This is an optimization exercise on Yosys and OpenROAD, whose aim is small area, a short achievable clock period and few clock cycles per item, not a production implementation.
Where RTL was checked, it was by simulation tests only, not by an equivalence proof against the original.
Some runs may be left out. An edit can pass the tests and still lose a function that they never use.
Function not checked in runs 1 to 4, 8, 9 and 14 to 19: the RTL went through the layout flow alone.

--- flow/flow/run.sh ---
#!/bin/bash
# The standard layout (standard.sh: standard synthesis, then ORFS to
# finish), with the ports buffered by sky130_fd_sc_hd__buf_1 cells instead of
# the delay buffers buffer_ports picks by default. Make's output goes to
# flow.log; each ORFS step keeps its own log under orfs/logs/.
set -euo pipefail
bash standard.sh "BUFFER_PORTS_ARGS=-buffer_cell sky130_fd_sc_hd__buf_1" finish > flow.log 2>&1
--- flow/standard.sh ---
#!/bin/bash
# synth_recipe.tcl (not shown) runs the flow's synth.tcl, then flattens the netlist and writes it again
# the make line also repeats each setting of config.mk as NAME=value (left out here)
make -C /OpenROAD-flow-scripts/flow DESIGN_CONFIG=/design/flow/config.mk WORK_HOME=/design/flow/orfs CLKGATE_MAP_FILE= SYNTH_SCRIPT=/design/flow/synth_recipe.tcl "${@:-finish}"
--- flow/config.mk ---
export PLATFORM = sky130hd
export DESIGN_NAME = Neuron
export DESIGN_NICKNAME = Neuron
export VERILOG_FILES = /design/flow/design.v
export SDC_FILE = /design/flow/constraint.sdc
export NUM_CORES = 4
export LEC_CHECK = 0
export CAP_MARGIN = 20
export CORE_MARGIN = 2
export CORE_UTILIZATION = 40
export PLACE_DENSITY = 0.6
export SLEW_MARGIN = 20
export SYNTH_HIERARCHICAL = 1
export SYNTH_MINIMUM_KEEP_SIZE = 0
--- flow/constraint.sdc ---
create_clock -name core_clock -period 4.0 [get_ports {clk}]
set_input_delay 0.8000 -clock core_clock [delete_from_list [all_inputs] [get_ports {clk}]]
set_output_delay 0.8000 -clock core_clock [all_outputs]
set_load 0.01 [all_outputs]
--- flow/design.v ---
module synBusSatRnd ( inp, outp);
   parameter inp_width = 16;
   parameter out_width = 16;
   parameter infrac = 0;
   parameter outfrac = 0;
   parameter round = 0;
   parameter sat = 0;
   parameter datatype = "SS";
   input [inp_width-1:0] inp; 
   output reg [out_width-1:0] outp;
   parameter signed inputIntWidth = inp_width - infrac;
   parameter signed outputIntWidth = out_width - outfrac;
   parameter doRnd = (round >= 1) && ( infrac > outfrac);
   parameter rounded = doRnd ? 1 : 0;
   parameter doSat = (sat == 1) && ( datatype == "SU" || ( rounded + (datatype == "US" ? 1 : 0) + inputIntWidth) > outputIntWidth  );
   parameter maximumWidth = inputIntWidth + outputIntWidth + infrac + outfrac + 2;
   parameter shiftLeftAmount = outfrac - infrac;
   parameter ShiftOutputWidth = maximumWidth + (shiftLeftAmount < 0 ? shiftLeftAmount : 0);
   wire [maximumWidth - 1 : 0] rndInput;
   wire [maximumWidth - 1 : 0] rndOutput;
   wire [ShiftOutputWidth - 1 : 0] shiftOutput;
   generate
	  begin
		 if ( datatype == "SU" || datatype == "SS" )
		   assign rndInput = $signed(inp);
		 else
		   assign rndInput = $unsigned(inp);
		 if (doRnd )
		   begin
			  if(round == 1 || ((datatype=="US" || datatype=="UU") && round==5))   
				begin
				   if( shiftLeftAmount == -1)
					 assign rndOutput = rndInput + { 1'b1 };
				   else
					 assign rndOutput = rndInput + { 1'b1, { -shiftLeftAmount-1{1'b0} } };
				end
			  else
				if (round==4)  
				  begin
					 assign rndOutput = rndInput + { -shiftLeftAmount{1'b1} };
				  end
				else
				  if (round==3)	 
					begin
					   if ( datatype == "SS" || datatype == "SU")
						 assign rndOutput = rndInput + { -shiftLeftAmount{rndInput[ maximumWidth-1]} };
					   else
						 assign rndOutput = rndInput;
					end
				  else
					if(round==2)  
					  begin
						 if( shiftLeftAmount == -1)		
						   assign rndOutput = (rndInput & {1'b1}  ) == { 1'b1 } ? 
											  rndInput + rndInput[1]: 
											  rndInput + { 1'b1};		     
						 else
						   assign rndOutput = (rndInput & { (-shiftLeftAmount) {1'b1} } ) == { 1'b1, { (-shiftLeftAmount  - 1) {1'b0} } } ? 
											  rndInput + {rndInput[ -shiftLeftAmount ] , { -shiftLeftAmount -1 {1'b0}}}: 
											  rndInput + { 1'b1, { - shiftLeftAmount - 1 {1'b0} } };
 					  end
					else
					  if(round==5)  
						begin
						   if( shiftLeftAmount == -1)					    
							 assign rndOutput =rndInput[maximumWidth-1]?
											   rndInput : 
											   rndInput + { 1'b1}; 
						   else
							 assign rndOutput =rndInput[maximumWidth-1]?
											   rndInput + { -shiftLeftAmount-1{1'b1} }: 
											   rndInput + { 1'b1, { - shiftLeftAmount - 1 {1'b0} } }; 				  
						end
           end
		 else
		   assign rndOutput = rndInput;     
		 if ( shiftLeftAmount < 0 )
		   assign shiftOutput = rndOutput[maximumWidth -1 : - shiftLeftAmount];
		 else
		   assign shiftOutput = rndOutput << shiftLeftAmount;
	  end
   endgenerate
   generate
	  begin
		 always@(shiftOutput)
		   if ( doSat )
			 begin
				if ( datatype == "SS" && ( { ShiftOutputWidth - out_width {shiftOutput[ ShiftOutputWidth- 1]}} != shiftOutput[ShiftOutputWidth - 2 : out_width - 1] ) )
				  begin
					 if ( shiftOutput[ ShiftOutputWidth- 1] == 1)
					   outp = { 1'b1, { out_width - 1 {1'b0} } };
					 else
					   outp = { 1'b0, { out_width - 1 {1'b1}}};
				  end
				else if ( datatype == "SU" && ( { ShiftOutputWidth - out_width {1'b0}} != shiftOutput[ShiftOutputWidth - 1 : out_width] ) )
				  begin
					 if ( shiftOutput[ ShiftOutputWidth- 1] == 1)
					   outp = { out_width {1'b0} };
					 else
					   outp = { out_width {1'b1} };
				  end
				else if ( datatype == "UU" && ( { ShiftOutputWidth - out_width {1'b0}} != shiftOutput[ShiftOutputWidth - 1 : out_width] ) )
				  outp = { out_width {1'b1} };
				else if ( datatype == "US" && ( { ShiftOutputWidth - out_width + 1 {1'b0}} != shiftOutput[ShiftOutputWidth - 1 : out_width - 1] ) )
				  outp = { 1'b0, { out_width - 1 {1'b1}}};
				else
				  outp = shiftOutput[out_width - 1 : 0];
			 end
		   else
			 outp = shiftOutput[out_width - 1 : 0];
	  end
   endgenerate
endmodule  
module singleDelayWithEnableGeneric(clk, grst, rst, en, inp,outp);
   parameter   bitwidth = 16;
   input  clk, grst, rst, en;
   input [bitwidth-1:0] inp;
   output [bitwidth-1:0] outp;
   reg [bitwidth-1:0] 	 outreg;
   always @(posedge clk or posedge grst)
     begin
        if (grst==1)
          outreg <= {bitwidth{1'b0}};
        else if (rst==1)
          outreg <= {bitwidth{1'b0}};
        else if (en)
          outreg <= inp;
     end
   assign outp = outreg;
endmodule  
module synDelayWithEnableGeneric(clk, grst, rst, en, inp,outp);
   parameter   preferRAMImpl = 1;
   parameter   bitwidth = 16;
   parameter   delaylength = 100;
   parameter decompRegs = 2;
   parameter decompThresholdMin = 9;
   parameter ramThreshold = 68;
   parameter forceRAMThreshold = 4000;
   parameter cntWidth = ((delaylength) <= (1<<0) ? 0 : (delaylength) <= (1<<1) ? 1 :
						(delaylength) <= (1<<2) ? 2 : (delaylength) <= (1<<3) ? 3 :
						(delaylength) <= (1<<4) ? 4 : (delaylength) <= (1<<5) ? 5 :
						(delaylength) <= (1<<6) ? 6 : (delaylength) <= (1<<7) ? 7 :
						(delaylength) <= (1<<8) ? 8 : (delaylength) <= (1<<9) ? 9 :
						(delaylength) <= (1<<10) ? 10 : (delaylength) <= (1<<11) ? 11 :
						(delaylength) <= (1<<12) ? 12 : (delaylength) <= (1<<13) ? 13 :
						(delaylength) <= (1<<14) ? 14 : (delaylength) <= (1<<15) ? 15 :
						(delaylength) <= (1<<16) ? 16 : (delaylength) <= (1<<17) ? 17 :
						(delaylength) <= (1<<18) ? 18 : (delaylength) <= (1<<19) ? 19 :
						(delaylength) <= (1<<20) ? 20 : (delaylength) <= (1<<21) ? 21 :
						(delaylength) <= (1<<22) ? 22 : (delaylength) <= (1<<23) ? 23 :
						(delaylength) <= (1<<24) ? 24 : (delaylength) <= (1<<25) ? 25 :
						(delaylength) <= (1<<26) ? 26 : (delaylength) <= (1<<27) ? 27 :
						(delaylength) <= (1<<28) ? 28 : (delaylength) <= (1<<29) ? 29 :
						(delaylength) <= (1<<30) ? 30 : (delaylength) <= (1<<31) ? 31 : 32);
   parameter decompThresholdBW = (64 / bitwidth) + 2*decompRegs;
   parameter delayNRLen = delaylength-2*decompRegs > 0 ? delaylength-2*decompRegs : 0;
   parameter resetType = "asynch";
   input  clk, grst, rst, en;
   input [bitwidth-1:0] inp;
   output [bitwidth-1:0] outp;
   reg [bitwidth-1:0] 	 delayline [0:delaylength-1];
   reg [bitwidth-1:0] 	 delayLineClip [0:delayNRLen-1];
   reg [bitwidth-1:0] 	 regsL [0:decompRegs-1];
   reg [bitwidth-1:0] 	 regsR [0:decompRegs-1];
   reg [cntWidth-1:0] 	 cnt;
   reg 					 resetExpired;
   reg 					 cntDone;
   generate
	  begin: GenBlock
		 if ( resetType == "asynch" )
		   begin : asynch_implementation
			  if ((preferRAMImpl == 1 && delaylength > ramThreshold) || (delaylength > forceRAMThreshold && preferRAMImpl != 2 ) )
				begin: implementRAM
				   integer i;
				   always @ (posedge clk or posedge grst)
					 begin
						if (grst==1)
						  begin
							 resetExpired <= 1'b0;
							 cnt <= {cntWidth{1'b0}};
							 for (i=0; i < decompRegs; i=i+1)
							   begin
								  regsL[i] <= {bitwidth{1'b0}};
								  regsR[i] <= {bitwidth{1'b0}};
							   end
						  end
						else if (rst==1)
						  begin
							 resetExpired <= 1'b0;
							 cnt <= {cntWidth{1'b0}};
							 for (i=0; i < decompRegs; i=i+1)
							   begin
								  regsL[i] <= {bitwidth{1'b0}};
								  regsR[i] <= {bitwidth{1'b0}};
							   end
						  end
						else if (en)
						  begin
							 if (cnt == delayNRLen - 1) 
							   begin
								  resetExpired <= 1'b1;
								  cnt <= {cntWidth{1'b0}};
							   end
							 else
							   cnt <= cnt + 1;
							 regsL[0] <= inp;
							 for (i=1; i < decompRegs; i=i+1)
							   begin
								  regsL[i] <= regsL[i-1];
								  regsR[i] <= regsR[i-1];
							   end
							 regsR[0] <= resetExpired ? delayLineClip[cnt] : 0;
						  end
					 end  
				   always @ (posedge clk or posedge grst)
					 begin     
						if(grst==1)
						  begin
							 for (i=0; i < delayNRLen; i=i+1)
							   delayLineClip[i] <= 0;
						  end
						else if (en)
      					  delayLineClip[cnt] <= regsL[decompRegs-1];   
					 end 
				   assign outp = regsR[decompRegs-1];
				end
			  else if(preferRAMImpl == 0 && delaylength >= decompThresholdMin && delaylength >= decompThresholdBW)
				begin : norstshift
				   integer i;
				   always @ (posedge clk or posedge grst)
					 begin
						if(grst==1)
						  begin
							 cnt <= $unsigned(0);
							 cntDone <= 1'b0;
							 for (i=0; i < decompRegs; i=i+1)
							   begin
								  regsL[i] <= {bitwidth{1'b0}};
								  regsR[i] <= {bitwidth{1'b0}};
							   end
						  end
						else if(rst==1)
						  begin
							 cnt <= $unsigned(0);
							 cntDone <= 1'b0;
							 for (i=0; i < decompRegs; i=i+1)
							   begin
								  regsL[i] <= {bitwidth{1'b0}};
								  regsR[i] <= {bitwidth{1'b0}};
							   end
						  end
						else if(en)
						  begin
							 if(cnt == $unsigned(delayNRLen-1))
							   cntDone <= 1'b1;
							 if(!cntDone)
							   cnt <= cnt + 1;
							 regsL[0] <= inp;
							 for (i=1; i < decompRegs; i=i+1)
							   begin
								  regsL[i] <= regsL[i-1];
								  regsR[i] <= regsR[i-1];
							   end
							 regsR[0] <= (cntDone) ? delayLineClip[delayNRLen-1] : {bitwidth{1'b0}};
						  end
					 end  
				   always @ (posedge clk or posedge grst)
					 begin     
						if(grst==1)
						  begin
							 for (i=0; i < delayNRLen; i=i+1)
							   delayLineClip[i] <= 0;
						  end
						else if (en) 
						  begin
							 for (i=1; i < delayNRLen; i=i+1)
							   delayLineClip[i] <= delayLineClip[i-1];
							 delayLineClip[0] <= regsL[decompRegs-1];
						  end
					 end
				   assign outp = regsR[decompRegs-1];
				end  
			  else if(delaylength > 0 || preferRAMImpl == 2)
				begin : RegisterStyle
				   integer i;
				   always @(posedge clk or posedge grst)
					 begin
						if (grst==1)
						  for (i = 0; i < delaylength; i = i + 1)
							delayline[i] <= {bitwidth{1'b0}};
						else if (rst==1)
						  for (i = 0; i < delaylength; i = i + 1)
							delayline[i] <= {bitwidth{1'b0}};
						else if (en)
						  begin
							 for(i = delaylength-1; i>=1; i=i-1)
							   delayline[i] <= delayline[i-1];
							 delayline[0] <= inp;
						  end 
					 end
				   assign outp = delayline[delaylength-1];
				end  
			  else
				begin : nodelay
				   assign outp = inp;
				end
		   end  
		 if ( resetType == "synch" )
		   begin : synch_implementation
			  if ((preferRAMImpl == 1 && delaylength > ramThreshold) || (delaylength > forceRAMThreshold && preferRAMImpl != 2 ) )
				begin: implementRAM
				   integer i;
				   always @ (posedge clk or posedge grst)
					 begin
						if (grst==1 || rst==1)
						  begin
							 resetExpired <= 1'b0;
							 cnt <= {cntWidth{1'b0}};
							 for (i=0; i < decompRegs; i=i+1)
							   begin
								  regsL[i] <= {bitwidth{1'b0}};
								  regsR[i] <= {bitwidth{1'b0}};
							   end
						  end
						else if (en)
						  begin
							 if (cnt == delayNRLen - 1) 
							   begin
								  resetExpired <= 1'b1;
								  cnt <= {cntWidth{1'b0}};
							   end
							 else
							   cnt <= cnt + 1;
							 regsL[0] <= inp;
							 for (i=1; i < decompRegs; i=i+1)
							   begin
								  regsL[i] <= regsL[i-1];
								  regsR[i] <= regsR[i-1];
							   end
							 regsR[0] <= resetExpired ? delayLineClip[cnt] : 0;
						  end
					 end  
				   always @ (posedge clk or posedge grst)
					 begin
						if (grst==1)
						  for (i=0; i < delayNRLen; i=i+1)
							delayLineClip[i] <= 0;
						else if (en)
      					  delayLineClip[cnt] <= regsL[decompRegs-1];             
					 end 
				   assign outp = regsR[decompRegs-1];
				end
			  else if(preferRAMImpl == 0 && delaylength >= decompThresholdMin && delaylength >= decompThresholdBW)
				begin : norstshift
				   integer i;
				   always @ (posedge clk or posedge grst)
					 begin
						if(grst==1 || rst==1)
						  begin
							 cnt <= $unsigned(0);
							 cntDone <= 1'b0;
							 for (i=0; i < decompRegs; i=i+1)
							   begin
								  regsL[i] <= {bitwidth{1'b0}};
								  regsR[i] <= {bitwidth{1'b0}};
							   end
						  end
						else if(en)
						  begin
							 if(cnt == $unsigned(delayNRLen-1))
							   cntDone <= 1'b1;
							 if(!cntDone)
							   cnt <= cnt + 1;
							 regsL[0] <= inp;
							 for (i=1; i < decompRegs; i=i+1)
							   begin
								  regsL[i] <= regsL[i-1];
								  regsR[i] <= regsR[i-1];
							   end
							 regsR[0] <= (cntDone) ? delayLineClip[delayNRLen-1] : {bitwidth{1'b0}};
						  end
					 end  
				   always @ (posedge clk or posedge grst)
					 begin
						if (grst==1)
						  for (i=0; i < delayNRLen; i=i+1)
							delayLineClip[i] <= 0;
						else if (en) 
						  begin
							 for (i=1; i < delayNRLen; i=i+1)
							   delayLineClip[i] <= delayLineClip[i-1];
							 delayLineClip[0] <= regsL[decompRegs-1];
						  end
					 end
				   assign outp = regsR[decompRegs-1];
				end  
			  else if(delaylength > 0 || preferRAMImpl == 2)
				begin : RegisterStyle
				   integer i;
				   always @(posedge clk or posedge grst)
					 begin
						if (grst==1 || rst==1)
						  for (i = 0; i < delaylength; i = i + 1)
							delayline[i] <= {bitwidth{1'b0}};
						else if (en)
						  begin
							 for(i = delaylength-1; i>=1; i=i-1)
							   delayline[i] <= delayline[i-1];
							 delayline[0] <= inp;
						  end 
					 end
				   assign outp = delayline[delaylength-1];
				end  
			  else
				begin : nodelay
				   assign outp = inp;
				end
		   end  
	  end  
   endgenerate
endmodule
module synDelayWithEnable(clk, grst, rst, en, inp,outp);
   parameter  preferRAMImpl = 1;
   parameter  bitwidth = 16;
   parameter  delaylength = 100;
   input  clk, grst, rst, en;
   input [bitwidth-1:0] inp;
   output [bitwidth-1:0] outp;
   generate
      begin: GenBlock
		 if (delaylength == 0)
		   assign outp = inp;
		 else if (delaylength == 1)
		   singleDelayWithEnableGeneric #( .bitwidth(bitwidth)) theDelay ( .clk(clk), .en(en), .grst(grst), .rst(rst), .inp(inp), .outp(outp) );
		 else
		   synDelayWithEnableGeneric #( .bitwidth(bitwidth), .delaylength(delaylength), .preferRAMImpl(preferRAMImpl) ) theDelay ( .clk(clk), .en(en), .grst(grst), .rst(rst), .inp(inp), .outp(outp) );
      end  
   endgenerate
endmodule
module FixedPointMultiplier (
  input clk,
  input GlobalReset,
  input [11:0] WeightPort,  
  input [0:0] PixelPort,  
  output [18:0] Output_syn  
);
wire [11:0] N_1;  
wire [0:0] N_2;  
wire [11:0] N_3;  
wire [0:0] GlobalEnableSignal1;  
wire GlobalResetSel;
  wire GlobalEnable1;
  assign GlobalEnable1 = 1;
  assign GlobalEnableSignal1 = GlobalEnable1;
  assign N_3 = WeightPort;
  assign N_2 = PixelPort;
assign Output_syn = {7'b0000000,N_1};
  generate
  begin: Multiplier_12b_11f_block
    wire        [11:0] tmpOut;
    wire  	    [0:0] tmpin1;
    wire        [11:0] tmpin2;
    wire   	    [0:0] tmpin1_dly;
    wire        [11:0] tmpin2_dly;
    wire        [11:0] med;
    assign med = tmpOut ;
    synDelayWithEnable #( .bitwidth(12), .preferRAMImpl(2), .delaylength(5) ) multOut_block ( .clk(clk), .en(GlobalEnable1), .grst(GlobalResetSel), .rst(1'b0), .inp(med), .outp(N_1) );
    assign tmpin1 = N_2;
    assign tmpin2 = N_3;
    synDelayWithEnable #( .bitwidth(1), .preferRAMImpl(2), .delaylength(1) ) multInp1_block ( .clk(clk), .en(GlobalEnable1), .grst(GlobalResetSel), .rst(1'b0), .inp(tmpin1), .outp(tmpin1_dly) );
    synDelayWithEnable #( .bitwidth(12), .preferRAMImpl(2), .delaylength(1) ) multInp2_block ( .clk(clk), .en(GlobalEnable1), .grst(GlobalResetSel), .rst(1'b0), .inp(tmpin2), .outp(tmpin2_dly) );
    assign tmpOut = tmpin1_dly * tmpin2_dly;
  end  
  endgenerate
assign GlobalResetSel = GlobalReset;
endmodule
module FixedPointAdder (
  input clk,
  input GlobalReset,
  input [18:0] Port2,  
  input [18:0] Port1,  
  output [18:0] Output_syn  
);
wire [18:0] N_1;  
wire [18:0] N_2;  
wire [18:0] N_3;  
wire [0:0] GlobalEnableSignal1;  
wire GlobalResetSel;
  wire GlobalEnable1;
  assign GlobalEnable1 = 1;
  assign GlobalEnableSignal1 = GlobalEnable1;
  assign N_3 = Port2;
  assign N_2 = Port1;
assign Output_syn = N_1;
  generate
  begin: Adder_19b_18f_block
    wire enab;
    wire [19:0] tmpOut;
    wire signed [19:0] tmp_N_2_0;
    wire signed [19:0] tmp_N_3_1;
    wire [19:0] tmpOutPre;
    assign  enab= GlobalEnable1;
    assign tmp_N_2_0 = ($signed(N_2) << 0);
    assign tmp_N_3_1 = ($signed(N_3) << 0);
    assign  tmpOutPre =   tmp_N_2_0 + tmp_N_3_1;
    synDelayWithEnable #( .bitwidth(20), .preferRAMImpl(2), .delaylength(2) ) delayForLatency_block ( .clk(clk), .en(enab), .grst(GlobalResetSel), .rst(1'b0), .inp(tmpOutPre), .outp(tmpOut) );
    synBusSatRnd #( .inp_width(20), .out_width(19), .infrac(18), .outfrac(18), .round(0), .sat(0), .datatype("SS") )
    sat_tmpOut ( .inp(tmpOut), .outp(N_1) );
  end  
  endgenerate
assign GlobalResetSel = GlobalReset;
endmodule
module Neuron (
 input clk,
 input GlobalReset,             
 input Input_Valid,             
 input [11:0] Bias,             
 output Idle,
 input [335:0] Row_Wgt,         
 input [27:0] Row_Pix,          
 output Row_Ready,              
 output [18:0] NeuronOutput,
 output OutputReady);
reg busy;
reg take_r;
reg first_r;
reg [5:0] cyc;       
reg o_OutputReady;
wire start = Input_Valid & ~busy;
wire take = start | take_r;
assign Idle = ~busy;
assign Row_Ready = take;
assign OutputReady = o_OutputReady;
always @(posedge clk or negedge GlobalReset) begin
  if (!GlobalReset) begin
    busy <= 1'b0;
    take_r <= 1'b0;
    first_r <= 1'b0;
    cyc <= 6'd0;
    o_OutputReady <= 1'b0;
  end else begin
    first_r <= busy & (cyc == 6'd1);
    if (start) begin
      busy <= 1'b1;
      take_r <= 1'b1;
      cyc <= 6'd1;
      o_OutputReady <= 1'b0;
    end else if (busy) begin
      cyc <= cyc + 6'd1;
      if (cyc == 6'd27)
        take_r <= 1'b0;
      if (cyc == 6'd30) begin
        busy <= 1'b0;
        o_OutputReady <= 1'b1;
      end
    end
  end
end
reg [11:0] bias_r;
always @(posedge clk)
  if (start)
    bias_r <= Bias;
wire [11:0] pp [0:27];
genvar g;
generate
for (g = 0; g < 28; g = g + 1) begin : PP
  assign pp[g] = ~(Row_Wgt[12*g +: 12] & {12{Row_Pix[g]}});
end
endgenerate
wire s0l0_fs0;
wire s0l0_fc0;
wire s0l0_fs1;
wire s0l0_fc1;
wire s0l0_fs2;
wire s0l0_fc2;
wire s0l0_fs3;
wire s0l0_fc3;
wire s0l0_fs4;
wire s0l0_fc4;
wire s0l0_fs5;
wire s0l0_fc5;
wire s0l0_fs6;
wire s0l0_fc6;
wire s0l0_fs7;
wire s0l0_fc7;
wire s0l0_fs8;
wire s0l0_fc8;
wire s0l0_fs9;
wire s0l0_fc9;
wire s0l0_fs10;
wire s0l0_fc10;
wire s0l0_fs11;
wire s0l0_fc11;
wire s0l0_fs12;
wire s0l0_fc12;
wire s0l0_fs13;
wire s0l0_fc13;
wire s0l0_fs14;
wire s0l0_fc14;
wire s0l0_fs15;
wire s0l0_fc15;
wire s0l0_fs16;
wire s0l0_fc16;
wire s0l0_fs17;
wire s0l0_fc17;
wire s0l0_fs18;
wire s0l0_fc18;
wire s0l0_fs19;
wire s0l0_fc19;
wire s0l0_fs20;
wire s0l0_fc20;
wire s0l0_fs21;
wire s0l0_fc21;
wire s0l0_fs22;
wire s0l0_fc22;
wire s0l0_fs23;
wire s0l0_fc23;
wire s0l0_fs24;
wire s0l0_fc24;
wire s0l0_fs25;
wire s0l0_fc25;
wire s0l0_fs26;
wire s0l0_fc26;
wire s0l0_fs27;
wire s0l0_fc27;
wire s0l0_fs28;
wire s0l0_fc28;
wire s0l0_fs29;
wire s0l0_fc29;
wire s0l0_fs30;
wire s0l0_fc30;
wire s0l0_fs31;
wire s0l0_fc31;
wire s0l0_fs32;
wire s0l0_fc32;
wire s0l0_fs33;
wire s0l0_fc33;
wire s0l0_fs34;
wire s0l0_fc34;
wire s0l0_fs35;
wire s0l0_fc35;
wire s0l0_fs36;
wire s0l0_fc36;
wire s0l0_fs37;
wire s0l0_fc37;
wire s0l0_fs38;
wire s0l0_fc38;
wire s0l0_fs39;
wire s0l0_fc39;
wire s0l0_fs40;
wire s0l0_fc40;
wire s0l0_fs41;
wire s0l0_fc41;
wire s0l0_fs42;
wire s0l0_fc42;
wire s0l0_fs43;
wire s0l0_fc43;
wire s0l0_fs44;
wire s0l0_fc44;
wire s0l0_fs45;
wire s0l0_fc45;
wire s0l0_fs46;
wire s0l0_fc46;
wire s0l0_fs47;
wire s0l0_fc47;
wire s0l0_fs48;
wire s0l0_fc48;
wire s0l0_fs49;
wire s0l0_fc49;
wire s0l0_fs50;
wire s0l0_fc50;
wire s0l0_fs51;
wire s0l0_fc51;
wire s0l0_fs52;
wire s0l0_fc52;
wire s0l0_fs53;
wire s0l0_fc53;
wire s0l0_fs54;
wire s0l0_fc54;
wire s0l0_fs55;
wire s0l0_fc55;
wire s0l0_fs56;
wire s0l0_fc56;
wire s0l0_fs57;
wire s0l0_fc57;
wire s0l0_fs58;
wire s0l0_fc58;
wire s0l0_fs59;
wire s0l0_fc59;
wire s0l0_fs60;
wire s0l0_fc60;
wire s0l0_fs61;
wire s0l0_fc61;
wire s0l0_fs62;
wire s0l0_fc62;
wire s0l0_fs63;
wire s0l0_fc63;
wire s0l0_fs64;
wire s0l0_fc64;
wire s0l0_fs65;
wire s0l0_fc65;
wire s0l0_fs66;
wire s0l0_fc66;
wire s0l0_fs67;
wire s0l0_fc67;
wire s0l0_fs68;
wire s0l0_fc68;
wire s0l0_fs69;
wire s0l0_fc69;
wire s0l0_fs70;
wire s0l0_fc70;
wire s0l0_fs71;
wire s0l0_fc71;
wire s0l0_fs72;
wire s0l0_fc72;
wire s0l0_fs73;
wire s0l0_fc73;
wire s0l0_fs74;
wire s0l0_fc74;
wire s0l0_fs75;
wire s0l0_fc75;
wire s0l0_fs76;
wire s0l0_fc76;
wire s0l0_fs77;
wire s0l0_fc77;
wire s0l0_fs78;
wire s0l0_fc78;
wire s0l0_fs79;
wire s0l0_fc79;
wire s0l0_fs80;
wire s0l0_fc80;
wire s0l0_fs81;
wire s0l0_fc81;
wire s0l0_fs82;
wire s0l0_fc82;
wire s0l0_fs83;
wire s0l0_fc83;
wire s0l0_fs84;
wire s0l0_fc84;
wire s0l0_fs85;
wire s0l0_fc85;
wire s0l0_fs86;
wire s0l0_fc86;
wire s0l0_fs87;
wire s0l0_fc87;
wire s0l0_fs88;
wire s0l0_fc88;
wire s0l0_fs89;
wire s0l0_fc89;
wire s0l0_fs90;
wire s0l0_fc90;
wire s0l0_fs91;
wire s0l0_fc91;
wire s0l0_fs92;
wire s0l0_fc92;
wire s0l0_fs93;
wire s0l0_fc93;
wire s0l0_fs94;
wire s0l0_fc94;
wire s0l0_fs95;
wire s0l0_fc95;
wire s0l0_fs96;
wire s0l0_fc96;
wire s0l0_fs97;
wire s0l0_fc97;
wire s0l0_fs98;
wire s0l0_fc98;
wire s0l0_fs99;
wire s0l0_fc99;
wire s0l0_fs100;
wire s0l0_fc100;
wire s0l0_fs101;
wire s0l0_fc101;
wire s0l0_fs102;
wire s0l0_fc102;
wire s0l0_fs103;
wire s0l0_fc103;
wire s0l0_fs104;
wire s0l0_fc104;
wire s0l0_fs105;
wire s0l0_fc105;
wire s0l0_fs106;
wire s0l0_fc106;
wire s0l0_fs107;
wire s0l0_fc107;
wire s0l1_fs108;
wire s0l1_fc108;
wire s0l1_fs109;
wire s0l1_fc109;
wire s0l1_fs110;
wire s0l1_fc110;
wire s0l1_fs111;
wire s0l1_fc111;
wire s0l1_fs112;
wire s0l1_fc112;
wire s0l1_fs113;
wire s0l1_fc113;
wire s0l1_fs114;
wire s0l1_fc114;
wire s0l1_fs115;
wire s0l1_fc115;
wire s0l1_fs116;
wire s0l1_fc116;
wire s0l1_fs117;
wire s0l1_fc117;
wire s0l1_fs118;
wire s0l1_fc118;
wire s0l1_fs119;
wire s0l1_fc119;
wire s0l1_fs120;
wire s0l1_fc120;
wire s0l1_fs121;
wire s0l1_fc121;
wire s0l1_fs122;
wire s0l1_fc122;
wire s0l1_fs123;
wire s0l1_fc123;
wire s0l1_fs124;
wire s0l1_fc124;
wire s0l1_fs125;
wire s0l1_fc125;
wire s0l1_fs126;
wire s0l1_fc126;
wire s0l1_fs127;
wire s0l1_fc127;
wire s0l1_fs128;
wire s0l1_fc128;
wire s0l1_fs129;
wire s0l1_fc129;
wire s0l1_fs130;
wire s0l1_fc130;
wire s0l1_fs131;
wire s0l1_fc131;
wire s0l1_fs132;
wire s0l1_fc132;
wire s0l1_fs133;
wire s0l1_fc133;
wire s0l1_fs134;
wire s0l1_fc134;
wire s0l1_fs135;
wire s0l1_fc135;
wire s0l1_fs136;
wire s0l1_fc136;
wire s0l1_fs137;
wire s0l1_fc137;
wire s0l1_fs138;
wire s0l1_fc138;
wire s0l1_fs139;
wire s0l1_fc139;
wire s0l1_fs140;
wire s0l1_fc140;
wire s0l1_fs141;
wire s0l1_fc141;
wire s0l1_fs142;
wire s0l1_fc142;
wire s0l1_fs143;
wire s0l1_fc143;
wire s0l1_fs144;
wire s0l1_fc144;
wire s0l1_fs145;
wire s0l1_fc145;
wire s0l1_fs146;
wire s0l1_fc146;
wire s0l1_fs147;
wire s0l1_fc147;
wire s0l1_fs148;
wire s0l1_fc148;
wire s0l1_fs149;
wire s0l1_fc149;
wire s0l1_fs150;
wire s0l1_fc150;
wire s0l1_fs151;
wire s0l1_fc151;
wire s0l1_fs152;
wire s0l1_fc152;
wire s0l1_fs153;
wire s0l1_fc153;
wire s0l1_fs154;
wire s0l1_fc154;
wire s0l1_fs155;
wire s0l1_fc155;
wire s0l1_fs156;
wire s0l1_fc156;
wire s0l1_fs157;
wire s0l1_fc157;
wire s0l1_fs158;
wire s0l1_fc158;
wire s0l1_fs159;
wire s0l1_fc159;
wire s0l1_fs160;
wire s0l1_fc160;
wire s0l1_fs161;
wire s0l1_fc161;
wire s0l1_fs162;
wire s0l1_fc162;
wire s0l1_fs163;
wire s0l1_fc163;
wire s0l1_fs164;
wire s0l1_fc164;
wire s0l1_fs165;
wire s0l1_fc165;
wire s0l1_fs166;
wire s0l1_fc166;
wire s0l1_fs167;
wire s0l1_fc167;
wire s0l1_fs168;
wire s0l1_fc168;
wire s0l1_fs169;
wire s0l1_fc169;
wire s0l1_fs170;
wire s0l1_fc170;
wire s0l1_fs171;
wire s0l1_fc171;
wire s0l1_fs172;
wire s0l1_fc172;
wire s0l1_fs173;
wire s0l1_fc173;
wire s0l1_fs174;
wire s0l1_fc174;
wire s0l1_fs175;
wire s0l1_fc175;
wire s0l1_fs176;
wire s0l1_fc176;
wire s0l1_fs177;
wire s0l1_fc177;
wire s0l1_fs178;
wire s0l1_fc178;
wire s0l1_fs179;
wire s0l1_fc179;
wire s0l2_fs180;
wire s0l2_fc180;
wire s0l2_fs181;
wire s0l2_fc181;
wire s0l2_fs182;
wire s0l2_fc182;
wire s0l2_fs183;
wire s0l2_fc183;
wire s0l2_fs184;
wire s0l2_fc184;
wire s0l2_fs185;
wire s0l2_fc185;
wire s0l2_fs186;
wire s0l2_fc186;
wire s0l2_fs187;
wire s0l2_fc187;
wire s0l2_fs188;
wire s0l2_fc188;
wire s0l2_fs189;
wire s0l2_fc189;
wire s0l2_fs190;
wire s0l2_fc190;
wire s0l2_fs191;
wire s0l2_fc191;
wire s0l2_fs192;
wire s0l2_fc192;
wire s0l2_fs193;
wire s0l2_fc193;
wire s0l2_fs194;
wire s0l2_fc194;
wire s0l2_fs195;
wire s0l2_fc195;
wire s0l2_fs196;
wire s0l2_fc196;
wire s0l2_fs197;
wire s0l2_fc197;
wire s0l2_fs198;
wire s0l2_fc198;
wire s0l2_fs199;
wire s0l2_fc199;
wire s0l2_fs200;
wire s0l2_fc200;
wire s0l2_fs201;
wire s0l2_fc201;
wire s0l2_fs202;
wire s0l2_fc202;
wire s0l2_fs203;
wire s0l2_fc203;
wire s0l2_fs204;
wire s0l2_fc204;
wire s0l2_fs205;
wire s0l2_fc205;
wire s0l2_fs206;
wire s0l2_fc206;
wire s0l2_fs207;
wire s0l2_fc207;
wire s0l2_fs208;
wire s0l2_fc208;
wire s0l2_fs209;
wire s0l2_fc209;
wire s0l2_fs210;
wire s0l2_fc210;
wire s0l2_fs211;
wire s0l2_fc211;
wire s0l2_fs212;
wire s0l2_fc212;
wire s0l2_fs213;
wire s0l2_fc213;
wire s0l2_fs214;
wire s0l2_fc214;
wire s0l2_fs215;
wire s0l2_fc215;
wire s0l2_fs216;
wire s0l2_fc216;
wire s0l2_fs217;
wire s0l2_fc217;
wire s0l2_fs218;
wire s0l2_fc218;
wire s0l2_fs219;
wire s0l2_fc219;
wire s0l2_fs220;
wire s0l2_fc220;
wire s0l2_fs221;
wire s0l2_fc221;
wire s0l2_fs222;
wire s0l2_fc222;
wire s0l2_fs223;
wire s0l2_fc223;
wire s0l2_fs224;
wire s0l2_fc224;
wire s0l2_fs225;
wire s0l2_fc225;
wire s0l2_fs226;
wire s0l2_fc226;
wire s0l2_fs227;
wire s0l2_fc227;
FA u_s0l0_f0 (.a(pp[0][0]), .b(pp[1][0]), .c(pp[2][0]), .s(s0l0_fs0), .co(s0l0_fc0));
FA u_s0l0_f1 (.a(pp[3][0]), .b(pp[4][0]), .c(pp[5][0]), .s(s0l0_fs1), .co(s0l0_fc1));
FA u_s0l0_f2 (.a(pp[6][0]), .b(pp[7][0]), .c(pp[8][0]), .s(s0l0_fs2), .co(s0l0_fc2));
FA u_s0l0_f3 (.a(pp[9][0]), .b(pp[10][0]), .c(pp[11][0]), .s(s0l0_fs3), .co(s0l0_fc3));
FA u_s0l0_f4 (.a(pp[12][0]), .b(pp[13][0]), .c(pp[14][0]), .s(s0l0_fs4), .co(s0l0_fc4));
FA u_s0l0_f5 (.a(pp[15][0]), .b(pp[16][0]), .c(pp[17][0]), .s(s0l0_fs5), .co(s0l0_fc5));
FA u_s0l0_f6 (.a(pp[18][0]), .b(pp[19][0]), .c(pp[20][0]), .s(s0l0_fs6), .co(s0l0_fc6));
FA u_s0l0_f7 (.a(pp[21][0]), .b(pp[22][0]), .c(pp[23][0]), .s(s0l0_fs7), .co(s0l0_fc7));
FA u_s0l0_f8 (.a(pp[24][0]), .b(pp[25][0]), .c(pp[26][0]), .s(s0l0_fs8), .co(s0l0_fc8));
FA u_s0l0_f9 (.a(pp[0][1]), .b(pp[1][1]), .c(pp[2][1]), .s(s0l0_fs9), .co(s0l0_fc9));
FA u_s0l0_f10 (.a(pp[3][1]), .b(pp[4][1]), .c(pp[5][1]), .s(s0l0_fs10), .co(s0l0_fc10));
FA u_s0l0_f11 (.a(pp[6][1]), .b(pp[7][1]), .c(pp[8][1]), .s(s0l0_fs11), .co(s0l0_fc11));
FA u_s0l0_f12 (.a(pp[9][1]), .b(pp[10][1]), .c(pp[11][1]), .s(s0l0_fs12), .co(s0l0_fc12));
FA u_s0l0_f13 (.a(pp[12][1]), .b(pp[13][1]), .c(pp[14][1]), .s(s0l0_fs13), .co(s0l0_fc13));
FA u_s0l0_f14 (.a(pp[15][1]), .b(pp[16][1]), .c(pp[17][1]), .s(s0l0_fs14), .co(s0l0_fc14));
FA u_s0l0_f15 (.a(pp[18][1]), .b(pp[19][1]), .c(pp[20][1]), .s(s0l0_fs15), .co(s0l0_fc15));
FA u_s0l0_f16 (.a(pp[21][1]), .b(pp[22][1]), .c(pp[23][1]), .s(s0l0_fs16), .co(s0l0_fc16));
FA u_s0l0_f17 (.a(pp[24][1]), .b(pp[25][1]), .c(pp[26][1]), .s(s0l0_fs17), .co(s0l0_fc17));
FA u_s0l0_f18 (.a(pp[0][2]), .b(pp[1][2]), .c(pp[2][2]), .s(s0l0_fs18), .co(s0l0_fc18));
FA u_s0l0_f19 (.a(pp[3][2]), .b(pp[4][2]), .c(pp[5][2]), .s(s0l0_fs19), .co(s0l0_fc19));
FA u_s0l0_f20 (.a(pp[6][2]), .b(pp[7][2]), .c(pp[8][2]), .s(s0l0_fs20), .co(s0l0_fc20));
FA u_s0l0_f21 (.a(pp[9][2]), .b(pp[10][2]), .c(pp[11][2]), .s(s0l0_fs21), .co(s0l0_fc21));
FA u_s0l0_f22 (.a(pp[12][2]), .b(pp[13][2]), .c(pp[14][2]), .s(s0l0_fs22), .co(s0l0_fc22));
FA u_s0l0_f23 (.a(pp[15][2]), .b(pp[16][2]), .c(pp[17][2]), .s(s0l0_fs23), .co(s0l0_fc23));
FA u_s0l0_f24 (.a(pp[18][2]), .b(pp[19][2]), .c(pp[20][2]), .s(s0l0_fs24), .co(s0l0_fc24));
FA u_s0l0_f25 (.a(pp[21][2]), .b(pp[22][2]), .c(pp[23][2]), .s(s0l0_fs25), .co(s0l0_fc25));
FA u_s0l0_f26 (.a(pp[24][2]), .b(pp[25][2]), .c(pp[26][2]), .s(s0l0_fs26), .co(s0l0_fc26));
FA u_s0l0_f27 (.a(pp[0][3]), .b(pp[1][3]), .c(pp[2][3]), .s(s0l0_fs27), .co(s0l0_fc27));
FA u_s0l0_f28 (.a(pp[3][3]), .b(pp[4][3]), .c(pp[5][3]), .s(s0l0_fs28), .co(s0l0_fc28));
FA u_s0l0_f29 (.a(pp[6][3]), .b(pp[7][3]), .c(pp[8][3]), .s(s0l0_fs29), .co(s0l0_fc29));
FA u_s0l0_f30 (.a(pp[9][3]), .b(pp[10][3]), .c(pp[11][3]), .s(s0l0_fs30), .co(s0l0_fc30));
FA u_s0l0_f31 (.a(pp[12][3]), .b(pp[13][3]), .c(pp[14][3]), .s(s0l0_fs31), .co(s0l0_fc31));
FA u_s0l0_f32 (.a(pp[15][3]), .b(pp[16][3]), .c(pp[17][3]), .s(s0l0_fs32), .co(s0l0_fc32));
FA u_s0l0_f33 (.a(pp[18][3]), .b(pp[19][3]), .c(pp[20][3]), .s(s0l0_fs33), .co(s0l0_fc33));
FA u_s0l0_f34 (.a(pp[21][3]), .b(pp[22][3]), .c(pp[23][3]), .s(s0l0_fs34), .co(s0l0_fc34));
FA u_s0l0_f35 (.a(pp[24][3]), .b(pp[25][3]), .c(pp[26][3]), .s(s0l0_fs35), .co(s0l0_fc35));
FA u_s0l0_f36 (.a(pp[0][4]), .b(pp[1][4]), .c(pp[2][4]), .s(s0l0_fs36), .co(s0l0_fc36));
FA u_s0l0_f37 (.a(pp[3][4]), .b(pp[4][4]), .c(pp[5][4]), .s(s0l0_fs37), .co(s0l0_fc37));
FA u_s0l0_f38 (.a(pp[6][4]), .b(pp[7][4]), .c(pp[8][4]), .s(s0l0_fs38), .co(s0l0_fc38));
FA u_s0l0_f39 (.a(pp[9][4]), .b(pp[10][4]), .c(pp[11][4]), .s(s0l0_fs39), .co(s0l0_fc39));
FA u_s0l0_f40 (.a(pp[12][4]), .b(pp[13][4]), .c(pp[14][4]), .s(s0l0_fs40), .co(s0l0_fc40));
FA u_s0l0_f41 (.a(pp[15][4]), .b(pp[16][4]), .c(pp[17][4]), .s(s0l0_fs41), .co(s0l0_fc41));
FA u_s0l0_f42 (.a(pp[18][4]), .b(pp[19][4]), .c(pp[20][4]), .s(s0l0_fs42), .co(s0l0_fc42));
FA u_s0l0_f43 (.a(pp[21][4]), .b(pp[22][4]), .c(pp[23][4]), .s(s0l0_fs43), .co(s0l0_fc43));
FA u_s0l0_f44 (.a(pp[24][4]), .b(pp[25][4]), .c(pp[26][4]), .s(s0l0_fs44), .co(s0l0_fc44));
FA u_s0l0_f45 (.a(pp[0][5]), .b(pp[1][5]), .c(pp[2][5]), .s(s0l0_fs45), .co(s0l0_fc45));
FA u_s0l0_f46 (.a(pp[3][5]), .b(pp[4][5]), .c(pp[5][5]), .s(s0l0_fs46), .co(s0l0_fc46));
FA u_s0l0_f47 (.a(pp[6][5]), .b(pp[7][5]), .c(pp[8][5]), .s(s0l0_fs47), .co(s0l0_fc47));
FA u_s0l0_f48 (.a(pp[9][5]), .b(pp[10][5]), .c(pp[11][5]), .s(s0l0_fs48), .co(s0l0_fc48));
FA u_s0l0_f49 (.a(pp[12][5]), .b(pp[13][5]), .c(pp[14][5]), .s(s0l0_fs49), .co(s0l0_fc49));
FA u_s0l0_f50 (.a(pp[15][5]), .b(pp[16][5]), .c(pp[17][5]), .s(s0l0_fs50), .co(s0l0_fc50));
FA u_s0l0_f51 (.a(pp[18][5]), .b(pp[19][5]), .c(pp[20][5]), .s(s0l0_fs51), .co(s0l0_fc51));
FA u_s0l0_f52 (.a(pp[21][5]), .b(pp[22][5]), .c(pp[23][5]), .s(s0l0_fs52), .co(s0l0_fc52));
FA u_s0l0_f53 (.a(pp[24][5]), .b(pp[25][5]), .c(pp[26][5]), .s(s0l0_fs53), .co(s0l0_fc53));
FA u_s0l0_f54 (.a(pp[0][6]), .b(pp[1][6]), .c(pp[2][6]), .s(s0l0_fs54), .co(s0l0_fc54));
FA u_s0l0_f55 (.a(pp[3][6]), .b(pp[4][6]), .c(pp[5][6]), .s(s0l0_fs55), .co(s0l0_fc55));
FA u_s0l0_f56 (.a(pp[6][6]), .b(pp[7][6]), .c(pp[8][6]), .s(s0l0_fs56), .co(s0l0_fc56));
FA u_s0l0_f57 (.a(pp[9][6]), .b(pp[10][6]), .c(pp[11][6]), .s(s0l0_fs57), .co(s0l0_fc57));
FA u_s0l0_f58 (.a(pp[12][6]), .b(pp[13][6]), .c(pp[14][6]), .s(s0l0_fs58), .co(s0l0_fc58));
FA u_s0l0_f59 (.a(pp[15][6]), .b(pp[16][6]), .c(pp[17][6]), .s(s0l0_fs59), .co(s0l0_fc59));
FA u_s0l0_f60 (.a(pp[18][6]), .b(pp[19][6]), .c(pp[20][6]), .s(s0l0_fs60), .co(s0l0_fc60));
FA u_s0l0_f61 (.a(pp[21][6]), .b(pp[22][6]), .c(pp[23][6]), .s(s0l0_fs61), .co(s0l0_fc61));
FA u_s0l0_f62 (.a(pp[24][6]), .b(pp[25][6]), .c(pp[26][6]), .s(s0l0_fs62), .co(s0l0_fc62));
FA u_s0l0_f63 (.a(pp[0][7]), .b(pp[1][7]), .c(pp[2][7]), .s(s0l0_fs63), .co(s0l0_fc63));
FA u_s0l0_f64 (.a(pp[3][7]), .b(pp[4][7]), .c(pp[5][7]), .s(s0l0_fs64), .co(s0l0_fc64));
FA u_s0l0_f65 (.a(pp[6][7]), .b(pp[7][7]), .c(pp[8][7]), .s(s0l0_fs65), .co(s0l0_fc65));
FA u_s0l0_f66 (.a(pp[9][7]), .b(pp[10][7]), .c(pp[11][7]), .s(s0l0_fs66), .co(s0l0_fc66));
FA u_s0l0_f67 (.a(pp[12][7]), .b(pp[13][7]), .c(pp[14][7]), .s(s0l0_fs67), .co(s0l0_fc67));
FA u_s0l0_f68 (.a(pp[15][7]), .b(pp[16][7]), .c(pp[17][7]), .s(s0l0_fs68), .co(s0l0_fc68));
FA u_s0l0_f69 (.a(pp[18][7]), .b(pp[19][7]), .c(pp[20][7]), .s(s0l0_fs69), .co(s0l0_fc69));
FA u_s0l0_f70 (.a(pp[21][7]), .b(pp[22][7]), .c(pp[23][7]), .s(s0l0_fs70), .co(s0l0_fc70));
FA u_s0l0_f71 (.a(pp[24][7]), .b(pp[25][7]), .c(pp[26][7]), .s(s0l0_fs71), .co(s0l0_fc71));
FA u_s0l0_f72 (.a(pp[0][8]), .b(pp[1][8]), .c(pp[2][8]), .s(s0l0_fs72), .co(s0l0_fc72));
FA u_s0l0_f73 (.a(pp[3][8]), .b(pp[4][8]), .c(pp[5][8]), .s(s0l0_fs73), .co(s0l0_fc73));
FA u_s0l0_f74 (.a(pp[6][8]), .b(pp[7][8]), .c(pp[8][8]), .s(s0l0_fs74), .co(s0l0_fc74));
FA u_s0l0_f75 (.a(pp[9][8]), .b(pp[10][8]), .c(pp[11][8]), .s(s0l0_fs75), .co(s0l0_fc75));
FA u_s0l0_f76 (.a(pp[12][8]), .b(pp[13][8]), .c(pp[14][8]), .s(s0l0_fs76), .co(s0l0_fc76));
FA u_s0l0_f77 (.a(pp[15][8]), .b(pp[16][8]), .c(pp[17][8]), .s(s0l0_fs77), .co(s0l0_fc77));
FA u_s0l0_f78 (.a(pp[18][8]), .b(pp[19][8]), .c(pp[20][8]), .s(s0l0_fs78), .co(s0l0_fc78));
FA u_s0l0_f79 (.a(pp[21][8]), .b(pp[22][8]), .c(pp[23][8]), .s(s0l0_fs79), .co(s0l0_fc79));
FA u_s0l0_f80 (.a(pp[24][8]), .b(pp[25][8]), .c(pp[26][8]), .s(s0l0_fs80), .co(s0l0_fc80));
FA u_s0l0_f81 (.a(pp[0][9]), .b(pp[1][9]), .c(pp[2][9]), .s(s0l0_fs81), .co(s0l0_fc81));
FA u_s0l0_f82 (.a(pp[3][9]), .b(pp[4][9]), .c(pp[5][9]), .s(s0l0_fs82), .co(s0l0_fc82));
FA u_s0l0_f83 (.a(pp[6][9]), .b(pp[7][9]), .c(pp[8][9]), .s(s0l0_fs83), .co(s0l0_fc83));
FA u_s0l0_f84 (.a(pp[9][9]), .b(pp[10][9]), .c(pp[11][9]), .s(s0l0_fs84), .co(s0l0_fc84));
FA u_s0l0_f85 (.a(pp[12][9]), .b(pp[13][9]), .c(pp[14][9]), .s(s0l0_fs85), .co(s0l0_fc85));
FA u_s0l0_f86 (.a(pp[15][9]), .b(pp[16][9]), .c(pp[17][9]), .s(s0l0_fs86), .co(s0l0_fc86));
FA u_s0l0_f87 (.a(pp[18][9]), .b(pp[19][9]), .c(pp[20][9]), .s(s0l0_fs87), .co(s0l0_fc87));
FA u_s0l0_f88 (.a(pp[21][9]), .b(pp[22][9]), .c(pp[23][9]), .s(s0l0_fs88), .co(s0l0_fc88));
FA u_s0l0_f89 (.a(pp[24][9]), .b(pp[25][9]), .c(pp[26][9]), .s(s0l0_fs89), .co(s0l0_fc89));
FA u_s0l0_f90 (.a(pp[0][10]), .b(pp[1][10]), .c(pp[2][10]), .s(s0l0_fs90), .co(s0l0_fc90));
FA u_s0l0_f91 (.a(pp[3][10]), .b(pp[4][10]), .c(pp[5][10]), .s(s0l0_fs91), .co(s0l0_fc91));
FA u_s0l0_f92 (.a(pp[6][10]), .b(pp[7][10]), .c(pp[8][10]), .s(s0l0_fs92), .co(s0l0_fc92));
FA u_s0l0_f93 (.a(pp[9][10]), .b(pp[10][10]), .c(pp[11][10]), .s(s0l0_fs93), .co(s0l0_fc93));
FA u_s0l0_f94 (.a(pp[12][10]), .b(pp[13][10]), .c(pp[14][10]), .s(s0l0_fs94), .co(s0l0_fc94));
FA u_s0l0_f95 (.a(pp[15][10]), .b(pp[16][10]), .c(pp[17][10]), .s(s0l0_fs95), .co(s0l0_fc95));
FA u_s0l0_f96 (.a(pp[18][10]), .b(pp[19][10]), .c(pp[20][10]), .s(s0l0_fs96), .co(s0l0_fc96));
FA u_s0l0_f97 (.a(pp[21][10]), .b(pp[22][10]), .c(pp[23][10]), .s(s0l0_fs97), .co(s0l0_fc97));
FA u_s0l0_f98 (.a(pp[24][10]), .b(pp[25][10]), .c(pp[26][10]), .s(s0l0_fs98), .co(s0l0_fc98));
FA u_s0l0_f99 (.a(pp[0][11]), .b(pp[1][11]), .c(pp[2][11]), .s(s0l0_fs99), .co(s0l0_fc99));
FA u_s0l0_f100 (.a(pp[3][11]), .b(pp[4][11]), .c(pp[5][11]), .s(s0l0_fs100), .co(s0l0_fc100));
FA u_s0l0_f101 (.a(pp[6][11]), .b(pp[7][11]), .c(pp[8][11]), .s(s0l0_fs101), .co(s0l0_fc101));
FA u_s0l0_f102 (.a(pp[9][11]), .b(pp[10][11]), .c(pp[11][11]), .s(s0l0_fs102), .co(s0l0_fc102));
FA u_s0l0_f103 (.a(pp[12][11]), .b(pp[13][11]), .c(pp[14][11]), .s(s0l0_fs103), .co(s0l0_fc103));
FA u_s0l0_f104 (.a(pp[15][11]), .b(pp[16][11]), .c(pp[17][11]), .s(s0l0_fs104), .co(s0l0_fc104));
FA u_s0l0_f105 (.a(pp[18][11]), .b(pp[19][11]), .c(pp[20][11]), .s(s0l0_fs105), .co(s0l0_fc105));
FA u_s0l0_f106 (.a(pp[21][11]), .b(pp[22][11]), .c(pp[23][11]), .s(s0l0_fs106), .co(s0l0_fc106));
FA u_s0l0_f107 (.a(pp[24][11]), .b(pp[25][11]), .c(pp[26][11]), .s(s0l0_fs107), .co(s0l0_fc107));
FA u_s0l1_f108 (.a(s0l0_fs0), .b(s0l0_fs1), .c(s0l0_fs2), .s(s0l1_fs108), .co(s0l1_fc108));
FA u_s0l1_f109 (.a(s0l0_fs3), .b(s0l0_fs4), .c(s0l0_fs5), .s(s0l1_fs109), .co(s0l1_fc109));
FA u_s0l1_f110 (.a(s0l0_fs6), .b(s0l0_fs7), .c(s0l0_fs8), .s(s0l1_fs110), .co(s0l1_fc110));
FA u_s0l1_f111 (.a(s0l0_fc0), .b(s0l0_fc1), .c(s0l0_fc2), .s(s0l1_fs111), .co(s0l1_fc111));
FA u_s0l1_f112 (.a(s0l0_fc3), .b(s0l0_fc4), .c(s0l0_fc5), .s(s0l1_fs112), .co(s0l1_fc112));
FA u_s0l1_f113 (.a(s0l0_fc6), .b(s0l0_fc7), .c(s0l0_fc8), .s(s0l1_fs113), .co(s0l1_fc113));
FA u_s0l1_f114 (.a(s0l0_fs9), .b(s0l0_fs10), .c(s0l0_fs11), .s(s0l1_fs114), .co(s0l1_fc114));
FA u_s0l1_f115 (.a(s0l0_fs12), .b(s0l0_fs13), .c(s0l0_fs14), .s(s0l1_fs115), .co(s0l1_fc115));
FA u_s0l1_f116 (.a(s0l0_fs15), .b(s0l0_fs16), .c(s0l0_fs17), .s(s0l1_fs116), .co(s0l1_fc116));
FA u_s0l1_f117 (.a(s0l0_fc9), .b(s0l0_fc10), .c(s0l0_fc11), .s(s0l1_fs117), .co(s0l1_fc117));
FA u_s0l1_f118 (.a(s0l0_fc12), .b(s0l0_fc13), .c(s0l0_fc14), .s(s0l1_fs118), .co(s0l1_fc118));
FA u_s0l1_f119 (.a(s0l0_fc15), .b(s0l0_fc16), .c(s0l0_fc17), .s(s0l1_fs119), .co(s0l1_fc119));
FA u_s0l1_f120 (.a(s0l0_fs18), .b(s0l0_fs19), .c(s0l0_fs20), .s(s0l1_fs120), .co(s0l1_fc120));
FA u_s0l1_f121 (.a(s0l0_fs21), .b(s0l0_fs22), .c(s0l0_fs23), .s(s0l1_fs121), .co(s0l1_fc121));
FA u_s0l1_f122 (.a(s0l0_fs24), .b(s0l0_fs25), .c(s0l0_fs26), .s(s0l1_fs122), .co(s0l1_fc122));
FA u_s0l1_f123 (.a(s0l0_fc18), .b(s0l0_fc19), .c(s0l0_fc20), .s(s0l1_fs123), .co(s0l1_fc123));
FA u_s0l1_f124 (.a(s0l0_fc21), .b(s0l0_fc22), .c(s0l0_fc23), .s(s0l1_fs124), .co(s0l1_fc124));
FA u_s0l1_f125 (.a(s0l0_fc24), .b(s0l0_fc25), .c(s0l0_fc26), .s(s0l1_fs125), .co(s0l1_fc125));
FA u_s0l1_f126 (.a(s0l0_fs27), .b(s0l0_fs28), .c(s0l0_fs29), .s(s0l1_fs126), .co(s0l1_fc126));
FA u_s0l1_f127 (.a(s0l0_fs30), .b(s0l0_fs31), .c(s0l0_fs32), .s(s0l1_fs127), .co(s0l1_fc127));
FA u_s0l1_f128 (.a(s0l0_fs33), .b(s0l0_fs34), .c(s0l0_fs35), .s(s0l1_fs128), .co(s0l1_fc128));
FA u_s0l1_f129 (.a(s0l0_fc27), .b(s0l0_fc28), .c(s0l0_fc29), .s(s0l1_fs129), .co(s0l1_fc129));
FA u_s0l1_f130 (.a(s0l0_fc30), .b(s0l0_fc31), .c(s0l0_fc32), .s(s0l1_fs130), .co(s0l1_fc130));
FA u_s0l1_f131 (.a(s0l0_fc33), .b(s0l0_fc34), .c(s0l0_fc35), .s(s0l1_fs131), .co(s0l1_fc131));
FA u_s0l1_f132 (.a(s0l0_fs36), .b(s0l0_fs37), .c(s0l0_fs38), .s(s0l1_fs132), .co(s0l1_fc132));
FA u_s0l1_f133 (.a(s0l0_fs39), .b(s0l0_fs40), .c(s0l0_fs41), .s(s0l1_fs133), .co(s0l1_fc133));
FA u_s0l1_f134 (.a(s0l0_fs42), .b(s0l0_fs43), .c(s0l0_fs44), .s(s0l1_fs134), .co(s0l1_fc134));
FA u_s0l1_f135 (.a(s0l0_fc36), .b(s0l0_fc37), .c(s0l0_fc38), .s(s0l1_fs135), .co(s0l1_fc135));
FA u_s0l1_f136 (.a(s0l0_fc39), .b(s0l0_fc40), .c(s0l0_fc41), .s(s0l1_fs136), .co(s0l1_fc136));
FA u_s0l1_f137 (.a(s0l0_fc42), .b(s0l0_fc43), .c(s0l0_fc44), .s(s0l1_fs137), .co(s0l1_fc137));
FA u_s0l1_f138 (.a(s0l0_fs45), .b(s0l0_fs46), .c(s0l0_fs47), .s(s0l1_fs138), .co(s0l1_fc138));
FA u_s0l1_f139 (.a(s0l0_fs48), .b(s0l0_fs49), .c(s0l0_fs50), .s(s0l1_fs139), .co(s0l1_fc139));
FA u_s0l1_f140 (.a(s0l0_fs51), .b(s0l0_fs52), .c(s0l0_fs53), .s(s0l1_fs140), .co(s0l1_fc140));
FA u_s0l1_f141 (.a(s0l0_fc45), .b(s0l0_fc46), .c(s0l0_fc47), .s(s0l1_fs141), .co(s0l1_fc141));
FA u_s0l1_f142 (.a(s0l0_fc48), .b(s0l0_fc49), .c(s0l0_fc50), .s(s0l1_fs142), .co(s0l1_fc142));
FA u_s0l1_f143 (.a(s0l0_fc51), .b(s0l0_fc52), .c(s0l0_fc53), .s(s0l1_fs143), .co(s0l1_fc143));
FA u_s0l1_f144 (.a(s0l0_fs54), .b(s0l0_fs55), .c(s0l0_fs56), .s(s0l1_fs144), .co(s0l1_fc144));
FA u_s0l1_f145 (.a(s0l0_fs57), .b(s0l0_fs58), .c(s0l0_fs59), .s(s0l1_fs145), .co(s0l1_fc145));
FA u_s0l1_f146 (.a(s0l0_fs60), .b(s0l0_fs61), .c(s0l0_fs62), .s(s0l1_fs146), .co(s0l1_fc146));
FA u_s0l1_f147 (.a(s0l0_fc54), .b(s0l0_fc55), .c(s0l0_fc56), .s(s0l1_fs147), .co(s0l1_fc147));
FA u_s0l1_f148 (.a(s0l0_fc57), .b(s0l0_fc58), .c(s0l0_fc59), .s(s0l1_fs148), .co(s0l1_fc148));
FA u_s0l1_f149 (.a(s0l0_fc60), .b(s0l0_fc61), .c(s0l0_fc62), .s(s0l1_fs149), .co(s0l1_fc149));
FA u_s0l1_f150 (.a(s0l0_fs63), .b(s0l0_fs64), .c(s0l0_fs65), .s(s0l1_fs150), .co(s0l1_fc150));
FA u_s0l1_f151 (.a(s0l0_fs66), .b(s0l0_fs67), .c(s0l0_fs68), .s(s0l1_fs151), .co(s0l1_fc151));
FA u_s0l1_f152 (.a(s0l0_fs69), .b(s0l0_fs70), .c(s0l0_fs71), .s(s0l1_fs152), .co(s0l1_fc152));
FA u_s0l1_f153 (.a(s0l0_fc63), .b(s0l0_fc64), .c(s0l0_fc65), .s(s0l1_fs153), .co(s0l1_fc153));
FA u_s0l1_f154 (.a(s0l0_fc66), .b(s0l0_fc67), .c(s0l0_fc68), .s(s0l1_fs154), .co(s0l1_fc154));
FA u_s0l1_f155 (.a(s0l0_fc69), .b(s0l0_fc70), .c(s0l0_fc71), .s(s0l1_fs155), .co(s0l1_fc155));
FA u_s0l1_f156 (.a(s0l0_fs72), .b(s0l0_fs73), .c(s0l0_fs74), .s(s0l1_fs156), .co(s0l1_fc156));
FA u_s0l1_f157 (.a(s0l0_fs75), .b(s0l0_fs76), .c(s0l0_fs77), .s(s0l1_fs157), .co(s0l1_fc157));
FA u_s0l1_f158 (.a(s0l0_fs78), .b(s0l0_fs79), .c(s0l0_fs80), .s(s0l1_fs158), .co(s0l1_fc158));
FA u_s0l1_f159 (.a(s0l0_fc72), .b(s0l0_fc73), .c(s0l0_fc74), .s(s0l1_fs159), .co(s0l1_fc159));
FA u_s0l1_f160 (.a(s0l0_fc75), .b(s0l0_fc76), .c(s0l0_fc77), .s(s0l1_fs160), .co(s0l1_fc160));
FA u_s0l1_f161 (.a(s0l0_fc78), .b(s0l0_fc79), .c(s0l0_fc80), .s(s0l1_fs161), .co(s0l1_fc161));
FA u_s0l1_f162 (.a(s0l0_fs81), .b(s0l0_fs82), .c(s0l0_fs83), .s(s0l1_fs162), .co(s0l1_fc162));
FA u_s0l1_f163 (.a(s0l0_fs84), .b(s0l0_fs85), .c(s0l0_fs86), .s(s0l1_fs163), .co(s0l1_fc163));
FA u_s0l1_f164 (.a(s0l0_fs87), .b(s0l0_fs88), .c(s0l0_fs89), .s(s0l1_fs164), .co(s0l1_fc164));
FA u_s0l1_f165 (.a(s0l0_fc81), .b(s0l0_fc82), .c(s0l0_fc83), .s(s0l1_fs165), .co(s0l1_fc165));
FA u_s0l1_f166 (.a(s0l0_fc84), .b(s0l0_fc85), .c(s0l0_fc86), .s(s0l1_fs166), .co(s0l1_fc166));
FA u_s0l1_f167 (.a(s0l0_fc87), .b(s0l0_fc88), .c(s0l0_fc89), .s(s0l1_fs167), .co(s0l1_fc167));
FA u_s0l1_f168 (.a(s0l0_fs90), .b(s0l0_fs91), .c(s0l0_fs92), .s(s0l1_fs168), .co(s0l1_fc168));
FA u_s0l1_f169 (.a(s0l0_fs93), .b(s0l0_fs94), .c(s0l0_fs95), .s(s0l1_fs169), .co(s0l1_fc169));
FA u_s0l1_f170 (.a(s0l0_fs96), .b(s0l0_fs97), .c(s0l0_fs98), .s(s0l1_fs170), .co(s0l1_fc170));
FA u_s0l1_f171 (.a(s0l0_fc90), .b(s0l0_fc91), .c(s0l0_fc92), .s(s0l1_fs171), .co(s0l1_fc171));
FA u_s0l1_f172 (.a(s0l0_fc93), .b(s0l0_fc94), .c(s0l0_fc95), .s(s0l1_fs172), .co(s0l1_fc172));
FA u_s0l1_f173 (.a(s0l0_fc96), .b(s0l0_fc97), .c(s0l0_fc98), .s(s0l1_fs173), .co(s0l1_fc173));
FA u_s0l1_f174 (.a(s0l0_fs99), .b(s0l0_fs100), .c(s0l0_fs101), .s(s0l1_fs174), .co(s0l1_fc174));
FA u_s0l1_f175 (.a(s0l0_fs102), .b(s0l0_fs103), .c(s0l0_fs104), .s(s0l1_fs175), .co(s0l1_fc175));
FA u_s0l1_f176 (.a(s0l0_fs105), .b(s0l0_fs106), .c(s0l0_fs107), .s(s0l1_fs176), .co(s0l1_fc176));
FA u_s0l1_f177 (.a(s0l0_fc99), .b(s0l0_fc100), .c(s0l0_fc101), .s(s0l1_fs177), .co(s0l1_fc177));
FA u_s0l1_f178 (.a(s0l0_fc102), .b(s0l0_fc103), .c(s0l0_fc104), .s(s0l1_fs178), .co(s0l1_fc178));
FA u_s0l1_f179 (.a(s0l0_fc105), .b(s0l0_fc106), .c(s0l0_fc107), .s(s0l1_fs179), .co(s0l1_fc179));
FA u_s0l2_f180 (.a(s0l1_fs108), .b(s0l1_fs109), .c(s0l1_fs110), .s(s0l2_fs180), .co(s0l2_fc180));
FA u_s0l2_f181 (.a(s0l1_fc108), .b(s0l1_fc109), .c(s0l1_fc110), .s(s0l2_fs181), .co(s0l2_fc181));
FA u_s0l2_f182 (.a(s0l1_fs111), .b(s0l1_fs112), .c(s0l1_fs113), .s(s0l2_fs182), .co(s0l2_fc182));
FA u_s0l2_f183 (.a(s0l1_fs114), .b(s0l1_fs115), .c(s0l1_fs116), .s(s0l2_fs183), .co(s0l2_fc183));
FA u_s0l2_f184 (.a(s0l1_fc111), .b(s0l1_fc112), .c(s0l1_fc113), .s(s0l2_fs184), .co(s0l2_fc184));
FA u_s0l2_f185 (.a(s0l1_fc114), .b(s0l1_fc115), .c(s0l1_fc116), .s(s0l2_fs185), .co(s0l2_fc185));
FA u_s0l2_f186 (.a(s0l1_fs117), .b(s0l1_fs118), .c(s0l1_fs119), .s(s0l2_fs186), .co(s0l2_fc186));
FA u_s0l2_f187 (.a(s0l1_fs120), .b(s0l1_fs121), .c(s0l1_fs122), .s(s0l2_fs187), .co(s0l2_fc187));
FA u_s0l2_f188 (.a(s0l1_fc117), .b(s0l1_fc118), .c(s0l1_fc119), .s(s0l2_fs188), .co(s0l2_fc188));
FA u_s0l2_f189 (.a(s0l1_fc120), .b(s0l1_fc121), .c(s0l1_fc122), .s(s0l2_fs189), .co(s0l2_fc189));
FA u_s0l2_f190 (.a(s0l1_fs123), .b(s0l1_fs124), .c(s0l1_fs125), .s(s0l2_fs190), .co(s0l2_fc190));
FA u_s0l2_f191 (.a(s0l1_fs126), .b(s0l1_fs127), .c(s0l1_fs128), .s(s0l2_fs191), .co(s0l2_fc191));
FA u_s0l2_f192 (.a(s0l1_fc123), .b(s0l1_fc124), .c(s0l1_fc125), .s(s0l2_fs192), .co(s0l2_fc192));
FA u_s0l2_f193 (.a(s0l1_fc126), .b(s0l1_fc127), .c(s0l1_fc128), .s(s0l2_fs193), .co(s0l2_fc193));
FA u_s0l2_f194 (.a(s0l1_fs129), .b(s0l1_fs130), .c(s0l1_fs131), .s(s0l2_fs194), .co(s0l2_fc194));
FA u_s0l2_f195 (.a(s0l1_fs132), .b(s0l1_fs133), .c(s0l1_fs134), .s(s0l2_fs195), .co(s0l2_fc195));
FA u_s0l2_f196 (.a(s0l1_fc129), .b(s0l1_fc130), .c(s0l1_fc131), .s(s0l2_fs196), .co(s0l2_fc196));
FA u_s0l2_f197 (.a(s0l1_fc132), .b(s0l1_fc133), .c(s0l1_fc134), .s(s0l2_fs197), .co(s0l2_fc197));
FA u_s0l2_f198 (.a(s0l1_fs135), .b(s0l1_fs136), .c(s0l1_fs137), .s(s0l2_fs198), .co(s0l2_fc198));
FA u_s0l2_f199 (.a(s0l1_fs138), .b(s0l1_fs139), .c(s0l1_fs140), .s(s0l2_fs199), .co(s0l2_fc199));
FA u_s0l2_f200 (.a(s0l1_fc135), .b(s0l1_fc136), .c(s0l1_fc137), .s(s0l2_fs200), .co(s0l2_fc200));
FA u_s0l2_f201 (.a(s0l1_fc138), .b(s0l1_fc139), .c(s0l1_fc140), .s(s0l2_fs201), .co(s0l2_fc201));
FA u_s0l2_f202 (.a(s0l1_fs141), .b(s0l1_fs142), .c(s0l1_fs143), .s(s0l2_fs202), .co(s0l2_fc202));
FA u_s0l2_f203 (.a(s0l1_fs144), .b(s0l1_fs145), .c(s0l1_fs146), .s(s0l2_fs203), .co(s0l2_fc203));
FA u_s0l2_f204 (.a(s0l1_fc141), .b(s0l1_fc142), .c(s0l1_fc143), .s(s0l2_fs204), .co(s0l2_fc204));
FA u_s0l2_f205 (.a(s0l1_fc144), .b(s0l1_fc145), .c(s0l1_fc146), .s(s0l2_fs205), .co(s0l2_fc205));
FA u_s0l2_f206 (.a(s0l1_fs147), .b(s0l1_fs148), .c(s0l1_fs149), .s(s0l2_fs206), .co(s0l2_fc206));
FA u_s0l2_f207 (.a(s0l1_fs150), .b(s0l1_fs151), .c(s0l1_fs152), .s(s0l2_fs207), .co(s0l2_fc207));
FA u_s0l2_f208 (.a(s0l1_fc147), .b(s0l1_fc148), .c(s0l1_fc149), .s(s0l2_fs208), .co(s0l2_fc208));
FA u_s0l2_f209 (.a(s0l1_fc150), .b(s0l1_fc151), .c(s0l1_fc152), .s(s0l2_fs209), .co(s0l2_fc209));
FA u_s0l2_f210 (.a(s0l1_fs153), .b(s0l1_fs154), .c(s0l1_fs155), .s(s0l2_fs210), .co(s0l2_fc210));
FA u_s0l2_f211 (.a(s0l1_fs156), .b(s0l1_fs157), .c(s0l1_fs158), .s(s0l2_fs211), .co(s0l2_fc211));
FA u_s0l2_f212 (.a(s0l1_fc153), .b(s0l1_fc154), .c(s0l1_fc155), .s(s0l2_fs212), .co(s0l2_fc212));
FA u_s0l2_f213 (.a(s0l1_fc156), .b(s0l1_fc157), .c(s0l1_fc158), .s(s0l2_fs213), .co(s0l2_fc213));
FA u_s0l2_f214 (.a(s0l1_fs159), .b(s0l1_fs160), .c(s0l1_fs161), .s(s0l2_fs214), .co(s0l2_fc214));
FA u_s0l2_f215 (.a(s0l1_fs162), .b(s0l1_fs163), .c(s0l1_fs164), .s(s0l2_fs215), .co(s0l2_fc215));
FA u_s0l2_f216 (.a(s0l1_fc159), .b(s0l1_fc160), .c(s0l1_fc161), .s(s0l2_fs216), .co(s0l2_fc216));
FA u_s0l2_f217 (.a(s0l1_fc162), .b(s0l1_fc163), .c(s0l1_fc164), .s(s0l2_fs217), .co(s0l2_fc217));
FA u_s0l2_f218 (.a(s0l1_fs165), .b(s0l1_fs166), .c(s0l1_fs167), .s(s0l2_fs218), .co(s0l2_fc218));
FA u_s0l2_f219 (.a(s0l1_fs168), .b(s0l1_fs169), .c(s0l1_fs170), .s(s0l2_fs219), .co(s0l2_fc219));
FA u_s0l2_f220 (.a(s0l1_fc165), .b(s0l1_fc166), .c(s0l1_fc167), .s(s0l2_fs220), .co(s0l2_fc220));
FA u_s0l2_f221 (.a(s0l1_fc168), .b(s0l1_fc169), .c(s0l1_fc170), .s(s0l2_fs221), .co(s0l2_fc221));
FA u_s0l2_f222 (.a(s0l1_fs171), .b(s0l1_fs172), .c(s0l1_fs173), .s(s0l2_fs222), .co(s0l2_fc222));
FA u_s0l2_f223 (.a(s0l1_fs174), .b(s0l1_fs175), .c(s0l1_fs176), .s(s0l2_fs223), .co(s0l2_fc223));
FA u_s0l2_f224 (.a(s0l1_fc171), .b(s0l1_fc172), .c(s0l1_fc173), .s(s0l2_fs224), .co(s0l2_fc224));
FA u_s0l2_f225 (.a(s0l1_fc174), .b(s0l1_fc175), .c(s0l1_fc176), .s(s0l2_fs225), .co(s0l2_fc225));
FA u_s0l2_f226 (.a(s0l1_fs177), .b(s0l1_fs178), .c(s0l1_fs179), .s(s0l2_fs226), .co(s0l2_fc226));
FA u_s0l2_f227 (.a(s0l1_fc177), .b(s0l1_fc178), .c(s0l1_fc179), .s(s0l2_fs227), .co(s0l2_fc227));
reg p0_0_0;
reg p0_0_1;
reg p0_1_0;
reg p0_1_1;
reg p0_1_2;
reg p0_1_3;
reg p0_1_4;
reg p0_2_0;
reg p0_2_1;
reg p0_2_2;
reg p0_2_3;
reg p0_2_4;
reg p0_2_5;
reg p0_2_6;
reg p0_2_7;
reg p0_3_0;
reg p0_3_1;
reg p0_3_2;
reg p0_3_3;
reg p0_3_4;
reg p0_3_5;
reg p0_3_6;
reg p0_3_7;
reg p0_3_8;
reg p0_4_0;
reg p0_4_1;
reg p0_4_2;
reg p0_4_3;
reg p0_4_4;
reg p0_4_5;
reg p0_4_6;
reg p0_4_7;
reg p0_4_8;
reg p0_5_0;
reg p0_5_1;
reg p0_5_2;
reg p0_5_3;
reg p0_5_4;
reg p0_5_5;
reg p0_5_6;
reg p0_5_7;
reg p0_5_8;
reg p0_6_0;
reg p0_6_1;
reg p0_6_2;
reg p0_6_3;
reg p0_6_4;
reg p0_6_5;
reg p0_6_6;
reg p0_6_7;
reg p0_6_8;
reg p0_7_0;
reg p0_7_1;
reg p0_7_2;
reg p0_7_3;
reg p0_7_4;
reg p0_7_5;
reg p0_7_6;
reg p0_7_7;
reg p0_7_8;
reg p0_8_0;
reg p0_8_1;
reg p0_8_2;
reg p0_8_3;
reg p0_8_4;
reg p0_8_5;
reg p0_8_6;
reg p0_8_7;
reg p0_8_8;
reg p0_9_0;
reg p0_9_1;
reg p0_9_2;
reg p0_9_3;
reg p0_9_4;
reg p0_9_5;
reg p0_9_6;
reg p0_9_7;
reg p0_9_8;
reg p0_10_0;
reg p0_10_1;
reg p0_10_2;
reg p0_10_3;
reg p0_10_4;
reg p0_10_5;
reg p0_10_6;
reg p0_10_7;
reg p0_10_8;
reg p0_11_0;
reg p0_11_1;
reg p0_11_2;
reg p0_11_3;
reg p0_11_4;
reg p0_11_5;
reg p0_11_6;
reg p0_11_7;
reg p0_11_8;
reg p0_12_0;
reg p0_12_1;
reg p0_12_2;
reg p0_12_3;
reg p0_12_4;
reg p0_12_5;
reg p0_12_6;
reg p0_13_0;
reg p0_13_1;
reg p0_13_2;
reg p0_13_3;
reg p0_14_0;
always @(posedge clk) begin
  p0_0_0 <= s0l2_fs180 | ~take;
  p0_0_1 <= pp[27][0] | ~take;
  p0_1_0 <= s0l2_fc180 | ~take;
  p0_1_1 <= s0l2_fs181 | ~take;
  p0_1_2 <= s0l2_fs182 | ~take;
  p0_1_3 <= s0l2_fs183 | ~take;
  p0_1_4 <= pp[27][1] | ~take;
  p0_2_0 <= s0l2_fc181 | ~take;
  p0_2_1 <= s0l2_fc182 | ~take;
  p0_2_2 <= s0l2_fc183 | ~take;
  p0_2_3 <= s0l2_fs184 | ~take;
  p0_2_4 <= s0l2_fs185 | ~take;
  p0_2_5 <= s0l2_fs186 | ~take;
  p0_2_6 <= s0l2_fs187 | ~take;
  p0_2_7 <= pp[27][2] | ~take;
  p0_3_0 <= s0l2_fc184 | ~take;
  p0_3_1 <= s0l2_fc185 | ~take;
  p0_3_2 <= s0l2_fc186 | ~take;
  p0_3_3 <= s0l2_fc187 | ~take;
  p0_3_4 <= s0l2_fs188 | ~take;
  p0_3_5 <= s0l2_fs189 | ~take;
  p0_3_6 <= s0l2_fs190 | ~take;
  p0_3_7 <= s0l2_fs191 | ~take;
  p0_3_8 <= pp[27][3] | ~take;
  p0_4_0 <= s0l2_fc188 | ~take;
  p0_4_1 <= s0l2_fc189 | ~take;
  p0_4_2 <= s0l2_fc190 | ~take;
  p0_4_3 <= s0l2_fc191 | ~take;
  p0_4_4 <= s0l2_fs192 | ~take;
  p0_4_5 <= s0l2_fs193 | ~take;
  p0_4_6 <= s0l2_fs194 | ~take;
  p0_4_7 <= s0l2_fs195 | ~take;
  p0_4_8 <= pp[27][4] | ~take;
  p0_5_0 <= s0l2_fc192 | ~take;
  p0_5_1 <= s0l2_fc193 | ~take;
  p0_5_2 <= s0l2_fc194 | ~take;
  p0_5_3 <= s0l2_fc195 | ~take;
  p0_5_4 <= s0l2_fs196 | ~take;
  p0_5_5 <= s0l2_fs197 | ~take;
  p0_5_6 <= s0l2_fs198 | ~take;
  p0_5_7 <= s0l2_fs199 | ~take;
  p0_5_8 <= pp[27][5] | ~take;
  p0_6_0 <= s0l2_fc196 | ~take;
  p0_6_1 <= s0l2_fc197 | ~take;
  p0_6_2 <= s0l2_fc198 | ~take;
  p0_6_3 <= s0l2_fc199 | ~take;
  p0_6_4 <= s0l2_fs200 | ~take;
  p0_6_5 <= s0l2_fs201 | ~take;
  p0_6_6 <= s0l2_fs202 | ~take;
  p0_6_7 <= s0l2_fs203 | ~take;
  p0_6_8 <= pp[27][6] | ~take;
  p0_7_0 <= s0l2_fc200 | ~take;
  p0_7_1 <= s0l2_fc201 | ~take;
  p0_7_2 <= s0l2_fc202 | ~take;
  p0_7_3 <= s0l2_fc203 | ~take;
  p0_7_4 <= s0l2_fs204 | ~take;
  p0_7_5 <= s0l2_fs205 | ~take;
  p0_7_6 <= s0l2_fs206 | ~take;
  p0_7_7 <= s0l2_fs207 | ~take;
  p0_7_8 <= pp[27][7] | ~take;
  p0_8_0 <= s0l2_fc204 | ~take;
  p0_8_1 <= s0l2_fc205 | ~take;
  p0_8_2 <= s0l2_fc206 | ~take;
  p0_8_3 <= s0l2_fc207 | ~take;
  p0_8_4 <= s0l2_fs208 | ~take;
  p0_8_5 <= s0l2_fs209 | ~take;
  p0_8_6 <= s0l2_fs210 | ~take;
  p0_8_7 <= s0l2_fs211 | ~take;
  p0_8_8 <= pp[27][8] | ~take;
  p0_9_0 <= s0l2_fc208 | ~take;
  p0_9_1 <= s0l2_fc209 | ~take;
  p0_9_2 <= s0l2_fc210 | ~take;
  p0_9_3 <= s0l2_fc211 | ~take;
  p0_9_4 <= s0l2_fs212 | ~take;
  p0_9_5 <= s0l2_fs213 | ~take;
  p0_9_6 <= s0l2_fs214 | ~take;
  p0_9_7 <= s0l2_fs215 | ~take;
  p0_9_8 <= pp[27][9] | ~take;
  p0_10_0 <= s0l2_fc212 | ~take;
  p0_10_1 <= s0l2_fc213 | ~take;
  p0_10_2 <= s0l2_fc214 | ~take;
  p0_10_3 <= s0l2_fc215 | ~take;
  p0_10_4 <= s0l2_fs216 | ~take;
  p0_10_5 <= s0l2_fs217 | ~take;
  p0_10_6 <= s0l2_fs218 | ~take;
  p0_10_7 <= s0l2_fs219 | ~take;
  p0_10_8 <= pp[27][10] | ~take;
  p0_11_0 <= s0l2_fc216 | ~take;
  p0_11_1 <= s0l2_fc217 | ~take;
  p0_11_2 <= s0l2_fc218 | ~take;
  p0_11_3 <= s0l2_fc219 | ~take;
  p0_11_4 <= s0l2_fs220 | ~take;
  p0_11_5 <= s0l2_fs221 | ~take;
  p0_11_6 <= s0l2_fs222 | ~take;
  p0_11_7 <= s0l2_fs223 | ~take;
  p0_11_8 <= pp[27][11] | ~take;
  p0_12_0 <= s0l2_fc220 | ~take;
  p0_12_1 <= s0l2_fc221 | ~take;
  p0_12_2 <= s0l2_fc222 | ~take;
  p0_12_3 <= s0l2_fc223 | ~take;
  p0_12_4 <= s0l2_fs224 | ~take;
  p0_12_5 <= s0l2_fs225 | ~take;
  p0_12_6 <= s0l2_fs226 | ~take;
  p0_13_0 <= s0l2_fc224 | ~take;
  p0_13_1 <= s0l2_fc225 | ~take;
  p0_13_2 <= s0l2_fc226 | ~take;
  p0_13_3 <= s0l2_fs227 | ~take;
  p0_14_0 <= s0l2_fc227 | ~take;
end
wire s1l0_fs228;
wire s1l0_fc228;
wire s1l0_fs229;
wire s1l0_fc229;
wire s1l0_fs230;
wire s1l0_fc230;
wire s1l0_fs231;
wire s1l0_fc231;
wire s1l0_fs232;
wire s1l0_fc232;
wire s1l0_fs233;
wire s1l0_fc233;
wire s1l0_fs234;
wire s1l0_fc234;
wire s1l0_fs235;
wire s1l0_fc235;
wire s1l0_fs236;
wire s1l0_fc236;
wire s1l0_fs237;
wire s1l0_fc237;
wire s1l0_fs238;
wire s1l0_fc238;
wire s1l0_fs239;
wire s1l0_fc239;
wire s1l0_fs240;
wire s1l0_fc240;
wire s1l0_fs241;
wire s1l0_fc241;
wire s1l0_fs242;
wire s1l0_fc242;
wire s1l0_fs243;
wire s1l0_fc243;
wire s1l0_fs244;
wire s1l0_fc244;
wire s1l0_fs245;
wire s1l0_fc245;
wire s1l0_fs246;
wire s1l0_fc246;
wire s1l0_fs247;
wire s1l0_fc247;
wire s1l0_fs248;
wire s1l0_fc248;
wire s1l0_fs249;
wire s1l0_fc249;
wire s1l0_fs250;
wire s1l0_fc250;
wire s1l0_fs251;
wire s1l0_fc251;
wire s1l0_fs252;
wire s1l0_fc252;
wire s1l0_fs253;
wire s1l0_fc253;
wire s1l0_fs254;
wire s1l0_fc254;
wire s1l0_fs255;
wire s1l0_fc255;
wire s1l0_fs256;
wire s1l0_fc256;
wire s1l0_fs257;
wire s1l0_fc257;
wire s1l0_fs258;
wire s1l0_fc258;
wire s1l0_fs259;
wire s1l0_fc259;
wire s1l0_fs260;
wire s1l0_fc260;
wire s1l1_fs261;
wire s1l1_fc261;
wire s1l1_fs262;
wire s1l1_fc262;
wire s1l1_fs263;
wire s1l1_fc263;
wire s1l1_fs264;
wire s1l1_fc264;
wire s1l1_fs265;
wire s1l1_fc265;
wire s1l1_fs266;
wire s1l1_fc266;
wire s1l1_fs267;
wire s1l1_fc267;
wire s1l1_fs268;
wire s1l1_fc268;
wire s1l1_fs269;
wire s1l1_fc269;
wire s1l1_fs270;
wire s1l1_fc270;
wire s1l1_fs271;
wire s1l1_fc271;
wire s1l1_fs272;
wire s1l1_fc272;
wire s1l1_fs273;
wire s1l1_fc273;
wire s1l1_fs274;
wire s1l1_fc274;
wire s1l1_fs275;
wire s1l1_fc275;
wire s1l1_fs276;
wire s1l1_fc276;
wire s1l1_fs277;
wire s1l1_fc277;
wire s1l1_fs278;
wire s1l1_fc278;
wire s1l1_fs279;
wire s1l1_fc279;
wire s1l1_fs280;
wire s1l1_fc280;
wire s1l1_fs281;
wire s1l1_fc281;
wire s1l1_fs282;
wire s1l1_fc282;
wire s1l2_fs283;
wire s1l2_fc283;
wire s1l2_fs284;
wire s1l2_fc284;
wire s1l2_fs285;
wire s1l2_fc285;
wire s1l2_fs286;
wire s1l2_fc286;
wire s1l2_fs287;
wire s1l2_fc287;
wire s1l2_fs288;
wire s1l2_fc288;
wire s1l2_fs289;
wire s1l2_fc289;
wire s1l2_fs290;
wire s1l2_fc290;
wire s1l2_fs291;
wire s1l2_fc291;
wire s1l2_fs292;
wire s1l2_fc292;
wire s1l2_fs293;
wire s1l2_fc293;
wire s1l2_fs294;
wire s1l2_fc294;
wire s1l2_fs295;
wire s1l2_fc295;
FA u_s1l0_f228 (.a(p0_1_0), .b(p0_1_1), .c(p0_1_2), .s(s1l0_fs228), .co(s1l0_fc228));
FA u_s1l0_f229 (.a(p0_2_0), .b(p0_2_1), .c(p0_2_2), .s(s1l0_fs229), .co(s1l0_fc229));
FA u_s1l0_f230 (.a(p0_2_3), .b(p0_2_4), .c(p0_2_5), .s(s1l0_fs230), .co(s1l0_fc230));
FA u_s1l0_f231 (.a(p0_3_0), .b(p0_3_1), .c(p0_3_2), .s(s1l0_fs231), .co(s1l0_fc231));
FA u_s1l0_f232 (.a(p0_3_3), .b(p0_3_4), .c(p0_3_5), .s(s1l0_fs232), .co(s1l0_fc232));
FA u_s1l0_f233 (.a(p0_3_6), .b(p0_3_7), .c(p0_3_8), .s(s1l0_fs233), .co(s1l0_fc233));
FA u_s1l0_f234 (.a(p0_4_0), .b(p0_4_1), .c(p0_4_2), .s(s1l0_fs234), .co(s1l0_fc234));
FA u_s1l0_f235 (.a(p0_4_3), .b(p0_4_4), .c(p0_4_5), .s(s1l0_fs235), .co(s1l0_fc235));
FA u_s1l0_f236 (.a(p0_4_6), .b(p0_4_7), .c(p0_4_8), .s(s1l0_fs236), .co(s1l0_fc236));
FA u_s1l0_f237 (.a(p0_5_0), .b(p0_5_1), .c(p0_5_2), .s(s1l0_fs237), .co(s1l0_fc237));
FA u_s1l0_f238 (.a(p0_5_3), .b(p0_5_4), .c(p0_5_5), .s(s1l0_fs238), .co(s1l0_fc238));
FA u_s1l0_f239 (.a(p0_5_6), .b(p0_5_7), .c(p0_5_8), .s(s1l0_fs239), .co(s1l0_fc239));
FA u_s1l0_f240 (.a(p0_6_0), .b(p0_6_1), .c(p0_6_2), .s(s1l0_fs240), .co(s1l0_fc240));
FA u_s1l0_f241 (.a(p0_6_3), .b(p0_6_4), .c(p0_6_5), .s(s1l0_fs241), .co(s1l0_fc241));
FA u_s1l0_f242 (.a(p0_6_6), .b(p0_6_7), .c(p0_6_8), .s(s1l0_fs242), .co(s1l0_fc242));
FA u_s1l0_f243 (.a(p0_7_0), .b(p0_7_1), .c(p0_7_2), .s(s1l0_fs243), .co(s1l0_fc243));
FA u_s1l0_f244 (.a(p0_7_3), .b(p0_7_4), .c(p0_7_5), .s(s1l0_fs244), .co(s1l0_fc244));
FA u_s1l0_f245 (.a(p0_7_6), .b(p0_7_7), .c(p0_7_8), .s(s1l0_fs245), .co(s1l0_fc245));
FA u_s1l0_f246 (.a(p0_8_0), .b(p0_8_1), .c(p0_8_2), .s(s1l0_fs246), .co(s1l0_fc246));
FA u_s1l0_f247 (.a(p0_8_3), .b(p0_8_4), .c(p0_8_5), .s(s1l0_fs247), .co(s1l0_fc247));
FA u_s1l0_f248 (.a(p0_8_6), .b(p0_8_7), .c(p0_8_8), .s(s1l0_fs248), .co(s1l0_fc248));
FA u_s1l0_f249 (.a(p0_9_0), .b(p0_9_1), .c(p0_9_2), .s(s1l0_fs249), .co(s1l0_fc249));
FA u_s1l0_f250 (.a(p0_9_3), .b(p0_9_4), .c(p0_9_5), .s(s1l0_fs250), .co(s1l0_fc250));
FA u_s1l0_f251 (.a(p0_9_6), .b(p0_9_7), .c(p0_9_8), .s(s1l0_fs251), .co(s1l0_fc251));
FA u_s1l0_f252 (.a(p0_10_0), .b(p0_10_1), .c(p0_10_2), .s(s1l0_fs252), .co(s1l0_fc252));
FA u_s1l0_f253 (.a(p0_10_3), .b(p0_10_4), .c(p0_10_5), .s(s1l0_fs253), .co(s1l0_fc253));
FA u_s1l0_f254 (.a(p0_10_6), .b(p0_10_7), .c(p0_10_8), .s(s1l0_fs254), .co(s1l0_fc254));
FA u_s1l0_f255 (.a(p0_11_0), .b(p0_11_1), .c(p0_11_2), .s(s1l0_fs255), .co(s1l0_fc255));
FA u_s1l0_f256 (.a(p0_11_3), .b(p0_11_4), .c(p0_11_5), .s(s1l0_fs256), .co(s1l0_fc256));
FA u_s1l0_f257 (.a(p0_11_6), .b(p0_11_7), .c(p0_11_8), .s(s1l0_fs257), .co(s1l0_fc257));
FA u_s1l0_f258 (.a(p0_12_0), .b(p0_12_1), .c(p0_12_2), .s(s1l0_fs258), .co(s1l0_fc258));
FA u_s1l0_f259 (.a(p0_12_3), .b(p0_12_4), .c(p0_12_5), .s(s1l0_fs259), .co(s1l0_fc259));
FA u_s1l0_f260 (.a(p0_13_0), .b(p0_13_1), .c(p0_13_2), .s(s1l0_fs260), .co(s1l0_fc260));
FA u_s1l1_f261 (.a(s1l0_fs228), .b(p0_1_3), .c(p0_1_4), .s(s1l1_fs261), .co(s1l1_fc261));
FA u_s1l1_f262 (.a(s1l0_fc228), .b(s1l0_fs229), .c(s1l0_fs230), .s(s1l1_fs262), .co(s1l1_fc262));
FA u_s1l1_f263 (.a(s1l0_fc229), .b(s1l0_fc230), .c(s1l0_fs231), .s(s1l1_fs263), .co(s1l1_fc263));
FA u_s1l1_f264 (.a(s1l0_fc231), .b(s1l0_fc232), .c(s1l0_fc233), .s(s1l1_fs264), .co(s1l1_fc264));
FA u_s1l1_f265 (.a(s1l0_fs234), .b(s1l0_fs235), .c(s1l0_fs236), .s(s1l1_fs265), .co(s1l1_fc265));
FA u_s1l1_f266 (.a(s1l0_fc234), .b(s1l0_fc235), .c(s1l0_fc236), .s(s1l1_fs266), .co(s1l1_fc266));
FA u_s1l1_f267 (.a(s1l0_fs237), .b(s1l0_fs238), .c(s1l0_fs239), .s(s1l1_fs267), .co(s1l1_fc267));
FA u_s1l1_f268 (.a(s1l0_fc237), .b(s1l0_fc238), .c(s1l0_fc239), .s(s1l1_fs268), .co(s1l1_fc268));
FA u_s1l1_f269 (.a(s1l0_fs240), .b(s1l0_fs241), .c(s1l0_fs242), .s(s1l1_fs269), .co(s1l1_fc269));
FA u_s1l1_f270 (.a(s1l0_fc240), .b(s1l0_fc241), .c(s1l0_fc242), .s(s1l1_fs270), .co(s1l1_fc270));
FA u_s1l1_f271 (.a(s1l0_fs243), .b(s1l0_fs244), .c(s1l0_fs245), .s(s1l1_fs271), .co(s1l1_fc271));
FA u_s1l1_f272 (.a(s1l0_fc243), .b(s1l0_fc244), .c(s1l0_fc245), .s(s1l1_fs272), .co(s1l1_fc272));
FA u_s1l1_f273 (.a(s1l0_fs246), .b(s1l0_fs247), .c(s1l0_fs248), .s(s1l1_fs273), .co(s1l1_fc273));
FA u_s1l1_f274 (.a(s1l0_fc246), .b(s1l0_fc247), .c(s1l0_fc248), .s(s1l1_fs274), .co(s1l1_fc274));
FA u_s1l1_f275 (.a(s1l0_fs249), .b(s1l0_fs250), .c(s1l0_fs251), .s(s1l1_fs275), .co(s1l1_fc275));
FA u_s1l1_f276 (.a(s1l0_fc249), .b(s1l0_fc250), .c(s1l0_fc251), .s(s1l1_fs276), .co(s1l1_fc276));
FA u_s1l1_f277 (.a(s1l0_fs252), .b(s1l0_fs253), .c(s1l0_fs254), .s(s1l1_fs277), .co(s1l1_fc277));
FA u_s1l1_f278 (.a(s1l0_fc252), .b(s1l0_fc253), .c(s1l0_fc254), .s(s1l1_fs278), .co(s1l1_fc278));
FA u_s1l1_f279 (.a(s1l0_fs255), .b(s1l0_fs256), .c(s1l0_fs257), .s(s1l1_fs279), .co(s1l1_fc279));
FA u_s1l1_f280 (.a(s1l0_fc255), .b(s1l0_fc256), .c(s1l0_fc257), .s(s1l1_fs280), .co(s1l1_fc280));
FA u_s1l1_f281 (.a(s1l0_fs258), .b(s1l0_fs259), .c(p0_12_6), .s(s1l1_fs281), .co(s1l1_fc281));
FA u_s1l1_f282 (.a(s1l0_fc258), .b(s1l0_fc259), .c(s1l0_fs260), .s(s1l1_fs282), .co(s1l1_fc282));
FA u_s1l2_f283 (.a(s1l1_fc261), .b(s1l1_fs262), .c(p0_2_6), .s(s1l2_fs283), .co(s1l2_fc283));
FA u_s1l2_f284 (.a(s1l1_fc262), .b(s1l1_fs263), .c(s1l0_fs232), .s(s1l2_fs284), .co(s1l2_fc284));
FA u_s1l2_f285 (.a(s1l1_fc263), .b(s1l1_fs264), .c(s1l1_fs265), .s(s1l2_fs285), .co(s1l2_fc285));
FA u_s1l2_f286 (.a(s1l1_fc264), .b(s1l1_fc265), .c(s1l1_fs266), .s(s1l2_fs286), .co(s1l2_fc286));
FA u_s1l2_f287 (.a(s1l1_fc266), .b(s1l1_fc267), .c(s1l1_fs268), .s(s1l2_fs287), .co(s1l2_fc287));
FA u_s1l2_f288 (.a(s1l1_fc268), .b(s1l1_fc269), .c(s1l1_fs270), .s(s1l2_fs288), .co(s1l2_fc288));
FA u_s1l2_f289 (.a(s1l1_fc270), .b(s1l1_fc271), .c(s1l1_fs272), .s(s1l2_fs289), .co(s1l2_fc289));
FA u_s1l2_f290 (.a(s1l1_fc272), .b(s1l1_fc273), .c(s1l1_fs274), .s(s1l2_fs290), .co(s1l2_fc290));
FA u_s1l2_f291 (.a(s1l1_fc274), .b(s1l1_fc275), .c(s1l1_fs276), .s(s1l2_fs291), .co(s1l2_fc291));
FA u_s1l2_f292 (.a(s1l1_fc276), .b(s1l1_fc277), .c(s1l1_fs278), .s(s1l2_fs292), .co(s1l2_fc292));
FA u_s1l2_f293 (.a(s1l1_fc278), .b(s1l1_fc279), .c(s1l1_fs280), .s(s1l2_fs293), .co(s1l2_fc293));
FA u_s1l2_f294 (.a(s1l1_fc280), .b(s1l1_fc281), .c(s1l1_fs282), .s(s1l2_fs294), .co(s1l2_fc294));
FA u_s1l2_f295 (.a(s1l1_fc282), .b(s1l0_fc260), .c(p0_14_0), .s(s1l2_fs295), .co(s1l2_fc295));
reg p1_0_0;
reg p1_0_1;
reg p1_1_0;
reg p1_2_0;
reg p1_2_1;
reg p1_3_0;
reg p1_3_1;
reg p1_3_2;
reg p1_4_0;
reg p1_4_1;
reg p1_5_0;
reg p1_5_1;
reg p1_5_2;
reg p1_6_0;
reg p1_6_1;
reg p1_6_2;
reg p1_7_0;
reg p1_7_1;
reg p1_7_2;
reg p1_8_0;
reg p1_8_1;
reg p1_8_2;
reg p1_9_0;
reg p1_9_1;
reg p1_9_2;
reg p1_10_0;
reg p1_10_1;
reg p1_10_2;
reg p1_11_0;
reg p1_11_1;
reg p1_11_2;
reg p1_12_0;
reg p1_12_1;
reg p1_12_2;
reg p1_13_0;
reg p1_13_1;
reg p1_13_2;
reg p1_14_0;
reg p1_14_1;
reg p1_15_0;
always @(posedge clk) begin
  p1_0_0 <= p0_0_0;
  p1_0_1 <= p0_0_1;
  p1_1_0 <= s1l1_fs261;
  p1_2_0 <= s1l2_fs283;
  p1_2_1 <= p0_2_7;
  p1_3_0 <= s1l2_fc283;
  p1_3_1 <= s1l2_fs284;
  p1_3_2 <= s1l0_fs233;
  p1_4_0 <= s1l2_fc284;
  p1_4_1 <= s1l2_fs285;
  p1_5_0 <= s1l2_fc285;
  p1_5_1 <= s1l2_fs286;
  p1_5_2 <= s1l1_fs267;
  p1_6_0 <= s1l2_fc286;
  p1_6_1 <= s1l2_fs287;
  p1_6_2 <= s1l1_fs269;
  p1_7_0 <= s1l2_fc287;
  p1_7_1 <= s1l2_fs288;
  p1_7_2 <= s1l1_fs271;
  p1_8_0 <= s1l2_fc288;
  p1_8_1 <= s1l2_fs289;
  p1_8_2 <= s1l1_fs273;
  p1_9_0 <= s1l2_fc289;
  p1_9_1 <= s1l2_fs290;
  p1_9_2 <= s1l1_fs275;
  p1_10_0 <= s1l2_fc290;
  p1_10_1 <= s1l2_fs291;
  p1_10_2 <= s1l1_fs277;
  p1_11_0 <= s1l2_fc291;
  p1_11_1 <= s1l2_fs292;
  p1_11_2 <= s1l1_fs279;
  p1_12_0 <= s1l2_fc292;
  p1_12_1 <= s1l2_fs293;
  p1_12_2 <= s1l1_fs281;
  p1_13_0 <= s1l2_fc293;
  p1_13_1 <= s1l2_fs294;
  p1_13_2 <= p0_13_3;
  p1_14_0 <= s1l2_fc294;
  p1_14_1 <= s1l2_fs295;
  p1_15_0 <= s1l2_fc295;
end
reg [18:0] acc_s, acc_c;
wire [18:0] as_in = acc_s |{19{first_r}};
wire [18:0] ac_in = acc_c |{19{first_r}};
wire [11:0] bias_in = ~(bias_r & {12{first_r}});
wire accl0_fs296;
wire accl0_fc296;
wire accl0_fs297;
wire accl0_fc297;
wire accl0_fs298;
wire accl0_fc298;
wire accl0_fs299;
wire accl0_fc299;
wire accl0_fs300;
wire accl0_fc300;
wire accl0_fs301;
wire accl0_fc301;
wire accl0_hs0;
wire accl0_hc0;
wire accl0_fs302;
wire accl0_fc302;
wire accl0_fs303;
wire accl0_fc303;
wire accl0_fs304;
wire accl0_fc304;
wire accl0_fs305;
wire accl0_fc305;
wire accl0_fs306;
wire accl0_fc306;
wire accl0_fs307;
wire accl0_fc307;
wire accl0_fs308;
wire accl0_fc308;
wire accl0_fs309;
wire accl0_fc309;
wire accl0_fs310;
wire accl0_fc310;
wire accl0_fs311;
wire accl0_fc311;
wire accl0_fs312;
wire accl0_fc312;
wire accl0_fs313;
wire accl0_fc313;
wire accl0_fs314;
wire accl0_fc314;
wire accl0_fs315;
wire accl0_fc315;
wire accl0_fs316;
wire accl0_fc316;
wire accl0_hs1;
wire accl0_hc1;
wire accl0_fs317;
wire accl0_fc317;
wire accl0_hs2;
wire accl0_hc2;
wire accl0_fs318;
wire accl0_fc318;
wire accl0_fs319;
wire accl0_fc319;
wire accl1_fs320;
wire accl1_fc320;
wire accl1_fs321;
wire accl1_fc321;
wire accl1_fs322;
wire accl1_fc322;
wire accl1_fs323;
wire accl1_fc323;
wire accl1_fs324;
wire accl1_fc324;
wire accl1_fs325;
wire accl1_fc325;
wire accl1_fs326;
wire accl1_fc326;
wire accl1_fs327;
wire accl1_fc327;
wire accl1_fs328;
wire accl1_fc328;
wire accl1_fs329;
wire accl1_fc329;
wire accl1_fs330;
wire accl1_fc330;
wire accl1_fs331;
wire accl1_fc331;
wire accl1_fs332;
wire accl1_fc332;
wire accl1_fs333;
wire accl1_fc333;
wire accl1_fs334;
wire accl1_fc334;
wire accl1_fs335;
wire accl1_fc335;
wire accl2_fs336;
wire accl2_fc336;
wire accl2_hs3;
wire accl2_hc3;
wire accl2_fs337;
wire accl2_fc337;
wire accl2_fs338;
wire accl2_fc338;
wire accl2_fs339;
wire accl2_fc339;
wire accl2_fs340;
wire accl2_fc340;
wire accl2_fs341;
wire accl2_fc341;
wire accl2_fs342;
wire accl2_fc342;
wire accl2_fs343;
wire accl2_fc343;
wire accl2_fs344;
wire accl2_fc344;
wire accl2_fs345;
wire accl2_fc345;
wire accl2_fs346;
wire accl2_fc346;
wire accl2_fs347;
wire accl2_fc347;
wire accl2_fs348;
wire accl2_fc348;
wire accl2_fs349;
wire accl2_fc349;
wire accl2_hs4;
wire accl2_hc4;
FA u_accl0_f296 (.a(p1_0_0), .b(p1_0_1), .c(as_in[0]), .s(accl0_fs296), .co(accl0_fc296));
FA u_accl0_f297 (.a(p1_1_0), .b(as_in[1]), .c(ac_in[1]), .s(accl0_fs297), .co(accl0_fc297));
FA u_accl0_f298 (.a(p1_2_0), .b(p1_2_1), .c(as_in[2]), .s(accl0_fs298), .co(accl0_fc298));
FA u_accl0_f299 (.a(p1_3_0), .b(p1_3_1), .c(p1_3_2), .s(accl0_fs299), .co(accl0_fc299));
FA u_accl0_f300 (.a(as_in[3]), .b(ac_in[3]), .c(bias_in[3]), .s(accl0_fs300), .co(accl0_fc300));
FA u_accl0_f301 (.a(p1_4_0), .b(p1_4_1), .c(as_in[4]), .s(accl0_fs301), .co(accl0_fc301));
HAN u_accl0_h0 (.a(ac_in[4]), .b(bias_in[4]), .s(accl0_hs0), .co(accl0_hc0));
FA u_accl0_f302 (.a(p1_5_0), .b(p1_5_1), .c(p1_5_2), .s(accl0_fs302), .co(accl0_fc302));
FA u_accl0_f303 (.a(as_in[5]), .b(ac_in[5]), .c(bias_in[5]), .s(accl0_fs303), .co(accl0_fc303));
FA u_accl0_f304 (.a(p1_6_0), .b(p1_6_1), .c(p1_6_2), .s(accl0_fs304), .co(accl0_fc304));
FA u_accl0_f305 (.a(as_in[6]), .b(ac_in[6]), .c(bias_in[6]), .s(accl0_fs305), .co(accl0_fc305));
FA u_accl0_f306 (.a(p1_7_0), .b(p1_7_1), .c(p1_7_2), .s(accl0_fs306), .co(accl0_fc306));
FA u_accl0_f307 (.a(as_in[7]), .b(ac_in[7]), .c(bias_in[7]), .s(accl0_fs307), .co(accl0_fc307));
FA u_accl0_f308 (.a(p1_8_0), .b(p1_8_1), .c(p1_8_2), .s(accl0_fs308), .co(accl0_fc308));
FA u_accl0_f309 (.a(as_in[8]), .b(ac_in[8]), .c(bias_in[8]), .s(accl0_fs309), .co(accl0_fc309));
FA u_accl0_f310 (.a(p1_9_0), .b(p1_9_1), .c(p1_9_2), .s(accl0_fs310), .co(accl0_fc310));
FA u_accl0_f311 (.a(as_in[9]), .b(ac_in[9]), .c(bias_in[9]), .s(accl0_fs311), .co(accl0_fc311));
FA u_accl0_f312 (.a(p1_10_0), .b(p1_10_1), .c(p1_10_2), .s(accl0_fs312), .co(accl0_fc312));
FA u_accl0_f313 (.a(as_in[10]), .b(ac_in[10]), .c(bias_in[10]), .s(accl0_fs313), .co(accl0_fc313));
FA u_accl0_f314 (.a(p1_11_0), .b(p1_11_1), .c(p1_11_2), .s(accl0_fs314), .co(accl0_fc314));
FA u_accl0_f315 (.a(as_in[11]), .b(ac_in[11]), .c(bias_in[11]), .s(accl0_fs315), .co(accl0_fc315));
FA u_accl0_f316 (.a(p1_12_0), .b(p1_12_1), .c(p1_12_2), .s(accl0_fs316), .co(accl0_fc316));
HAN u_accl0_h1 (.a(as_in[12]), .b(ac_in[12]), .s(accl0_hs1), .co(accl0_hc1));
FA u_accl0_f317 (.a(p1_13_0), .b(p1_13_1), .c(p1_13_2), .s(accl0_fs317), .co(accl0_fc317));
HAN u_accl0_h2 (.a(as_in[13]), .b(ac_in[13]), .s(accl0_hs2), .co(accl0_hc2));
FA u_accl0_f318 (.a(p1_14_0), .b(p1_14_1), .c(as_in[14]), .s(accl0_fs318), .co(accl0_fc318));
FA u_accl0_f319 (.a(p1_15_0), .b(as_in[15]), .c(ac_in[15]), .s(accl0_fs319), .co(accl0_fc319));
FA u_accl1_f320 (.a(accl0_fs296), .b(ac_in[0]), .c(bias_in[0]), .s(accl1_fs320), .co(accl1_fc320));
FA u_accl1_f321 (.a(accl0_fc296), .b(accl0_fs297), .c(bias_in[1]), .s(accl1_fs321), .co(accl1_fc321));
FA u_accl1_f322 (.a(accl0_fc297), .b(accl0_fs298), .c(ac_in[2]), .s(accl1_fs322), .co(accl1_fc322));
FA u_accl1_f323 (.a(accl0_fc298), .b(accl0_fs299), .c(accl0_fs300), .s(accl1_fs323), .co(accl1_fc323));
FA u_accl1_f324 (.a(accl0_fc299), .b(accl0_fc300), .c(accl0_fs301), .s(accl1_fs324), .co(accl1_fc324));
FA u_accl1_f325 (.a(accl0_fc301), .b(accl0_hc0), .c(accl0_fs302), .s(accl1_fs325), .co(accl1_fc325));
FA u_accl1_f326 (.a(accl0_fc302), .b(accl0_fc303), .c(accl0_fs304), .s(accl1_fs326), .co(accl1_fc326));
FA u_accl1_f327 (.a(accl0_fc304), .b(accl0_fc305), .c(accl0_fs306), .s(accl1_fs327), .co(accl1_fc327));
FA u_accl1_f328 (.a(accl0_fc306), .b(accl0_fc307), .c(accl0_fs308), .s(accl1_fs328), .co(accl1_fc328));
FA u_accl1_f329 (.a(accl0_fc308), .b(accl0_fc309), .c(accl0_fs310), .s(accl1_fs329), .co(accl1_fc329));
FA u_accl1_f330 (.a(accl0_fc310), .b(accl0_fc311), .c(accl0_fs312), .s(accl1_fs330), .co(accl1_fc330));
FA u_accl1_f331 (.a(accl0_fc312), .b(accl0_fc313), .c(accl0_fs314), .s(accl1_fs331), .co(accl1_fc331));
FA u_accl1_f332 (.a(accl0_fc314), .b(accl0_fc315), .c(accl0_fs316), .s(accl1_fs332), .co(accl1_fc332));
FA u_accl1_f333 (.a(accl0_fc316), .b(accl0_hc1), .c(accl0_fs317), .s(accl1_fs333), .co(accl1_fc333));
FA u_accl1_f334 (.a(accl0_fc317), .b(accl0_hc2), .c(accl0_fs318), .s(accl1_fs334), .co(accl1_fc334));
FA u_accl1_f335 (.a(accl0_fc319), .b(as_in[16]), .c(ac_in[16]), .s(accl1_fs335), .co(accl1_fc335));
FA u_accl2_f336 (.a(accl1_fc321), .b(accl1_fs322), .c(bias_in[2]), .s(accl2_fs336), .co(accl2_fc336));
HAN u_accl2_h3 (.a(accl1_fc322), .b(accl1_fs323), .s(accl2_hs3), .co(accl2_hc3));
FA u_accl2_f337 (.a(accl1_fc323), .b(accl1_fs324), .c(accl0_hs0), .s(accl2_fs337), .co(accl2_fc337));
FA u_accl2_f338 (.a(accl1_fc324), .b(accl1_fs325), .c(accl0_fs303), .s(accl2_fs338), .co(accl2_fc338));
FA u_accl2_f339 (.a(accl1_fc325), .b(accl1_fs326), .c(accl0_fs305), .s(accl2_fs339), .co(accl2_fc339));
FA u_accl2_f340 (.a(accl1_fc326), .b(accl1_fs327), .c(accl0_fs307), .s(accl2_fs340), .co(accl2_fc340));
FA u_accl2_f341 (.a(accl1_fc327), .b(accl1_fs328), .c(accl0_fs309), .s(accl2_fs341), .co(accl2_fc341));
FA u_accl2_f342 (.a(accl1_fc328), .b(accl1_fs329), .c(accl0_fs311), .s(accl2_fs342), .co(accl2_fc342));
FA u_accl2_f343 (.a(accl1_fc329), .b(accl1_fs330), .c(accl0_fs313), .s(accl2_fs343), .co(accl2_fc343));
FA u_accl2_f344 (.a(accl1_fc330), .b(accl1_fs331), .c(accl0_fs315), .s(accl2_fs344), .co(accl2_fc344));
FA u_accl2_f345 (.a(accl1_fc331), .b(accl1_fs332), .c(accl0_hs1), .s(accl2_fs345), .co(accl2_fc345));
FA u_accl2_f346 (.a(accl1_fc332), .b(accl1_fs333), .c(accl0_hs2), .s(accl2_fs346), .co(accl2_fc346));
FA u_accl2_f347 (.a(accl1_fc333), .b(accl1_fs334), .c(ac_in[14]), .s(accl2_fs347), .co(accl2_fc347));
FA u_accl2_f348 (.a(accl1_fc334), .b(accl0_fc318), .c(accl0_fs319), .s(accl2_fs348), .co(accl2_fc348));
FA u_accl2_f349 (.a(accl1_fc335), .b(as_in[17]), .c(ac_in[17]), .s(accl2_fs349), .co(accl2_fc349));
HAN u_accl2_h4 (.a(as_in[18]), .b(ac_in[18]), .s(accl2_hs4), .co(accl2_hc4));
always @(posedge clk) begin
  acc_s <= {accl2_fc349, accl2_fs349, accl2_fc348, accl2_fc347, accl2_fc346, accl2_fc345, accl2_fc344, accl2_fc343, accl2_fc342, accl2_fc341, accl2_fc340, accl2_fc339, accl2_fc338, accl2_fc337, accl2_hc3, accl2_fc336, accl2_fs336, accl1_fc320, accl1_fs320};
  acc_c <= {accl2_hs4, 1'b1, accl1_fs335, accl2_fs348, accl2_fs347, accl2_fs346, accl2_fs345, accl2_fs344, accl2_fs343, accl2_fs342, accl2_fs341, accl2_fs340, accl2_fs339, accl2_fs338, accl2_fs337, accl2_hs3, 1'b1, accl1_fs321, 1'b1};
end
reg [18:0] o_NeuronOutput;
always @(posedge clk)
  o_NeuronOutput <= ~acc_s + ~acc_c;
assign NeuronOutput = o_NeuronOutput;
endmodule
module FA (input a, input b, input c, output s, output co);
assign s = a ^ b ^ c;
assign co = (a & b) | (a & c) | (b & c);
endmodule
module HAN (input a, input b, output s, output co);
assign s = ~(a ^ b);
assign co = a | b;
endmodule
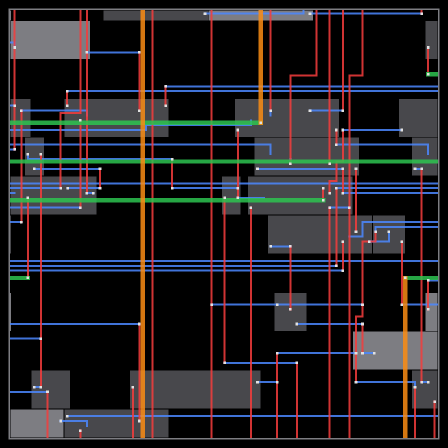
*Close-up of the layout, run 1*
Region (85, 85) to (115, 115) um. Cells in grey, sequential cells in the stronger grey; small squares are vias.
- orange: M4
- red: M2
- green: M3
- blue: M1
- sequential cells in the window: 3
- cells with their middle in the window: 17
- most frequent: fa_1 (7), or2_2 (3), dfxtp_1 (3)

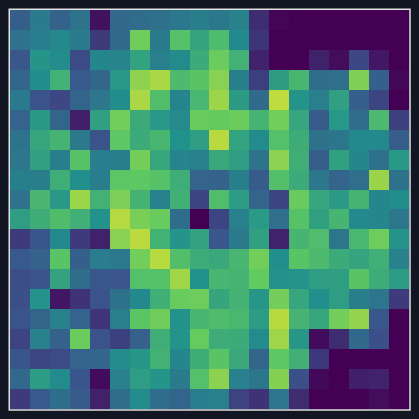
*Cell density map, run 1*
Scale: 2 px per um. 20 x 20 tiles, from dark purple (low) to yellow (high), 0 to 100% covered.
- fullest tile: 90%
- nearly empty tiles: 7.7%
- mean over tiles: 45%
- emptiest ninth of the die: upper right
Initial Util: 40.6%
final core occ: 49.1%
Core Box Area: 37700 um^2

==> out/results.ini, run 1 <==
[finish]
stdcell_count = 2252
multi_input_area_share_pct = 55.5
nNonClkBuffers = 432
mostFrequentLayoutCells = 400 x buf_1, 359 x nand2_1, 350 x fa_1
seqCellArea_um2 = 4650
final_common_cell = buf_1
final_area_um2 = 18500
clk_share_pct = 5.10

[timing]
slew-limit-headroom_pct = 42.4
setup_tns_ps = 0
rsz0062_at_grt = false
worst_pin_slew_ps = 864
timing.fmax_mhz = 314
period_share_pct = 79.7

[global_route]
grt_pass1_vias = 12100
met1_usage_pct = 33.6
grt_max_degree = 61

[yosys]
avgSynthCellArea_um2 = 11.7
syn_inst = 1308

[routing]
wl_met2_um = 24300
num_vias = 10800
viasPerCell = 4.77
drc = 0
maxUsedRoutingLayer = met5

[cts]
clkTransAtPathRegs_ps = 60
h-tree-depth = 1
clock_path_buffers = 3
cts_buffers = 25
cts_resized = 0

[critical_path]
crit_family = adder cells
crit_path_max_fanout = 7
cp.buffers_inverters = 2
worst_path_max_delay_cell = fa_1

[placement]
io_buffer_count = 400
place_area_um2 = 17500
post-place-ws_ps = 297
dp.cells = 2208

[run_status]
status = no timing/DRC/antenna violations

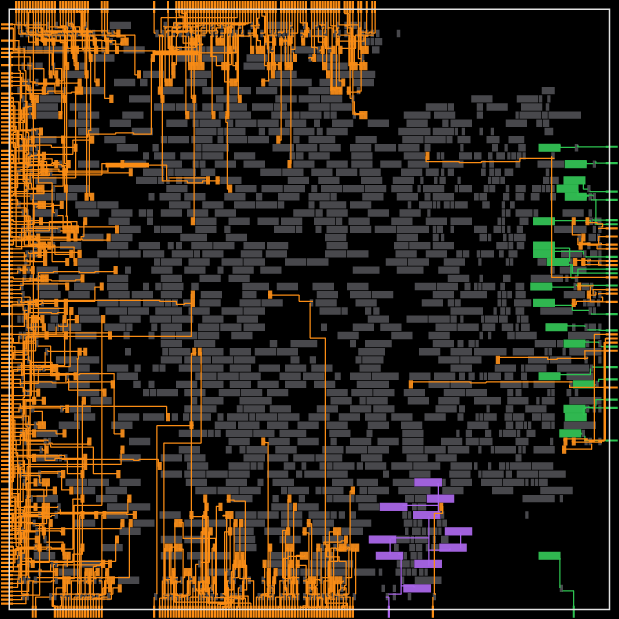
*I/O nets highlighted, run 1*
Scale: 3 px per um.
- orange: Row_Wgt (bits 336; direction input; edge 130 left, 98 top, 93 bottom, 15 right; end cells 336; buffers 336; wire 10200 um)
- purple: GlobalReset (bits 1; direction input; edge bottom; end cells 10; buffers 1; wire 98.6 um)
- green: NeuronOutput (bits 19; direction output; edge 18 right, 1 bottom; end cells 19; buffers 19; wire 268 um)

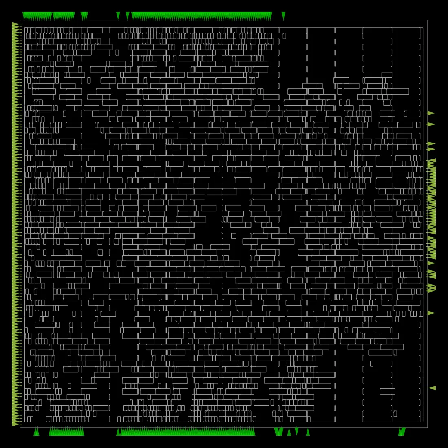
*Cell outlines without signal wires, run 1*
fill count: 3577
Seq area share: 25.2%

## Run 2: large edit since run 1, in outline
flow/design.v: 1955 -> 1804 lines; modules unchanged: 8
  Neuron: edited, 1435 -> 1284 lines
==> flow/run.sh (new file) <==
#!/bin/bash
# synth_recipe.tcl (not shown) runs the flow's synth.tcl, then flattens the netlist and writes it again
# the make line also repeats each setting of config.mk as NAME=value (left out here)
make -C /OpenROAD-flow-scripts/flow DESIGN_CONFIG=/design/flow/config.mk WORK_HOME=/design/flow/orfs CLKGATE_MAP_FILE= SYNTH_SCRIPT=/design/flow/synth_recipe.tcl finish
removed: flow/flow/run.sh
removed: flow/standard.sh
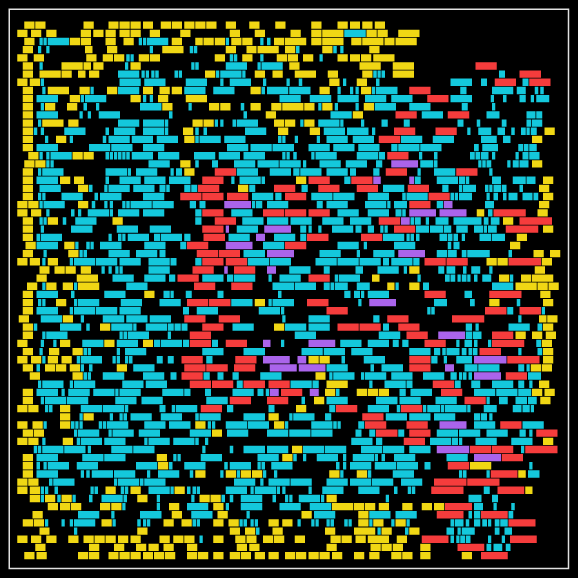
*Cells coloured by class, run 2*
Scale: 3 px per um.
- yellow: remaining buffers and delay cells (cells 438)
- red: registers (cells 131)
- purple: clock drivers and dummy loads (cells 32)
- cyan: remaining logic cells (cells 1004)

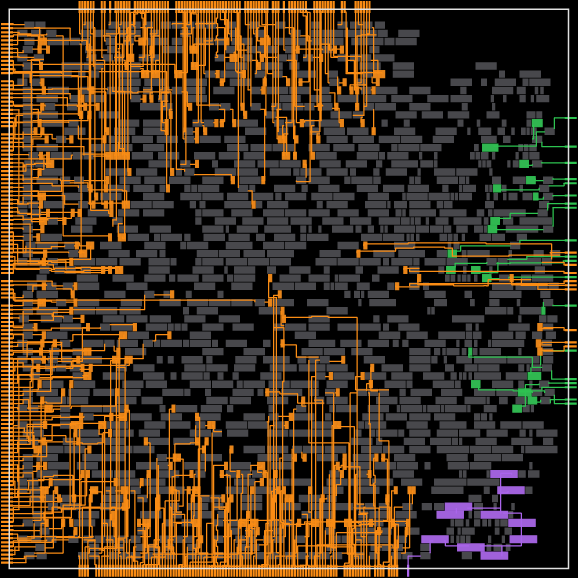
*I/O nets highlighted, run 2*
Scale: 3 px per um.
- orange: Row_Wgt (bits 336; direction input; edge 129 left, 110 bottom, 88 top, 9 right; end cells 336; buffers 336; wire 11700 um)
- purple: GlobalReset (bits 1; direction input; edge bottom; end cells 10; buffers 1; wire 89.9 um)
- green: NeuronOutput (bits 19; direction output; edge right; end cells 19; buffers 19; wire 401 um)

==> out/results.ini, run 2 <==
[finish]
seq_area_share_pct = 14.8  ; -10 points
mostFrequentLayoutCells = 400 x clkdlybuf4s50_1, 356 x nand2_1, 351 x fa_1
num-fill-cells = 2882  ; -19%
final_area_um2 = 18900  ; +2.1%
seqCellArea_um2 = 2790  ; -40%
multi_input_area_share_pct = 53.4  ; -2.1 points
final_common_cell = clkdlybuf4s50_1
nNonClkBuffers = 438  ; +1.4%
stdcell_count = 2049  ; -9.0%

[global_route]
grt_pass1_vias = 11300  ; -6.1%
met1_usage_pct = 34.6  ; +1.0 points

[cts]
clock_path_buffers = 2  ; -1
cts_root_buf = clkbuf_16
cts_buffers = 17  ; -32%
clkTransAtPathRegs_ps = 60  ; about the same
h-tree-depth = 4  ; +3
cts_resized = 0  ; unchanged

[critical_path]
worst_path_max_delay_cell = clkdlybuf4s50_1
crit_family = compound AO/OA/AOI/OAI gates
r2r_cells = 6
cp.required_ps = 3200
crit_path_max_fanout = 7  ; unchanged
slowest_delay_ps = 560

[timing]
slew-limit-headroom_pct = 51.5  ; +9.1 points
setup_tns_ps = 0  ; unchanged
period_share_pct = 94.7  ; +15 points
timing.fmax_mhz = 264  ; -16%
rsz0062_at_grt = false

[yosys]
avgSynthCellArea_um2 = 11.3  ; -3.6%
syn_inst = 1174  ; -10%

[routing]
wl_met2_um = 23900  ; -1.7%
maxUsedRoutingLayer = met4
num_vias = 9867  ; -8.2%
viasPerCell = 4.82  ; +0.88%
drc = 0  ; unchanged

[floorplanning]
initial_utilization_pct = 40.7  ; +0.061 points

[placement]
dp.cells = 2014  ; -8.8%
io_buffer_count = 400  ; unchanged
post-place-ws_ps = -138  ; -434 ps
place_area_um2 = 18300  ; +4.3%

[min_path]
holdPathEnd = o_OutputReady$_DFFE_PN0P_

[run_status]
status = no timing/DRC/antenna violations

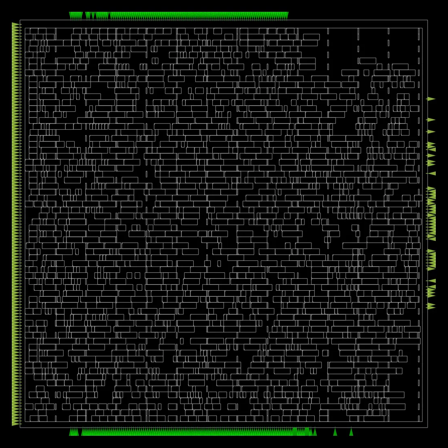
*Cell outlines without signal wires, run 2*
final core occ: 58.0%
Core Box Area: 32500 um^2
# Taps: 442
row count: 66

## Run 3: what changed since run 2
==> flow/flow/run.sh (new file) <==
#!/bin/bash
# The standard layout (standard.sh: standard synthesis, then ORFS to
# finish), with the ports buffered by sky130_fd_sc_hd__buf_1 cells instead of
# the delay buffers buffer_ports picks by default. Make's output goes to
# flow.log; each ORFS step keeps its own log under orfs/logs/.
set -euo pipefail
bash standard.sh "BUFFER_PORTS_ARGS=-buffer_cell sky130_fd_sc_hd__buf_1" finish > flow.log 2>&1
==> flow/standard.sh (new file) <==
#!/bin/bash
# synth_recipe.tcl (not shown) runs the flow's synth.tcl, then flattens the netlist and writes it again
# the make line also repeats each setting of config.mk as NAME=value (left out here)
make -C /OpenROAD-flow-scripts/flow DESIGN_CONFIG=/design/flow/config.mk WORK_HOME=/design/flow/orfs CLKGATE_MAP_FILE= SYNTH_SCRIPT=/design/flow/synth_recipe.tcl "${@:-finish}"
removed: flow/run.sh
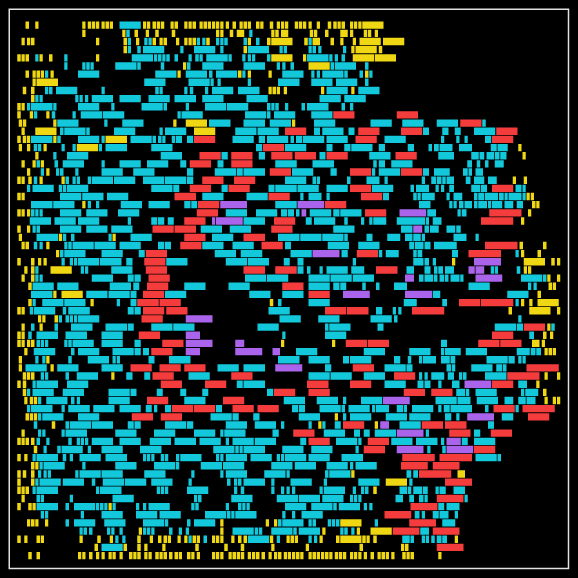
*Cells coloured by class, run 3*
Scale: 3 px per um.
- red: registers (cells 131)
- yellow: remaining buffers and delay cells (cells 430)
- cyan: remaining logic cells (cells 1004)
- purple: clock drivers and dummy loads (cells 31)
final instance area: 16300 um^2
final core occ: 50.0%
Seq area share: 17.2%

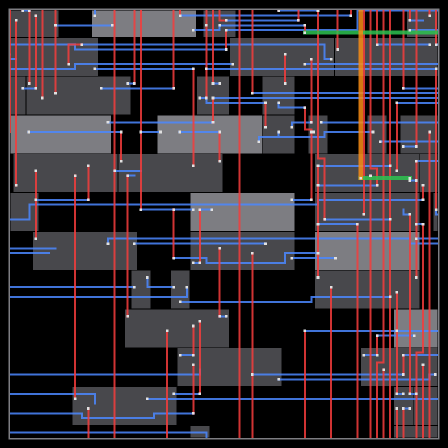
*Close-up of the layout, run 3*
Region (78, 78) to (108, 108) um. Cells in grey, sequential cells in the stronger grey; small squares are vias.
- green: M3
- blue: M1
- orange: M4
- red: M2
- cells with their middle in the window: 29
- sequential cells in the window: 5
- most frequent: fa_1 (14), dfxtp_1 (5), or2_2 (4)
- netlist names of flops here include: acc_c (3), acc_s (2)

==> out/results.ini, run 3 <==
[cts]
clkTransAtPathRegs_ps = 60  ; about the same
cts_resized = 0  ; unchanged
cts_root_buf = clkbuf_16
h-tree-depth = 4  ; unchanged
clkLatencyLatePin_ps = 420
clock_path_buffers = 2  ; unchanged
cts_buffers = 17  ; unchanged

[placement]
place_area_um2 = 15700  ; -14%
io_buffer_count = 400  ; unchanged
post-place-ws_ps = 215  ; +353 ps
dp.cells = 2007  ; -0.35%

[timing]
period_share_pct = 87.7  ; -7.0 points
hold_ws_ps = 334
timing.fmax_mhz = 285  ; +8.0%
slew-limit-headroom_pct = 41.7  ; -9.8 points
setup_viol = 0
rsz0062_at_grt = false
setup_tns_ps = 0  ; unchanged

[critical_path]
worst_path_max_delay_cell = a221oi_4
cp.required_ps = 3200  ; about the same
crit_family = compound AO/OA/AOI/OAI gates
r2r_cells = 6  ; unchanged
crit_path_max_fanout = 6  ; -1

[routing]
num_vias = 9934  ; +0.68%
wl_met2_um = 21500  ; -10%
viasPerCell = 4.87  ; +1.1%
drc = 0  ; unchanged
maxUsedRoutingLayer = met5

[run_status]
status = no timing/DRC/antenna violations

[floorplanning]
core_area_um2 = 32500  ; unchanged
taps = 442  ; unchanged
initial_utilization_pct = 40.7  ; unchanged
num_rows = 66  ; unchanged

[yosys]
syn_inst = 1174  ; unchanged
avgSynthCellArea_um2 = 11.3  ; unchanged

[global_route]
met1_usage_pct = 34.6  ; -0.059 points
grt_pass1_vias = 11300  ; -0.41%

[finish]
nNonClkBuffers = 430  ; -1.8%
final_common_cell = buf_1
multi_input_area_share_pct = 62.0  ; +8.6 points

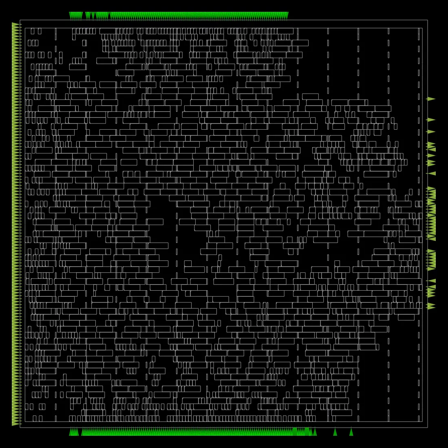
*Cell outlines without signal wires, run 3*
FFs & Latches: 131
fill count: 3095
Non-Filler Instances: 2041

## Run 4: what changed since run 3
--- a/flow/config.mk
+++ b/flow/config.mk
@@ -9,6 +9,7 @@
 export CORE_MARGIN = 2
 export CORE_UTILIZATION = 40
 export PLACE_DENSITY = 0.6
+export SETUP_SLACK_MARGIN = 0.8
 export SLEW_MARGIN = 20
 export SYNTH_HIERARCHICAL = 1
 export SYNTH_MINIMUM_KEEP_SIZE = 0
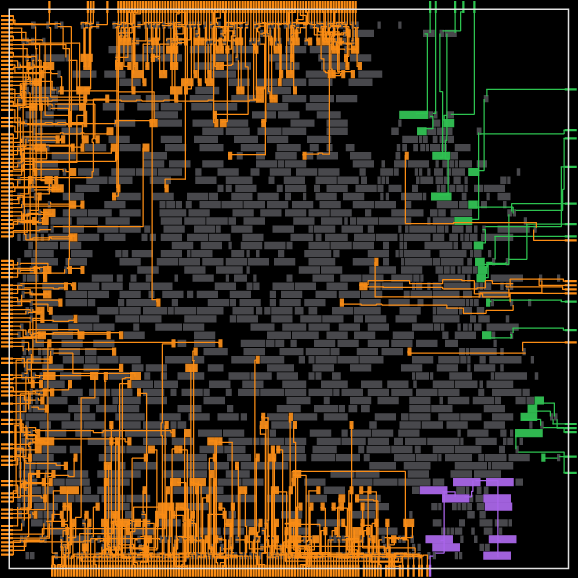
*I/O nets highlighted, run 4*
Scale: 3 px per um.
- orange: Row_Wgt (bits 336; direction input; edge 130 bottom, 108 left, 92 top, 6 right; end cells 336; buffers 336; wire 10400 um)
- purple: GlobalReset (bits 1; direction input; edge bottom; end cells 10; buffers 1; wire 76.6 um)
- green: NeuronOutput (bits 19; direction output; edge 14 right, 5 top; end cells 19; buffers 19; wire 728 um)

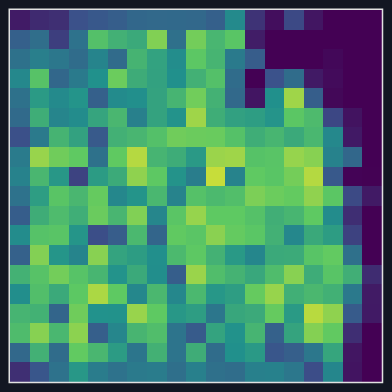
*Cell density map, run 4*
Scale: 2 px per um. 19 x 19 tiles, from dark purple (low) to yellow (high), 0 to 100% covered.
- densest ninth of the die: centre
- nearly empty tiles: 8.3%
- tiles over 75% full: 15%
- fullest tile: 92%
- mean over tiles: 49%
final core occ: 53.8%
Initial Util: 40.7%

==> out/results.ini, run 4 <==
[run_status]
status = no timing/DRC/antenna violations

[routing]
num_vias = 10400  ; +4.5%
viasPerCell = 4.99  ; +2.4%
drc = 0  ; unchanged
wl_met2_um = 23900  ; +11%
maxUsedRoutingLayer = met5

[cts]
clkTransAtPathRegs_ps = 60  ; about the same
cts_resized = 60  ; +60
cts_buffers = 17  ; unchanged
cts_root_buf = clkbuf_16
clkLatencyLatePin_ps = 420  ; about the same

[finish]
stdcell_count = 2082  ; +2.0%
final_area_um2 = 17500  ; +7.6%
seq_cell_count = 131  ; unchanged
final_common_cell = buf_1
nNonClkBuffers = 472  ; +9.8%

[timing]
setup_tns_ps = 0  ; unchanged
slew-limit-headroom_pct = 35.5  ; -6.2 points
period_share_pct = 81.4  ; -6.3 points
timing.fmax_mhz = 307  ; +7.7%
rsz0062_at_grt = true

[placement]
dp.cells = 2008  ; +0.050%
post-place-ws_ps = 259  ; +44.1 ps
place_area_um2 = 15900  ; +1.1%

[global_route]
met1_usage_pct = 35.4  ; +0.82 points
grt_pass1_vias = 11600  ; +2.6%

[floorplanning]
taps = 442  ; unchanged
num_rows = 66  ; unchanged
core_area_um2 = 32500  ; unchanged

[critical_path]
r2r_cells = 6  ; unchanged
cp.required_ps = 4310  ; +1110 ps
crit_path_max_fanout = 6  ; unchanged
crit_family = adder cells

[yosys]
avgSynthCellArea_um2 = 11.3  ; unchanged

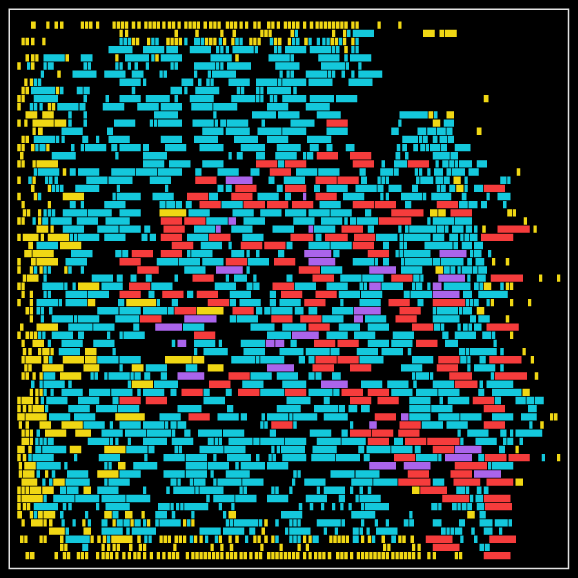
*Cells coloured by class, run 4*
Scale: 3 px per um.
- cyan: remaining logic cells (cells 1004)
- purple: clock drivers and dummy loads (cells 32)
- yellow: remaining buffers and delay cells (cells 472)
- red: registers (cells 131)

## Run 5: what changed since run 4
--- a/flow/design.v
+++ b/flow/design.v
@@ -531,6 +531,7 @@
 assign Idle = ~busy;
 assign Row_Ready = take;
 assign OutputReady = o_OutputReady;
+reg [0:0] vld_r;    
 always @(posedge clk or negedge GlobalReset) begin
   if (!GlobalReset) begin
     busy <= 1'b0;
@@ -538,8 +539,10 @@
     first_r <= 1'b0;
     cyc <= 6'd0;
     o_OutputReady <= 1'b0;
+    vld_r <= 0;
   end else begin
     first_r <= start;
+    vld_r[0] <= take;
     if (start) begin
       busy <= 1'b1;
       take_r <= 1'b1;
@@ -1426,81 +1429,81 @@
 reg p0_14_0;
 reg p0_14_1;
 always @(posedge clk) begin
-  p0_0_0 <= s0l2_fs180 | ~take;
-  p0_0_1 <= pp[27][0] | ~take;
-  p0_1_0 <= s0l3_fs228 | ~take;
-  p0_1_1 <= s0l2_fs183 | ~take;
-  p0_1_2 <= pp[27][1] | ~take;
-  p0_2_0 <= s0l3_fc228 | ~take;
-  p0_2_1 <= s0l3_fs229 | ~take;
-  p0_2_2 <= s0l3_fs230 | ~take;
-  p0_2_3 <= s0l2_fs187 | ~take;
-  p0_2_4 <= pp[27][2] | ~take;
-  p0_3_0 <= s0l3_fc229 | ~take;
-  p0_3_1 <= s0l3_fc230 | ~take;
-  p0_3_2 <= s0l3_fs231 | ~take;
-  p0_3_3 <= s0l3_fs232 | ~take;
-  p0_3_4 <= s0l3_fs233 | ~take;
-  p0_4_0 <= s0l3_fc231 | ~take;
-  p0_4_1 <= s0l3_fc232 | ~take;
-  p0_4_2 <= s0l3_fc233 | ~take;
-  p0_4_3 <= s0l3_fs234 | ~take;
-  p0_4_4 <= s0l3_fs235 | ~take;
-  p0_4_5 <= s0l3_fs236 | ~take;
-  p0_5_0 <= s0l3_fc234 | ~take;
-  p0_5_1 <= s0l3_fc235 | ~take;
-  p0_5_2 <= s0l3_fc236 | ~take;
-  p0_5_3 <= s0l3_fs237 | ~take;
-  p0_5_4 <= s0l3_fs238 | ~take;
-  p0_5_5 <= s0l3_fs239 | ~take;
-  p0_6_0 <= s0l3_fc237 | ~take;
-  p0_6_1 <= s0l3_fc238 | ~take;
-  p0_6_2 <= s0l3_fc239 | ~take;
-  p0_6_3 <= s0l3_fs240 | ~take;
-  p0_6_4 <= s0l3_fs241 | ~take;
-  p0_6_5 <= s0l3_fs242 | ~take;
-  p0_7_0 <= s0l3_fc240 | ~take;
-  p0_7_1 <= s0l3_fc241 | ~take;
-  p0_7_2 <= s0l3_fc242 | ~take;
-  p0_7_3 <= s0l3_fs243 | ~take;
-  p0_7_4 <= s0l3_fs244 | ~take;
-  p0_7_5 <= s0l3_fs245 | ~take;
-  p0_8_0 <= s0l3_fc243 | ~take;
-  p0_8_1 <= s0l3_fc244 | ~take;
-  p0_8_2 <= s0l3_fc245 | ~take;
-  p0_8_3 <= s0l3_fs246 | ~take;
-  p0_8_4 <= s0l3_fs247 | ~take;
-  p0_8_5 <= s0l3_fs248 | ~take;
-  p0_9_0 <= s0l3_fc246 | ~take;
-  p0_9_1 <= s0l3_fc247 | ~take;
-  p0_9_2 <= s0l3_fc248 | ~take;
-  p0_9_3 <= s0l3_fs249 | ~take;
-  p0_9_4 <= s0l3_fs250 | ~take;
-  p0_9_5 <= s0l3_fs251 | ~take;
-  p0_10_0 <= s0l3_fc249 | ~take;
-  p0_10_1 <= s0l3_fc250 | ~take;
-  p0_10_2 <= s0l3_fc251 | ~take;
-  p0_10_3 <= s0l3_fs252 | ~take;
-  p0_10_4 <= s0l3_fs253 | ~take;
-  p0_10_5 <= s0l3_fs254 | ~take;
-  p0_11_0 <= s0l3_fc252 | ~take;
-  p0_11_1 <= s0l3_fc253 | ~take;
-  p0_11_2 <= s0l3_fc254 | ~take;
-  p0_11_3 <= s0l3_fs255 | ~take;
-  p0_11_4 <= s0l3_fs256 | ~take;
-  p0_11_5 <= s0l3_fs257 | ~take;
-  p0_12_0 <= s0l3_fc255 | ~take;
-  p0_12_1 <= s0l3_fc256 | ~take;
-  p0_12_2 <= s0l3_fc257 | ~take;
-  p0_12_3 <= s0l3_fs258 | ~take;
-  p0_12_4 <= s0l3_fs259 | ~take;
-  p0_12_5 <= s0l2_fs226 | ~take;
-  p0_13_0 <= s0l3_fc258 | ~take;
-  p0_13_1 <= s0l3_fc259 | ~take;
-  p0_13_2 <= s0l3_fs260 | ~take;
-  p0_13_3 <= s0l2_fs227 | ~take;
-  p0_14_0 <= s0l3_fc260 | ~take;
-  p0_14_1 <= s0l2_fc227 | ~take;
+  p0_0_0 <= s0l2_fs180;
+  p0_0_1 <= pp[27][0];
+  p0_1_0 <= s0l3_fs228;
+  p0_1_1 <= s0l2_fs183;
+  p0_1_2 <= pp[27][1];
+  p0_2_0 <= s0l3_fc228;
+  p0_2_1 <= s0l3_fs229;
+  p0_2_2 <= s0l3_fs230;
+  p0_2_3 <= s0l2_fs187;
+  p0_2_4 <= pp[27][2];
+  p0_3_0 <= s0l3_fc229;
+  p0_3_1 <= s0l3_fc230;
+  p0_3_2 <= s0l3_fs231;
+  p0_3_3 <= s0l3_fs232;
+  p0_3_4 <= s0l3_fs233;
+  p0_4_0 <= s0l3_fc231;
+  p0_4_1 <= s0l3_fc232;
+  p0_4_2 <= s0l3_fc233;
+  p0_4_3 <= s0l3_fs234;
+  p0_4_4 <= s0l3_fs235;
+  p0_4_5 <= s0l3_fs236;
+  p0_5_0 <= s0l3_fc234;
+  p0_5_1 <= s0l3_fc235;
+  p0_5_2 <= s0l3_fc236;
+  p0_5_3 <= s0l3_fs237;
+  p0_5_4 <= s0l3_fs238;
+  p0_5_5 <= s0l3_fs239;
+  p0_6_0 <= s0l3_fc237;
+  p0_6_1 <= s0l3_fc238;
+  p0_6_2 <= s0l3_fc239;
+  p0_6_3 <= s0l3_fs240;
+  p0_6_4 <= s0l3_fs241;
+  p0_6_5 <= s0l3_fs242;
+  p0_7_0 <= s0l3_fc240;
+  p0_7_1 <= s0l3_fc241;
+  p0_7_2 <= s0l3_fc242;
+  p0_7_3 <= s0l3_fs243;
+  p0_7_4 <= s0l3_fs244;
+  p0_7_5 <= s0l3_fs245;
+  p0_8_0 <= s0l3_fc243;
+  p0_8_1 <= s0l3_fc244;
+  p0_8_2 <= s0l3_fc245;
+  p0_8_3 <= s0l3_fs246;
+  p0_8_4 <= s0l3_fs247;
+  p0_8_5 <= s0l3_fs248;
+  p0_9_0 <= s0l3_fc246;
+  p0_9_1 <= s0l3_fc247;
+  p0_9_2 <= s0l3_fc248;
+  p0_9_3 <= s0l3_fs249;
+  p0_9_4 <= s0l3_fs250;
+  p0_9_5 <= s0l3_fs251;
+  p0_10_0 <= s0l3_fc249;
+  p0_10_1 <= s0l3_fc250;
+  p0_10_2 <= s0l3_fc251;
+  p0_10_3 <= s0l3_fs252;
+  p0_10_4 <= s0l3_fs253;
+  p0_10_5 <= s0l3_fs254;
+  p0_11_0 <= s0l3_fc252;
+  p0_11_1 <= s0l3_fc253;
+  p0_11_2 <= s0l3_fc254;
+  p0_11_3 <= s0l3_fs255;
+  p0_11_4 <= s0l3_fs256;
+  p0_11_5 <= s0l3_fs257;
+  p0_12_0 <= s0l3_fc255;
+  p0_12_1 <= s0l3_fc256;
+  p0_12_2 <= s0l3_fc257;
+  p0_12_3 <= s0l3_fs258;
+  p0_12_4 <= s0l3_fs259;
+  p0_12_5 <= s0l2_fs226;
+  p0_13_0 <= s0l3_fc258;
+  p0_13_1 <= s0l3_fc259;
+  p0_13_2 <= s0l3_fs260;
+  p0_13_3 <= s0l2_fs227;
+  p0_14_0 <= s0l3_fc260;
+  p0_14_1 <= s0l2_fc227;
 end
 reg [18:0] acc_s, acc_c;
 wire [18:0] as_in = acc_s |{19{first_r}};
@@ -1788,10 +1791,11 @@
 FA u_accl3_f349 (.a(accl2_fc335), .b(accl1_fc321), .c(accl1_fs322), .s(accl3_fs349), .co(accl3_fc349));
 FA u_accl3_f350 (.a(accl2_fc336), .b(as_in[17]), .c(ac_in[17]), .s(accl3_fs350), .co(accl3_fc350));
 HAN u_accl3_h3 (.a(as_in[18]), .b(ac_in[18]), .s(accl3_hs3), .co(accl3_hc3));
-always @(posedge clk) begin
-  acc_s <= {accl3_fc350, accl3_fs350, accl3_fc349, accl3_fc348, accl3_fc347, accl3_fc346, accl3_fc345, accl3_fc344, accl3_fc343, accl3_fc342, accl3_fc341, accl3_fc340, accl3_fc339, accl3_fc338, accl3_fc337, accl3_fs337, accl2_fs323, accl1_fc297, accl1_fs297};
-  acc_c <= {accl3_hs3, 1'b1, accl2_fs336, accl3_fs349, accl3_fs348, accl3_fs347, accl3_fs346, accl3_fs345, accl3_fs344, accl3_fs343, accl3_fs342, accl3_fs341, accl3_fs340, accl3_fs339, accl3_fs338, 1'b1, 1'b1, accl1_fs298, 1'b1};
-end
+always @(posedge clk)
+  if (vld_r[0]) begin
+    acc_s <= {accl3_fc350, accl3_fs350, accl3_fc349, accl3_fc348, accl3_fc347, accl3_fc346, accl3_fc345, accl3_fc344, accl3_fc343, accl3_fc342, accl3_fc341, accl3_fc340, accl3_fc339, accl3_fc338, accl3_fc337, accl3_fs337, accl2_fs323, accl1_fc297, accl1_fs297};
+    acc_c <= {accl3_hs3, 1'b1, accl2_fs336, accl3_fs349, accl3_fs348, accl3_fs347, accl3_fs346, accl3_fs345, accl3_fs344, accl3_fs343, accl3_fs342, accl3_fs341, accl3_fs340, accl3_fs339, accl3_fs338, 1'b1, 1'b1, accl1_fs298, 1'b1};
+  end
 assign NeuronOutput = ~acc_s + ~acc_c;
 endmodule
 module FA (input a, input b, input c, output s, output co);
--- a/flow/config.mk
+++ b/flow/config.mk
@@ -5,11 +5,11 @@
 export SDC_FILE = /design/flow/constraint.sdc
 export NUM_CORES = 4
 export LEC_CHECK = 0
+export ABC_CLOCK_PERIOD_IN_PS = 1500
 export CAP_MARGIN = 20
 export CORE_MARGIN = 2
 export CORE_UTILIZATION = 40
 export PLACE_DENSITY = 0.6
-export SETUP_SLACK_MARGIN = 0.8
 export SLEW_MARGIN = 20
 export SYNTH_HIERARCHICAL = 1
 export SYNTH_MINIMUM_KEEP_SIZE = 0
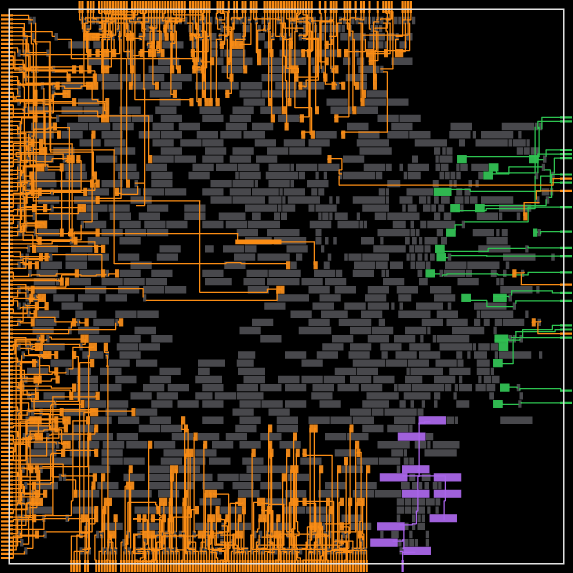
*I/O nets highlighted, run 5*
Scale: 3 px per um.
- orange: Row_Wgt (bits 336; direction input; edge 134 left, 104 bottom, 94 top, 4 right; end cells 336; buffers 336; wire 9630 um)
- green: NeuronOutput (bits 19; direction output; edge right; end cells 19; buffers 19; wire 599 um)
- purple: GlobalReset (bits 1; direction input; edge bottom; end cells 11; buffers 1; wire 95.9 um)

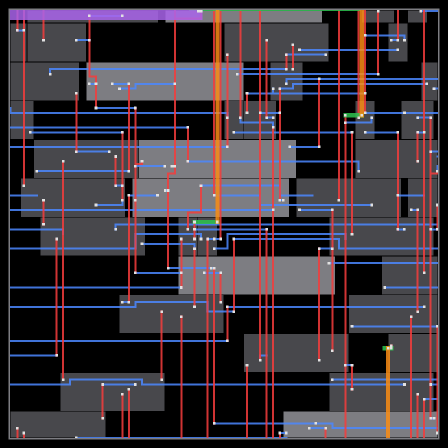
*Close-up of the layout, run 5*
Region (77, 77) to (107, 107) um. Cells in grey, sequential cells in the stronger grey; small squares are vias.
- purple: M5
- red: M2
- green: M3
- orange: M4
- blue: M1
- most frequent: fa_1 (15), nand2_1 (5), edfxtp_1 (5)
- sequential cells in the window: 5
- cells with their middle in the window: 30
- netlist names of flops here include: acc_s (3), acc_c (2)

==> out/results.ini, run 5 <==
[run_status]
status = no timing/DRC/antenna violations

[routing]
maxUsedRoutingLayer = met5
viasPerCell = 4.83  ; -3.0%
num_vias = 9442  ; -9.0%
firstDrtPassIters = 5
drc = 0  ; unchanged
wl_met2_um = 20500  ; -14%

[global_route]
met1_usage_pct = 33.8  ; -1.6 points
grt_pass1_vias = 10800  ; -7.1%

[critical_path]
cp.required_ps = 3200  ; -1110 ps
crit_family = compound AO/OA/AOI/OAI gates
r2r_cells = 6  ; unchanged
crit_path_max_fanout = 5  ; -1

[floorplanning]
initial_utilization_pct = 40.3  ; -0.39 points
taps = 442  ; unchanged

[placement]
place_area_um2 = 15200  ; -4.3%
dp.cells = 1919  ; -4.4%

[cts]
cts_buffers = 17  ; unchanged
cts_root_buf = clkbuf_16
cts_resized = 0  ; -100%
clkTransAtPathRegs_ps = 70  ; about the same

[finish]
final_common_cell = buf_1
nNonClkBuffers = 430  ; -8.9%
seq_cell_count = 132  ; +0.76%

[timing]
period_share_pct = 87.1  ; +5.7 points
timing.fmax_mhz = 287  ; -6.5%
setup_tns_ps = 0  ; unchanged
slew-limit-headroom_pct = 59.8  ; +24 points

Testbench counts for the RTL of run 5, summed over its fixed seeds: cycles 5,576, items 192.
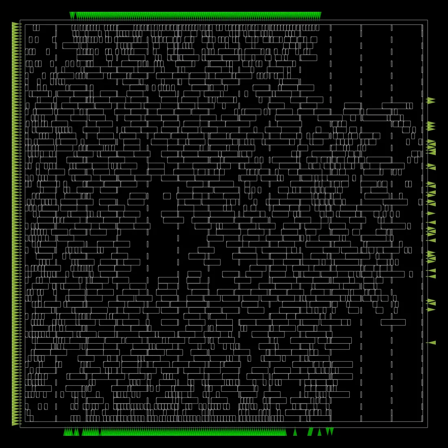
*Cell outlines without signal wires, run 5*
final core occ: 48.9%
Core Box Area: 32300 um^2
Seq area share: 20.0%

## Run 6: what changed since run 5
--- a/flow/config.mk
+++ b/flow/config.mk
@@ -5,7 +5,6 @@
 export SDC_FILE = /design/flow/constraint.sdc
 export NUM_CORES = 4
 export LEC_CHECK = 0
-export ABC_CLOCK_PERIOD_IN_PS = 1500
 export CAP_MARGIN = 20
 export CORE_MARGIN = 2
 export CORE_UTILIZATION = 40
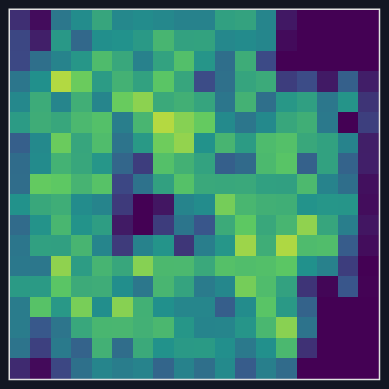
*Cell density map, run 6*
Scale: 2 px per um. 18 x 18 tiles, from dark purple (low) to yellow (high), 0 to 100% covered.
- tiles over 75% full: 6.5%
- fullest tile: 89%
- mean over tiles: 45%
- emptiest ninth of the die: upper right
Initial Util: 40.3%

==> out/results.ini, run 6 <==
[run_status]
status = no timing/DRC/antenna violations

[cts]
cts.hold.buffers_added = 0
cts_resized = 0  ; unchanged
clock_path_buffers = 2
cts_root_buf = clkbuf_16
clkTransAtPathRegs_ps = 70  ; about the same
h-tree-depth = 4

[routing]
drc = 0  ; unchanged
maxUsedRoutingLayer = met5
firstDrtPassIters = 5  ; unchanged
wl_met2_um = 20500  ; unchanged

[finish]
nNonClkBuffers = 430  ; unchanged
seq_area_share_pct = 20.0  ; unchanged
final_common_cell = buf_1
seq_cell_count = 132  ; unchanged

[critical_path]
crit_family = compound AO/OA/AOI/OAI gates
crit_path_max_fanout = 5  ; unchanged
r2r_cells = 6  ; unchanged
cp.required_ps = 3200  ; about the same
worst_path_max_delay_cell = edfxtp_1

[min_path]
hp-class = input port to async pin

[timing]
slew-limit-headroom_pct = 59.8  ; unchanged
period_share_pct = 87.1  ; unchanged
timing.fmax_mhz = 287  ; unchanged
setup_tns_ps = 0  ; unchanged
hold_ws_ps = 355

[global_route]
grt_most_used_layer = met2
met1_usage_pct = 33.8  ; unchanged
antenna_found_initial = 2
use_met2_pct = 41.8
grt_pass1_vias = 10800  ; unchanged

[floorplanning]
core_area_um2 = 32300  ; unchanged
taps = 442  ; unchanged

[yosys]
yosys_warnings = 7

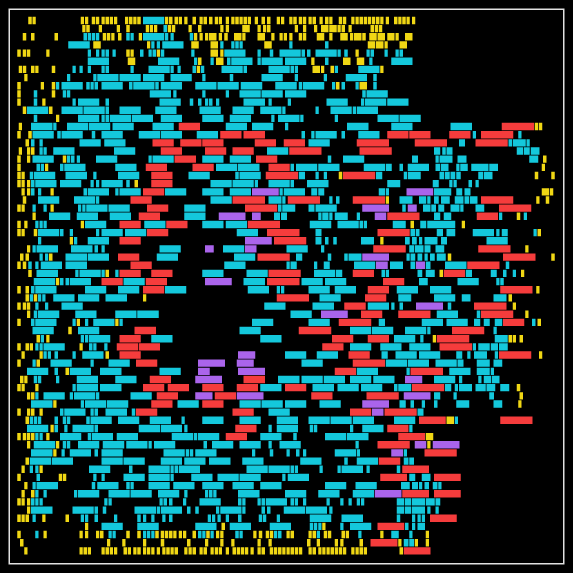
*Cells coloured by class, run 6*
Scale: 3 px per um.
- yellow: remaining buffers and delay cells (cells 430)
- cyan: remaining logic cells (cells 915)
- purple: clock drivers and dummy loads (cells 32)
- red: registers (cells 132)
final instance area: 15800 um^2

## Run 7: what changed since run 6
--- a/flow/config.mk
+++ b/flow/config.mk
@@ -9,6 +9,7 @@
 export CORE_MARGIN = 2
 export CORE_UTILIZATION = 40
 export PLACE_DENSITY = 0.6
+export SETUP_SLACK_MARGIN = 0.8
 export SLEW_MARGIN = 20
 export SYNTH_HIERARCHICAL = 1
 export SYNTH_MINIMUM_KEEP_SIZE = 0
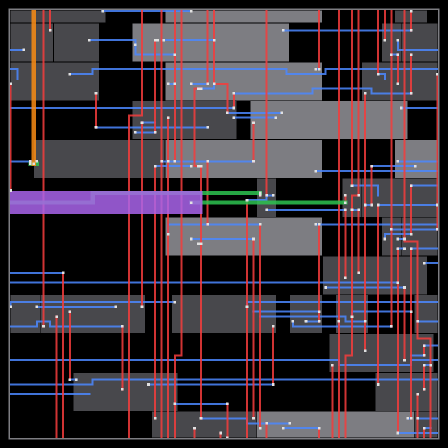
*Close-up of the layout, run 7*
Region (77, 77) to (107, 107) um. Cells in grey, sequential cells in the stronger grey; small squares are vias.
- orange: M4
- purple: M5
- green: M3
- red: M2
- blue: M1
- netlist names of flops here include: acc_c (3), acc_s (3)
- most frequent: fa_1 (11), edfxtp_1 (6), nand2_1 (4)
- cells with their middle in the window: 25
- sequential cells in the window: 6

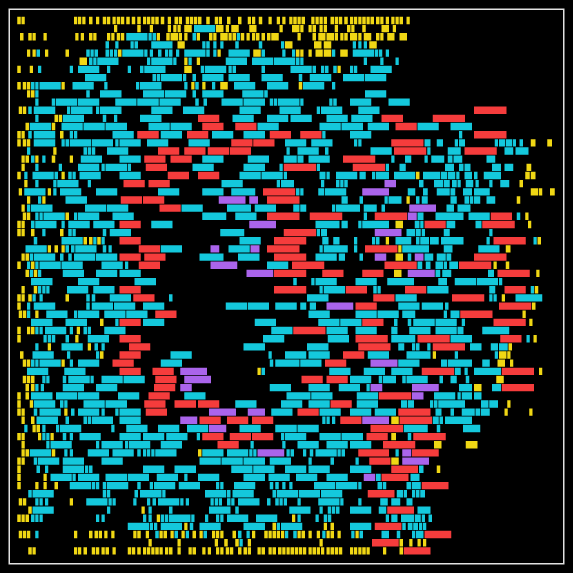
*Cells coloured by class, run 7*
Scale: 3 px per um.
- yellow: remaining buffers and delay cells (cells 440)
- red: registers (cells 132)
- purple: clock drivers and dummy loads (cells 32)
- cyan: remaining logic cells (cells 915)
final core occ: 49.8%
Seq area share: 19.7%

==> out/results.ini, run 7 <==
[critical_path]
cp.required_ps = 3200  ; about the same
worst_path_max_delay_cell = edfxtp_1
crit_path_max_fanout = 6  ; +1
r2r_cells = 6  ; unchanged
crit_family = compound AO/OA/AOI/OAI gates

[timing]
setup_tns_ps = 0  ; unchanged
slew-limit-headroom_pct = 55.2  ; -4.6 points
worst_slack_ps = 741
hold_ws_ps = 358  ; +2.83 ps
setup_viol = 0
timing.fmax_mhz = 307  ; +6.9%

[yosys]
yosys_warnings = 7  ; unchanged

[global_route]
use_met2_pct = 43.8  ; +2.0 points
grt_pass1_vias = 11100  ; +3.0%
grt_most_used_layer = met2
met1_usage_pct = 32.2  ; -1.6 points

[placement]
post-place-ws_ps = 483

[finish]
layout.nets = 2257
final_area_um2 = 16100  ; +1.8%
top_register = acc_s
buf_share_pct = 11.3
final_common_cell = buf_1
seq_cell_count = 132  ; unchanged
nNonClkBuffers = 440  ; +2.3%

[cts]
cts.hold.buffers_added = 0  ; unchanged
cts_root_buf = clkbuf_16
clkTransAtPathRegs_ps = 60  ; about the same
h-tree-depth = 4  ; unchanged
clock_path_buffers = 2  ; unchanged
cts_resized = 33  ; +33

[floorplanning]
core_area_um2 = 32300  ; unchanged
initial_utilization_pct = 40.3  ; unchanged

[routing]
firstDrtPassIters = 5  ; unchanged
wl_met2_um = 21400  ; +4.4%
maxUsedRoutingLayer = met5
drc = 0  ; unchanged
detail_route.wl_per_cell_um = 22.2

[run_status]
status = no timing/DRC/antenna violations

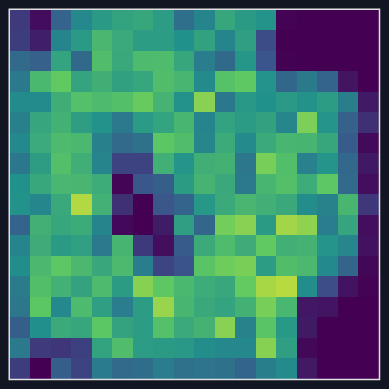
*Cell density map, run 7*
Scale: 2 px per um. 18 x 18 tiles, from dark purple (low) to yellow (high), 0 to 100% covered.
- tiles over 75% full: 6.5%
- mean over tiles: 46%
- emptiest ninth of the die: upper right

## Run 8: what changed since run 7
--- a/flow/design.v
+++ b/flow/design.v
@@ -523,7 +523,6 @@
  output OutputReady);
 reg busy;
 reg take_r;
-reg first_r;
 reg [5:0] cyc;       
 reg o_OutputReady;
 wire start = Input_Valid & ~busy;
@@ -531,18 +530,13 @@
 assign Idle = ~busy;
 assign Row_Ready = take;
 assign OutputReady = o_OutputReady;
-reg [0:0] vld_r;    
 always @(posedge clk or negedge GlobalReset) begin
   if (!GlobalReset) begin
     busy <= 1'b0;
     take_r <= 1'b0;
-    first_r <= 1'b0;
     cyc <= 6'd0;
     o_OutputReady <= 1'b0;
-    vld_r <= 0;
   end else begin
-    first_r <= start;
-    vld_r[0] <= take;
     if (start) begin
       busy <= 1'b1;
       take_r <= 1'b1;
@@ -559,15 +553,11 @@
     end
   end
 end
-reg [11:0] bias_r;
-always @(posedge clk)
-  if (start)
-    bias_r <= Bias;
 wire [11:0] pp [0:27];
 genvar g;
 generate
 for (g = 0; g < 28; g = g + 1) begin : PP
-  assign pp[g] = ~(Row_Wgt[12*g +: 12] & {12{Row_Pix[g]}});
+  assign pp[g] = ~(Row_Wgt[12*g +: 12] & {12{Row_Pix[g] & take}});
 end
 endgenerate
 wire s0l0_fs0;
@@ -1506,9 +1496,8 @@
   p0_14_1 <= s0l2_fc227;
 end
 reg [18:0] acc_s, acc_c;
-wire [18:0] as_in = acc_s |{19{first_r}};
-wire [18:0] ac_in = acc_c |{19{first_r}};
-wire [11:0] bias_in = ~(bias_r & {12{first_r}});
+wire [18:0] as_in = acc_s;
+wire [18:0] ac_in = acc_c;
 wire accl0_fs261;
 wire accl0_fc261;
 wire accl0_fs262;
@@ -1563,26 +1552,24 @@
 wire accl0_fc286;
 wire accl0_fs287;
 wire accl0_fc287;
-wire accl0_fs288;
-wire accl0_fc288;
-wire accl0_fs289;
-wire accl0_fc289;
-wire accl0_fs290;
-wire accl0_fc290;
-wire accl0_fs291;
-wire accl0_fc291;
-wire accl0_fs292;
-wire accl0_fc292;
-wire accl0_fs293;
-wire accl0_fc293;
-wire accl0_hs0;
-wire accl0_hc0;
-wire accl0_fs294;
-wire accl0_fc294;
-wire accl0_fs295;
-wire accl0_fc295;
-wire accl0_fs296;
-wire accl0_fc296;
+wire accl1_fs288;
+wire accl1_fc288;
+wire accl1_fs289;
+wire accl1_fc289;
+wire accl1_fs290;
+wire accl1_fc290;
+wire accl1_fs291;
+wire accl1_fc291;
+wire accl1_fs292;
+wire accl1_fc292;
+wire accl1_fs293;
+wire accl1_fc293;
+wire accl1_fs294;
+wire accl1_fc294;
+wire accl1_fs295;
+wire accl1_fc295;
+wire accl1_fs296;
+wire accl1_fc296;
 wire accl1_fs297;
 wire accl1_fc297;
 wire accl1_fs298;
@@ -1597,8 +1584,6 @@
 wire accl1_fc302;
 wire accl1_fs303;
 wire accl1_fc303;
-wire accl1_hs1;
-wire accl1_hc1;
 wire accl1_fs304;
 wire accl1_fc304;
 wire accl1_fs305;
@@ -1615,186 +1600,151 @@
 wire accl1_fc310;
 wire accl1_fs311;
 wire accl1_fc311;
-wire accl1_fs312;
-wire accl1_fc312;
-wire accl1_fs313;
-wire accl1_fc313;
-wire accl1_fs314;
-wire accl1_fc314;
-wire accl1_fs315;
-wire accl1_fc315;
-wire accl1_fs316;
-wire accl1_fc316;
-wire accl1_fs317;
-wire accl1_fc317;
-wire accl1_fs318;
-wire accl1_fc318;
-wire accl1_fs319;
-wire accl1_fc319;
-wire accl1_fs320;
-wire accl1_fc320;
-wire accl1_hs2;
-wire accl1_hc2;
-wire accl1_fs321;
-wire accl1_fc321;
-wire accl1_fs322;
-wire accl1_fc322;
+wire accl2_fs312;
+wire accl2_fc312;
+wire accl2_fs313;
+wire accl2_fc313;
+wire accl2_fs314;
+wire accl2_fc314;
+wire accl2_fs315;
+wire accl2_fc315;
+wire accl2_fs316;
+wire accl2_fc316;
+wire accl2_fs317;
+wire accl2_fc317;
+wire accl2_fs318;
+wire accl2_fc318;
+wire accl2_fs319;
+wire accl2_fc319;
+wire accl2_fs320;
+wire accl2_fc320;
+wire accl2_fs321;
+wire accl2_fc321;
+wire accl2_fs322;
+wire accl2_fc322;
 wire accl2_fs323;
 wire accl2_fc323;
 wire accl2_fs324;
 wire accl2_fc324;
 wire accl2_fs325;
 wire accl2_fc325;
-wire accl2_fs326;
-wire accl2_fc326;
-wire accl2_fs327;
-wire accl2_fc327;
-wire accl2_fs328;
-wire accl2_fc328;
-wire accl2_fs329;
-wire accl2_fc329;
-wire accl2_fs330;
-wire accl2_fc330;
-wire accl2_fs331;
-wire accl2_fc331;
-wire accl2_fs332;
-wire accl2_fc332;
-wire accl2_fs333;
-wire accl2_fc333;
-wire accl2_fs334;
-wire accl2_fc334;
-wire accl2_fs335;
-wire accl2_fc335;
-wire accl2_fs336;
-wire accl2_fc336;
+wire accl3_fs326;
+wire accl3_fc326;
+wire accl3_hs0;
+wire accl3_hc0;
+wire accl3_fs327;
+wire accl3_fc327;
+wire accl3_fs328;
+wire accl3_fc328;
+wire accl3_fs329;
+wire accl3_fc329;
+wire accl3_fs330;
+wire accl3_fc330;
+wire accl3_fs331;
+wire accl3_fc331;
+wire accl3_fs332;
+wire accl3_fc332;
+wire accl3_fs333;
+wire accl3_fc333;
+wire accl3_fs334;
+wire accl3_fc334;
+wire accl3_fs335;
+wire accl3_fc335;
+wire accl3_hs1;
+wire accl3_hc1;
+wire accl3_fs336;
+wire accl3_fc336;
 wire accl3_fs337;
 wire accl3_fc337;
-wire accl3_fs338;
-wire accl3_fc338;
-wire accl3_fs339;
-wire accl3_fc339;
-wire accl3_fs340;
-wire accl3_fc340;
-wire accl3_fs341;
-wire accl3_fc341;
-wire accl3_fs342;
-wire accl3_fc342;
-wire accl3_fs343;
-wire accl3_fc343;
-wire accl3_fs344;
-wire accl3_fc344;
-wire accl3_fs345;
-wire accl3_fc345;
-wire accl3_fs346;
-wire accl3_fc346;
-wire accl3_fs347;
-wire accl3_fc347;
-wire accl3_fs348;
-wire accl3_fc348;
-wire accl3_fs349;
-wire accl3_fc349;
-wire accl3_fs350;
-wire accl3_fc350;
-wire accl3_hs3;
-wire accl3_hc3;
+wire accl3_hs2;
+wire accl3_hc2;
 FA u_accl0_f261 (.a(p0_0_0), .b(p0_0_1), .c(as_in[0]), .s(accl0_fs261), .co(accl0_fc261));
 FA u_accl0_f262 (.a(p0_1_0), .b(p0_1_1), .c(p0_1_2), .s(accl0_fs262), .co(accl0_fc262));
-FA u_accl0_f263 (.a(as_in[1]), .b(ac_in[1]), .c(bias_in[1]), .s(accl0_fs263), .co(accl0_fc263));
-FA u_accl0_f264 (.a(p0_2_0), .b(p0_2_1), .c(p0_2_2), .s(accl0_fs264), .co(accl0_fc264));
-FA u_accl0_f265 (.a(p0_2_3), .b(p0_2_4), .c(as_in[2]), .s(accl0_fs265), .co(accl0_fc265));
-FA u_accl0_f266 (.a(p0_3_0), .b(p0_3_1), .c(p0_3_2), .s(accl0_fs266), .co(accl0_fc266));
-FA u_accl0_f267 (.a(p0_3_3), .b(p0_3_4), .c(as_in[3]), .s(accl0_fs267), .co(accl0_fc267));
-FA u_accl0_f268 (.a(p0_4_0), .b(p0_4_1), .c(p0_4_2), .s(accl0_fs268), .co(accl0_fc268));
-FA u_accl0_f269 (.a(p0_4_3), .b(p0_4_4), .c(p0_4_5), .s(accl0_fs269), .co(accl0_fc269));
-FA u_accl0_f270 (.a(as_in[4]), .b(ac_in[4]), .c(bias_in[4]), .s(accl0_fs270), .co(accl0_fc270));
-FA u_accl0_f271 (.a(p0_5_0), .b(p0_5_1), .c(p0_5_2), .s(accl0_fs271), .co(accl0_fc271));
-FA u_accl0_f272 (.a(p0_5_3), .b(p0_5_4), .c(p0_5_5), .s(accl0_fs272), .co(accl0_fc272));
-FA u_accl0_f273 (.a(as_in[5]), .b(ac_in[5]), .c(bias_in[5]), .s(accl0_fs273), .co(accl0_fc273));
-FA u_accl0_f274 (.a(p0_6_0), .b(p0_6_1), .c(p0_6_2), .s(accl0_fs274), .co(accl0_fc274));
-FA u_accl0_f275 (.a(p0_6_3), .b(p0_6_4), .c(p0_6_5), .s(accl0_fs275), .co(accl0_fc275));
-FA u_accl0_f276 (.a(as_in[6]), .b(ac_in[6]), .c(bias_in[6]), .s(accl0_fs276), .co(accl0_fc276));
-FA u_accl0_f277 (.a(p0_7_0), .b(p0_7_1), .c(p0_7_2), .s(accl0_fs277), .co(accl0_fc277));
-FA u_accl0_f278 (.a(p0_7_3), .b(p0_7_4), .c(p0_7_5), .s(accl0_fs278), .co(accl0_fc278));
-FA u_accl0_f279 (.a(as_in[7]), .b(ac_in[7]), .c(bias_in[7]), .s(accl0_fs279), .co(accl0_fc279));
-FA u_accl0_f280 (.a(p0_8_0), .b(p0_8_1), .c(p0_8_2), .s(accl0_fs280), .co(accl0_fc280));
-FA u_accl0_f281 (.a(p0_8_3), .b(p0_8_4), .c(p0_8_5), .s(accl0_fs281), .co(accl0_fc281));
-FA u_accl0_f282 (.a(as_in[8]), .b(ac_in[8]), .c(bias_in[8]), .s(accl0_fs282), .co(accl0_fc282));
-FA u_accl0_f283 (.a(p0_9_0), .b(p0_9_1), .c(p0_9_2), .s(accl0_fs283), .co(accl0_fc283));
-FA u_accl0_f284 (.a(p0_9_3), .b(p0_9_4), .c(p0_9_5), .s(accl0_fs284), .co(accl0_fc284));
-FA u_accl0_f285 (.a(as_in[9]), .b(ac_in[9]), .c(bias_in[9]), .s(accl0_fs285), .co(accl0_fc285));
-FA u_accl0_f286 (.a(p0_10_0), .b(p0_10_1), .c(p0_10_2), .s(accl0_fs286), .co(accl0_fc286));
-FA u_accl0_f287 (.a(p0_10_3), .b(p0_10_4), .c(p0_10_5), .s(accl0_fs287), .co(accl0_fc287));
-FA u_accl0_f288 (.a(as_in[10]), .b(ac_in[10]), .c(bias_in[10]), .s(accl0_fs288), .co(accl0_fc288));
-FA u_accl0_f289 (.a(p0_11_0), .b(p0_11_1), .c(p0_11_2), .s(accl0_fs289), .co(accl0_fc289));
-FA u_accl0_f290 (.a(p0_11_3), .b(p0_11_4), .c(p0_11_5), .s(accl0_fs290), .co(accl0_fc290));
-FA u_accl0_f291 (.a(as_in[11]), .b(ac_in[11]), .c(bias_in[11]), .s(accl0_fs291), .co(accl0_fc291));
-FA u_accl0_f292 (.a(p0_12_0), .b(p0_12_1), .c(p0_12_2), .s(accl0_fs292), .co(accl0_fc292));
-FA u_accl0_f293 (.a(p0_12_3), .b(p0_12_4), .c(p0_12_5), .s(accl0_fs293), .co(accl0_fc293));
-HAN u_accl0_h0 (.a(as_in[12]), .b(ac_in[12]), .s(accl0_hs0), .co(accl0_hc0));
-FA u_accl0_f294 (.a(p0_13_0), .b(p0_13_1), .c(p0_13_2), .s(accl0_fs294), .co(accl0_fc294));
-FA u_accl0_f295 (.a(p0_13_3), .b(as_in[13]), .c(ac_in[13]), .s(accl0_fs295), .co(accl0_fc295));
-FA u_accl0_f296 (.a(p0_14_0), .b(p0_14_1), .c(as_in[14]), .s(accl0_fs296), .co(accl0_fc296));
-FA u_accl1_f297 (.a(accl0_fs261), .b(ac_in[0]), .c(bias_in[0]), .s(accl1_fs297), .co(accl1_fc297));
-FA u_accl1_f298 (.a(accl0_fc261), .b(accl0_fs262), .c(accl0_fs263), .s(accl1_fs298), .co(accl1_fc298));
-FA u_accl1_f299 (.a(accl0_fc262), .b(accl0_fc263), .c(accl0_fs264), .s(accl1_fs299), .co(accl1_fc299));
-FA u_accl1_f300 (.a(accl0_fs265), .b(ac_in[2]), .c(bias_in[2]), .s(accl1_fs300), .co(accl1_fc300));
-FA u_accl1_f301 (.a(accl0_fc264), .b(accl0_fc265), .c(accl0_fs266), .s(accl1_fs301), .co(accl1_fc301));
-FA u_accl1_f302 (.a(accl0_fs267), .b(ac_in[3]), .c(bias_in[3]), .s(accl1_fs302), .co(accl1_fc302));
-FA u_accl1_f303 (.a(accl0_fc266), .b(accl0_fc267), .c(accl0_fs268), .s(accl1_fs303), .co(accl1_fc303));
-HAN u_accl1_h1 (.a(accl0_fs269), .b(accl0_fs270), .s(accl1_hs1), .co(accl1_hc1));
-FA u_accl1_f304 (.a(accl0_fc268), .b(accl0_fc269), .c(accl0_fc270), .s(accl1_fs304), .co(accl1_fc304));
-FA u_accl1_f305 (.a(accl0_fs271), .b(accl0_fs272), .c(accl0_fs273), .s(accl1_fs305), .co(accl1_fc305));
-FA u_accl1_f306 (.a(accl0_fc271), .b(accl0_fc272), .c(accl0_fc273), .s(accl1_fs306), .co(accl1_fc306));
-FA u_accl1_f307 (.a(accl0_fs274), .b(accl0_fs275), .c(accl0_fs276), .s(accl1_fs307), .co(accl1_fc307));
-FA u_accl1_f308 (.a(accl0_fc274), .b(accl0_fc275), .c(accl0_fc276), .s(accl1_fs308), .co(accl1_fc308));
-FA u_accl1_f309 (.a(accl0_fs277), .b(accl0_fs278), .c(accl0_fs279), .s(accl1_fs309), .co(accl1_fc309));
-FA u_accl1_f310 (.a(accl0_fc277), .b(accl0_fc278), .c(accl0_fc279), .s(accl1_fs310), .co(accl1_fc310));
-FA u_accl1_f311 (.a(accl0_fs280), .b(accl0_fs281), .c(accl0_fs282), .s(accl1_fs311), .co(accl1_fc311));
-FA u_accl1_f312 (.a(accl0_fc280), .b(accl0_fc281), .c(accl0_fc282), .s(accl1_fs312), .co(accl1_fc312));
-FA u_accl1_f313 (.a(accl0_fs283), .b(accl0_fs284), .c(accl0_fs285), .s(accl1_fs313), .co(accl1_fc313));
-FA u_accl1_f314 (.a(accl0_fc283), .b(accl0_fc284), .c(accl0_fc285), .s(accl1_fs314), .co(accl1_fc314));
-FA u_accl1_f315 (.a(accl0_fs286), .b(accl0_fs287), .c(accl0_fs288), .s(accl1_fs315), .co(accl1_fc315));
-FA u_accl1_f316 (.a(accl0_fc286), .b(accl0_fc287), .c(accl0_fc288), .s(accl1_fs316), .co(accl1_fc316));
-FA u_accl1_f317 (.a(accl0_fs289), .b(accl0_fs290), .c(accl0_fs291), .s(accl1_fs317), .co(accl1_fc317));
-FA u_accl1_f318 (.a(accl0_fc289), .b(accl0_fc290), .c(accl0_fc291), .s(accl1_fs318), .co(accl1_fc318));
-FA u_accl1_f319 (.a(accl0_fs292), .b(accl0_fs293), .c(accl0_hs0), .s(accl1_fs319), .co(accl1_fc319));
-FA u_accl1_f320 (.a(accl0_fc292), .b(accl0_fc293), .c(accl0_hc0), .s(accl1_fs320), .co(accl1_fc320));
-HAN u_accl1_h2 (.a(accl0_fs294), .b(accl0_fs295), .s(accl1_hs2), .co(accl1_hc2));
-FA u_accl1_f321 (.a(accl0_fc294), .b(accl0_fc295), .c(accl0_fs296), .s(accl1_fs321), .co(accl1_fc321));
-FA u_accl1_f322 (.a(accl0_fc296), .b(as_in[15]), .c(ac_in[15]), .s(accl1_fs322), .co(accl1_fc322));
-FA u_accl2_f323 (.a(accl1_fc298), .b(accl1_fs299), .c(accl1_fs300), .s(accl2_fs323), .co(accl2_fc323));
-FA u_accl2_f324 (.a(accl1_fc299), .b(accl1_fc300), .c(accl1_fs301), .s(accl2_fs324), .co(accl2_fc324));
-FA u_accl2_f325 (.a(accl1_fc301), .b(accl1_fc302), .c(accl1_fs303), .s(accl2_fs325), .co(accl2_fc325));
-FA u_accl2_f326 (.a(accl1_fc303), .b(accl1_hc1), .c(accl1_fs304), .s(accl2_fs326), .co(accl2_fc326));
-FA u_accl2_f327 (.a(accl1_fc304), .b(accl1_fc305), .c(accl1_fs306), .s(accl2_fs327), .co(accl2_fc327));
-FA u_accl2_f328 (.a(accl1_fc306), .b(accl1_fc307), .c(accl1_fs308), .s(accl2_fs328), .co(accl2_fc328));
-FA u_accl2_f329 (.a(accl1_fc308), .b(accl1_fc309), .c(accl1_fs310), .s(accl2_fs329), .co(accl2_fc329));
-FA u_accl2_f330 (.a(accl1_fc310), .b(accl1_fc311), .c(accl1_fs312), .s(accl2_fs330), .co(accl2_fc330));
-FA u_accl2_f331 (.a(accl1_fc312), .b(accl1_fc313), .c(accl1_fs314), .s(accl2_fs331), .co(accl2_fc331));
-FA u_accl2_f332 (.a(accl1_fc314), .b(accl1_fc315), .c(accl1_fs316), .s(accl2_fs332), .co(accl2_fc332));
-FA u_accl2_f333 (.a(accl1_fc316), .b(accl1_fc317), .c(accl1_fs318), .s(accl2_fs333), .co(accl2_fc333));
-FA u_accl2_f334 (.a(accl1_fc318), .b(accl1_fc319), .c(accl1_fs320), .s(accl2_fs334), .co(accl2_fc334));
-FA u_accl2_f335 (.a(accl1_fc320), .b(accl1_hc2), .c(accl1_fs321), .s(accl2_fs335), .co(accl2_fc335));
-FA u_accl2_f336 (.a(accl1_fc322), .b(as_in[16]), .c(ac_in[16]), .s(accl2_fs336), .co(accl2_fc336));
-FA u_accl3_f337 (.a(accl2_fc323), .b(accl2_fs324), .c(accl1_fs302), .s(accl3_fs337), .co(accl3_fc337));
-FA u_accl3_f338 (.a(accl2_fc324), .b(accl2_fs325), .c(accl1_hs1), .s(accl3_fs338), .co(accl3_fc338));
-FA u_accl3_f339 (.a(accl2_fc325), .b(accl2_fs326), .c(accl1_fs305), .s(accl3_fs339), .co(accl3_fc339));
-FA u_accl3_f340 (.a(accl2_fc326), .b(accl2_fs327), .c(accl1_fs307), .s(accl3_fs340), .co(accl3_fc340));
-FA u_accl3_f341 (.a(accl2_fc327), .b(accl2_fs328), .c(accl1_fs309), .s(accl3_fs341), .co(accl3_fc341));
-FA u_accl3_f342 (.a(accl2_fc328), .b(accl2_fs329), .c(accl1_fs311), .s(accl3_fs342), .co(accl3_fc342));
-FA u_accl3_f343 (.a(accl2_fc329), .b(accl2_fs330), .c(accl1_fs313), .s(accl3_fs343), .co(accl3_fc343));
-FA u_accl3_f344 (.a(accl2_fc330), .b(accl2_fs331), .c(accl1_fs315), .s(accl3_fs344), .co(accl3_fc344));
-FA u_accl3_f345 (.a(accl2_fc331), .b(accl2_fs332), .c(accl1_fs317), .s(accl3_fs345), .co(accl3_fc345));
-FA u_accl3_f346 (.a(accl2_fc332), .b(accl2_fs333), .c(accl1_fs319), .s(accl3_fs346), .co(accl3_fc346));
-FA u_accl3_f347 (.a(accl2_fc333), .b(accl2_fs334), .c(accl1_hs2), .s(accl3_fs347), .co(accl3_fc347));
-FA u_accl3_f348 (.a(accl2_fc334), .b(accl2_fs335), .c(ac_in[14]), .s(accl3_fs348), .co(accl3_fc348));
-FA u_accl3_f349 (.a(accl2_fc335), .b(accl1_fc321), .c(accl1_fs322), .s(accl3_fs349), .co(accl3_fc349));
-FA u_accl3_f350 (.a(accl2_fc336), .b(as_in[17]), .c(ac_in[17]), .s(accl3_fs350), .co(accl3_fc350));
-HAN u_accl3_h3 (.a(as_in[18]), .b(ac_in[18]), .s(accl3_hs3), .co(accl3_hc3));
+FA u_accl0_f263 (.a(p0_2_0), .b(p0_2_1), .c(p0_2_2), .s(accl0_fs263), .co(accl0_fc263));
+FA u_accl0_f264 (.a(p0_2_3), .b(p0_2_4), .c(as_in[2]), .s(accl0_fs264), .co(accl0_fc264));
+FA u_accl0_f265 (.a(p0_3_0), .b(p0_3_1), .c(p0_3_2), .s(accl0_fs265), .co(accl0_fc265));
+FA u_accl0_f266 (.a(p0_3_3), .b(p0_3_4), .c(as_in[3]), .s(accl0_fs266), .co(accl0_fc266));
+FA u_accl0_f267 (.a(p0_4_0), .b(p0_4_1), .c(p0_4_2), .s(accl0_fs267), .co(accl0_fc267));
+FA u_accl0_f268 (.a(p0_4_3), .b(p0_4_4), .c(p0_4_5), .s(accl0_fs268), .co(accl0_fc268));
+FA u_accl0_f269 (.a(p0_5_0), .b(p0_5_1), .c(p0_5_2), .s(accl0_fs269), .co(accl0_fc269));
+FA u_accl0_f270 (.a(p0_5_3), .b(p0_5_4), .c(p0_5_5), .s(accl0_fs270), .co(accl0_fc270));
+FA u_accl0_f271 (.a(p0_6_0), .b(p0_6_1), .c(p0_6_2), .s(accl0_fs271), .co(accl0_fc271));
+FA u_accl0_f272 (.a(p0_6_3), .b(p0_6_4), .c(p0_6_5), .s(accl0_fs272), .co(accl0_fc272));
+FA u_accl0_f273 (.a(p0_7_0), .b(p0_7_1), .c(p0_7_2), .s(accl0_fs273), .co(accl0_fc273));
+FA u_accl0_f274 (.a(p0_7_3), .b(p0_7_4), .c(p0_7_5), .s(accl0_fs274), .co(accl0_fc274));
+FA u_accl0_f275 (.a(p0_8_0), .b(p0_8_1), .c(p0_8_2), .s(accl0_fs275), .co(accl0_fc275));
+FA u_accl0_f276 (.a(p0_8_3), .b(p0_8_4), .c(p0_8_5), .s(accl0_fs276), .co(accl0_fc276));
+FA u_accl0_f277 (.a(p0_9_0), .b(p0_9_1), .c(p0_9_2), .s(accl0_fs277), .co(accl0_fc277));
+FA u_accl0_f278 (.a(p0_9_3), .b(p0_9_4), .c(p0_9_5), .s(accl0_fs278), .co(accl0_fc278));
+FA u_accl0_f279 (.a(p0_10_0), .b(p0_10_1), .c(p0_10_2), .s(accl0_fs279), .co(accl0_fc279));
+FA u_accl0_f280 (.a(p0_10_3), .b(p0_10_4), .c(p0_10_5), .s(accl0_fs280), .co(accl0_fc280));
+FA u_accl0_f281 (.a(p0_11_0), .b(p0_11_1), .c(p0_11_2), .s(accl0_fs281), .co(accl0_fc281));
+FA u_accl0_f282 (.a(p0_11_3), .b(p0_11_4), .c(p0_11_5), .s(accl0_fs282), .co(accl0_fc282));
+FA u_accl0_f283 (.a(p0_12_0), .b(p0_12_1), .c(p0_12_2), .s(accl0_fs283), .co(accl0_fc283));
+FA u_accl0_f284 (.a(p0_12_3), .b(p0_12_4), .c(p0_12_5), .s(accl0_fs284), .co(accl0_fc284));
+FA u_accl0_f285 (.a(p0_13_0), .b(p0_13_1), .c(p0_13_2), .s(accl0_fs285), .co(accl0_fc285));
+FA u_accl0_f286 (.a(p0_13_3), .b(as_in[13]), .c(ac_in[13]), .s(accl0_fs286), .co(accl0_fc286));
+FA u_accl0_f287 (.a(p0_14_0), .b(p0_14_1), .c(as_in[14]), .s(accl0_fs287), .co(accl0_fc287));
+FA u_accl1_f288 (.a(accl0_fc261), .b(accl0_fs262), .c(as_in[1]), .s(accl1_fs288), .co(accl1_fc288));
+FA u_accl1_f289 (.a(accl0_fc262), .b(accl0_fs263), .c(accl0_fs264), .s(accl1_fs289), .co(accl1_fc289));
+FA u_accl1_f290 (.a(accl0_fc263), .b(accl0_fc264), .c(accl0_fs265), .s(accl1_fs290), .co(accl1_fc290));
+FA u_accl1_f291 (.a(accl0_fc265), .b(accl0_fc266), .c(accl0_fs267), .s(accl1_fs291), .co(accl1_fc291));
+FA u_accl1_f292 (.a(accl0_fs268), .b(as_in[4]), .c(ac_in[4]), .s(accl1_fs292), .co(accl1_fc292));
+FA u_accl1_f293 (.a(accl0_fc267), .b(accl0_fc268), .c(accl0_fs269), .s(accl1_fs293), .co(accl1_fc293));
+FA u_accl1_f294 (.a(accl0_fs270), .b(as_in[5]), .c(ac_in[5]), .s(accl1_fs294), .co(accl1_fc294));
+FA u_accl1_f295 (.a(accl0_fc269), .b(accl0_fc270), .c(accl0_fs271), .s(accl1_fs295), .co(accl1_fc295));
+FA u_accl1_f296 (.a(accl0_fs272), .b(as_in[6]), .c(ac_in[6]), .s(accl1_fs296), .co(accl1_fc296));
+FA u_accl1_f297 (.a(accl0_fc271), .b(accl0_fc272), .c(accl0_fs273), .s(accl1_fs297), .co(accl1_fc297));
+FA u_accl1_f298 (.a(accl0_fs274), .b(as_in[7]), .c(ac_in[7]), .s(accl1_fs298), .co(accl1_fc298));
+FA u_accl1_f299 (.a(accl0_fc273), .b(accl0_fc274), .c(accl0_fs275), .s(accl1_fs299), .co(accl1_fc299));
+FA u_accl1_f300 (.a(accl0_fs276), .b(as_in[8]), .c(ac_in[8]), .s(accl1_fs300), .co(accl1_fc300));
+FA u_accl1_f301 (.a(accl0_fc275), .b(accl0_fc276), .c(accl0_fs277), .s(accl1_fs301), .co(accl1_fc301));
+FA u_accl1_f302 (.a(accl0_fs278), .b(as_in[9]), .c(ac_in[9]), .s(accl1_fs302), .co(accl1_fc302));
+FA u_accl1_f303 (.a(accl0_fc277), .b(accl0_fc278), .c(accl0_fs279), .s(accl1_fs303), .co(accl1_fc303));
+FA u_accl1_f304 (.a(accl0_fs280), .b(as_in[10]), .c(ac_in[10]), .s(accl1_fs304), .co(accl1_fc304));
+FA u_accl1_f305 (.a(accl0_fc279), .b(accl0_fc280), .c(accl0_fs281), .s(accl1_fs305), .co(accl1_fc305));
+FA u_accl1_f306 (.a(accl0_fs282), .b(as_in[11]), .c(ac_in[11]), .s(accl1_fs306), .co(accl1_fc306));
+FA u_accl1_f307 (.a(accl0_fc281), .b(accl0_fc282), .c(accl0_fs283), .s(accl1_fs307), .co(accl1_fc307));
+FA u_accl1_f308 (.a(accl0_fs284), .b(as_in[12]), .c(ac_in[12]), .s(accl1_fs308), .co(accl1_fc308));
+FA u_accl1_f309 (.a(accl0_fc283), .b(accl0_fc284), .c(accl0_fs285), .s(accl1_fs309), .co(accl1_fc309));
+FA u_accl1_f310 (.a(accl0_fc285), .b(accl0_fc286), .c(accl0_fs287), .s(accl1_fs310), .co(accl1_fc310));
+FA u_accl1_f311 (.a(accl0_fc287), .b(as_in[15]), .c(ac_in[15]), .s(accl1_fs311), .co(accl1_fc311));
+FA u_accl2_f312 (.a(accl1_fc288), .b(accl1_fs289), .c(ac_in[2]), .s(accl2_fs312), .co(accl2_fc312));
+FA u_accl2_f313 (.a(accl1_fc289), .b(accl1_fs290), .c(accl0_fs266), .s(accl2_fs313), .co(accl2_fc313));
+FA u_accl2_f314 (.a(accl1_fc290), .b(accl1_fs291), .c(accl1_fs292), .s(accl2_fs314), .co(accl2_fc314));
+FA u_accl2_f315 (.a(accl1_fc291), .b(accl1_fc292), .c(accl1_fs293), .s(accl2_fs315), .co(accl2_fc315));
+FA u_accl2_f316 (.a(accl1_fc293), .b(accl1_fc294), .c(accl1_fs295), .s(accl2_fs316), .co(accl2_fc316));
+FA u_accl2_f317 (.a(accl1_fc295), .b(accl1_fc296), .c(accl1_fs297), .s(accl2_fs317), .co(accl2_fc317));
+FA u_accl2_f318 (.a(accl1_fc297), .b(accl1_fc298), .c(accl1_fs299), .s(accl2_fs318), .co(accl2_fc318));
+FA u_accl2_f319 (.a(accl1_fc299), .b(accl1_fc300), .c(accl1_fs301), .s(accl2_fs319), .co(accl2_fc319));
+FA u_accl2_f320 (.a(accl1_fc301), .b(accl1_fc302), .c(accl1_fs303), .s(accl2_fs320), .co(accl2_fc320));
+FA u_accl2_f321 (.a(accl1_fc303), .b(accl1_fc304), .c(accl1_fs305), .s(accl2_fs321), .co(accl2_fc321));
+FA u_accl2_f322 (.a(accl1_fc305), .b(accl1_fc306), .c(accl1_fs307), .s(accl2_fs322), .co(accl2_fc322));
+FA u_accl2_f323 (.a(accl1_fc307), .b(accl1_fc308), .c(accl1_fs309), .s(accl2_fs323), .co(accl2_fc323));
+FA u_accl2_f324 (.a(accl1_fc309), .b(accl1_fs310), .c(ac_in[14]), .s(accl2_fs324), .co(accl2_fc324));
+FA u_accl2_f325 (.a(accl1_fc311), .b(as_in[16]), .c(ac_in[16]), .s(accl2_fs325), .co(accl2_fc325));
+FA u_accl3_f326 (.a(accl2_fc312), .b(accl2_fs313), .c(ac_in[3]), .s(accl3_fs326), .co(accl3_fc326));
+HAN u_accl3_h0 (.a(accl2_fc313), .b(accl2_fs314), .s(accl3_hs0), .co(accl3_hc0));
+FA u_accl3_f327 (.a(accl2_fc314), .b(accl2_fs315), .c(accl1_fs294), .s(accl3_fs327), .co(accl3_fc327));
+FA u_accl3_f328 (.a(accl2_fc315), .b(accl2_fs316), .c(accl1_fs296), .s(accl3_fs328), .co(accl3_fc328));
+FA u_accl3_f329 (.a(accl2_fc316), .b(accl2_fs317), .c(accl1_fs298), .s(accl3_fs329), .co(accl3_fc329));
+FA u_accl3_f330 (.a(accl2_fc317), .b(accl2_fs318), .c(accl1_fs300), .s(accl3_fs330), .co(accl3_fc330));
+FA u_accl3_f331 (.a(accl2_fc318), .b(accl2_fs319), .c(accl1_fs302), .s(accl3_fs331), .co(accl3_fc331));
+FA u_accl3_f332 (.a(accl2_fc319), .b(accl2_fs320), .c(accl1_fs304), .s(accl3_fs332), .co(accl3_fc332));
+FA u_accl3_f333 (.a(accl2_fc320), .b(accl2_fs321), .c(accl1_fs306), .s(accl3_fs333), .co(accl3_fc333));
+FA u_accl3_f334 (.a(accl2_fc321), .b(accl2_fs322), .c(accl1_fs308), .s(accl3_fs334), .co(accl3_fc334));
+FA u_accl3_f335 (.a(accl2_fc322), .b(accl2_fs323), .c(accl0_fs286), .s(accl3_fs335), .co(accl3_fc335));
+HAN u_accl3_h1 (.a(accl2_fc323), .b(accl2_fs324), .s(accl3_hs1), .co(accl3_hc1));
+FA u_accl3_f336 (.a(accl2_fc324), .b(accl1_fc310), .c(accl1_fs311), .s(accl3_fs336), .co(accl3_fc336));
+FA u_accl3_f337 (.a(accl2_fc325), .b(as_in[17]), .c(ac_in[17]), .s(accl3_fs337), .co(accl3_fc337));
+HAN u_accl3_h2 (.a(as_in[18]), .b(ac_in[18]), .s(accl3_hs2), .co(accl3_hc2));
 always @(posedge clk)
-  if (vld_r[0]) begin
-    acc_s <= {accl3_fc350, accl3_fs350, accl3_fc349, accl3_fc348, accl3_fc347, accl3_fc346, accl3_fc345, accl3_fc344, accl3_fc343, accl3_fc342, accl3_fc341, accl3_fc340, accl3_fc339, accl3_fc338, accl3_fc337, accl3_fs337, accl2_fs323, accl1_fc297, accl1_fs297};
-    acc_c <= {accl3_hs3, 1'b1, accl2_fs336, accl3_fs349, accl3_fs348, accl3_fs347, accl3_fs346, accl3_fs345, accl3_fs344, accl3_fs343, accl3_fs342, accl3_fs341, accl3_fs340, accl3_fs339, accl3_fs338, 1'b1, 1'b1, accl1_fs298, 1'b1};
+  if (start) begin
+    acc_s <= ~{7'd0, Bias};
+    acc_c <= {19{1'b1}};
+  end else begin
+    acc_s <= {accl3_fc337, accl3_fs337, accl3_fc336, accl3_hc1, accl3_fc335, accl3_fc334, accl3_fc333, accl3_fc332, accl3_fc331, accl3_fc330, accl3_fc329, accl3_fc328, accl3_fc327, accl3_hc0, accl3_fc326, accl3_fs326, accl2_fs312, accl1_fs288, accl0_fs261};
+    acc_c <= {accl3_hs2, 1'b1, accl2_fs325, accl3_fs336, accl3_hs1, accl3_fs335, accl3_fs334, accl3_fs333, accl3_fs332, accl3_fs331, accl3_fs330, accl3_fs329, accl3_fs328, accl3_fs327, accl3_hs0, 1'b1, 1'b1, ac_in[1], ac_in[0]};
   end
 assign NeuronOutput = ~acc_s + ~acc_c;
 endmodule
--- a/flow/config.mk
+++ b/flow/config.mk
@@ -9,7 +9,6 @@
 export CORE_MARGIN = 2
 export CORE_UTILIZATION = 40
 export PLACE_DENSITY = 0.6
-export SETUP_SLACK_MARGIN = 0.8
 export SLEW_MARGIN = 20
 export SYNTH_HIERARCHICAL = 1
 export SYNTH_MINIMUM_KEEP_SIZE = 0
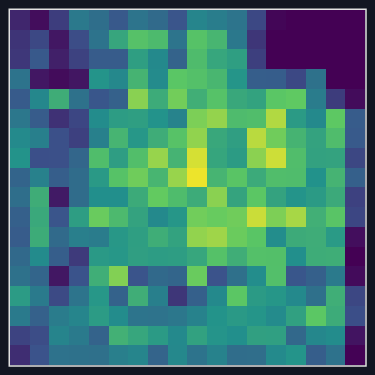
*Cell density map, run 8*
Scale: 2 px per um. 18 x 18 tiles, from dark purple (low) to yellow (high), 0 to 100% covered.
- tiles over 75% full: 9.3%
- fullest tile: 98%
- emptiest ninth of the die: upper right
- mean over tiles: 46%
- nearly empty tiles: 5.9%
- densest ninth of the die: centre
Initial Util: 40.7%
Core Box Area: 29600 um^2

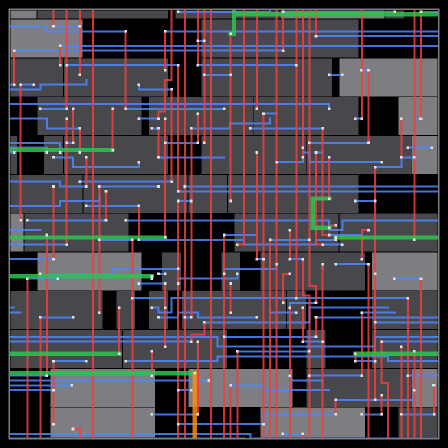
*Close-up of the layout, run 8*
Region (74, 74) to (104, 104) um. Cells in grey, sequential cells in the stronger grey; small squares are vias.
- green: M3
- orange: M4
- blue: M1
- red: M2
- most frequent: fa_1 (20), dfxtp_1 (8), nand2_1 (4)
- cells with their middle in the window: 40
- sequential cells in the window: 8

==> out/results.ini, run 8 <==
[global_route]
met1_usage_pct = 41.2  ; +9.0 points
grt_pass1_vias = 10300  ; -7.3%
use_met2_pct = 47.5  ; +3.6 points
grt_most_used_layer = met2

[finish]
buf_share_pct = 13.0  ; +1.8 points
nNonClkBuffers = 444  ; +0.91%
diodes = 2
finish.utilization_pct = 50.3  ; +0.52 points
final_area_um2 = 14900  ; -7.2%
top_register = acc_s
seq_cell_count = 117  ; -11%
mostFrequentLayoutCells = 400 x buf_1, 361 x nand2_1, 339 x fa_1
layout.nets = 2232  ; -1.1%
final_common_cell = buf_1
seq_area_share_pct = 16.0  ; -3.7 points

[timing]
slew-limit-headroom_pct = 38.9  ; -16 points
timing.fmax_mhz = 261  ; -15%
setup_viol = 0  ; unchanged
setup_tns_ps = 0  ; unchanged
worst_slack_ps = 175  ; -566 ps
hold_ws_ps = 326  ; -32.1 ps

[routing]
wl_met2_um = 21500  ; +0.61%
drc = 0  ; unchanged
firstDrtPassIters = 5  ; unchanged
detail_route.wl_per_cell_um = 23.7  ; +6.5%

[cts]
clkTransAtPathRegs_ps = 60  ; about the same
clock_path_buffers = 2  ; unchanged
h-tree-depth = 4  ; unchanged
cts_root_buf = clkbuf_16
cts_resized = 0  ; -100%

[placement]
post-place-ws_ps = -233  ; -716 ps

[critical_path]
worst_path_max_delay_cell = fa_1
cp.required_ps = 4300  ; +1100 ps
crit_family = adder cells
r2r_cells = 12  ; +6

[yosys]
yosys_warnings = 7  ; unchanged

[run_status]
status = no timing/DRC/antenna violations

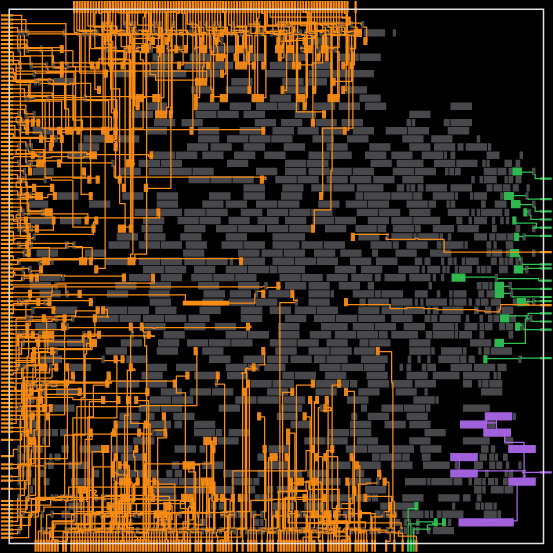
*I/O nets highlighted, run 8*
Scale: 3 px per um.
- green: NeuronOutput (bits 19; direction output; edge 16 right, 3 bottom; end cells 19; buffers 19; wire 230 um)
- purple: GlobalReset (bits 1; direction input; edge right; end cells 9; buffers 1; wire 87.5 um)
- orange: Row_Wgt (bits 336; direction input; edge 120 left, 113 bottom, 101 top, 2 right; end cells 336; buffers 336; wire 12400 um)
PortBufs: 400
Top-Level Pins: 401

## Run 9: what changed since run 8
--- a/flow/design.v
+++ b/flow/design.v
@@ -530,13 +530,16 @@
 assign Idle = ~busy;
 assign Row_Ready = take;
 assign OutputReady = o_OutputReady;
+reg [0:0] vld_r;    
 always @(posedge clk or negedge GlobalReset) begin
   if (!GlobalReset) begin
     busy <= 1'b0;
     take_r <= 1'b0;
     cyc <= 6'd0;
     o_OutputReady <= 1'b0;
+    vld_r <= 0;
   end else begin
+    vld_r[0] <= take;
     if (start) begin
       busy <= 1'b1;
       take_r <= 1'b1;
@@ -557,7 +560,7 @@
 genvar g;
 generate
 for (g = 0; g < 28; g = g + 1) begin : PP
-  assign pp[g] = ~(Row_Wgt[12*g +: 12] & {12{Row_Pix[g] & take}});
+  assign pp[g] = ~(Row_Wgt[12*g +: 12] & {12{Row_Pix[g]}});
 end
 endgenerate
 wire s0l0_fs0;
@@ -1742,11 +1745,11 @@
   if (start) begin
     acc_s <= ~{7'd0, Bias};
     acc_c <= {19{1'b1}};
-  end else begin
+  end else if (vld_r[0]) begin
     acc_s <= {accl3_fc337, accl3_fs337, accl3_fc336, accl3_hc1, accl3_fc335, accl3_fc334, accl3_fc333, accl3_fc332, accl3_fc331, accl3_fc330, accl3_fc329, accl3_fc328, accl3_fc327, accl3_hc0, accl3_fc326, accl3_fs326, accl2_fs312, accl1_fs288, accl0_fs261};
     acc_c <= {accl3_hs2, 1'b1, accl2_fs325, accl3_fs336, accl3_hs1, accl3_fs335, accl3_fs334, accl3_fs333, accl3_fs332, accl3_fs331, accl3_fs330, accl3_fs329, accl3_fs328, accl3_fs327, accl3_hs0, 1'b1, 1'b1, ac_in[1], ac_in[0]};
   end
-assign NeuronOutput = ~acc_s + ~acc_c;
+assign NeuronOutput = ~(acc_s + acc_c + 19'd1);
 endmodule
 module FA (input a, input b, input c, output s, output co);
 assign s = a ^ b ^ c;
--- a/flow/config.mk
+++ b/flow/config.mk
@@ -9,6 +9,7 @@
 export CORE_MARGIN = 2
 export CORE_UTILIZATION = 40
 export PLACE_DENSITY = 0.6
+export SETUP_SLACK_MARGIN = 0.8
 export SLEW_MARGIN = 20
 export SYNTH_HIERARCHICAL = 1
 export SYNTH_MINIMUM_KEEP_SIZE = 0
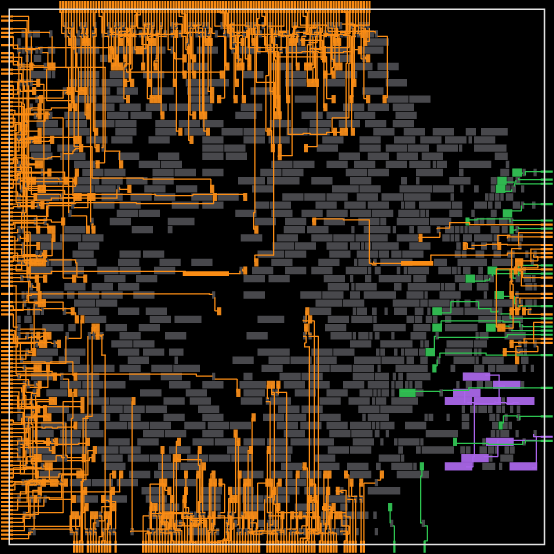
*I/O nets highlighted, run 9*
Scale: 3 px per um.
- orange: Row_Wgt (bits 336; direction input; edge 118 left, 113 top, 89 bottom, 16 right; end cells 336; buffers 336; wire 9430 um)
- purple: GlobalReset (bits 1; direction input; edge right; end cells 10; buffers 1; wire 96.8 um)
- green: NeuronOutput (bits 19; direction output; edge 17 right, 2 bottom; end cells 19; buffers 19; wire 448 um)

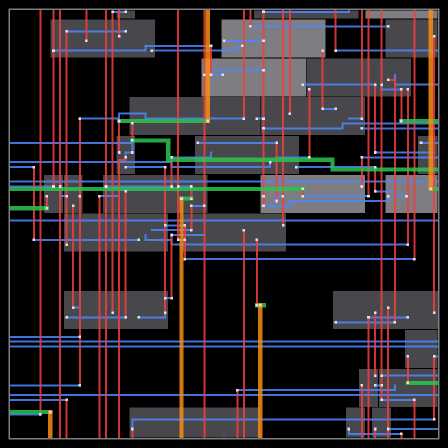
*Close-up of the layout, run 9*
Region (74, 74) to (104, 104) um. Cells in grey, sequential cells in the stronger grey; small squares are vias.
- green: M3
- blue: M1
- red: M2
- orange: M4
- most frequent: fa_1 (11), nand2_1 (4), dfxtp_1 (4)
- cells with their middle in the window: 23
- sequential cells in the window: 4

==> out/results.ini, run 9 <==
[run_status]
status = no timing/DRC/antenna violations

[critical_path]
worst_path_max_delay_cell = edfxtp_1
end_kind = primary output
cp.required_ps = 3200  ; -1100 ps
cp.depth = 10
crit_family = compound AO/OA/AOI/OAI gates
r2r_cells = 6  ; -6
cp.buffers_inverters = 3

[routing]
maxUsedRoutingLayer = met5
wl_met2_um = 20900  ; -2.9%
drc = 0  ; unchanged
first_iter_violations = 523
firstDrtPassIters = 5  ; unchanged
detail_route.wl_per_cell_um = 23.3  ; -1.7%

[timing]
timing.fmax_mhz = 302  ; +15%
slew-limit-headroom_pct = 30.1  ; -8.8 points
worst_slack_ps = 683  ; +509 ps
hold_ws_ps = 343  ; +17.4 ps
setup_tns_ps = 0  ; unchanged
setup_viol = 0  ; unchanged

[placement]
io_buffer_count = 400  ; unchanged

[finish]
mostFrequentLayoutCells = 392 x buf_1, 374 x nand2_1, 338 x fa_1
final_common_cell = buf_1
top_register = acc_s
layout.nets = 2194  ; -1.7%
nNonClkBuffers = 441  ; -0.68%
finish.utilization_pct = 50.6  ; +0.29 points
final_area_um2 = 15000  ; +0.85%
buf_share_pct = 12.2  ; -0.83 points
stdcell_count = 1869
seq_area_share_pct = 17.3  ; +1.3 points
diodes = 8  ; +6

[cts]
clock_path_buffers = 2  ; unchanged
cts_root_buf = clkbuf_16
h-tree-depth = 4  ; unchanged
clkTransAtPathRegs_ps = 60  ; about the same
cts_resized = 16  ; +16
clkLatencyLatePin_ps = 420

[global_route]
use_met2_pct = 44.8  ; -2.6 points
grt_most_used_layer = met2
met1_usage_pct = 36.0  ; -5.2 points
grt_pass1_vias = 10500  ; +2.2%

[floorplanning]
initial_utilization_pct = 40.7  ; +0.052 points
core_area_um2 = 29700  ; +0.27%
num_io_pins = 401  ; unchanged

[run]
max_cap_viol_count = 0

[yosys]
yosys_warnings = 7  ; unchanged

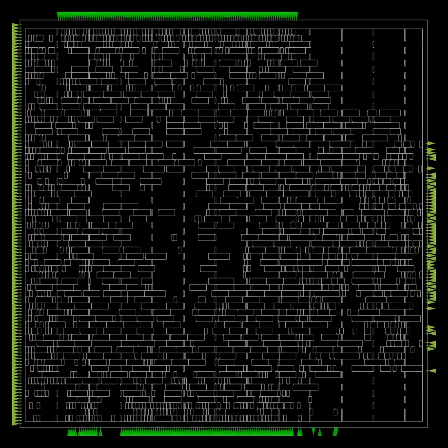
*Cell outlines without signal wires, run 9*
FFs & Latches: 118
# Taps: 390

## Run 10: what changed since run 9
--- a/flow/design.v
+++ b/flow/design.v
@@ -549,7 +549,7 @@
       cyc <= cyc + 6'd1;
       if (cyc == 6'd27)
         take_r <= 1'b0;
-      if (cyc == 6'd28) begin
+      if (cyc == 6'd29) begin
         busy <= 1'b0;
         o_OutputReady <= 1'b1;
       end
@@ -1749,7 +1749,10 @@
     acc_s <= {accl3_fc337, accl3_fs337, accl3_fc336, accl3_hc1, accl3_fc335, accl3_fc334, accl3_fc333, accl3_fc332, accl3_fc331, accl3_fc330, accl3_fc329, accl3_fc328, accl3_fc327, accl3_hc0, accl3_fc326, accl3_fs326, accl2_fs312, accl1_fs288, accl0_fs261};
     acc_c <= {accl3_hs2, 1'b1, accl2_fs325, accl3_fs336, accl3_hs1, accl3_fs335, accl3_fs334, accl3_fs333, accl3_fs332, accl3_fs331, accl3_fs330, accl3_fs329, accl3_fs328, accl3_fs327, accl3_hs0, 1'b1, 1'b1, ac_in[1], ac_in[0]};
   end
-assign NeuronOutput = ~(acc_s + acc_c + 19'd1);
+reg [18:0] o_NeuronOutput;
+always @(posedge clk)
+  o_NeuronOutput <= ~(acc_s + acc_c + 19'd1);
+assign NeuronOutput = o_NeuronOutput;
 endmodule
 module FA (input a, input b, input c, output s, output co);
 assign s = a ^ b ^ c;
--- a/flow/config.mk
+++ b/flow/config.mk
@@ -9,7 +9,7 @@
 export CORE_MARGIN = 2
 export CORE_UTILIZATION = 40
 export PLACE_DENSITY = 0.6
-export SETUP_SLACK_MARGIN = 0.8
+export SETUP_SLACK_MARGIN = 1.1
 export SLEW_MARGIN = 20
 export SYNTH_HIERARCHICAL = 1
 export SYNTH_MINIMUM_KEEP_SIZE = 0
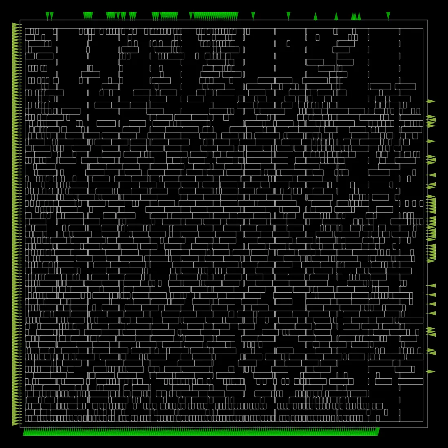
*Cell outlines without signal wires, run 10*
Core Box Area: 30700 um^2
final core occ: 53.9%
Seq area share: 18.1%

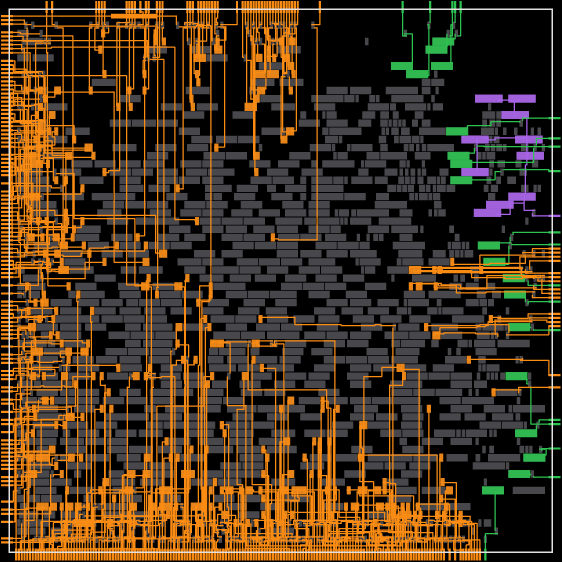
*I/O nets highlighted, run 10*
Scale: 3 px per um.
- green: NeuronOutput (bits 19; direction output; edge 13 right, 5 top, 1 bottom; end cells 19; buffers 19; wire 338 um)
- purple: GlobalReset (bits 1; direction input; edge right; end cells 10; buffers 1; wire 97.2 um)
- orange: Row_Wgt (bits 336; direction input; edge 166 bottom, 104 left, 50 top, 16 right; end cells 336; buffers 336; wire 12900 um)

==> out/results.ini, run 10 <==
[run_status]
status = no timing/DRC/antenna violations

[routing]
drc = 0  ; unchanged
maxUsedRoutingLayer = met5
first_iter_violations = 617  ; +18%
wl_met2_um = 25400  ; +22%
detail_route.wl_per_cell_um = 27.6  ; +18%
firstDrtPassIters = 5  ; unchanged

[critical_path]
cp.depth = 7  ; -3
r2r_cells = 6  ; unchanged
crit_family = adder cells
end_kind = register
cp.required_ps = 4300  ; +1100 ps
cp.buffers_inverters = 2  ; -1

[cts]
cts_root_buf = clkbuf_16
cts_buffers = 17
clkTransAtPathRegs_ps = 60  ; about the same
h-tree-depth = 4  ; unchanged
cts_resized = 108  ; +92

[timing]
slew-limit-headroom_pct = 59.4  ; +29 points
setup_tns_ps = 0  ; unchanged
setup_viol = 0  ; unchanged
hold_viol = 0
worst_slack_ps = 1020  ; +337 ps
report.final.slew_viol_count = 0
hold_ws_ps = 338  ; -4.82 ps
timing.fmax_mhz = 336  ; +11%

[finish]
layout.nets = 2243  ; +2.2%
diodes = 2  ; -6
seq_cell_count = 137  ; +16%
mostFrequentLayoutCells = 376 x buf_1, 319 x nand2_1, 265 x fa_1
areaGrowthSynthToFinish_pct = 32.5
buf_share_pct = 16.5  ; +4.3 points
stdcell_count = 1918  ; +2.6%
final_common_cell = buf_1
final_area_um2 = 16500  ; +9.9%
nNonClkBuffers = 467  ; +5.9%

[global_route]
grt_pass1_vias = 11200  ; +6.8%
met1_usage_pct = 39.0  ; +3.0 points
grt_most_used_layer = met2
use_met2_pct = 52.5  ; +7.6 points

[placement]
io_buffer_count = 400  ; unchanged
dpl.hpwl_um = 40400

[yosys]
yosys_warnings = 7  ; unchanged

[run]
max_cap_viol_count = 0  ; unchanged

[floorplanning]
num_io_pins = 401  ; unchanged
taps = 396  ; +1.5%

Testbench counts for the RTL of run 10, summed over its fixed seeds: cycles 5,768, items 192.
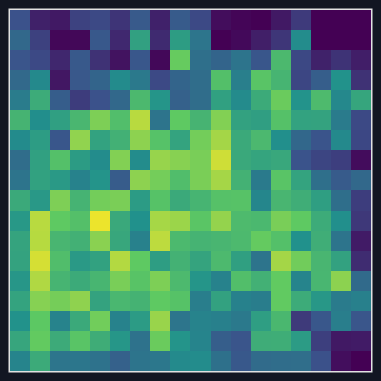
*Cell density map, run 10*
Scale: 2 px per um. 18 x 18 tiles, from dark purple (low) to yellow (high), 0 to 100% covered.
- nearly empty tiles: 3.4%
- mean over tiles: 49%
- densest ninth of the die: centre
Initial Util: 40.6%

## Run 11: what changed since run 10
--- a/flow/config.mk
+++ b/flow/config.mk
@@ -9,7 +9,7 @@
 export CORE_MARGIN = 2
 export CORE_UTILIZATION = 40
 export PLACE_DENSITY = 0.6
-export SETUP_SLACK_MARGIN = 1.1
+export SETUP_SLACK_MARGIN = 1.4
 export SLEW_MARGIN = 20
 export SYNTH_HIERARCHICAL = 1
 export SYNTH_MINIMUM_KEEP_SIZE = 0
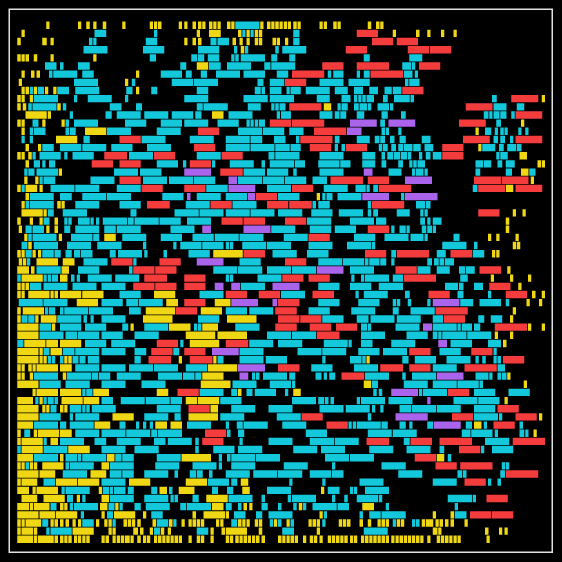
*Cells coloured by class, run 11*
Scale: 3 px per um.
- yellow: remaining buffers and delay cells (cells 492)
- cyan: remaining logic cells (cells 884)
- red: registers (cells 137)
- purple: clock drivers and dummy loads (cells 32)

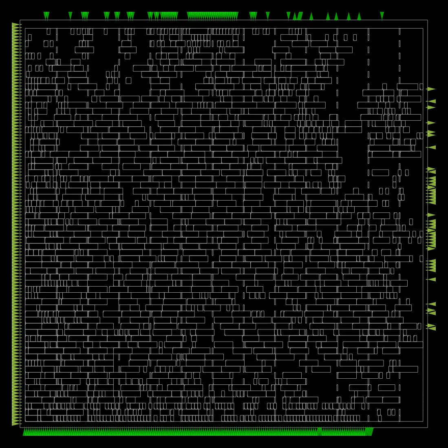
*Cell outlines without signal wires, run 11*
Seq area share: 16.5%
Non-Filler Instances: 1943
row count: 64
fill count: 2520

==> out/results.ini, run 11 <==
[critical_path]
end_kind = register
cp.depth = 8  ; +1
cp.required_ps = 4310  ; about the same
crit_family = adder cells
r2r_cells = 6  ; unchanged

[timing]
setup_tns_ps = 0  ; unchanged
hold_viol = 0  ; unchanged
timing.fmax_mhz = 344  ; +2.6%
hold_ws_ps = 327  ; -11.2 ps
worst_slack_ps = 1100  ; +74.9 ps
setup_viol = 0  ; unchanged
slew-limit-headroom_pct = 39.9  ; -19 points

[floorplanning]
initial_utilization_pct = 40.6  ; unchanged
num_io_pins = 401  ; unchanged
core_area_um2 = 30700  ; unchanged
taps = 396  ; unchanged

[global_route]
met1_usage_pct = 41.6  ; +2.6 points
use_met2_pct = 55.3  ; +2.9 points
grt_pass1_vias = 11700  ; +4.6%

[routing]
first_iter_violations = 638  ; +3.4%
wl_met2_um = 25900  ; +1.7%
firstDrtPassIters = 4  ; -1
maxUsedRoutingLayer = met5
drc = 0  ; unchanged

[cts]
cts_resized = 461  ; +330%
cts_buffers = 17  ; unchanged
clkTransAtPathRegs_ps = 60  ; about the same
cts_root_buf = clkbuf_16

[placement]
io_buffer_count = 400  ; unchanged
dpl.hpwl_um = 40600  ; +0.53%

[yosys]
yosys_warnings = 7  ; unchanged
synth_area_um2 = 12500

[finish]
finish.utilization_pct = 59.4  ; +5.6 points
layout.nets = 2268  ; +1.1%
seq_cell_count = 137  ; unchanged
mostFrequentLayoutCells = 368 x buf_1, 254 x fa_2, 203 x nand2_1
areaGrowthSynthToFinish_pct = 46.2
buf_share_pct = 18.4  ; +1.9 points
final_area_um2 = 18200  ; +10%
final_common_cell = buf_1

[run]
max_cap_viol_count = 0  ; unchanged

[run_status]
status = no timing/DRC/antenna violations

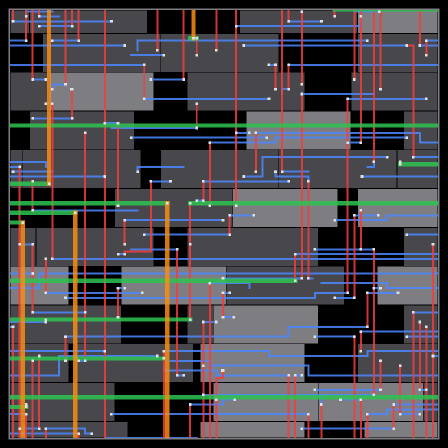
*Close-up of the layout, run 11*
Region (75, 75) to (105, 105) um. Cells in grey, sequential cells in the stronger grey; small squares are vias.
- red: M2
- green: M3
- orange: M4
- blue: M1
- sequential cells in the window: 12
- most frequent: fa_2 (13), dfxtp_1 (12), fa_1 (4)
- cells with their middle in the window: 34

## Run 12: what changed since run 11
--- a/flow/config.mk
+++ b/flow/config.mk
@@ -9,7 +9,7 @@
 export CORE_MARGIN = 2
 export CORE_UTILIZATION = 40
 export PLACE_DENSITY = 0.6
-export SETUP_SLACK_MARGIN = 1.4
+export SETUP_SLACK_MARGIN = 0.5
 export SLEW_MARGIN = 20
 export SYNTH_HIERARCHICAL = 1
 export SYNTH_MINIMUM_KEEP_SIZE = 0
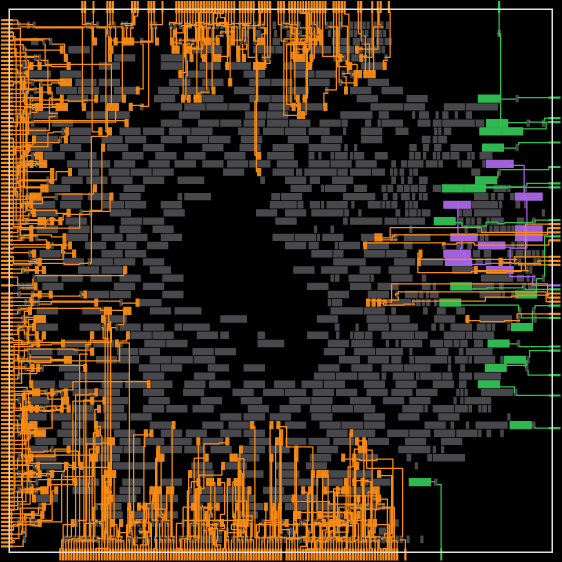
*I/O nets highlighted, run 12*
Scale: 3 px per um.
- purple: GlobalReset (bits 1; direction input; edge right; end cells 10; buffers 1; wire 109 um)
- orange: Row_Wgt (bits 336; direction input; edge 128 left, 123 bottom, 74 top, 11 right; end cells 336; buffers 336; wire 9230 um)
- green: NeuronOutput (bits 19; direction output; edge 17 right, 1 top, 1 bottom; end cells 19; buffers 19; wire 390 um)

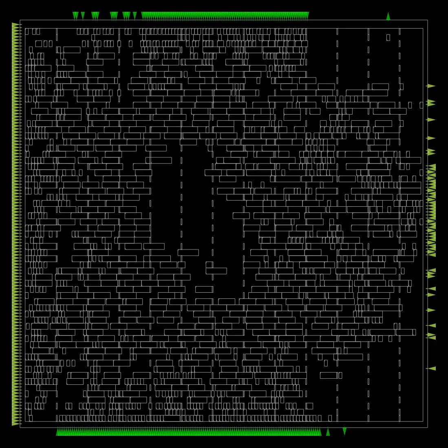
*Cell outlines without signal wires, run 12*
Seq area share: 19.7%
fill count: 2834

==> out/results.ini, run 12 <==
[timing]
hold_viol = 0  ; unchanged
setup_viol = 0  ; unchanged
slew-limit-headroom_pct = 39.8  ; -0.12 points
setup_tns_ps = 0  ; unchanged
worst_slack_ps = 869  ; -227 ps
timing.fmax_mhz = 319  ; -7.2%
hold_ws_ps = 364  ; +36.4 ps

[routing]
maxUsedRoutingLayer = met4
firstDrtPassIters = 4  ; unchanged
first_iter_violations = 609  ; -4.5%

[finish]
mostFrequentLayoutCells = 400 x buf_1, 376 x nand2_1, 339 x fa_1
stdcell_count = 1882  ; -3.1%
layout.nets = 2207  ; -2.7%
seq_cell_count = 137  ; unchanged
finish.utilization_pct = 49.3  ; -10 points
buf_share_pct = 11.5  ; -7.0 points
areaGrowthSynthToFinish_pct = 21.4
final_area_um2 = 15100  ; -17%

[floorplanning]
initial_utilization_pct = 40.6  ; unchanged
core_area_um2 = 30700  ; unchanged
num_rows = 64  ; unchanged
num_io_pins = 401  ; unchanged
taps = 396  ; unchanged

[placement]
io_buffer_count = 400  ; unchanged
dpl.hpwl_um = 35400  ; -13%

[cts]
cts_root_buf = clkbuf_16
clock_sinks = 137
cts_buffers = 17  ; unchanged
cts_resized = 0  ; -100%

[run]
max_cap_viol_count = 0  ; unchanged

[critical_path]
end_kind = register
cp.required_ps = 4290  ; -20 ps
r2r_cells = 6  ; unchanged
cp.depth = 7  ; -1

[global_route]
use_met2_pct = 44.2  ; -11 points
grt_pass1_vias = 10800  ; -7.9%
grtUsageTotal_pct = 26.7

[yosys]
synth_area_um2 = 12500  ; unchanged

[run_status]
status = no timing/DRC/antenna violations

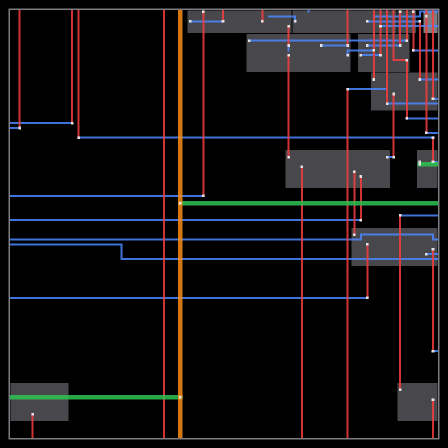
*Close-up of the layout, run 12*
Region (75, 75) to (105, 105) um. Cells in grey, sequential cells in the stronger grey; small squares are vias.
- green: M3
- red: M2
- blue: M1
- orange: M4
- most frequent: fa_1 (6), mux2i_1 (1), nand2_1 (1)
- cells with their middle in the window: 8
- sequential cells in the window: 0

## Run 13: what changed since run 12
--- a/flow/config.mk
+++ b/flow/config.mk
@@ -9,7 +9,7 @@
 export CORE_MARGIN = 2
 export CORE_UTILIZATION = 40
 export PLACE_DENSITY = 0.6
-export SETUP_SLACK_MARGIN = 0.5
+export SETUP_SLACK_MARGIN = 0.8
 export SLEW_MARGIN = 20
 export SYNTH_HIERARCHICAL = 1
 export SYNTH_MINIMUM_KEEP_SIZE = 0
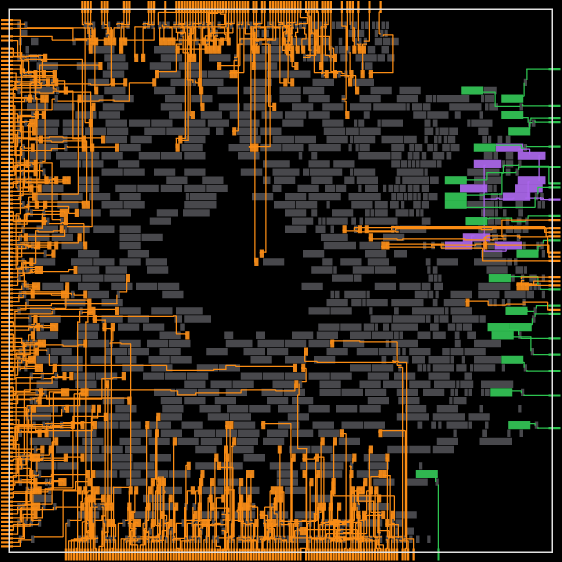
*I/O nets highlighted, run 13*
Scale: 3 px per um.
- orange: Row_Wgt (bits 336; direction input; edge 128 left, 124 bottom, 73 top, 11 right; end cells 336; buffers 336; wire 9320 um)
- purple: GlobalReset (bits 1; direction input; edge right; end cells 10; buffers 1; wire 85.4 um)
- green: NeuronOutput (bits 19; direction output; edge 18 right, 1 bottom; end cells 19; buffers 19; wire 330 um)

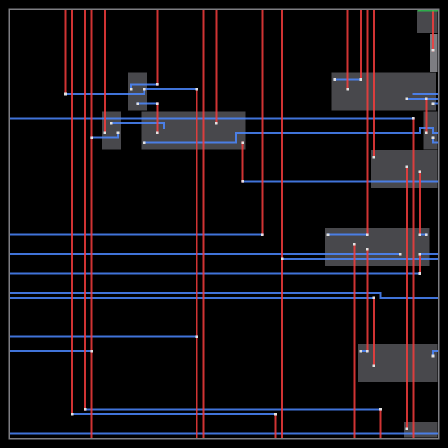
*Close-up of the layout, run 13*
Region (75, 75) to (105, 105) um. Cells in grey, sequential cells in the stronger grey; small squares are vias.
- blue: M1
- red: M2
- green: M3
- most frequent: fa_1 (5), nand2_1 (2)
- cells with their middle in the window: 7
- sequential cells in the window: 0

==> out/results.ini, run 13 <==
[finish]
mostFrequentLayoutCells = 400 x buf_1, 376 x nand2_1, 339 x fa_1
stdcell_count = 1882  ; unchanged
layout.nets = 2208  ; +0.045%
diodes = 1
areaGrowthSynthToFinish_pct = 21.8
multi_input_area_share_pct = 61.0
num-fill-cells = 2863  ; +1.0%
seq_cell_count = 137  ; unchanged
buf_share_pct = 11.5  ; about the same

[cts]
clock_path_buffers = 2
cts_buffers = 17  ; unchanged
cts_resized = 0  ; unchanged
clock_sinks = 137  ; unchanged
clkLatencyLatePin_ps = 420
h-tree-depth = 4
cts_root_buf = clkbuf_16

[timing]
setup_viol = 0  ; unchanged
hold_viol = 0  ; unchanged
slew-limit-headroom_pct = 26.8  ; -13 points
hold_ws_ps = 344  ; -19.2 ps
worst_slack_ps = 896  ; +27.2 ps
timing.fmax_mhz = 322  ; +0.88%
setup_tns_ps = 0  ; unchanged
period_minus_slack_ps = 3100

[global_route]
grt.overflow.total = 0
grt_pass1_vias = 10800  ; -0.14%
antenna_found_initial = 1
grtUsageTotal_pct = 27.3  ; +0.54 points
use_met2_pct = 46.3  ; +2.1 points

[run_status]
status = no timing/DRC/antenna violations

[critical_path]
r2r-start = acc_s[2]$_DFFE_PP_
end_kind = register
cp.required_ps = 4290  ; about the same
slowest_delay_ps = 600
cp.depth = 7  ; unchanged
r2r_cells = 6  ; unchanged
r2r_slack_ps = 1290
critPathCapture = p0_11_5$_DFF_P_
worstSetupStartpoint = Row_Pix[18]

[floorplanning]
taps = 396  ; unchanged
num_io_pins = 401  ; unchanged
initial_utilization_pct = 40.6  ; unchanged
num_rows = 64  ; unchanged
core_area_um2 = 30700  ; unchanged

[yosys]
synth_area_um2 = 12500  ; unchanged

[placement]
dpl.hpwl_um = 35800  ; +0.97%
io_buffer_count = 400  ; unchanged
dp.cells = 1849

[routing]
first_iter_violations = 527  ; -13%
drc = 0
firstDrtPassIters = 5  ; +1
maxUsedRoutingLayer = met4

[run]
max_cap_viol_count = 0  ; unchanged

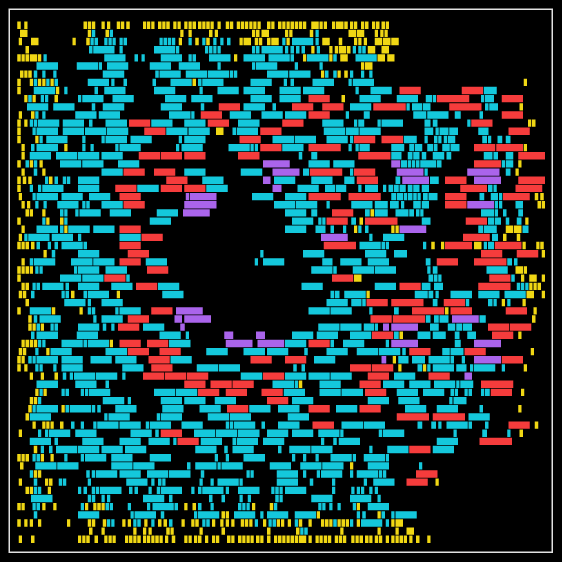
*Cells coloured by class, run 13*
Scale: 3 px per um.
- purple: clock drivers and dummy loads (cells 32)
- cyan: remaining logic cells (cells 884)
- yellow: remaining buffers and delay cells (cells 432)
- red: registers (cells 137)
final core occ: 49.5%
Seq area share: 19.7%
final instance area: 15200 um^2

==> run 14: too many edits to list; what changed since run 13 <==
flow/design.v: 1764 -> 2039 lines; modules unchanged: 8
  Neuron: edited, 1244 -> 1519 lines
--- a/flow/config.mk
+++ b/flow/config.mk
@@ -8,7 +8,10 @@
 export CAP_MARGIN = 20
 export CORE_MARGIN = 2
-export CORE_UTILIZATION = 40
-export PLACE_DENSITY = 0.6
-export SETUP_SLACK_MARGIN = 0.8
+export CORE_UTILIZATION = 55
+export CTS_BUF_LIST = sky130_fd_sc_hd__clkbuf_8
+export CTS_CLUSTER_DIAMETER = 60
+export CTS_CLUSTER_SIZE = 16
+export PLACE_DENSITY = 0.75
+export SETUP_SLACK_MARGIN = 1.75
 export SLEW_MARGIN = 20
 export SYNTH_HIERARCHICAL = 1
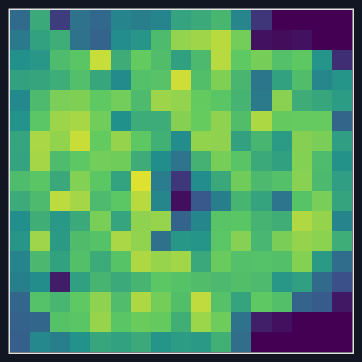
*Cell density map, run 14*
Scale: 2 px per um. 17 x 17 tiles, from dark purple (low) to yellow (high), 0 to 100% covered.
- tiles over 75% full: 26%
- mean over tiles: 60%
- fullest tile: 95%
- nearly empty tiles: 4.8%
Core Box Area: 27600 um^2
Initial Util: 55.7%
final core occ: 64.9%

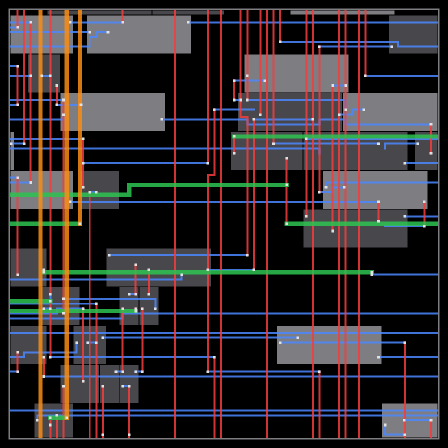
*Close-up of the layout, run 14*
Region (71, 71) to (101, 101) um. Cells in grey, sequential cells in the stronger grey; small squares are vias.
- orange: M4
- green: M3
- blue: M1
- red: M2
- most frequent: dfxtp_1 (9), fa_1 (4), buf_4 (4)
- sequential cells in the window: 9
- cells with their middle in the window: 24

==> out/results.ini, run 14 <==
[critical_path]
r2r_cells = 4  ; -2
slowest_delay_ps = 540  ; -60 ps
crit_path_max_fanout = 7
r2r_slack_ps = 1810  ; +520 ps
critPathCapture = p0_10_9$_DFF_P_
cp.depth = 5  ; -2
cp.required_ps = 4410  ; +120 ps
end_kind = register
worstSetupStartpoint = Row_Pix[8]
r2r-start = p0_1_2$_DFF_P_

[finish]
layout.nets = 2392  ; +8.3%
seq_cell_count = 274  ; +100%
areaGrowthSynthToFinish_pct = 16.6
seq_area_share_pct = 30.9  ; +11 points
final_area_um2 = 17900  ; +18%
multi_input_area_share_pct = 53.6  ; -7.4 points
buf_share_pct = 10.1  ; -1.3 points
mostFrequentLayoutCells = 388 x buf_1, 361 x nand2_1, 337 x fa_1

[cts]
cts_root_buf = clkbuf_8
clock_path_buffers = 3  ; +1
clkLatencyLatePin_ps = 550  ; +130 ps
cts_resized = 22  ; +22
cts_buffers = 22  ; +5

[timing]
setup_tns_ps = 0  ; unchanged
period_minus_slack_ps = 2280  ; -821 ps
hold_viol = 0  ; unchanged
worst_slack_ps = 1720  ; +821 ps
timing.fmax_mhz = 438  ; +36%
setup_viol = 0  ; unchanged
hold_ws_ps = 240  ; -104 ps

[global_route]
grt_pass1_vias = 11700  ; +8.9%
antenna_found_initial = 6  ; +5
grtUsageTotal_pct = 31.5  ; +4.2 points
grt.overflow.total = 0  ; unchanged
use_met2_pct = 52.7  ; +6.4 points

[run_status]
status = no timing/DRC/antenna violations

[placement]
io_buffer_count = 400  ; unchanged
dp.cells = 2003  ; +8.3%
dpl.hpwl_um = 36700  ; +2.5%

[routing]
firstDrtPassIters = 5  ; unchanged
drc = 0  ; unchanged

[yosys]
synth_area_um2 = 15400  ; +23%

[run]
max_cap_viol_count = 0  ; unchanged

[floorplanning]
num_io_pins = 401  ; unchanged

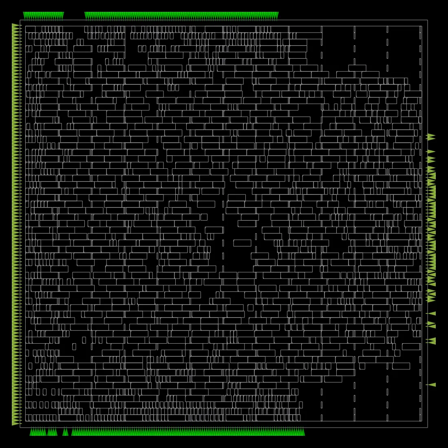
*Cell outlines without signal wires, run 14*
fill count: 2155
row count: 61

--- run 15: outline of the changes from run 14 ---
flow/design.v: 2039 -> 2245 lines; modules unchanged: 6
  Neuron: edited, 1519 -> 1733 lines
  removed: FA, HAN
==> flow/run.sh (new file) <==
#!/bin/bash
# synth_recipe.tcl (not shown) runs the flow's synth.tcl, then flattens the netlist and writes it again
# the make line also repeats each setting of config.mk as NAME=value (left out here)
make -C /OpenROAD-flow-scripts/flow DESIGN_CONFIG=/design/flow/config.mk WORK_HOME=/design/flow/orfs CLKGATE_MAP_FILE= SYNTH_SCRIPT=/design/flow/synth_recipe.tcl finish
==> flow/config.mk (replaced) <==
export PLATFORM = sky130hd
export DESIGN_NAME = Neuron
export DESIGN_NICKNAME = Neuron
export VERILOG_FILES = /design/flow/design.v
export SDC_FILE = /design/flow/constraint.sdc
export NUM_CORES = 4
export LEC_CHECK = 0
export CAP_MARGIN = 20
export CORE_MARGIN = 2
export CORE_UTILIZATION = 40
export PLACE_DENSITY = 0.6
export SLEW_MARGIN = 20
removed: flow/flow/run.sh
removed: flow/standard.sh
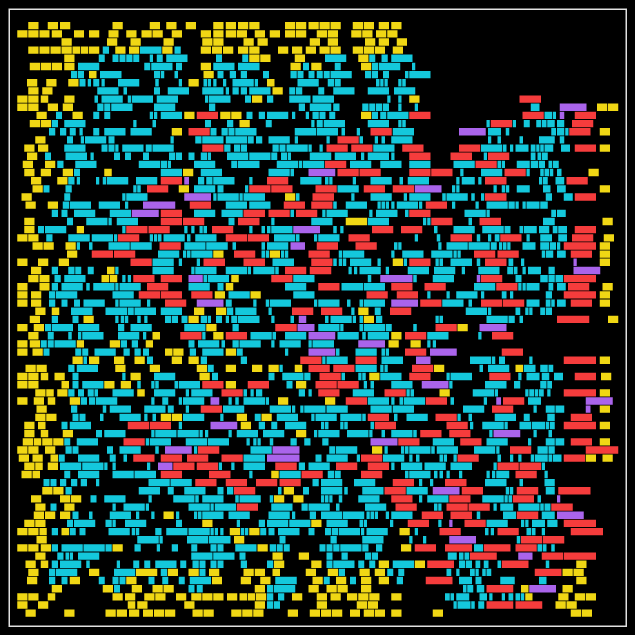
*Cells coloured by class, run 15*
Scale: 3 px per um.
- yellow: remaining buffers and delay cells (cells 443)
- red: registers (cells 223)
- cyan: remaining logic cells (cells 1217)
- purple: clock drivers and dummy loads (cells 45)
row count: 73
final core occ: 54.9%

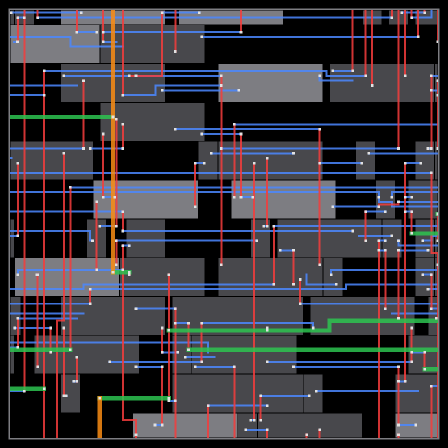
*Close-up of the layout, run 15*
Region (88, 88) to (118, 118) um. Cells in grey, sequential cells in the stronger grey; small squares are vias.
- green: M3
- blue: M1
- orange: M4
- red: M2
- most frequent: inv_1 (14), fa_1 (13), dfxtp_1 (6)
- cells with their middle in the window: 40
- sequential cells in the window: 6

==> out/results.ini, run 15 <==
[min_path]
worstHoldStart = p0_2_7$_DFF_P_

[finish]
inverters = 368
buf_share_pct = 19.9  ; +9.8 points
mostFrequentLayoutCells = 400 x clkdlybuf4s50_1, 367 x inv_1, 335 x fa_1
seq_cell_count = 223  ; -19%
layout.nets = 2648  ; +11%
areaGrowthSynthToFinish_pct = 35.2
drive_gt1_share_pct = 5.29
final_area_um2 = 21900  ; +22%
multi_input_area_um2 = 9930
multi_input_area_share_pct = 45.4  ; -8.2 points
num-fill-cells = 3642  ; +69%
nNonClkBuffers = 443

[critical_path]
r2r_slack_ps = 630  ; -1180 ps
crit_path_max_fanout = 97  ; +90
r2r-start = busy$_DFF_PN0_
end_kind = register
cp.depth = 9  ; +4
cp-start-kind = input port
worstSetupStartpoint = Input_Valid
cp.required_ps = 4410  ; about the same
critPathCapture = p0_6_7$_DFF_P_
r2r_cells = 9  ; +5

[timing]
worst_slack_ps = 487  ; -1230 ps
slew-limit-headroom_pct = 59.1
hold_ws_ps = 325  ; +84.7 ps
period_minus_slack_ps = 3510  ; +1230 ps
report.final.slew_viol_count = 0
setup_viol = 0  ; unchanged
timing.fmax_mhz = 285  ; -35%
setup_tns_ps = 0  ; unchanged
hold_viol = 0  ; unchanged

[global_route]
grtUsageTotal_pct = 26.1  ; -5.4 points
grt_most_used_layer = met2
use_met2_pct = 44.5  ; -8.2 points
antenna_found_initial = 35  ; +29
grt_pass1_vias = 13400  ; +14%

[placement]
io_buffer_count = 400  ; unchanged
dpl.hpwl_um = 44500  ; +21%
dp.cells = 2408  ; +20%

[cts]
post_cts_buffers = 0
cts_root_buf = clkbuf_16
cts_buffers = 26  ; +18%
clkLatencyLatePin_ps = 530  ; -20 ps
clock_path_buffers = 3  ; unchanged

[yosys]
synth_top_family_by_area = adder cells
synth_top_area_cell = fa_1
synth_area_um2 = 16200  ; +5.2%
synth-adder-area-share_pct = 43.2
synthTopCellsByArea = fa_1 41%, dfxtp_1 25%, and3_1 11%, inv_1 8.5%, edfxtp_1 2.2%
syn_inst = 1504

[run]
max_cap_viol_count = 0  ; unchanged

[routing]
firstDrtPassIters = 6  ; +1
drc = 0  ; unchanged

[run_status]
status = no timing/DRC/antenna violations

[floorplanning]
num_io_pins = 401  ; unchanged

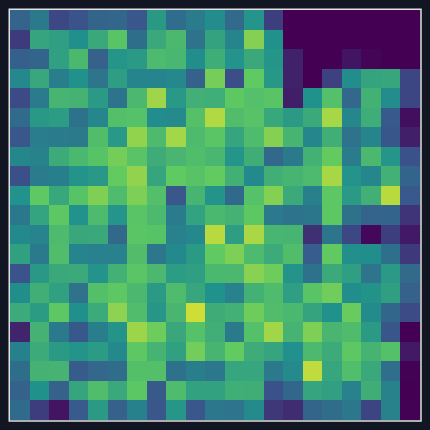
*Cell density map, run 15*
Scale: 2 px per um. 21 x 21 tiles, from dark purple (low) to yellow (high), 0 to 100% covered.
- tiles over 75% full: 9.1%
- nearly empty tiles: 5.4%
- fullest tile: 93%
- mean over tiles: 50%
- emptiest ninth of the die: upper right
Initial Util: 40.6%
Core Box Area: 39800 um^2

--- run 16: outline of the changes from run 15 ---
flow/design.v: 2245 -> 2493 lines; modules unchanged: 6
  Neuron: edited, 1733 -> 1981 lines
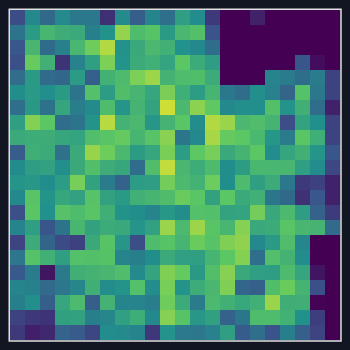
*Cell density map, run 16*
Scale: 1.5 px per um. 22 x 22 tiles, from dark purple (low) to yellow (high), 0 to 100% covered.
- nearly empty tiles: 8.7%
- emptiest ninth of the die: upper right
- densest ninth of the die: centre
- tiles over 75% full: 9.1%
- fullest tile: 93%
Initial Util: 40.3%
Core Box Area: 46400 um^2
final core occ: 53.4%

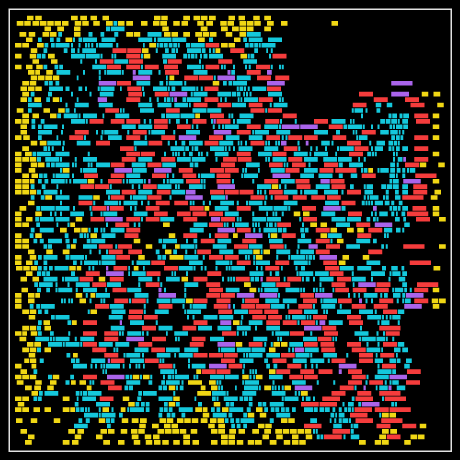
*Cells coloured by class, run 16*
Scale: 2 px per um.
- red: registers (cells 346)
- yellow: remaining buffers and delay cells (cells 430)
- purple: clock drivers and dummy loads (cells 70)
- cyan: remaining logic cells (cells 1281)

==> out/results.ini, run 16 <==
[finish]
inverters = 430  ; +17%
multi_input_area_um2 = 9780  ; -1.4%
mostFrequentLayoutCells = 429 x inv_1, 400 x clkdlybuf4s50_1, 335 x fa_1
layout.nets = 2833  ; +7.0%
drive_gt1_share_pct = 5.17  ; -0.12 points
nNonClkBuffers = 430  ; -2.9%
areaGrowthSynthToFinish_pct = 32.4
num-fill-cells = 4069  ; +12%
final_area_um2 = 24800  ; +13%

[yosys]
synth_area_um2 = 18700  ; +16%
synthTopCellsByArea = fa_1 36%, dfxtp_1 35%, inv_1 8.6%, and3_1 7.3%, nand2_1 2.7%
synth_top_area_cell = fa_1
syn_inst = 1685  ; +12%
synth-adder-area-share_pct = 37.3  ; -5.9 points

[routing]
firstDrtPassIters = 5  ; -1
drc = 0  ; unchanged

[timing]
hold_ws_ps = 328  ; +3.32 ps
slew-limit-headroom_pct = 33.4  ; -26 points
report.final.slew_viol_count = 0  ; unchanged
timing.fmax_mhz = 289  ; +1.4%
hold_viol = 0  ; unchanged
setup_tns_ps = 0  ; unchanged
worst_slack_ps = 537  ; +49.8 ps

[critical_path]
r2r_slack_ps = 1090  ; +460 ps
worstSetupStartpoint = Input_Valid
end_kind = primary output
cp.depth = 6  ; -3
cp-start-kind = input port
critPathCapture = Row_Ready
crit_path_max_fanout = 50  ; -48%
r2r_cells = 9  ; unchanged

[min_path]
worstHoldStart = p0_1_9$_DFF_P_

[run_status]
status = no timing/DRC/antenna violations

[cts]
post_cts_buffers = 0  ; unchanged
clock_path_buffers = 3  ; unchanged
cts_root_buf = clkbuf_16
cts_buffers = 38  ; +46%

[floorplanning]
num_rows = 79  ; +8.2%

[global_route]
grtUsageTotal_pct = 25.2  ; -0.88 points
grt_pass1_vias = 14500  ; +8.0%
use_met2_pct = 42.8  ; -1.7 points
antenna_found_initial = 18  ; -49%

[placement]
io_buffer_count = 400  ; unchanged
dpl.hpwl_um = 48800  ; +9.6%

[run]
max_cap_viol_count = 0  ; unchanged

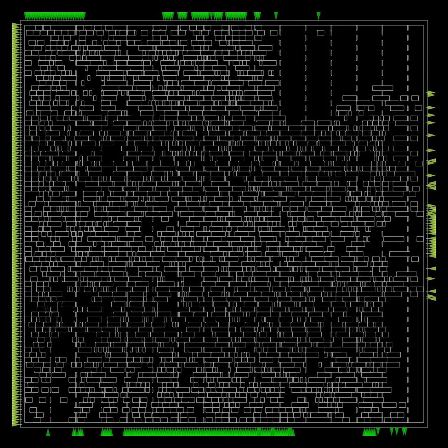
*Cell outlines without signal wires, run 16*
# Taps: 607
Seq area share: 28.7%
FFs & Latches: 346

## Run 17: large edit since run 16, in outline
flow/design.v: 2493 -> 2066 lines; modules unchanged: 6
  Neuron: edited, 1981 -> 1554 lines
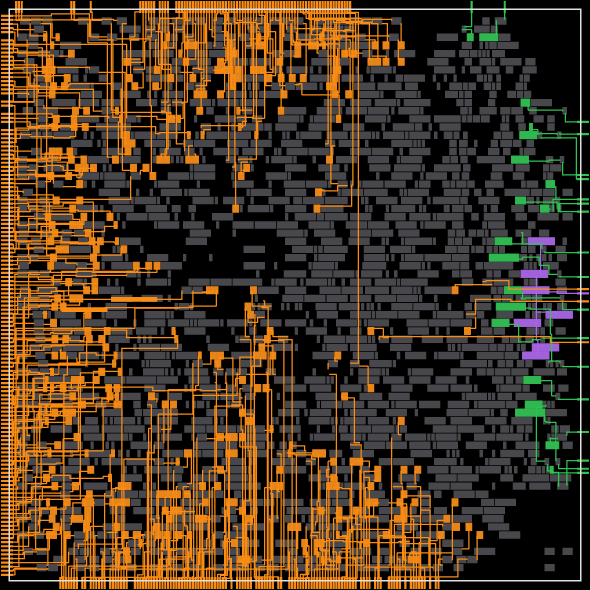
*I/O nets highlighted, run 17*
Scale: 3 px per um.
- purple: GlobalReset (bits 1; direction input; edge right; end cells 7; buffers 1; wire 63.8 um)
- green: NeuronOutput (bits 19; direction output; edge 17 right, 2 top; end cells 19; buffers 19; wire 414 um)
- orange: Row_Wgt (bits 336; direction input; edge 134 left, 119 bottom, 80 top, 3 right; end cells 336; buffers 336; wire 12500 um)

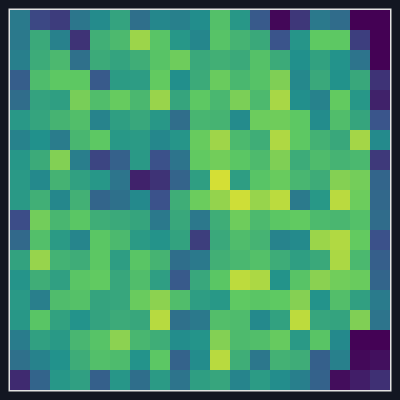
*Cell density map, run 17*
Scale: 2 px per um. 19 x 19 tiles, from dark purple (low) to yellow (high), 0 to 100% covered.
- fullest tile: 94%
- mean over tiles: 56%
- tiles over 75% full: 16%
- nearly empty tiles: 1.9%
final core occ: 60.9%
Core Box Area: 34300 um^2
Initial Util: 40.3%

==> out/results.ini, run 17 <==
[run_status]
status = failed layout checks
check.faults = setup timing

[global_route]
antenna_found_initial = 14  ; -4
grt_pass1_vias = 13300  ; -8.0%
grtUsageTotal_pct = 30.6  ; +5.4 points

[critical_path]
cp-start-kind = register
crit_path_max_fanout = 3  ; -94%
worstSetupStartpoint = r_9_0$_DFF_P_
critPathCapture = NeuronOutput[18]
r2r_slack_ps = -160  ; -1250 ps

[finish]
inverters = 384  ; -11%
layout.nets = 2658  ; -6.2%
seq_area_share_pct = 10.9  ; -18 points
num-fill-cells = 2902  ; -29%
mostFrequentLayoutCells = 381 x clkdlybuf4s50_1, 357 x inv_1, 302 x fa_1
multi_input_area_um2 = 10600  ; +8.7%

[timing]
hold_ws_ps = 514  ; +186 ps
setup_viol = 28
slew-limit-headroom_pct = 49.8  ; +16 points
worst_slack_ps = -1170  ; -1710 ps
report.final.slew_viol_count = 0  ; unchanged

[cts]
cts_root_buf = clkbuf_16
clock_path_buffers = 2  ; -1

[placement]
dpl.hpwl_um = 44900  ; -7.9%
io_buffer_count = 400  ; unchanged

[yosys]
synth-adder-area-share_pct = 49.0  ; +12 points
synth_area_um2 = 13800  ; -26%
synth_top_area_cell = fa_1

[floorplanning]
taps = 455  ; -25%
num_rows = 68  ; -14%

[min_path]
worstHoldStart = rowcnt[0]$_DFFE_PN0P_

[run]
max_cap_viol_count = 0  ; unchanged

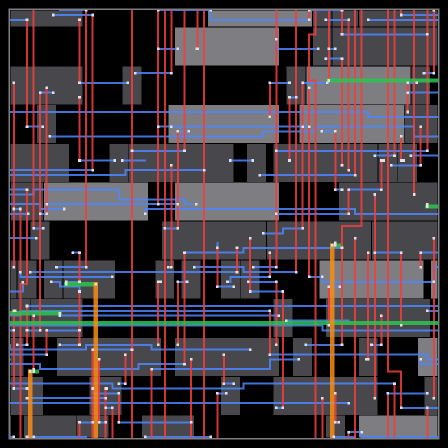
*Close-up of the layout, run 17*
Region (80, 80) to (110, 110) um. Cells in grey, sequential cells in the stronger grey; small squares are vias.
- blue: M1
- red: M2
- orange: M4
- green: M3
- most frequent: inv_1 (21), fa_1 (11), dfxtp_1 (7)
- cells with their middle in the window: 52
- sequential cells in the window: 8

## Run 18: large edit since run 17, in outline
flow/design.v: 2066 -> 1988 lines; modules unchanged: 6
  Neuron: edited, 1554 -> 1476 lines
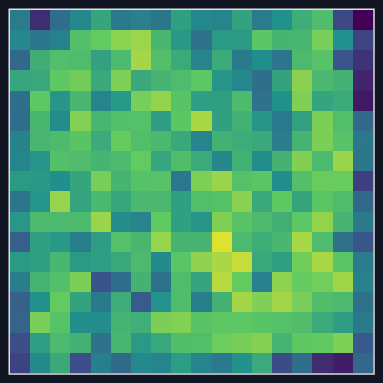
*Cell density map, run 18*
Scale: 2 px per um. 18 x 18 tiles, from dark purple (low) to yellow (high), 0 to 100% covered.
- fullest tile: 95%
- tiles over 75% full: 18%
- mean over tiles: 59%
- nearly empty tiles: 0.30%

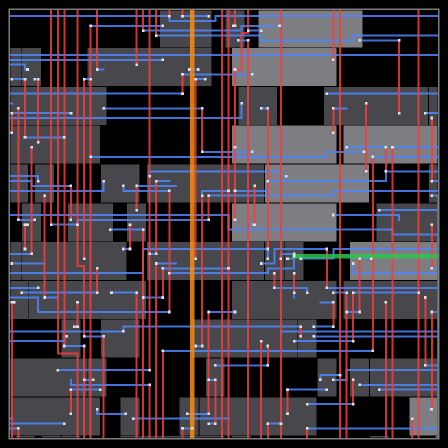
*Close-up of the layout, run 18*
Region (76, 76) to (106, 106) um. Cells in grey, sequential cells in the stronger grey; small squares are vias.
- blue: M1
- orange: M4
- red: M2
- green: M3
- cells with their middle in the window: 47
- most frequent: inv_1 (9), fa_1 (8)
- sequential cells in the window: 7

==> out/results.ini, run 18 <==
[finish]
num-fill-cells = 2542  ; -12%
seq_area_share_pct = 7.36  ; -3.5 points
largest_register_ff_count = 19
top_regs = acc: 19 flops, rowcnt: 5 flops
diodes = 3
mostFrequentLayoutCells = 364 x clkdlybuf4s50_1, 278 x inv_1, 251 x fa_1
multi_input_area_um2 = 10700  ; +0.25%
final_common_cell = clkdlybuf4s50_1
layout.nets = 2580  ; -2.9%
seq_cell_count = 72
finish.utilization_pct = 64.2  ; +3.3 points

[cts]
clkLatencyLatePin_ps = 330
cts_root_buf = clkbuf_16
cts_buffers = 9
cts_tree = yes
clkTransAtPathRegs_ps = 60
clock_path_buffers = 2  ; unchanged

[floorplanning]
taps = 402  ; -12%
core_area_um2 = 31300  ; -8.7%
initial_utilization_pct = 40.3  ; about the same
num_rows = 65  ; -4.4%
dieArea_um2 = 33000

[critical_path]
critPathCapture = r_11_1$_DFF_P_
r2r_slack_ps = -540  ; -380 ps
cp-start-kind = input port
worstSetupStartpoint = Input_Valid
end_kind = register
r2r-start = busy$_DFF_PN0_
crit_path_max_fanout = 30  ; +27
crit_family = adder cells

[yosys]
synth_xor_xnor_area_share_pct = 1.11
synth.top_cell.area_share_pct = 50.8
synth_area_um2 = 12600  ; -8.8%
synth_top_area_cell = fa_1
synth-adder-area-share_pct = 53.7  ; +4.7 points
synthMuxAreaShare_pct = 0.763

[run_status]
check.faults = setup timing
status = failed layout checks

[min_path]
worstHoldStart = rowcnt[0]$_DFFE_PN0P_

[timing]
setup_viol = 48  ; +71%
hold_viol = 0
worst_slack_ps = -661  ; +507 ps
hold_ws_ps = 508  ; -6.45 ps
fin_worst_skew_ps = 9.69
report.final.slew_viol_count = 0  ; unchanged
slew-limit-headroom_pct = 59.1  ; +9.3 points
worst_pin_slew_ps = 612

[global_route]
grt_use_met3_pct = 4.49
grt_pass1_vias = 12800  ; -4.4%
grt_pass1_wl_um = 77700
antenna_found_initial = 4  ; -10
grtUsageTotal_pct = 32.5  ; +2.0 points

[routing]
met3_length_um = 3080
route.antenna.remaining_nets = 0

[placement]
io_buffer_count = 400  ; unchanged
dpl.hpwl_um = 45300  ; +0.89%

[run]
max_cap_viol_count = 0  ; unchanged

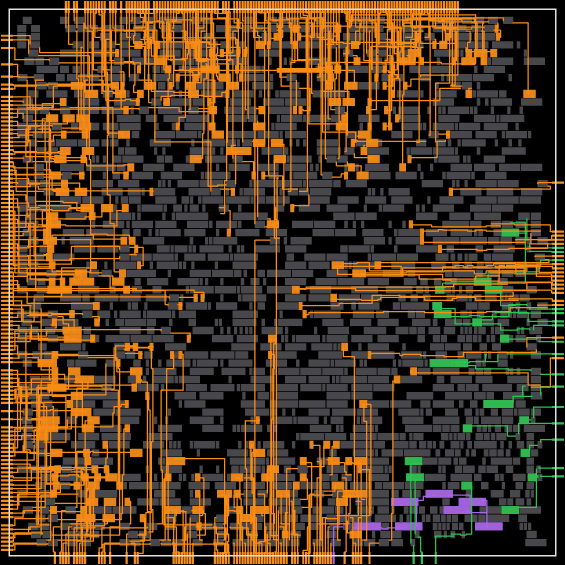
*I/O nets highlighted, run 18*
Scale: 3 px per um.
- orange: Row_Wgt (bits 336; direction input; edge 134 top, 114 left, 70 bottom, 18 right; end cells 336; buffers 336; wire 13000 um)
- purple: GlobalReset (bits 1; direction input; edge bottom; end cells 7; buffers 1; wire 72.8 um)
- green: NeuronOutput (bits 19; direction output; edge 16 right, 3 bottom; end cells 19; buffers 19; wire 531 um)

==> run 19: too many edits to list; what changed since run 18 <==
flow/design.v: 1988 -> 1917 lines; modules unchanged: 6
  Neuron: edited, 1476 -> 1397 lines
  FA: new, 4 lines
  HAN: new, 4 lines
==> module FA as of run 19 <==
module FA (input a, input b, input c, output s, output co);
assign s = a ^ b ^ c;
assign co = (a & b) | (a & c) | (b & c);
endmodule
==> module HAN as of run 19 <==
module HAN (input a, input b, output s, output co);
assign s = ~(a ^ b);
assign co = a | b;
endmodule
==> flow/flow/run.sh (new file) <==
#!/bin/bash
# The standard layout (standard.sh: standard synthesis, then ORFS to
# finish), with the ports buffered by sky130_fd_sc_hd__buf_1 cells instead of
# the delay buffers buffer_ports picks by default. Make's output goes to
# flow.log; each ORFS step keeps its own log under orfs/logs/.
set -euo pipefail
bash standard.sh "BUFFER_PORTS_ARGS=-buffer_cell sky130_fd_sc_hd__buf_1" finish > flow.log 2>&1
==> flow/standard.sh (new file) <==
#!/bin/bash
# synth_recipe.tcl (not shown) runs the flow's synth.tcl, then flattens the netlist and writes it again
# the make line also repeats each setting of config.mk as NAME=value (left out here)
make -C /OpenROAD-flow-scripts/flow DESIGN_CONFIG=/design/flow/config.mk WORK_HOME=/design/flow/orfs CLKGATE_MAP_FILE= SYNTH_SCRIPT=/design/flow/synth_recipe.tcl "${@:-finish}"
--- a/flow/config.mk
+++ b/flow/config.mk
@@ -8,5 +8,11 @@
 export CAP_MARGIN = 20
 export CORE_MARGIN = 2
-export CORE_UTILIZATION = 40
-export PLACE_DENSITY = 0.6
+export CORE_UTILIZATION = 55
+export CTS_BUF_LIST = sky130_fd_sc_hd__clkbuf_8
+export CTS_CLUSTER_DIAMETER = 60
+export CTS_CLUSTER_SIZE = 16
+export PLACE_DENSITY = 0.75
+export SETUP_SLACK_MARGIN = 1.6
 export SLEW_MARGIN = 20
+export SYNTH_HIERARCHICAL = 1
+export SYNTH_MINIMUM_KEEP_SIZE = 0
removed: flow/run.sh
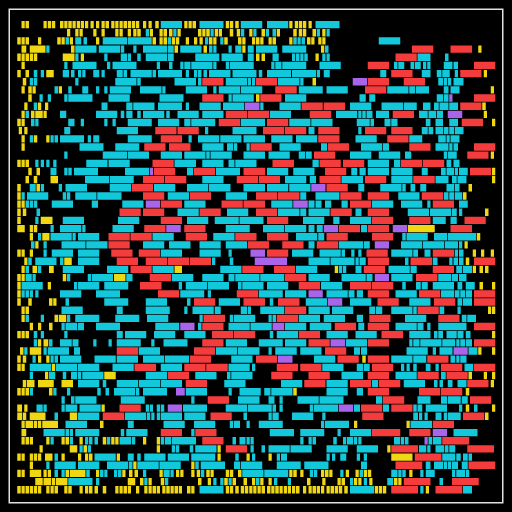
*Cells coloured by class, run 19*
Scale: 3 px per um.
- yellow: remaining buffers and delay cells (cells 429)
- purple: clock drivers and dummy loads (cells 27)
- red: registers (cells 213)
- cyan: remaining logic cells (cells 919)

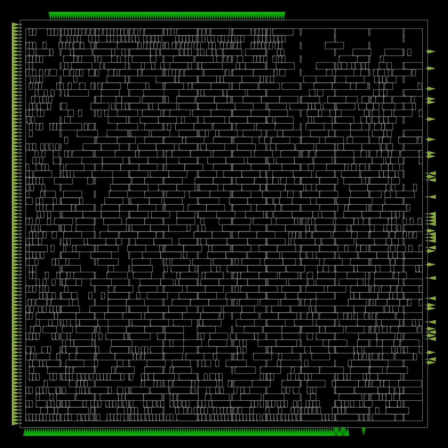
*Cell outlines without signal wires, run 19*
# Taps: 330
Non-Filler Instances: 1920
Seq area share: 25.5%
fill count: 1937

==> out/results.ini, run 19 <==
[routing]
route.antenna.remaining_nets = 0  ; unchanged
met3_length_um = 3570  ; +16%
first_iter_violations = 757

[floorplanning]
num_rows = 58  ; -11%
core_area_um2 = 25200  ; -20%
initial_utilization_pct = 55.9  ; +16 points
num_io_pins = 401
dieArea_um2 = 26900  ; -18%
die_x_um = 164

[critical_path]
critPathCapture = p0_3_5$_DFF_P_
cp.required_ps = 4410
crit_path_max_fanout = 12  ; -60%
end_kind = register
cp-start-kind = input port
r2r_slack_ps = 1690  ; +2230 ps
worstSetupStartpoint = Row_Pix[22]
r2r-start = acc_s[0]$_DFF_P_

[timing]
worst_slack_ps = 1590  ; +2250 ps
hold_ws_ps = 242  ; -266 ps
period_share_pct = 60.1
report.final.slew_viol_count = 0  ; unchanged
slew-limit-headroom_pct = 57.3  ; -1.8 points
hold_viol = 0  ; unchanged
fin_worst_skew_ps = 12.7  ; +2.97 ps
worst_pin_slew_ps = 640  ; +27.8 ps
setup_viol = 0  ; -100%

[cts]
cts_tree = yes
clkLatencyLatePin_ps = 520  ; +190 ps
cts_root_buf = clkbuf_8
clock_path_buffers = 3  ; +1
clkTransAtPathRegs_ps = 100  ; +40 ps
h-tree-depth = 1
cts.hold.buffers_added = 0
cts_buffers = 18  ; +9

[placement]
dpl.hpwl_um = 39800  ; -12%
io_buffer_count = 400  ; unchanged

[finish]
clk_share_pct = 2.07
seq_cell_count = 213  ; +200%
mostFrequentLayoutCells = 391 x buf_1, 302 x nand2_1, 259 x fa_1
multi_input_area_um2 = 9940  ; -6.7%
top_regs = acc_s: 19 flops, o_NeuronOutput: 19 flops, acc_c: 16 flops
nNonClkBuffers = 429
diodes = 2  ; -1

[global_route]
grt_pass1_vias = 11400  ; -10%
antenna_found_initial = 3  ; -1
grtUsageTotal_pct = 35.2  ; +2.6 points
grt_use_met3_pct = 6.62  ; +2.1 points
grt_pass1_wl_um = 66100  ; -15%

[yosys]
synth_area_um2 = 14100  ; +12%

[run_status]
status = no timing/DRC/antenna violations

[run]
max_cap_viol_count = 0  ; unchanged

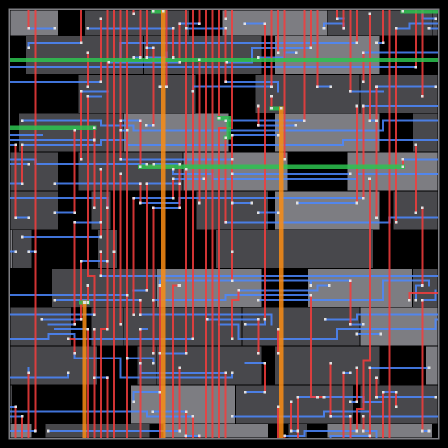
*Close-up of the layout, run 19*
Region (67, 67) to (97, 97) um. Cells in grey, sequential cells in the stronger grey; small squares are vias.
- blue: M1
- green: M3
- red: M2
- orange: M4
- cells with their middle in the window: 36
- sequential cells in the window: 11
- most frequent: fa_1 (12), dfxtp_1 (11), fa_2 (6)


==> screenshots <==
I/O nets highlighted.
shot_01.png
Scale: 3 px per um.
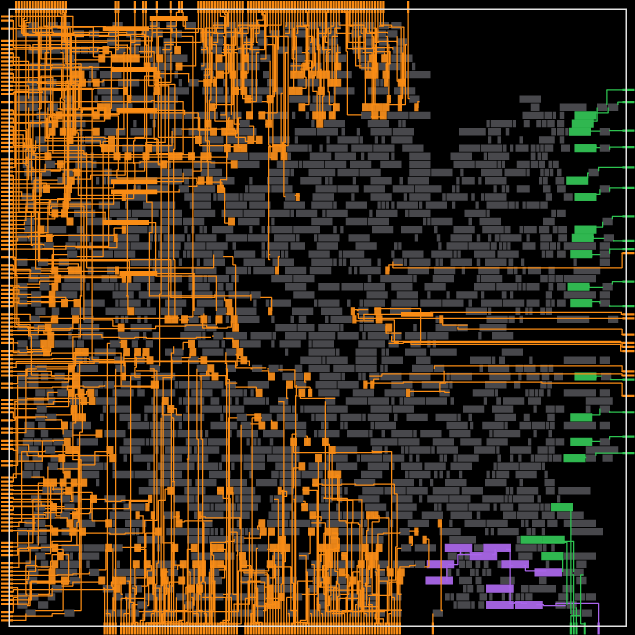
shot_02.png
Scale: 3 px per um.
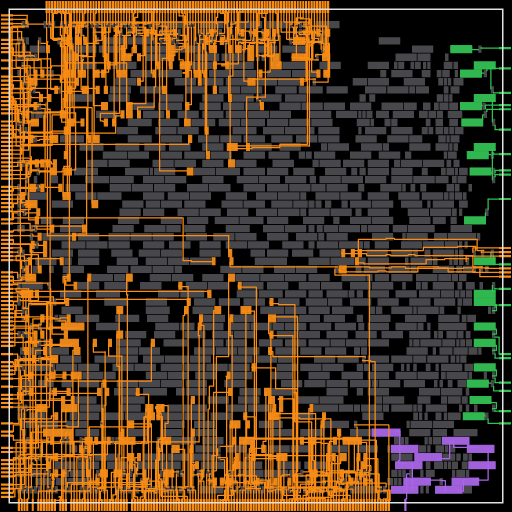
shot_03.png
Scale: 3 px per um.
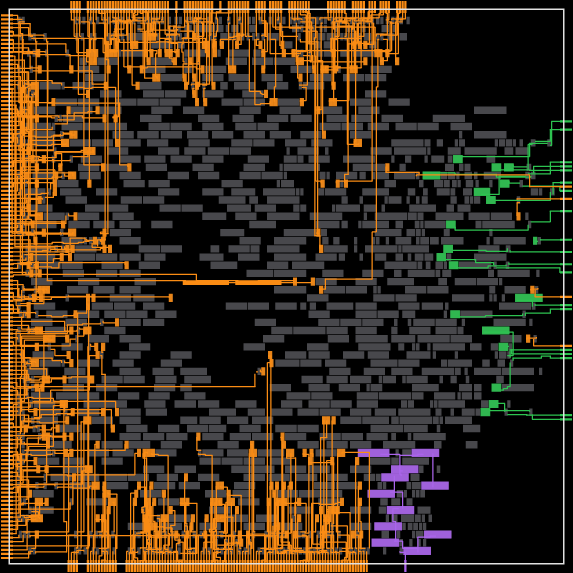
shot_04.png
Scale: 2 px per um.
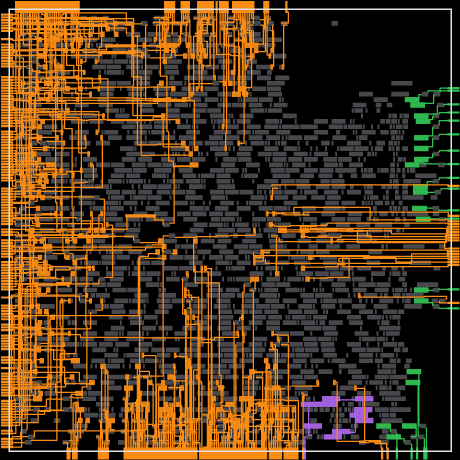
shot_05.png
Scale: 3 px per um.
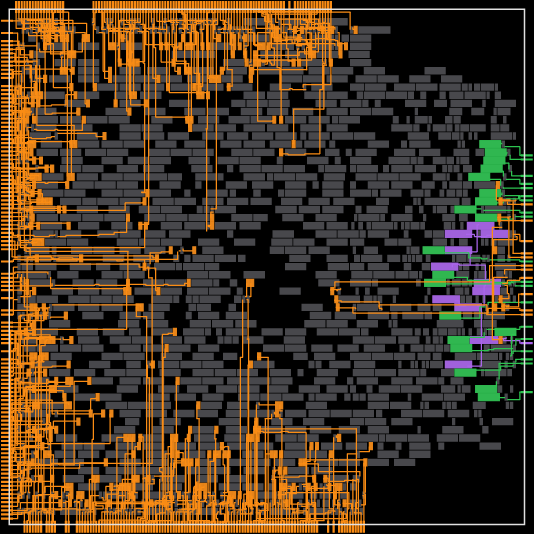
shot_06.png
Scale: 3 px per um.
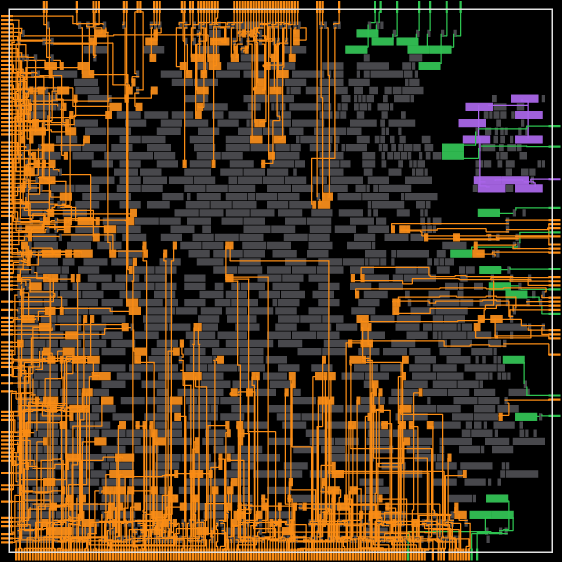
shot_04.png: run 16
shot_06.png: run 11
shot_02.png: run 19
shot_03.png: run 7
shot_05.png: run 14
shot_01.png: run 15
The one with the largest die is shot_04.png.


==> screenshots <==
Cell density map.
Plate I
Scale: 2 px per um. 18 x 18 tiles, from dark purple (low) to yellow (high), 0 to 100% covered.
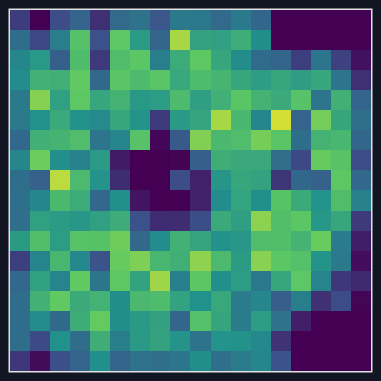
Plate II
Scale: 2 px per um. 18 x 18 tiles, from dark purple (low) to yellow (high), 0 to 100% covered.
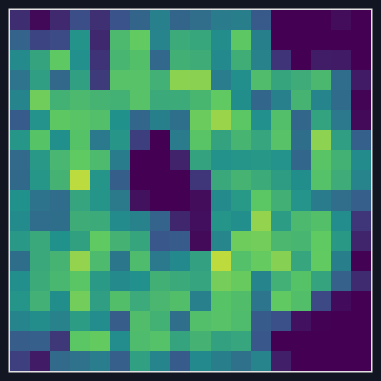
Plate III
Scale: 2 px per um. 18 x 18 tiles, from dark purple (low) to yellow (high), 0 to 100% covered.
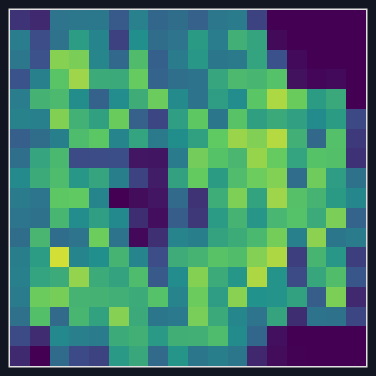
Plate IV
Scale: 2 px per um. 19 x 19 tiles, from dark purple (low) to yellow (high), 0 to 100% covered.
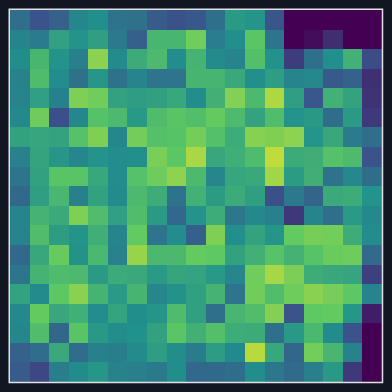
Plate V
Scale: 2 px per um. 18 x 18 tiles, from dark purple (low) to yellow (high), 0 to 100% covered.
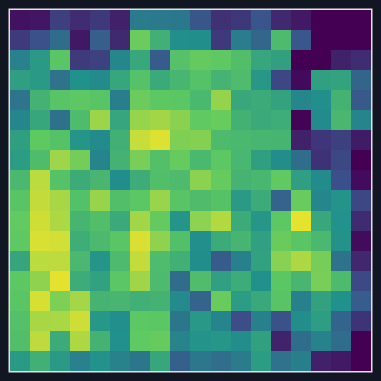
Plate VI
Scale: 2 px per um. 16 x 16 tiles, from dark purple (low) to yellow (high), 0 to 100% covered.
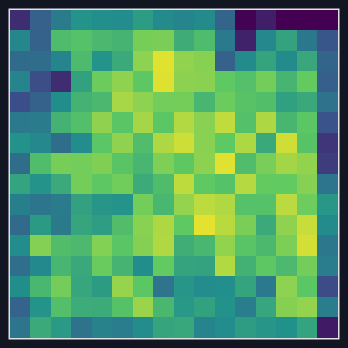
The one with the smallest die is Plate VI.
run 2 -> Plate IV
run 19 -> Plate VI
run 13 -> Plate I
run 11 -> Plate V
run 9 -> Plate III
run 12 -> Plate II

Key to Plate I:
- mean over tiles: 45%
- nearly empty tiles: 9.6%
- tiles over 75% full: 6.8%

==> afterwards: timing with drivers on the ports <==
In the flow no input, the clock included, has a driving cell. The finished layouts below were timed again as built, in two steps.
Step 1 assumes that a clkbuf_16 drives the clock port and a buf_2 every other input.
Step 2 adds t to the input delays and takes it off the output delays; t is the mean of the earliest and latest rising clock arrival at the registers after step 1. Input paths then give back, and output paths get back, about the clock's delay inside the block.
a / b / c = ideal ports / drivers / drivers and shift; a / b = the first two.
| run | t (ns) | setup WS [ns] | latest minus earliest clock arrival (ns) |
|---|---|---|---|
| run 1 | 0.552 | 0.812 / 0.836 / 0.285 | 0.016 / 0.017 |
| run 2 | 0.453 | 0.212 / 0.171 / -0.136 | 0.008 / 0.007 |
| run 3 | 0.457 | 0.492 / 0.449 / 0.169 | 0.011 / 0.011 |
| run 4 | 0.460 | 0.743 / 0.735 / 0.295 | 0.013 / 0.013 |
| run 5 | 0.460 | 0.515 / 0.474 / 0.485 | 0.013 / 0.013 |
| run 6 | 0.460 | 0.515 / 0.474 / 0.485 | 0.013 / 0.013 |
| run 7 | 0.463 | 0.741 / 0.700 / 0.487 | 0.015 / 0.014 |
| run 8 | 0.448 | 0.175 / 0.185 / -0.262 | 0.009 / 0.009 |
| run 9 | 0.464 | 0.683 / 0.636 / 0.383 | 0.009 / 0.010 |
| run 10 | 0.459 | 1.021 / 1.041 / 0.582 | 0.010 / 0.010 |
| run 11 | 0.468 | 1.095 / 1.076 / 0.609 | 0.011 / 0.011 |
| run 12 | 0.462 | 0.869 / 0.894 / 0.433 | 0.015 / 0.015 |
| run 13 | 0.464 | 0.896 / 0.919 / 0.455 | 0.008 / 0.009 |
| run 14 | 0.581 | 1.717 / 1.739 / 1.158 | 0.024 / 0.024 |
| run 15 | 0.568 | 0.487 / 0.505 / -0.063 | 0.021 / 0.021 |
| run 16 | 0.583 | 0.537 / 0.515 / 0.326 | 0.025 / 0.026 |
| run 17 | 0.403 | -1.168 / -1.216 / -0.813 | 0.012 / 0.013 |
| run 18 | 0.366 | -0.661 / -0.657 / -1.023 | 0.010 / 0.010 |
| run 19 | 0.544 | 1.594 / 1.601 / 1.057 | 0.017 / 0.017 |
Met with ideal ports but missed after step 2: setup timing in run 2, run 8 and run 15. The setup slack of run 14, which loses most, moves by +0.022 ns with the drivers and by -0.559 ns with both steps.
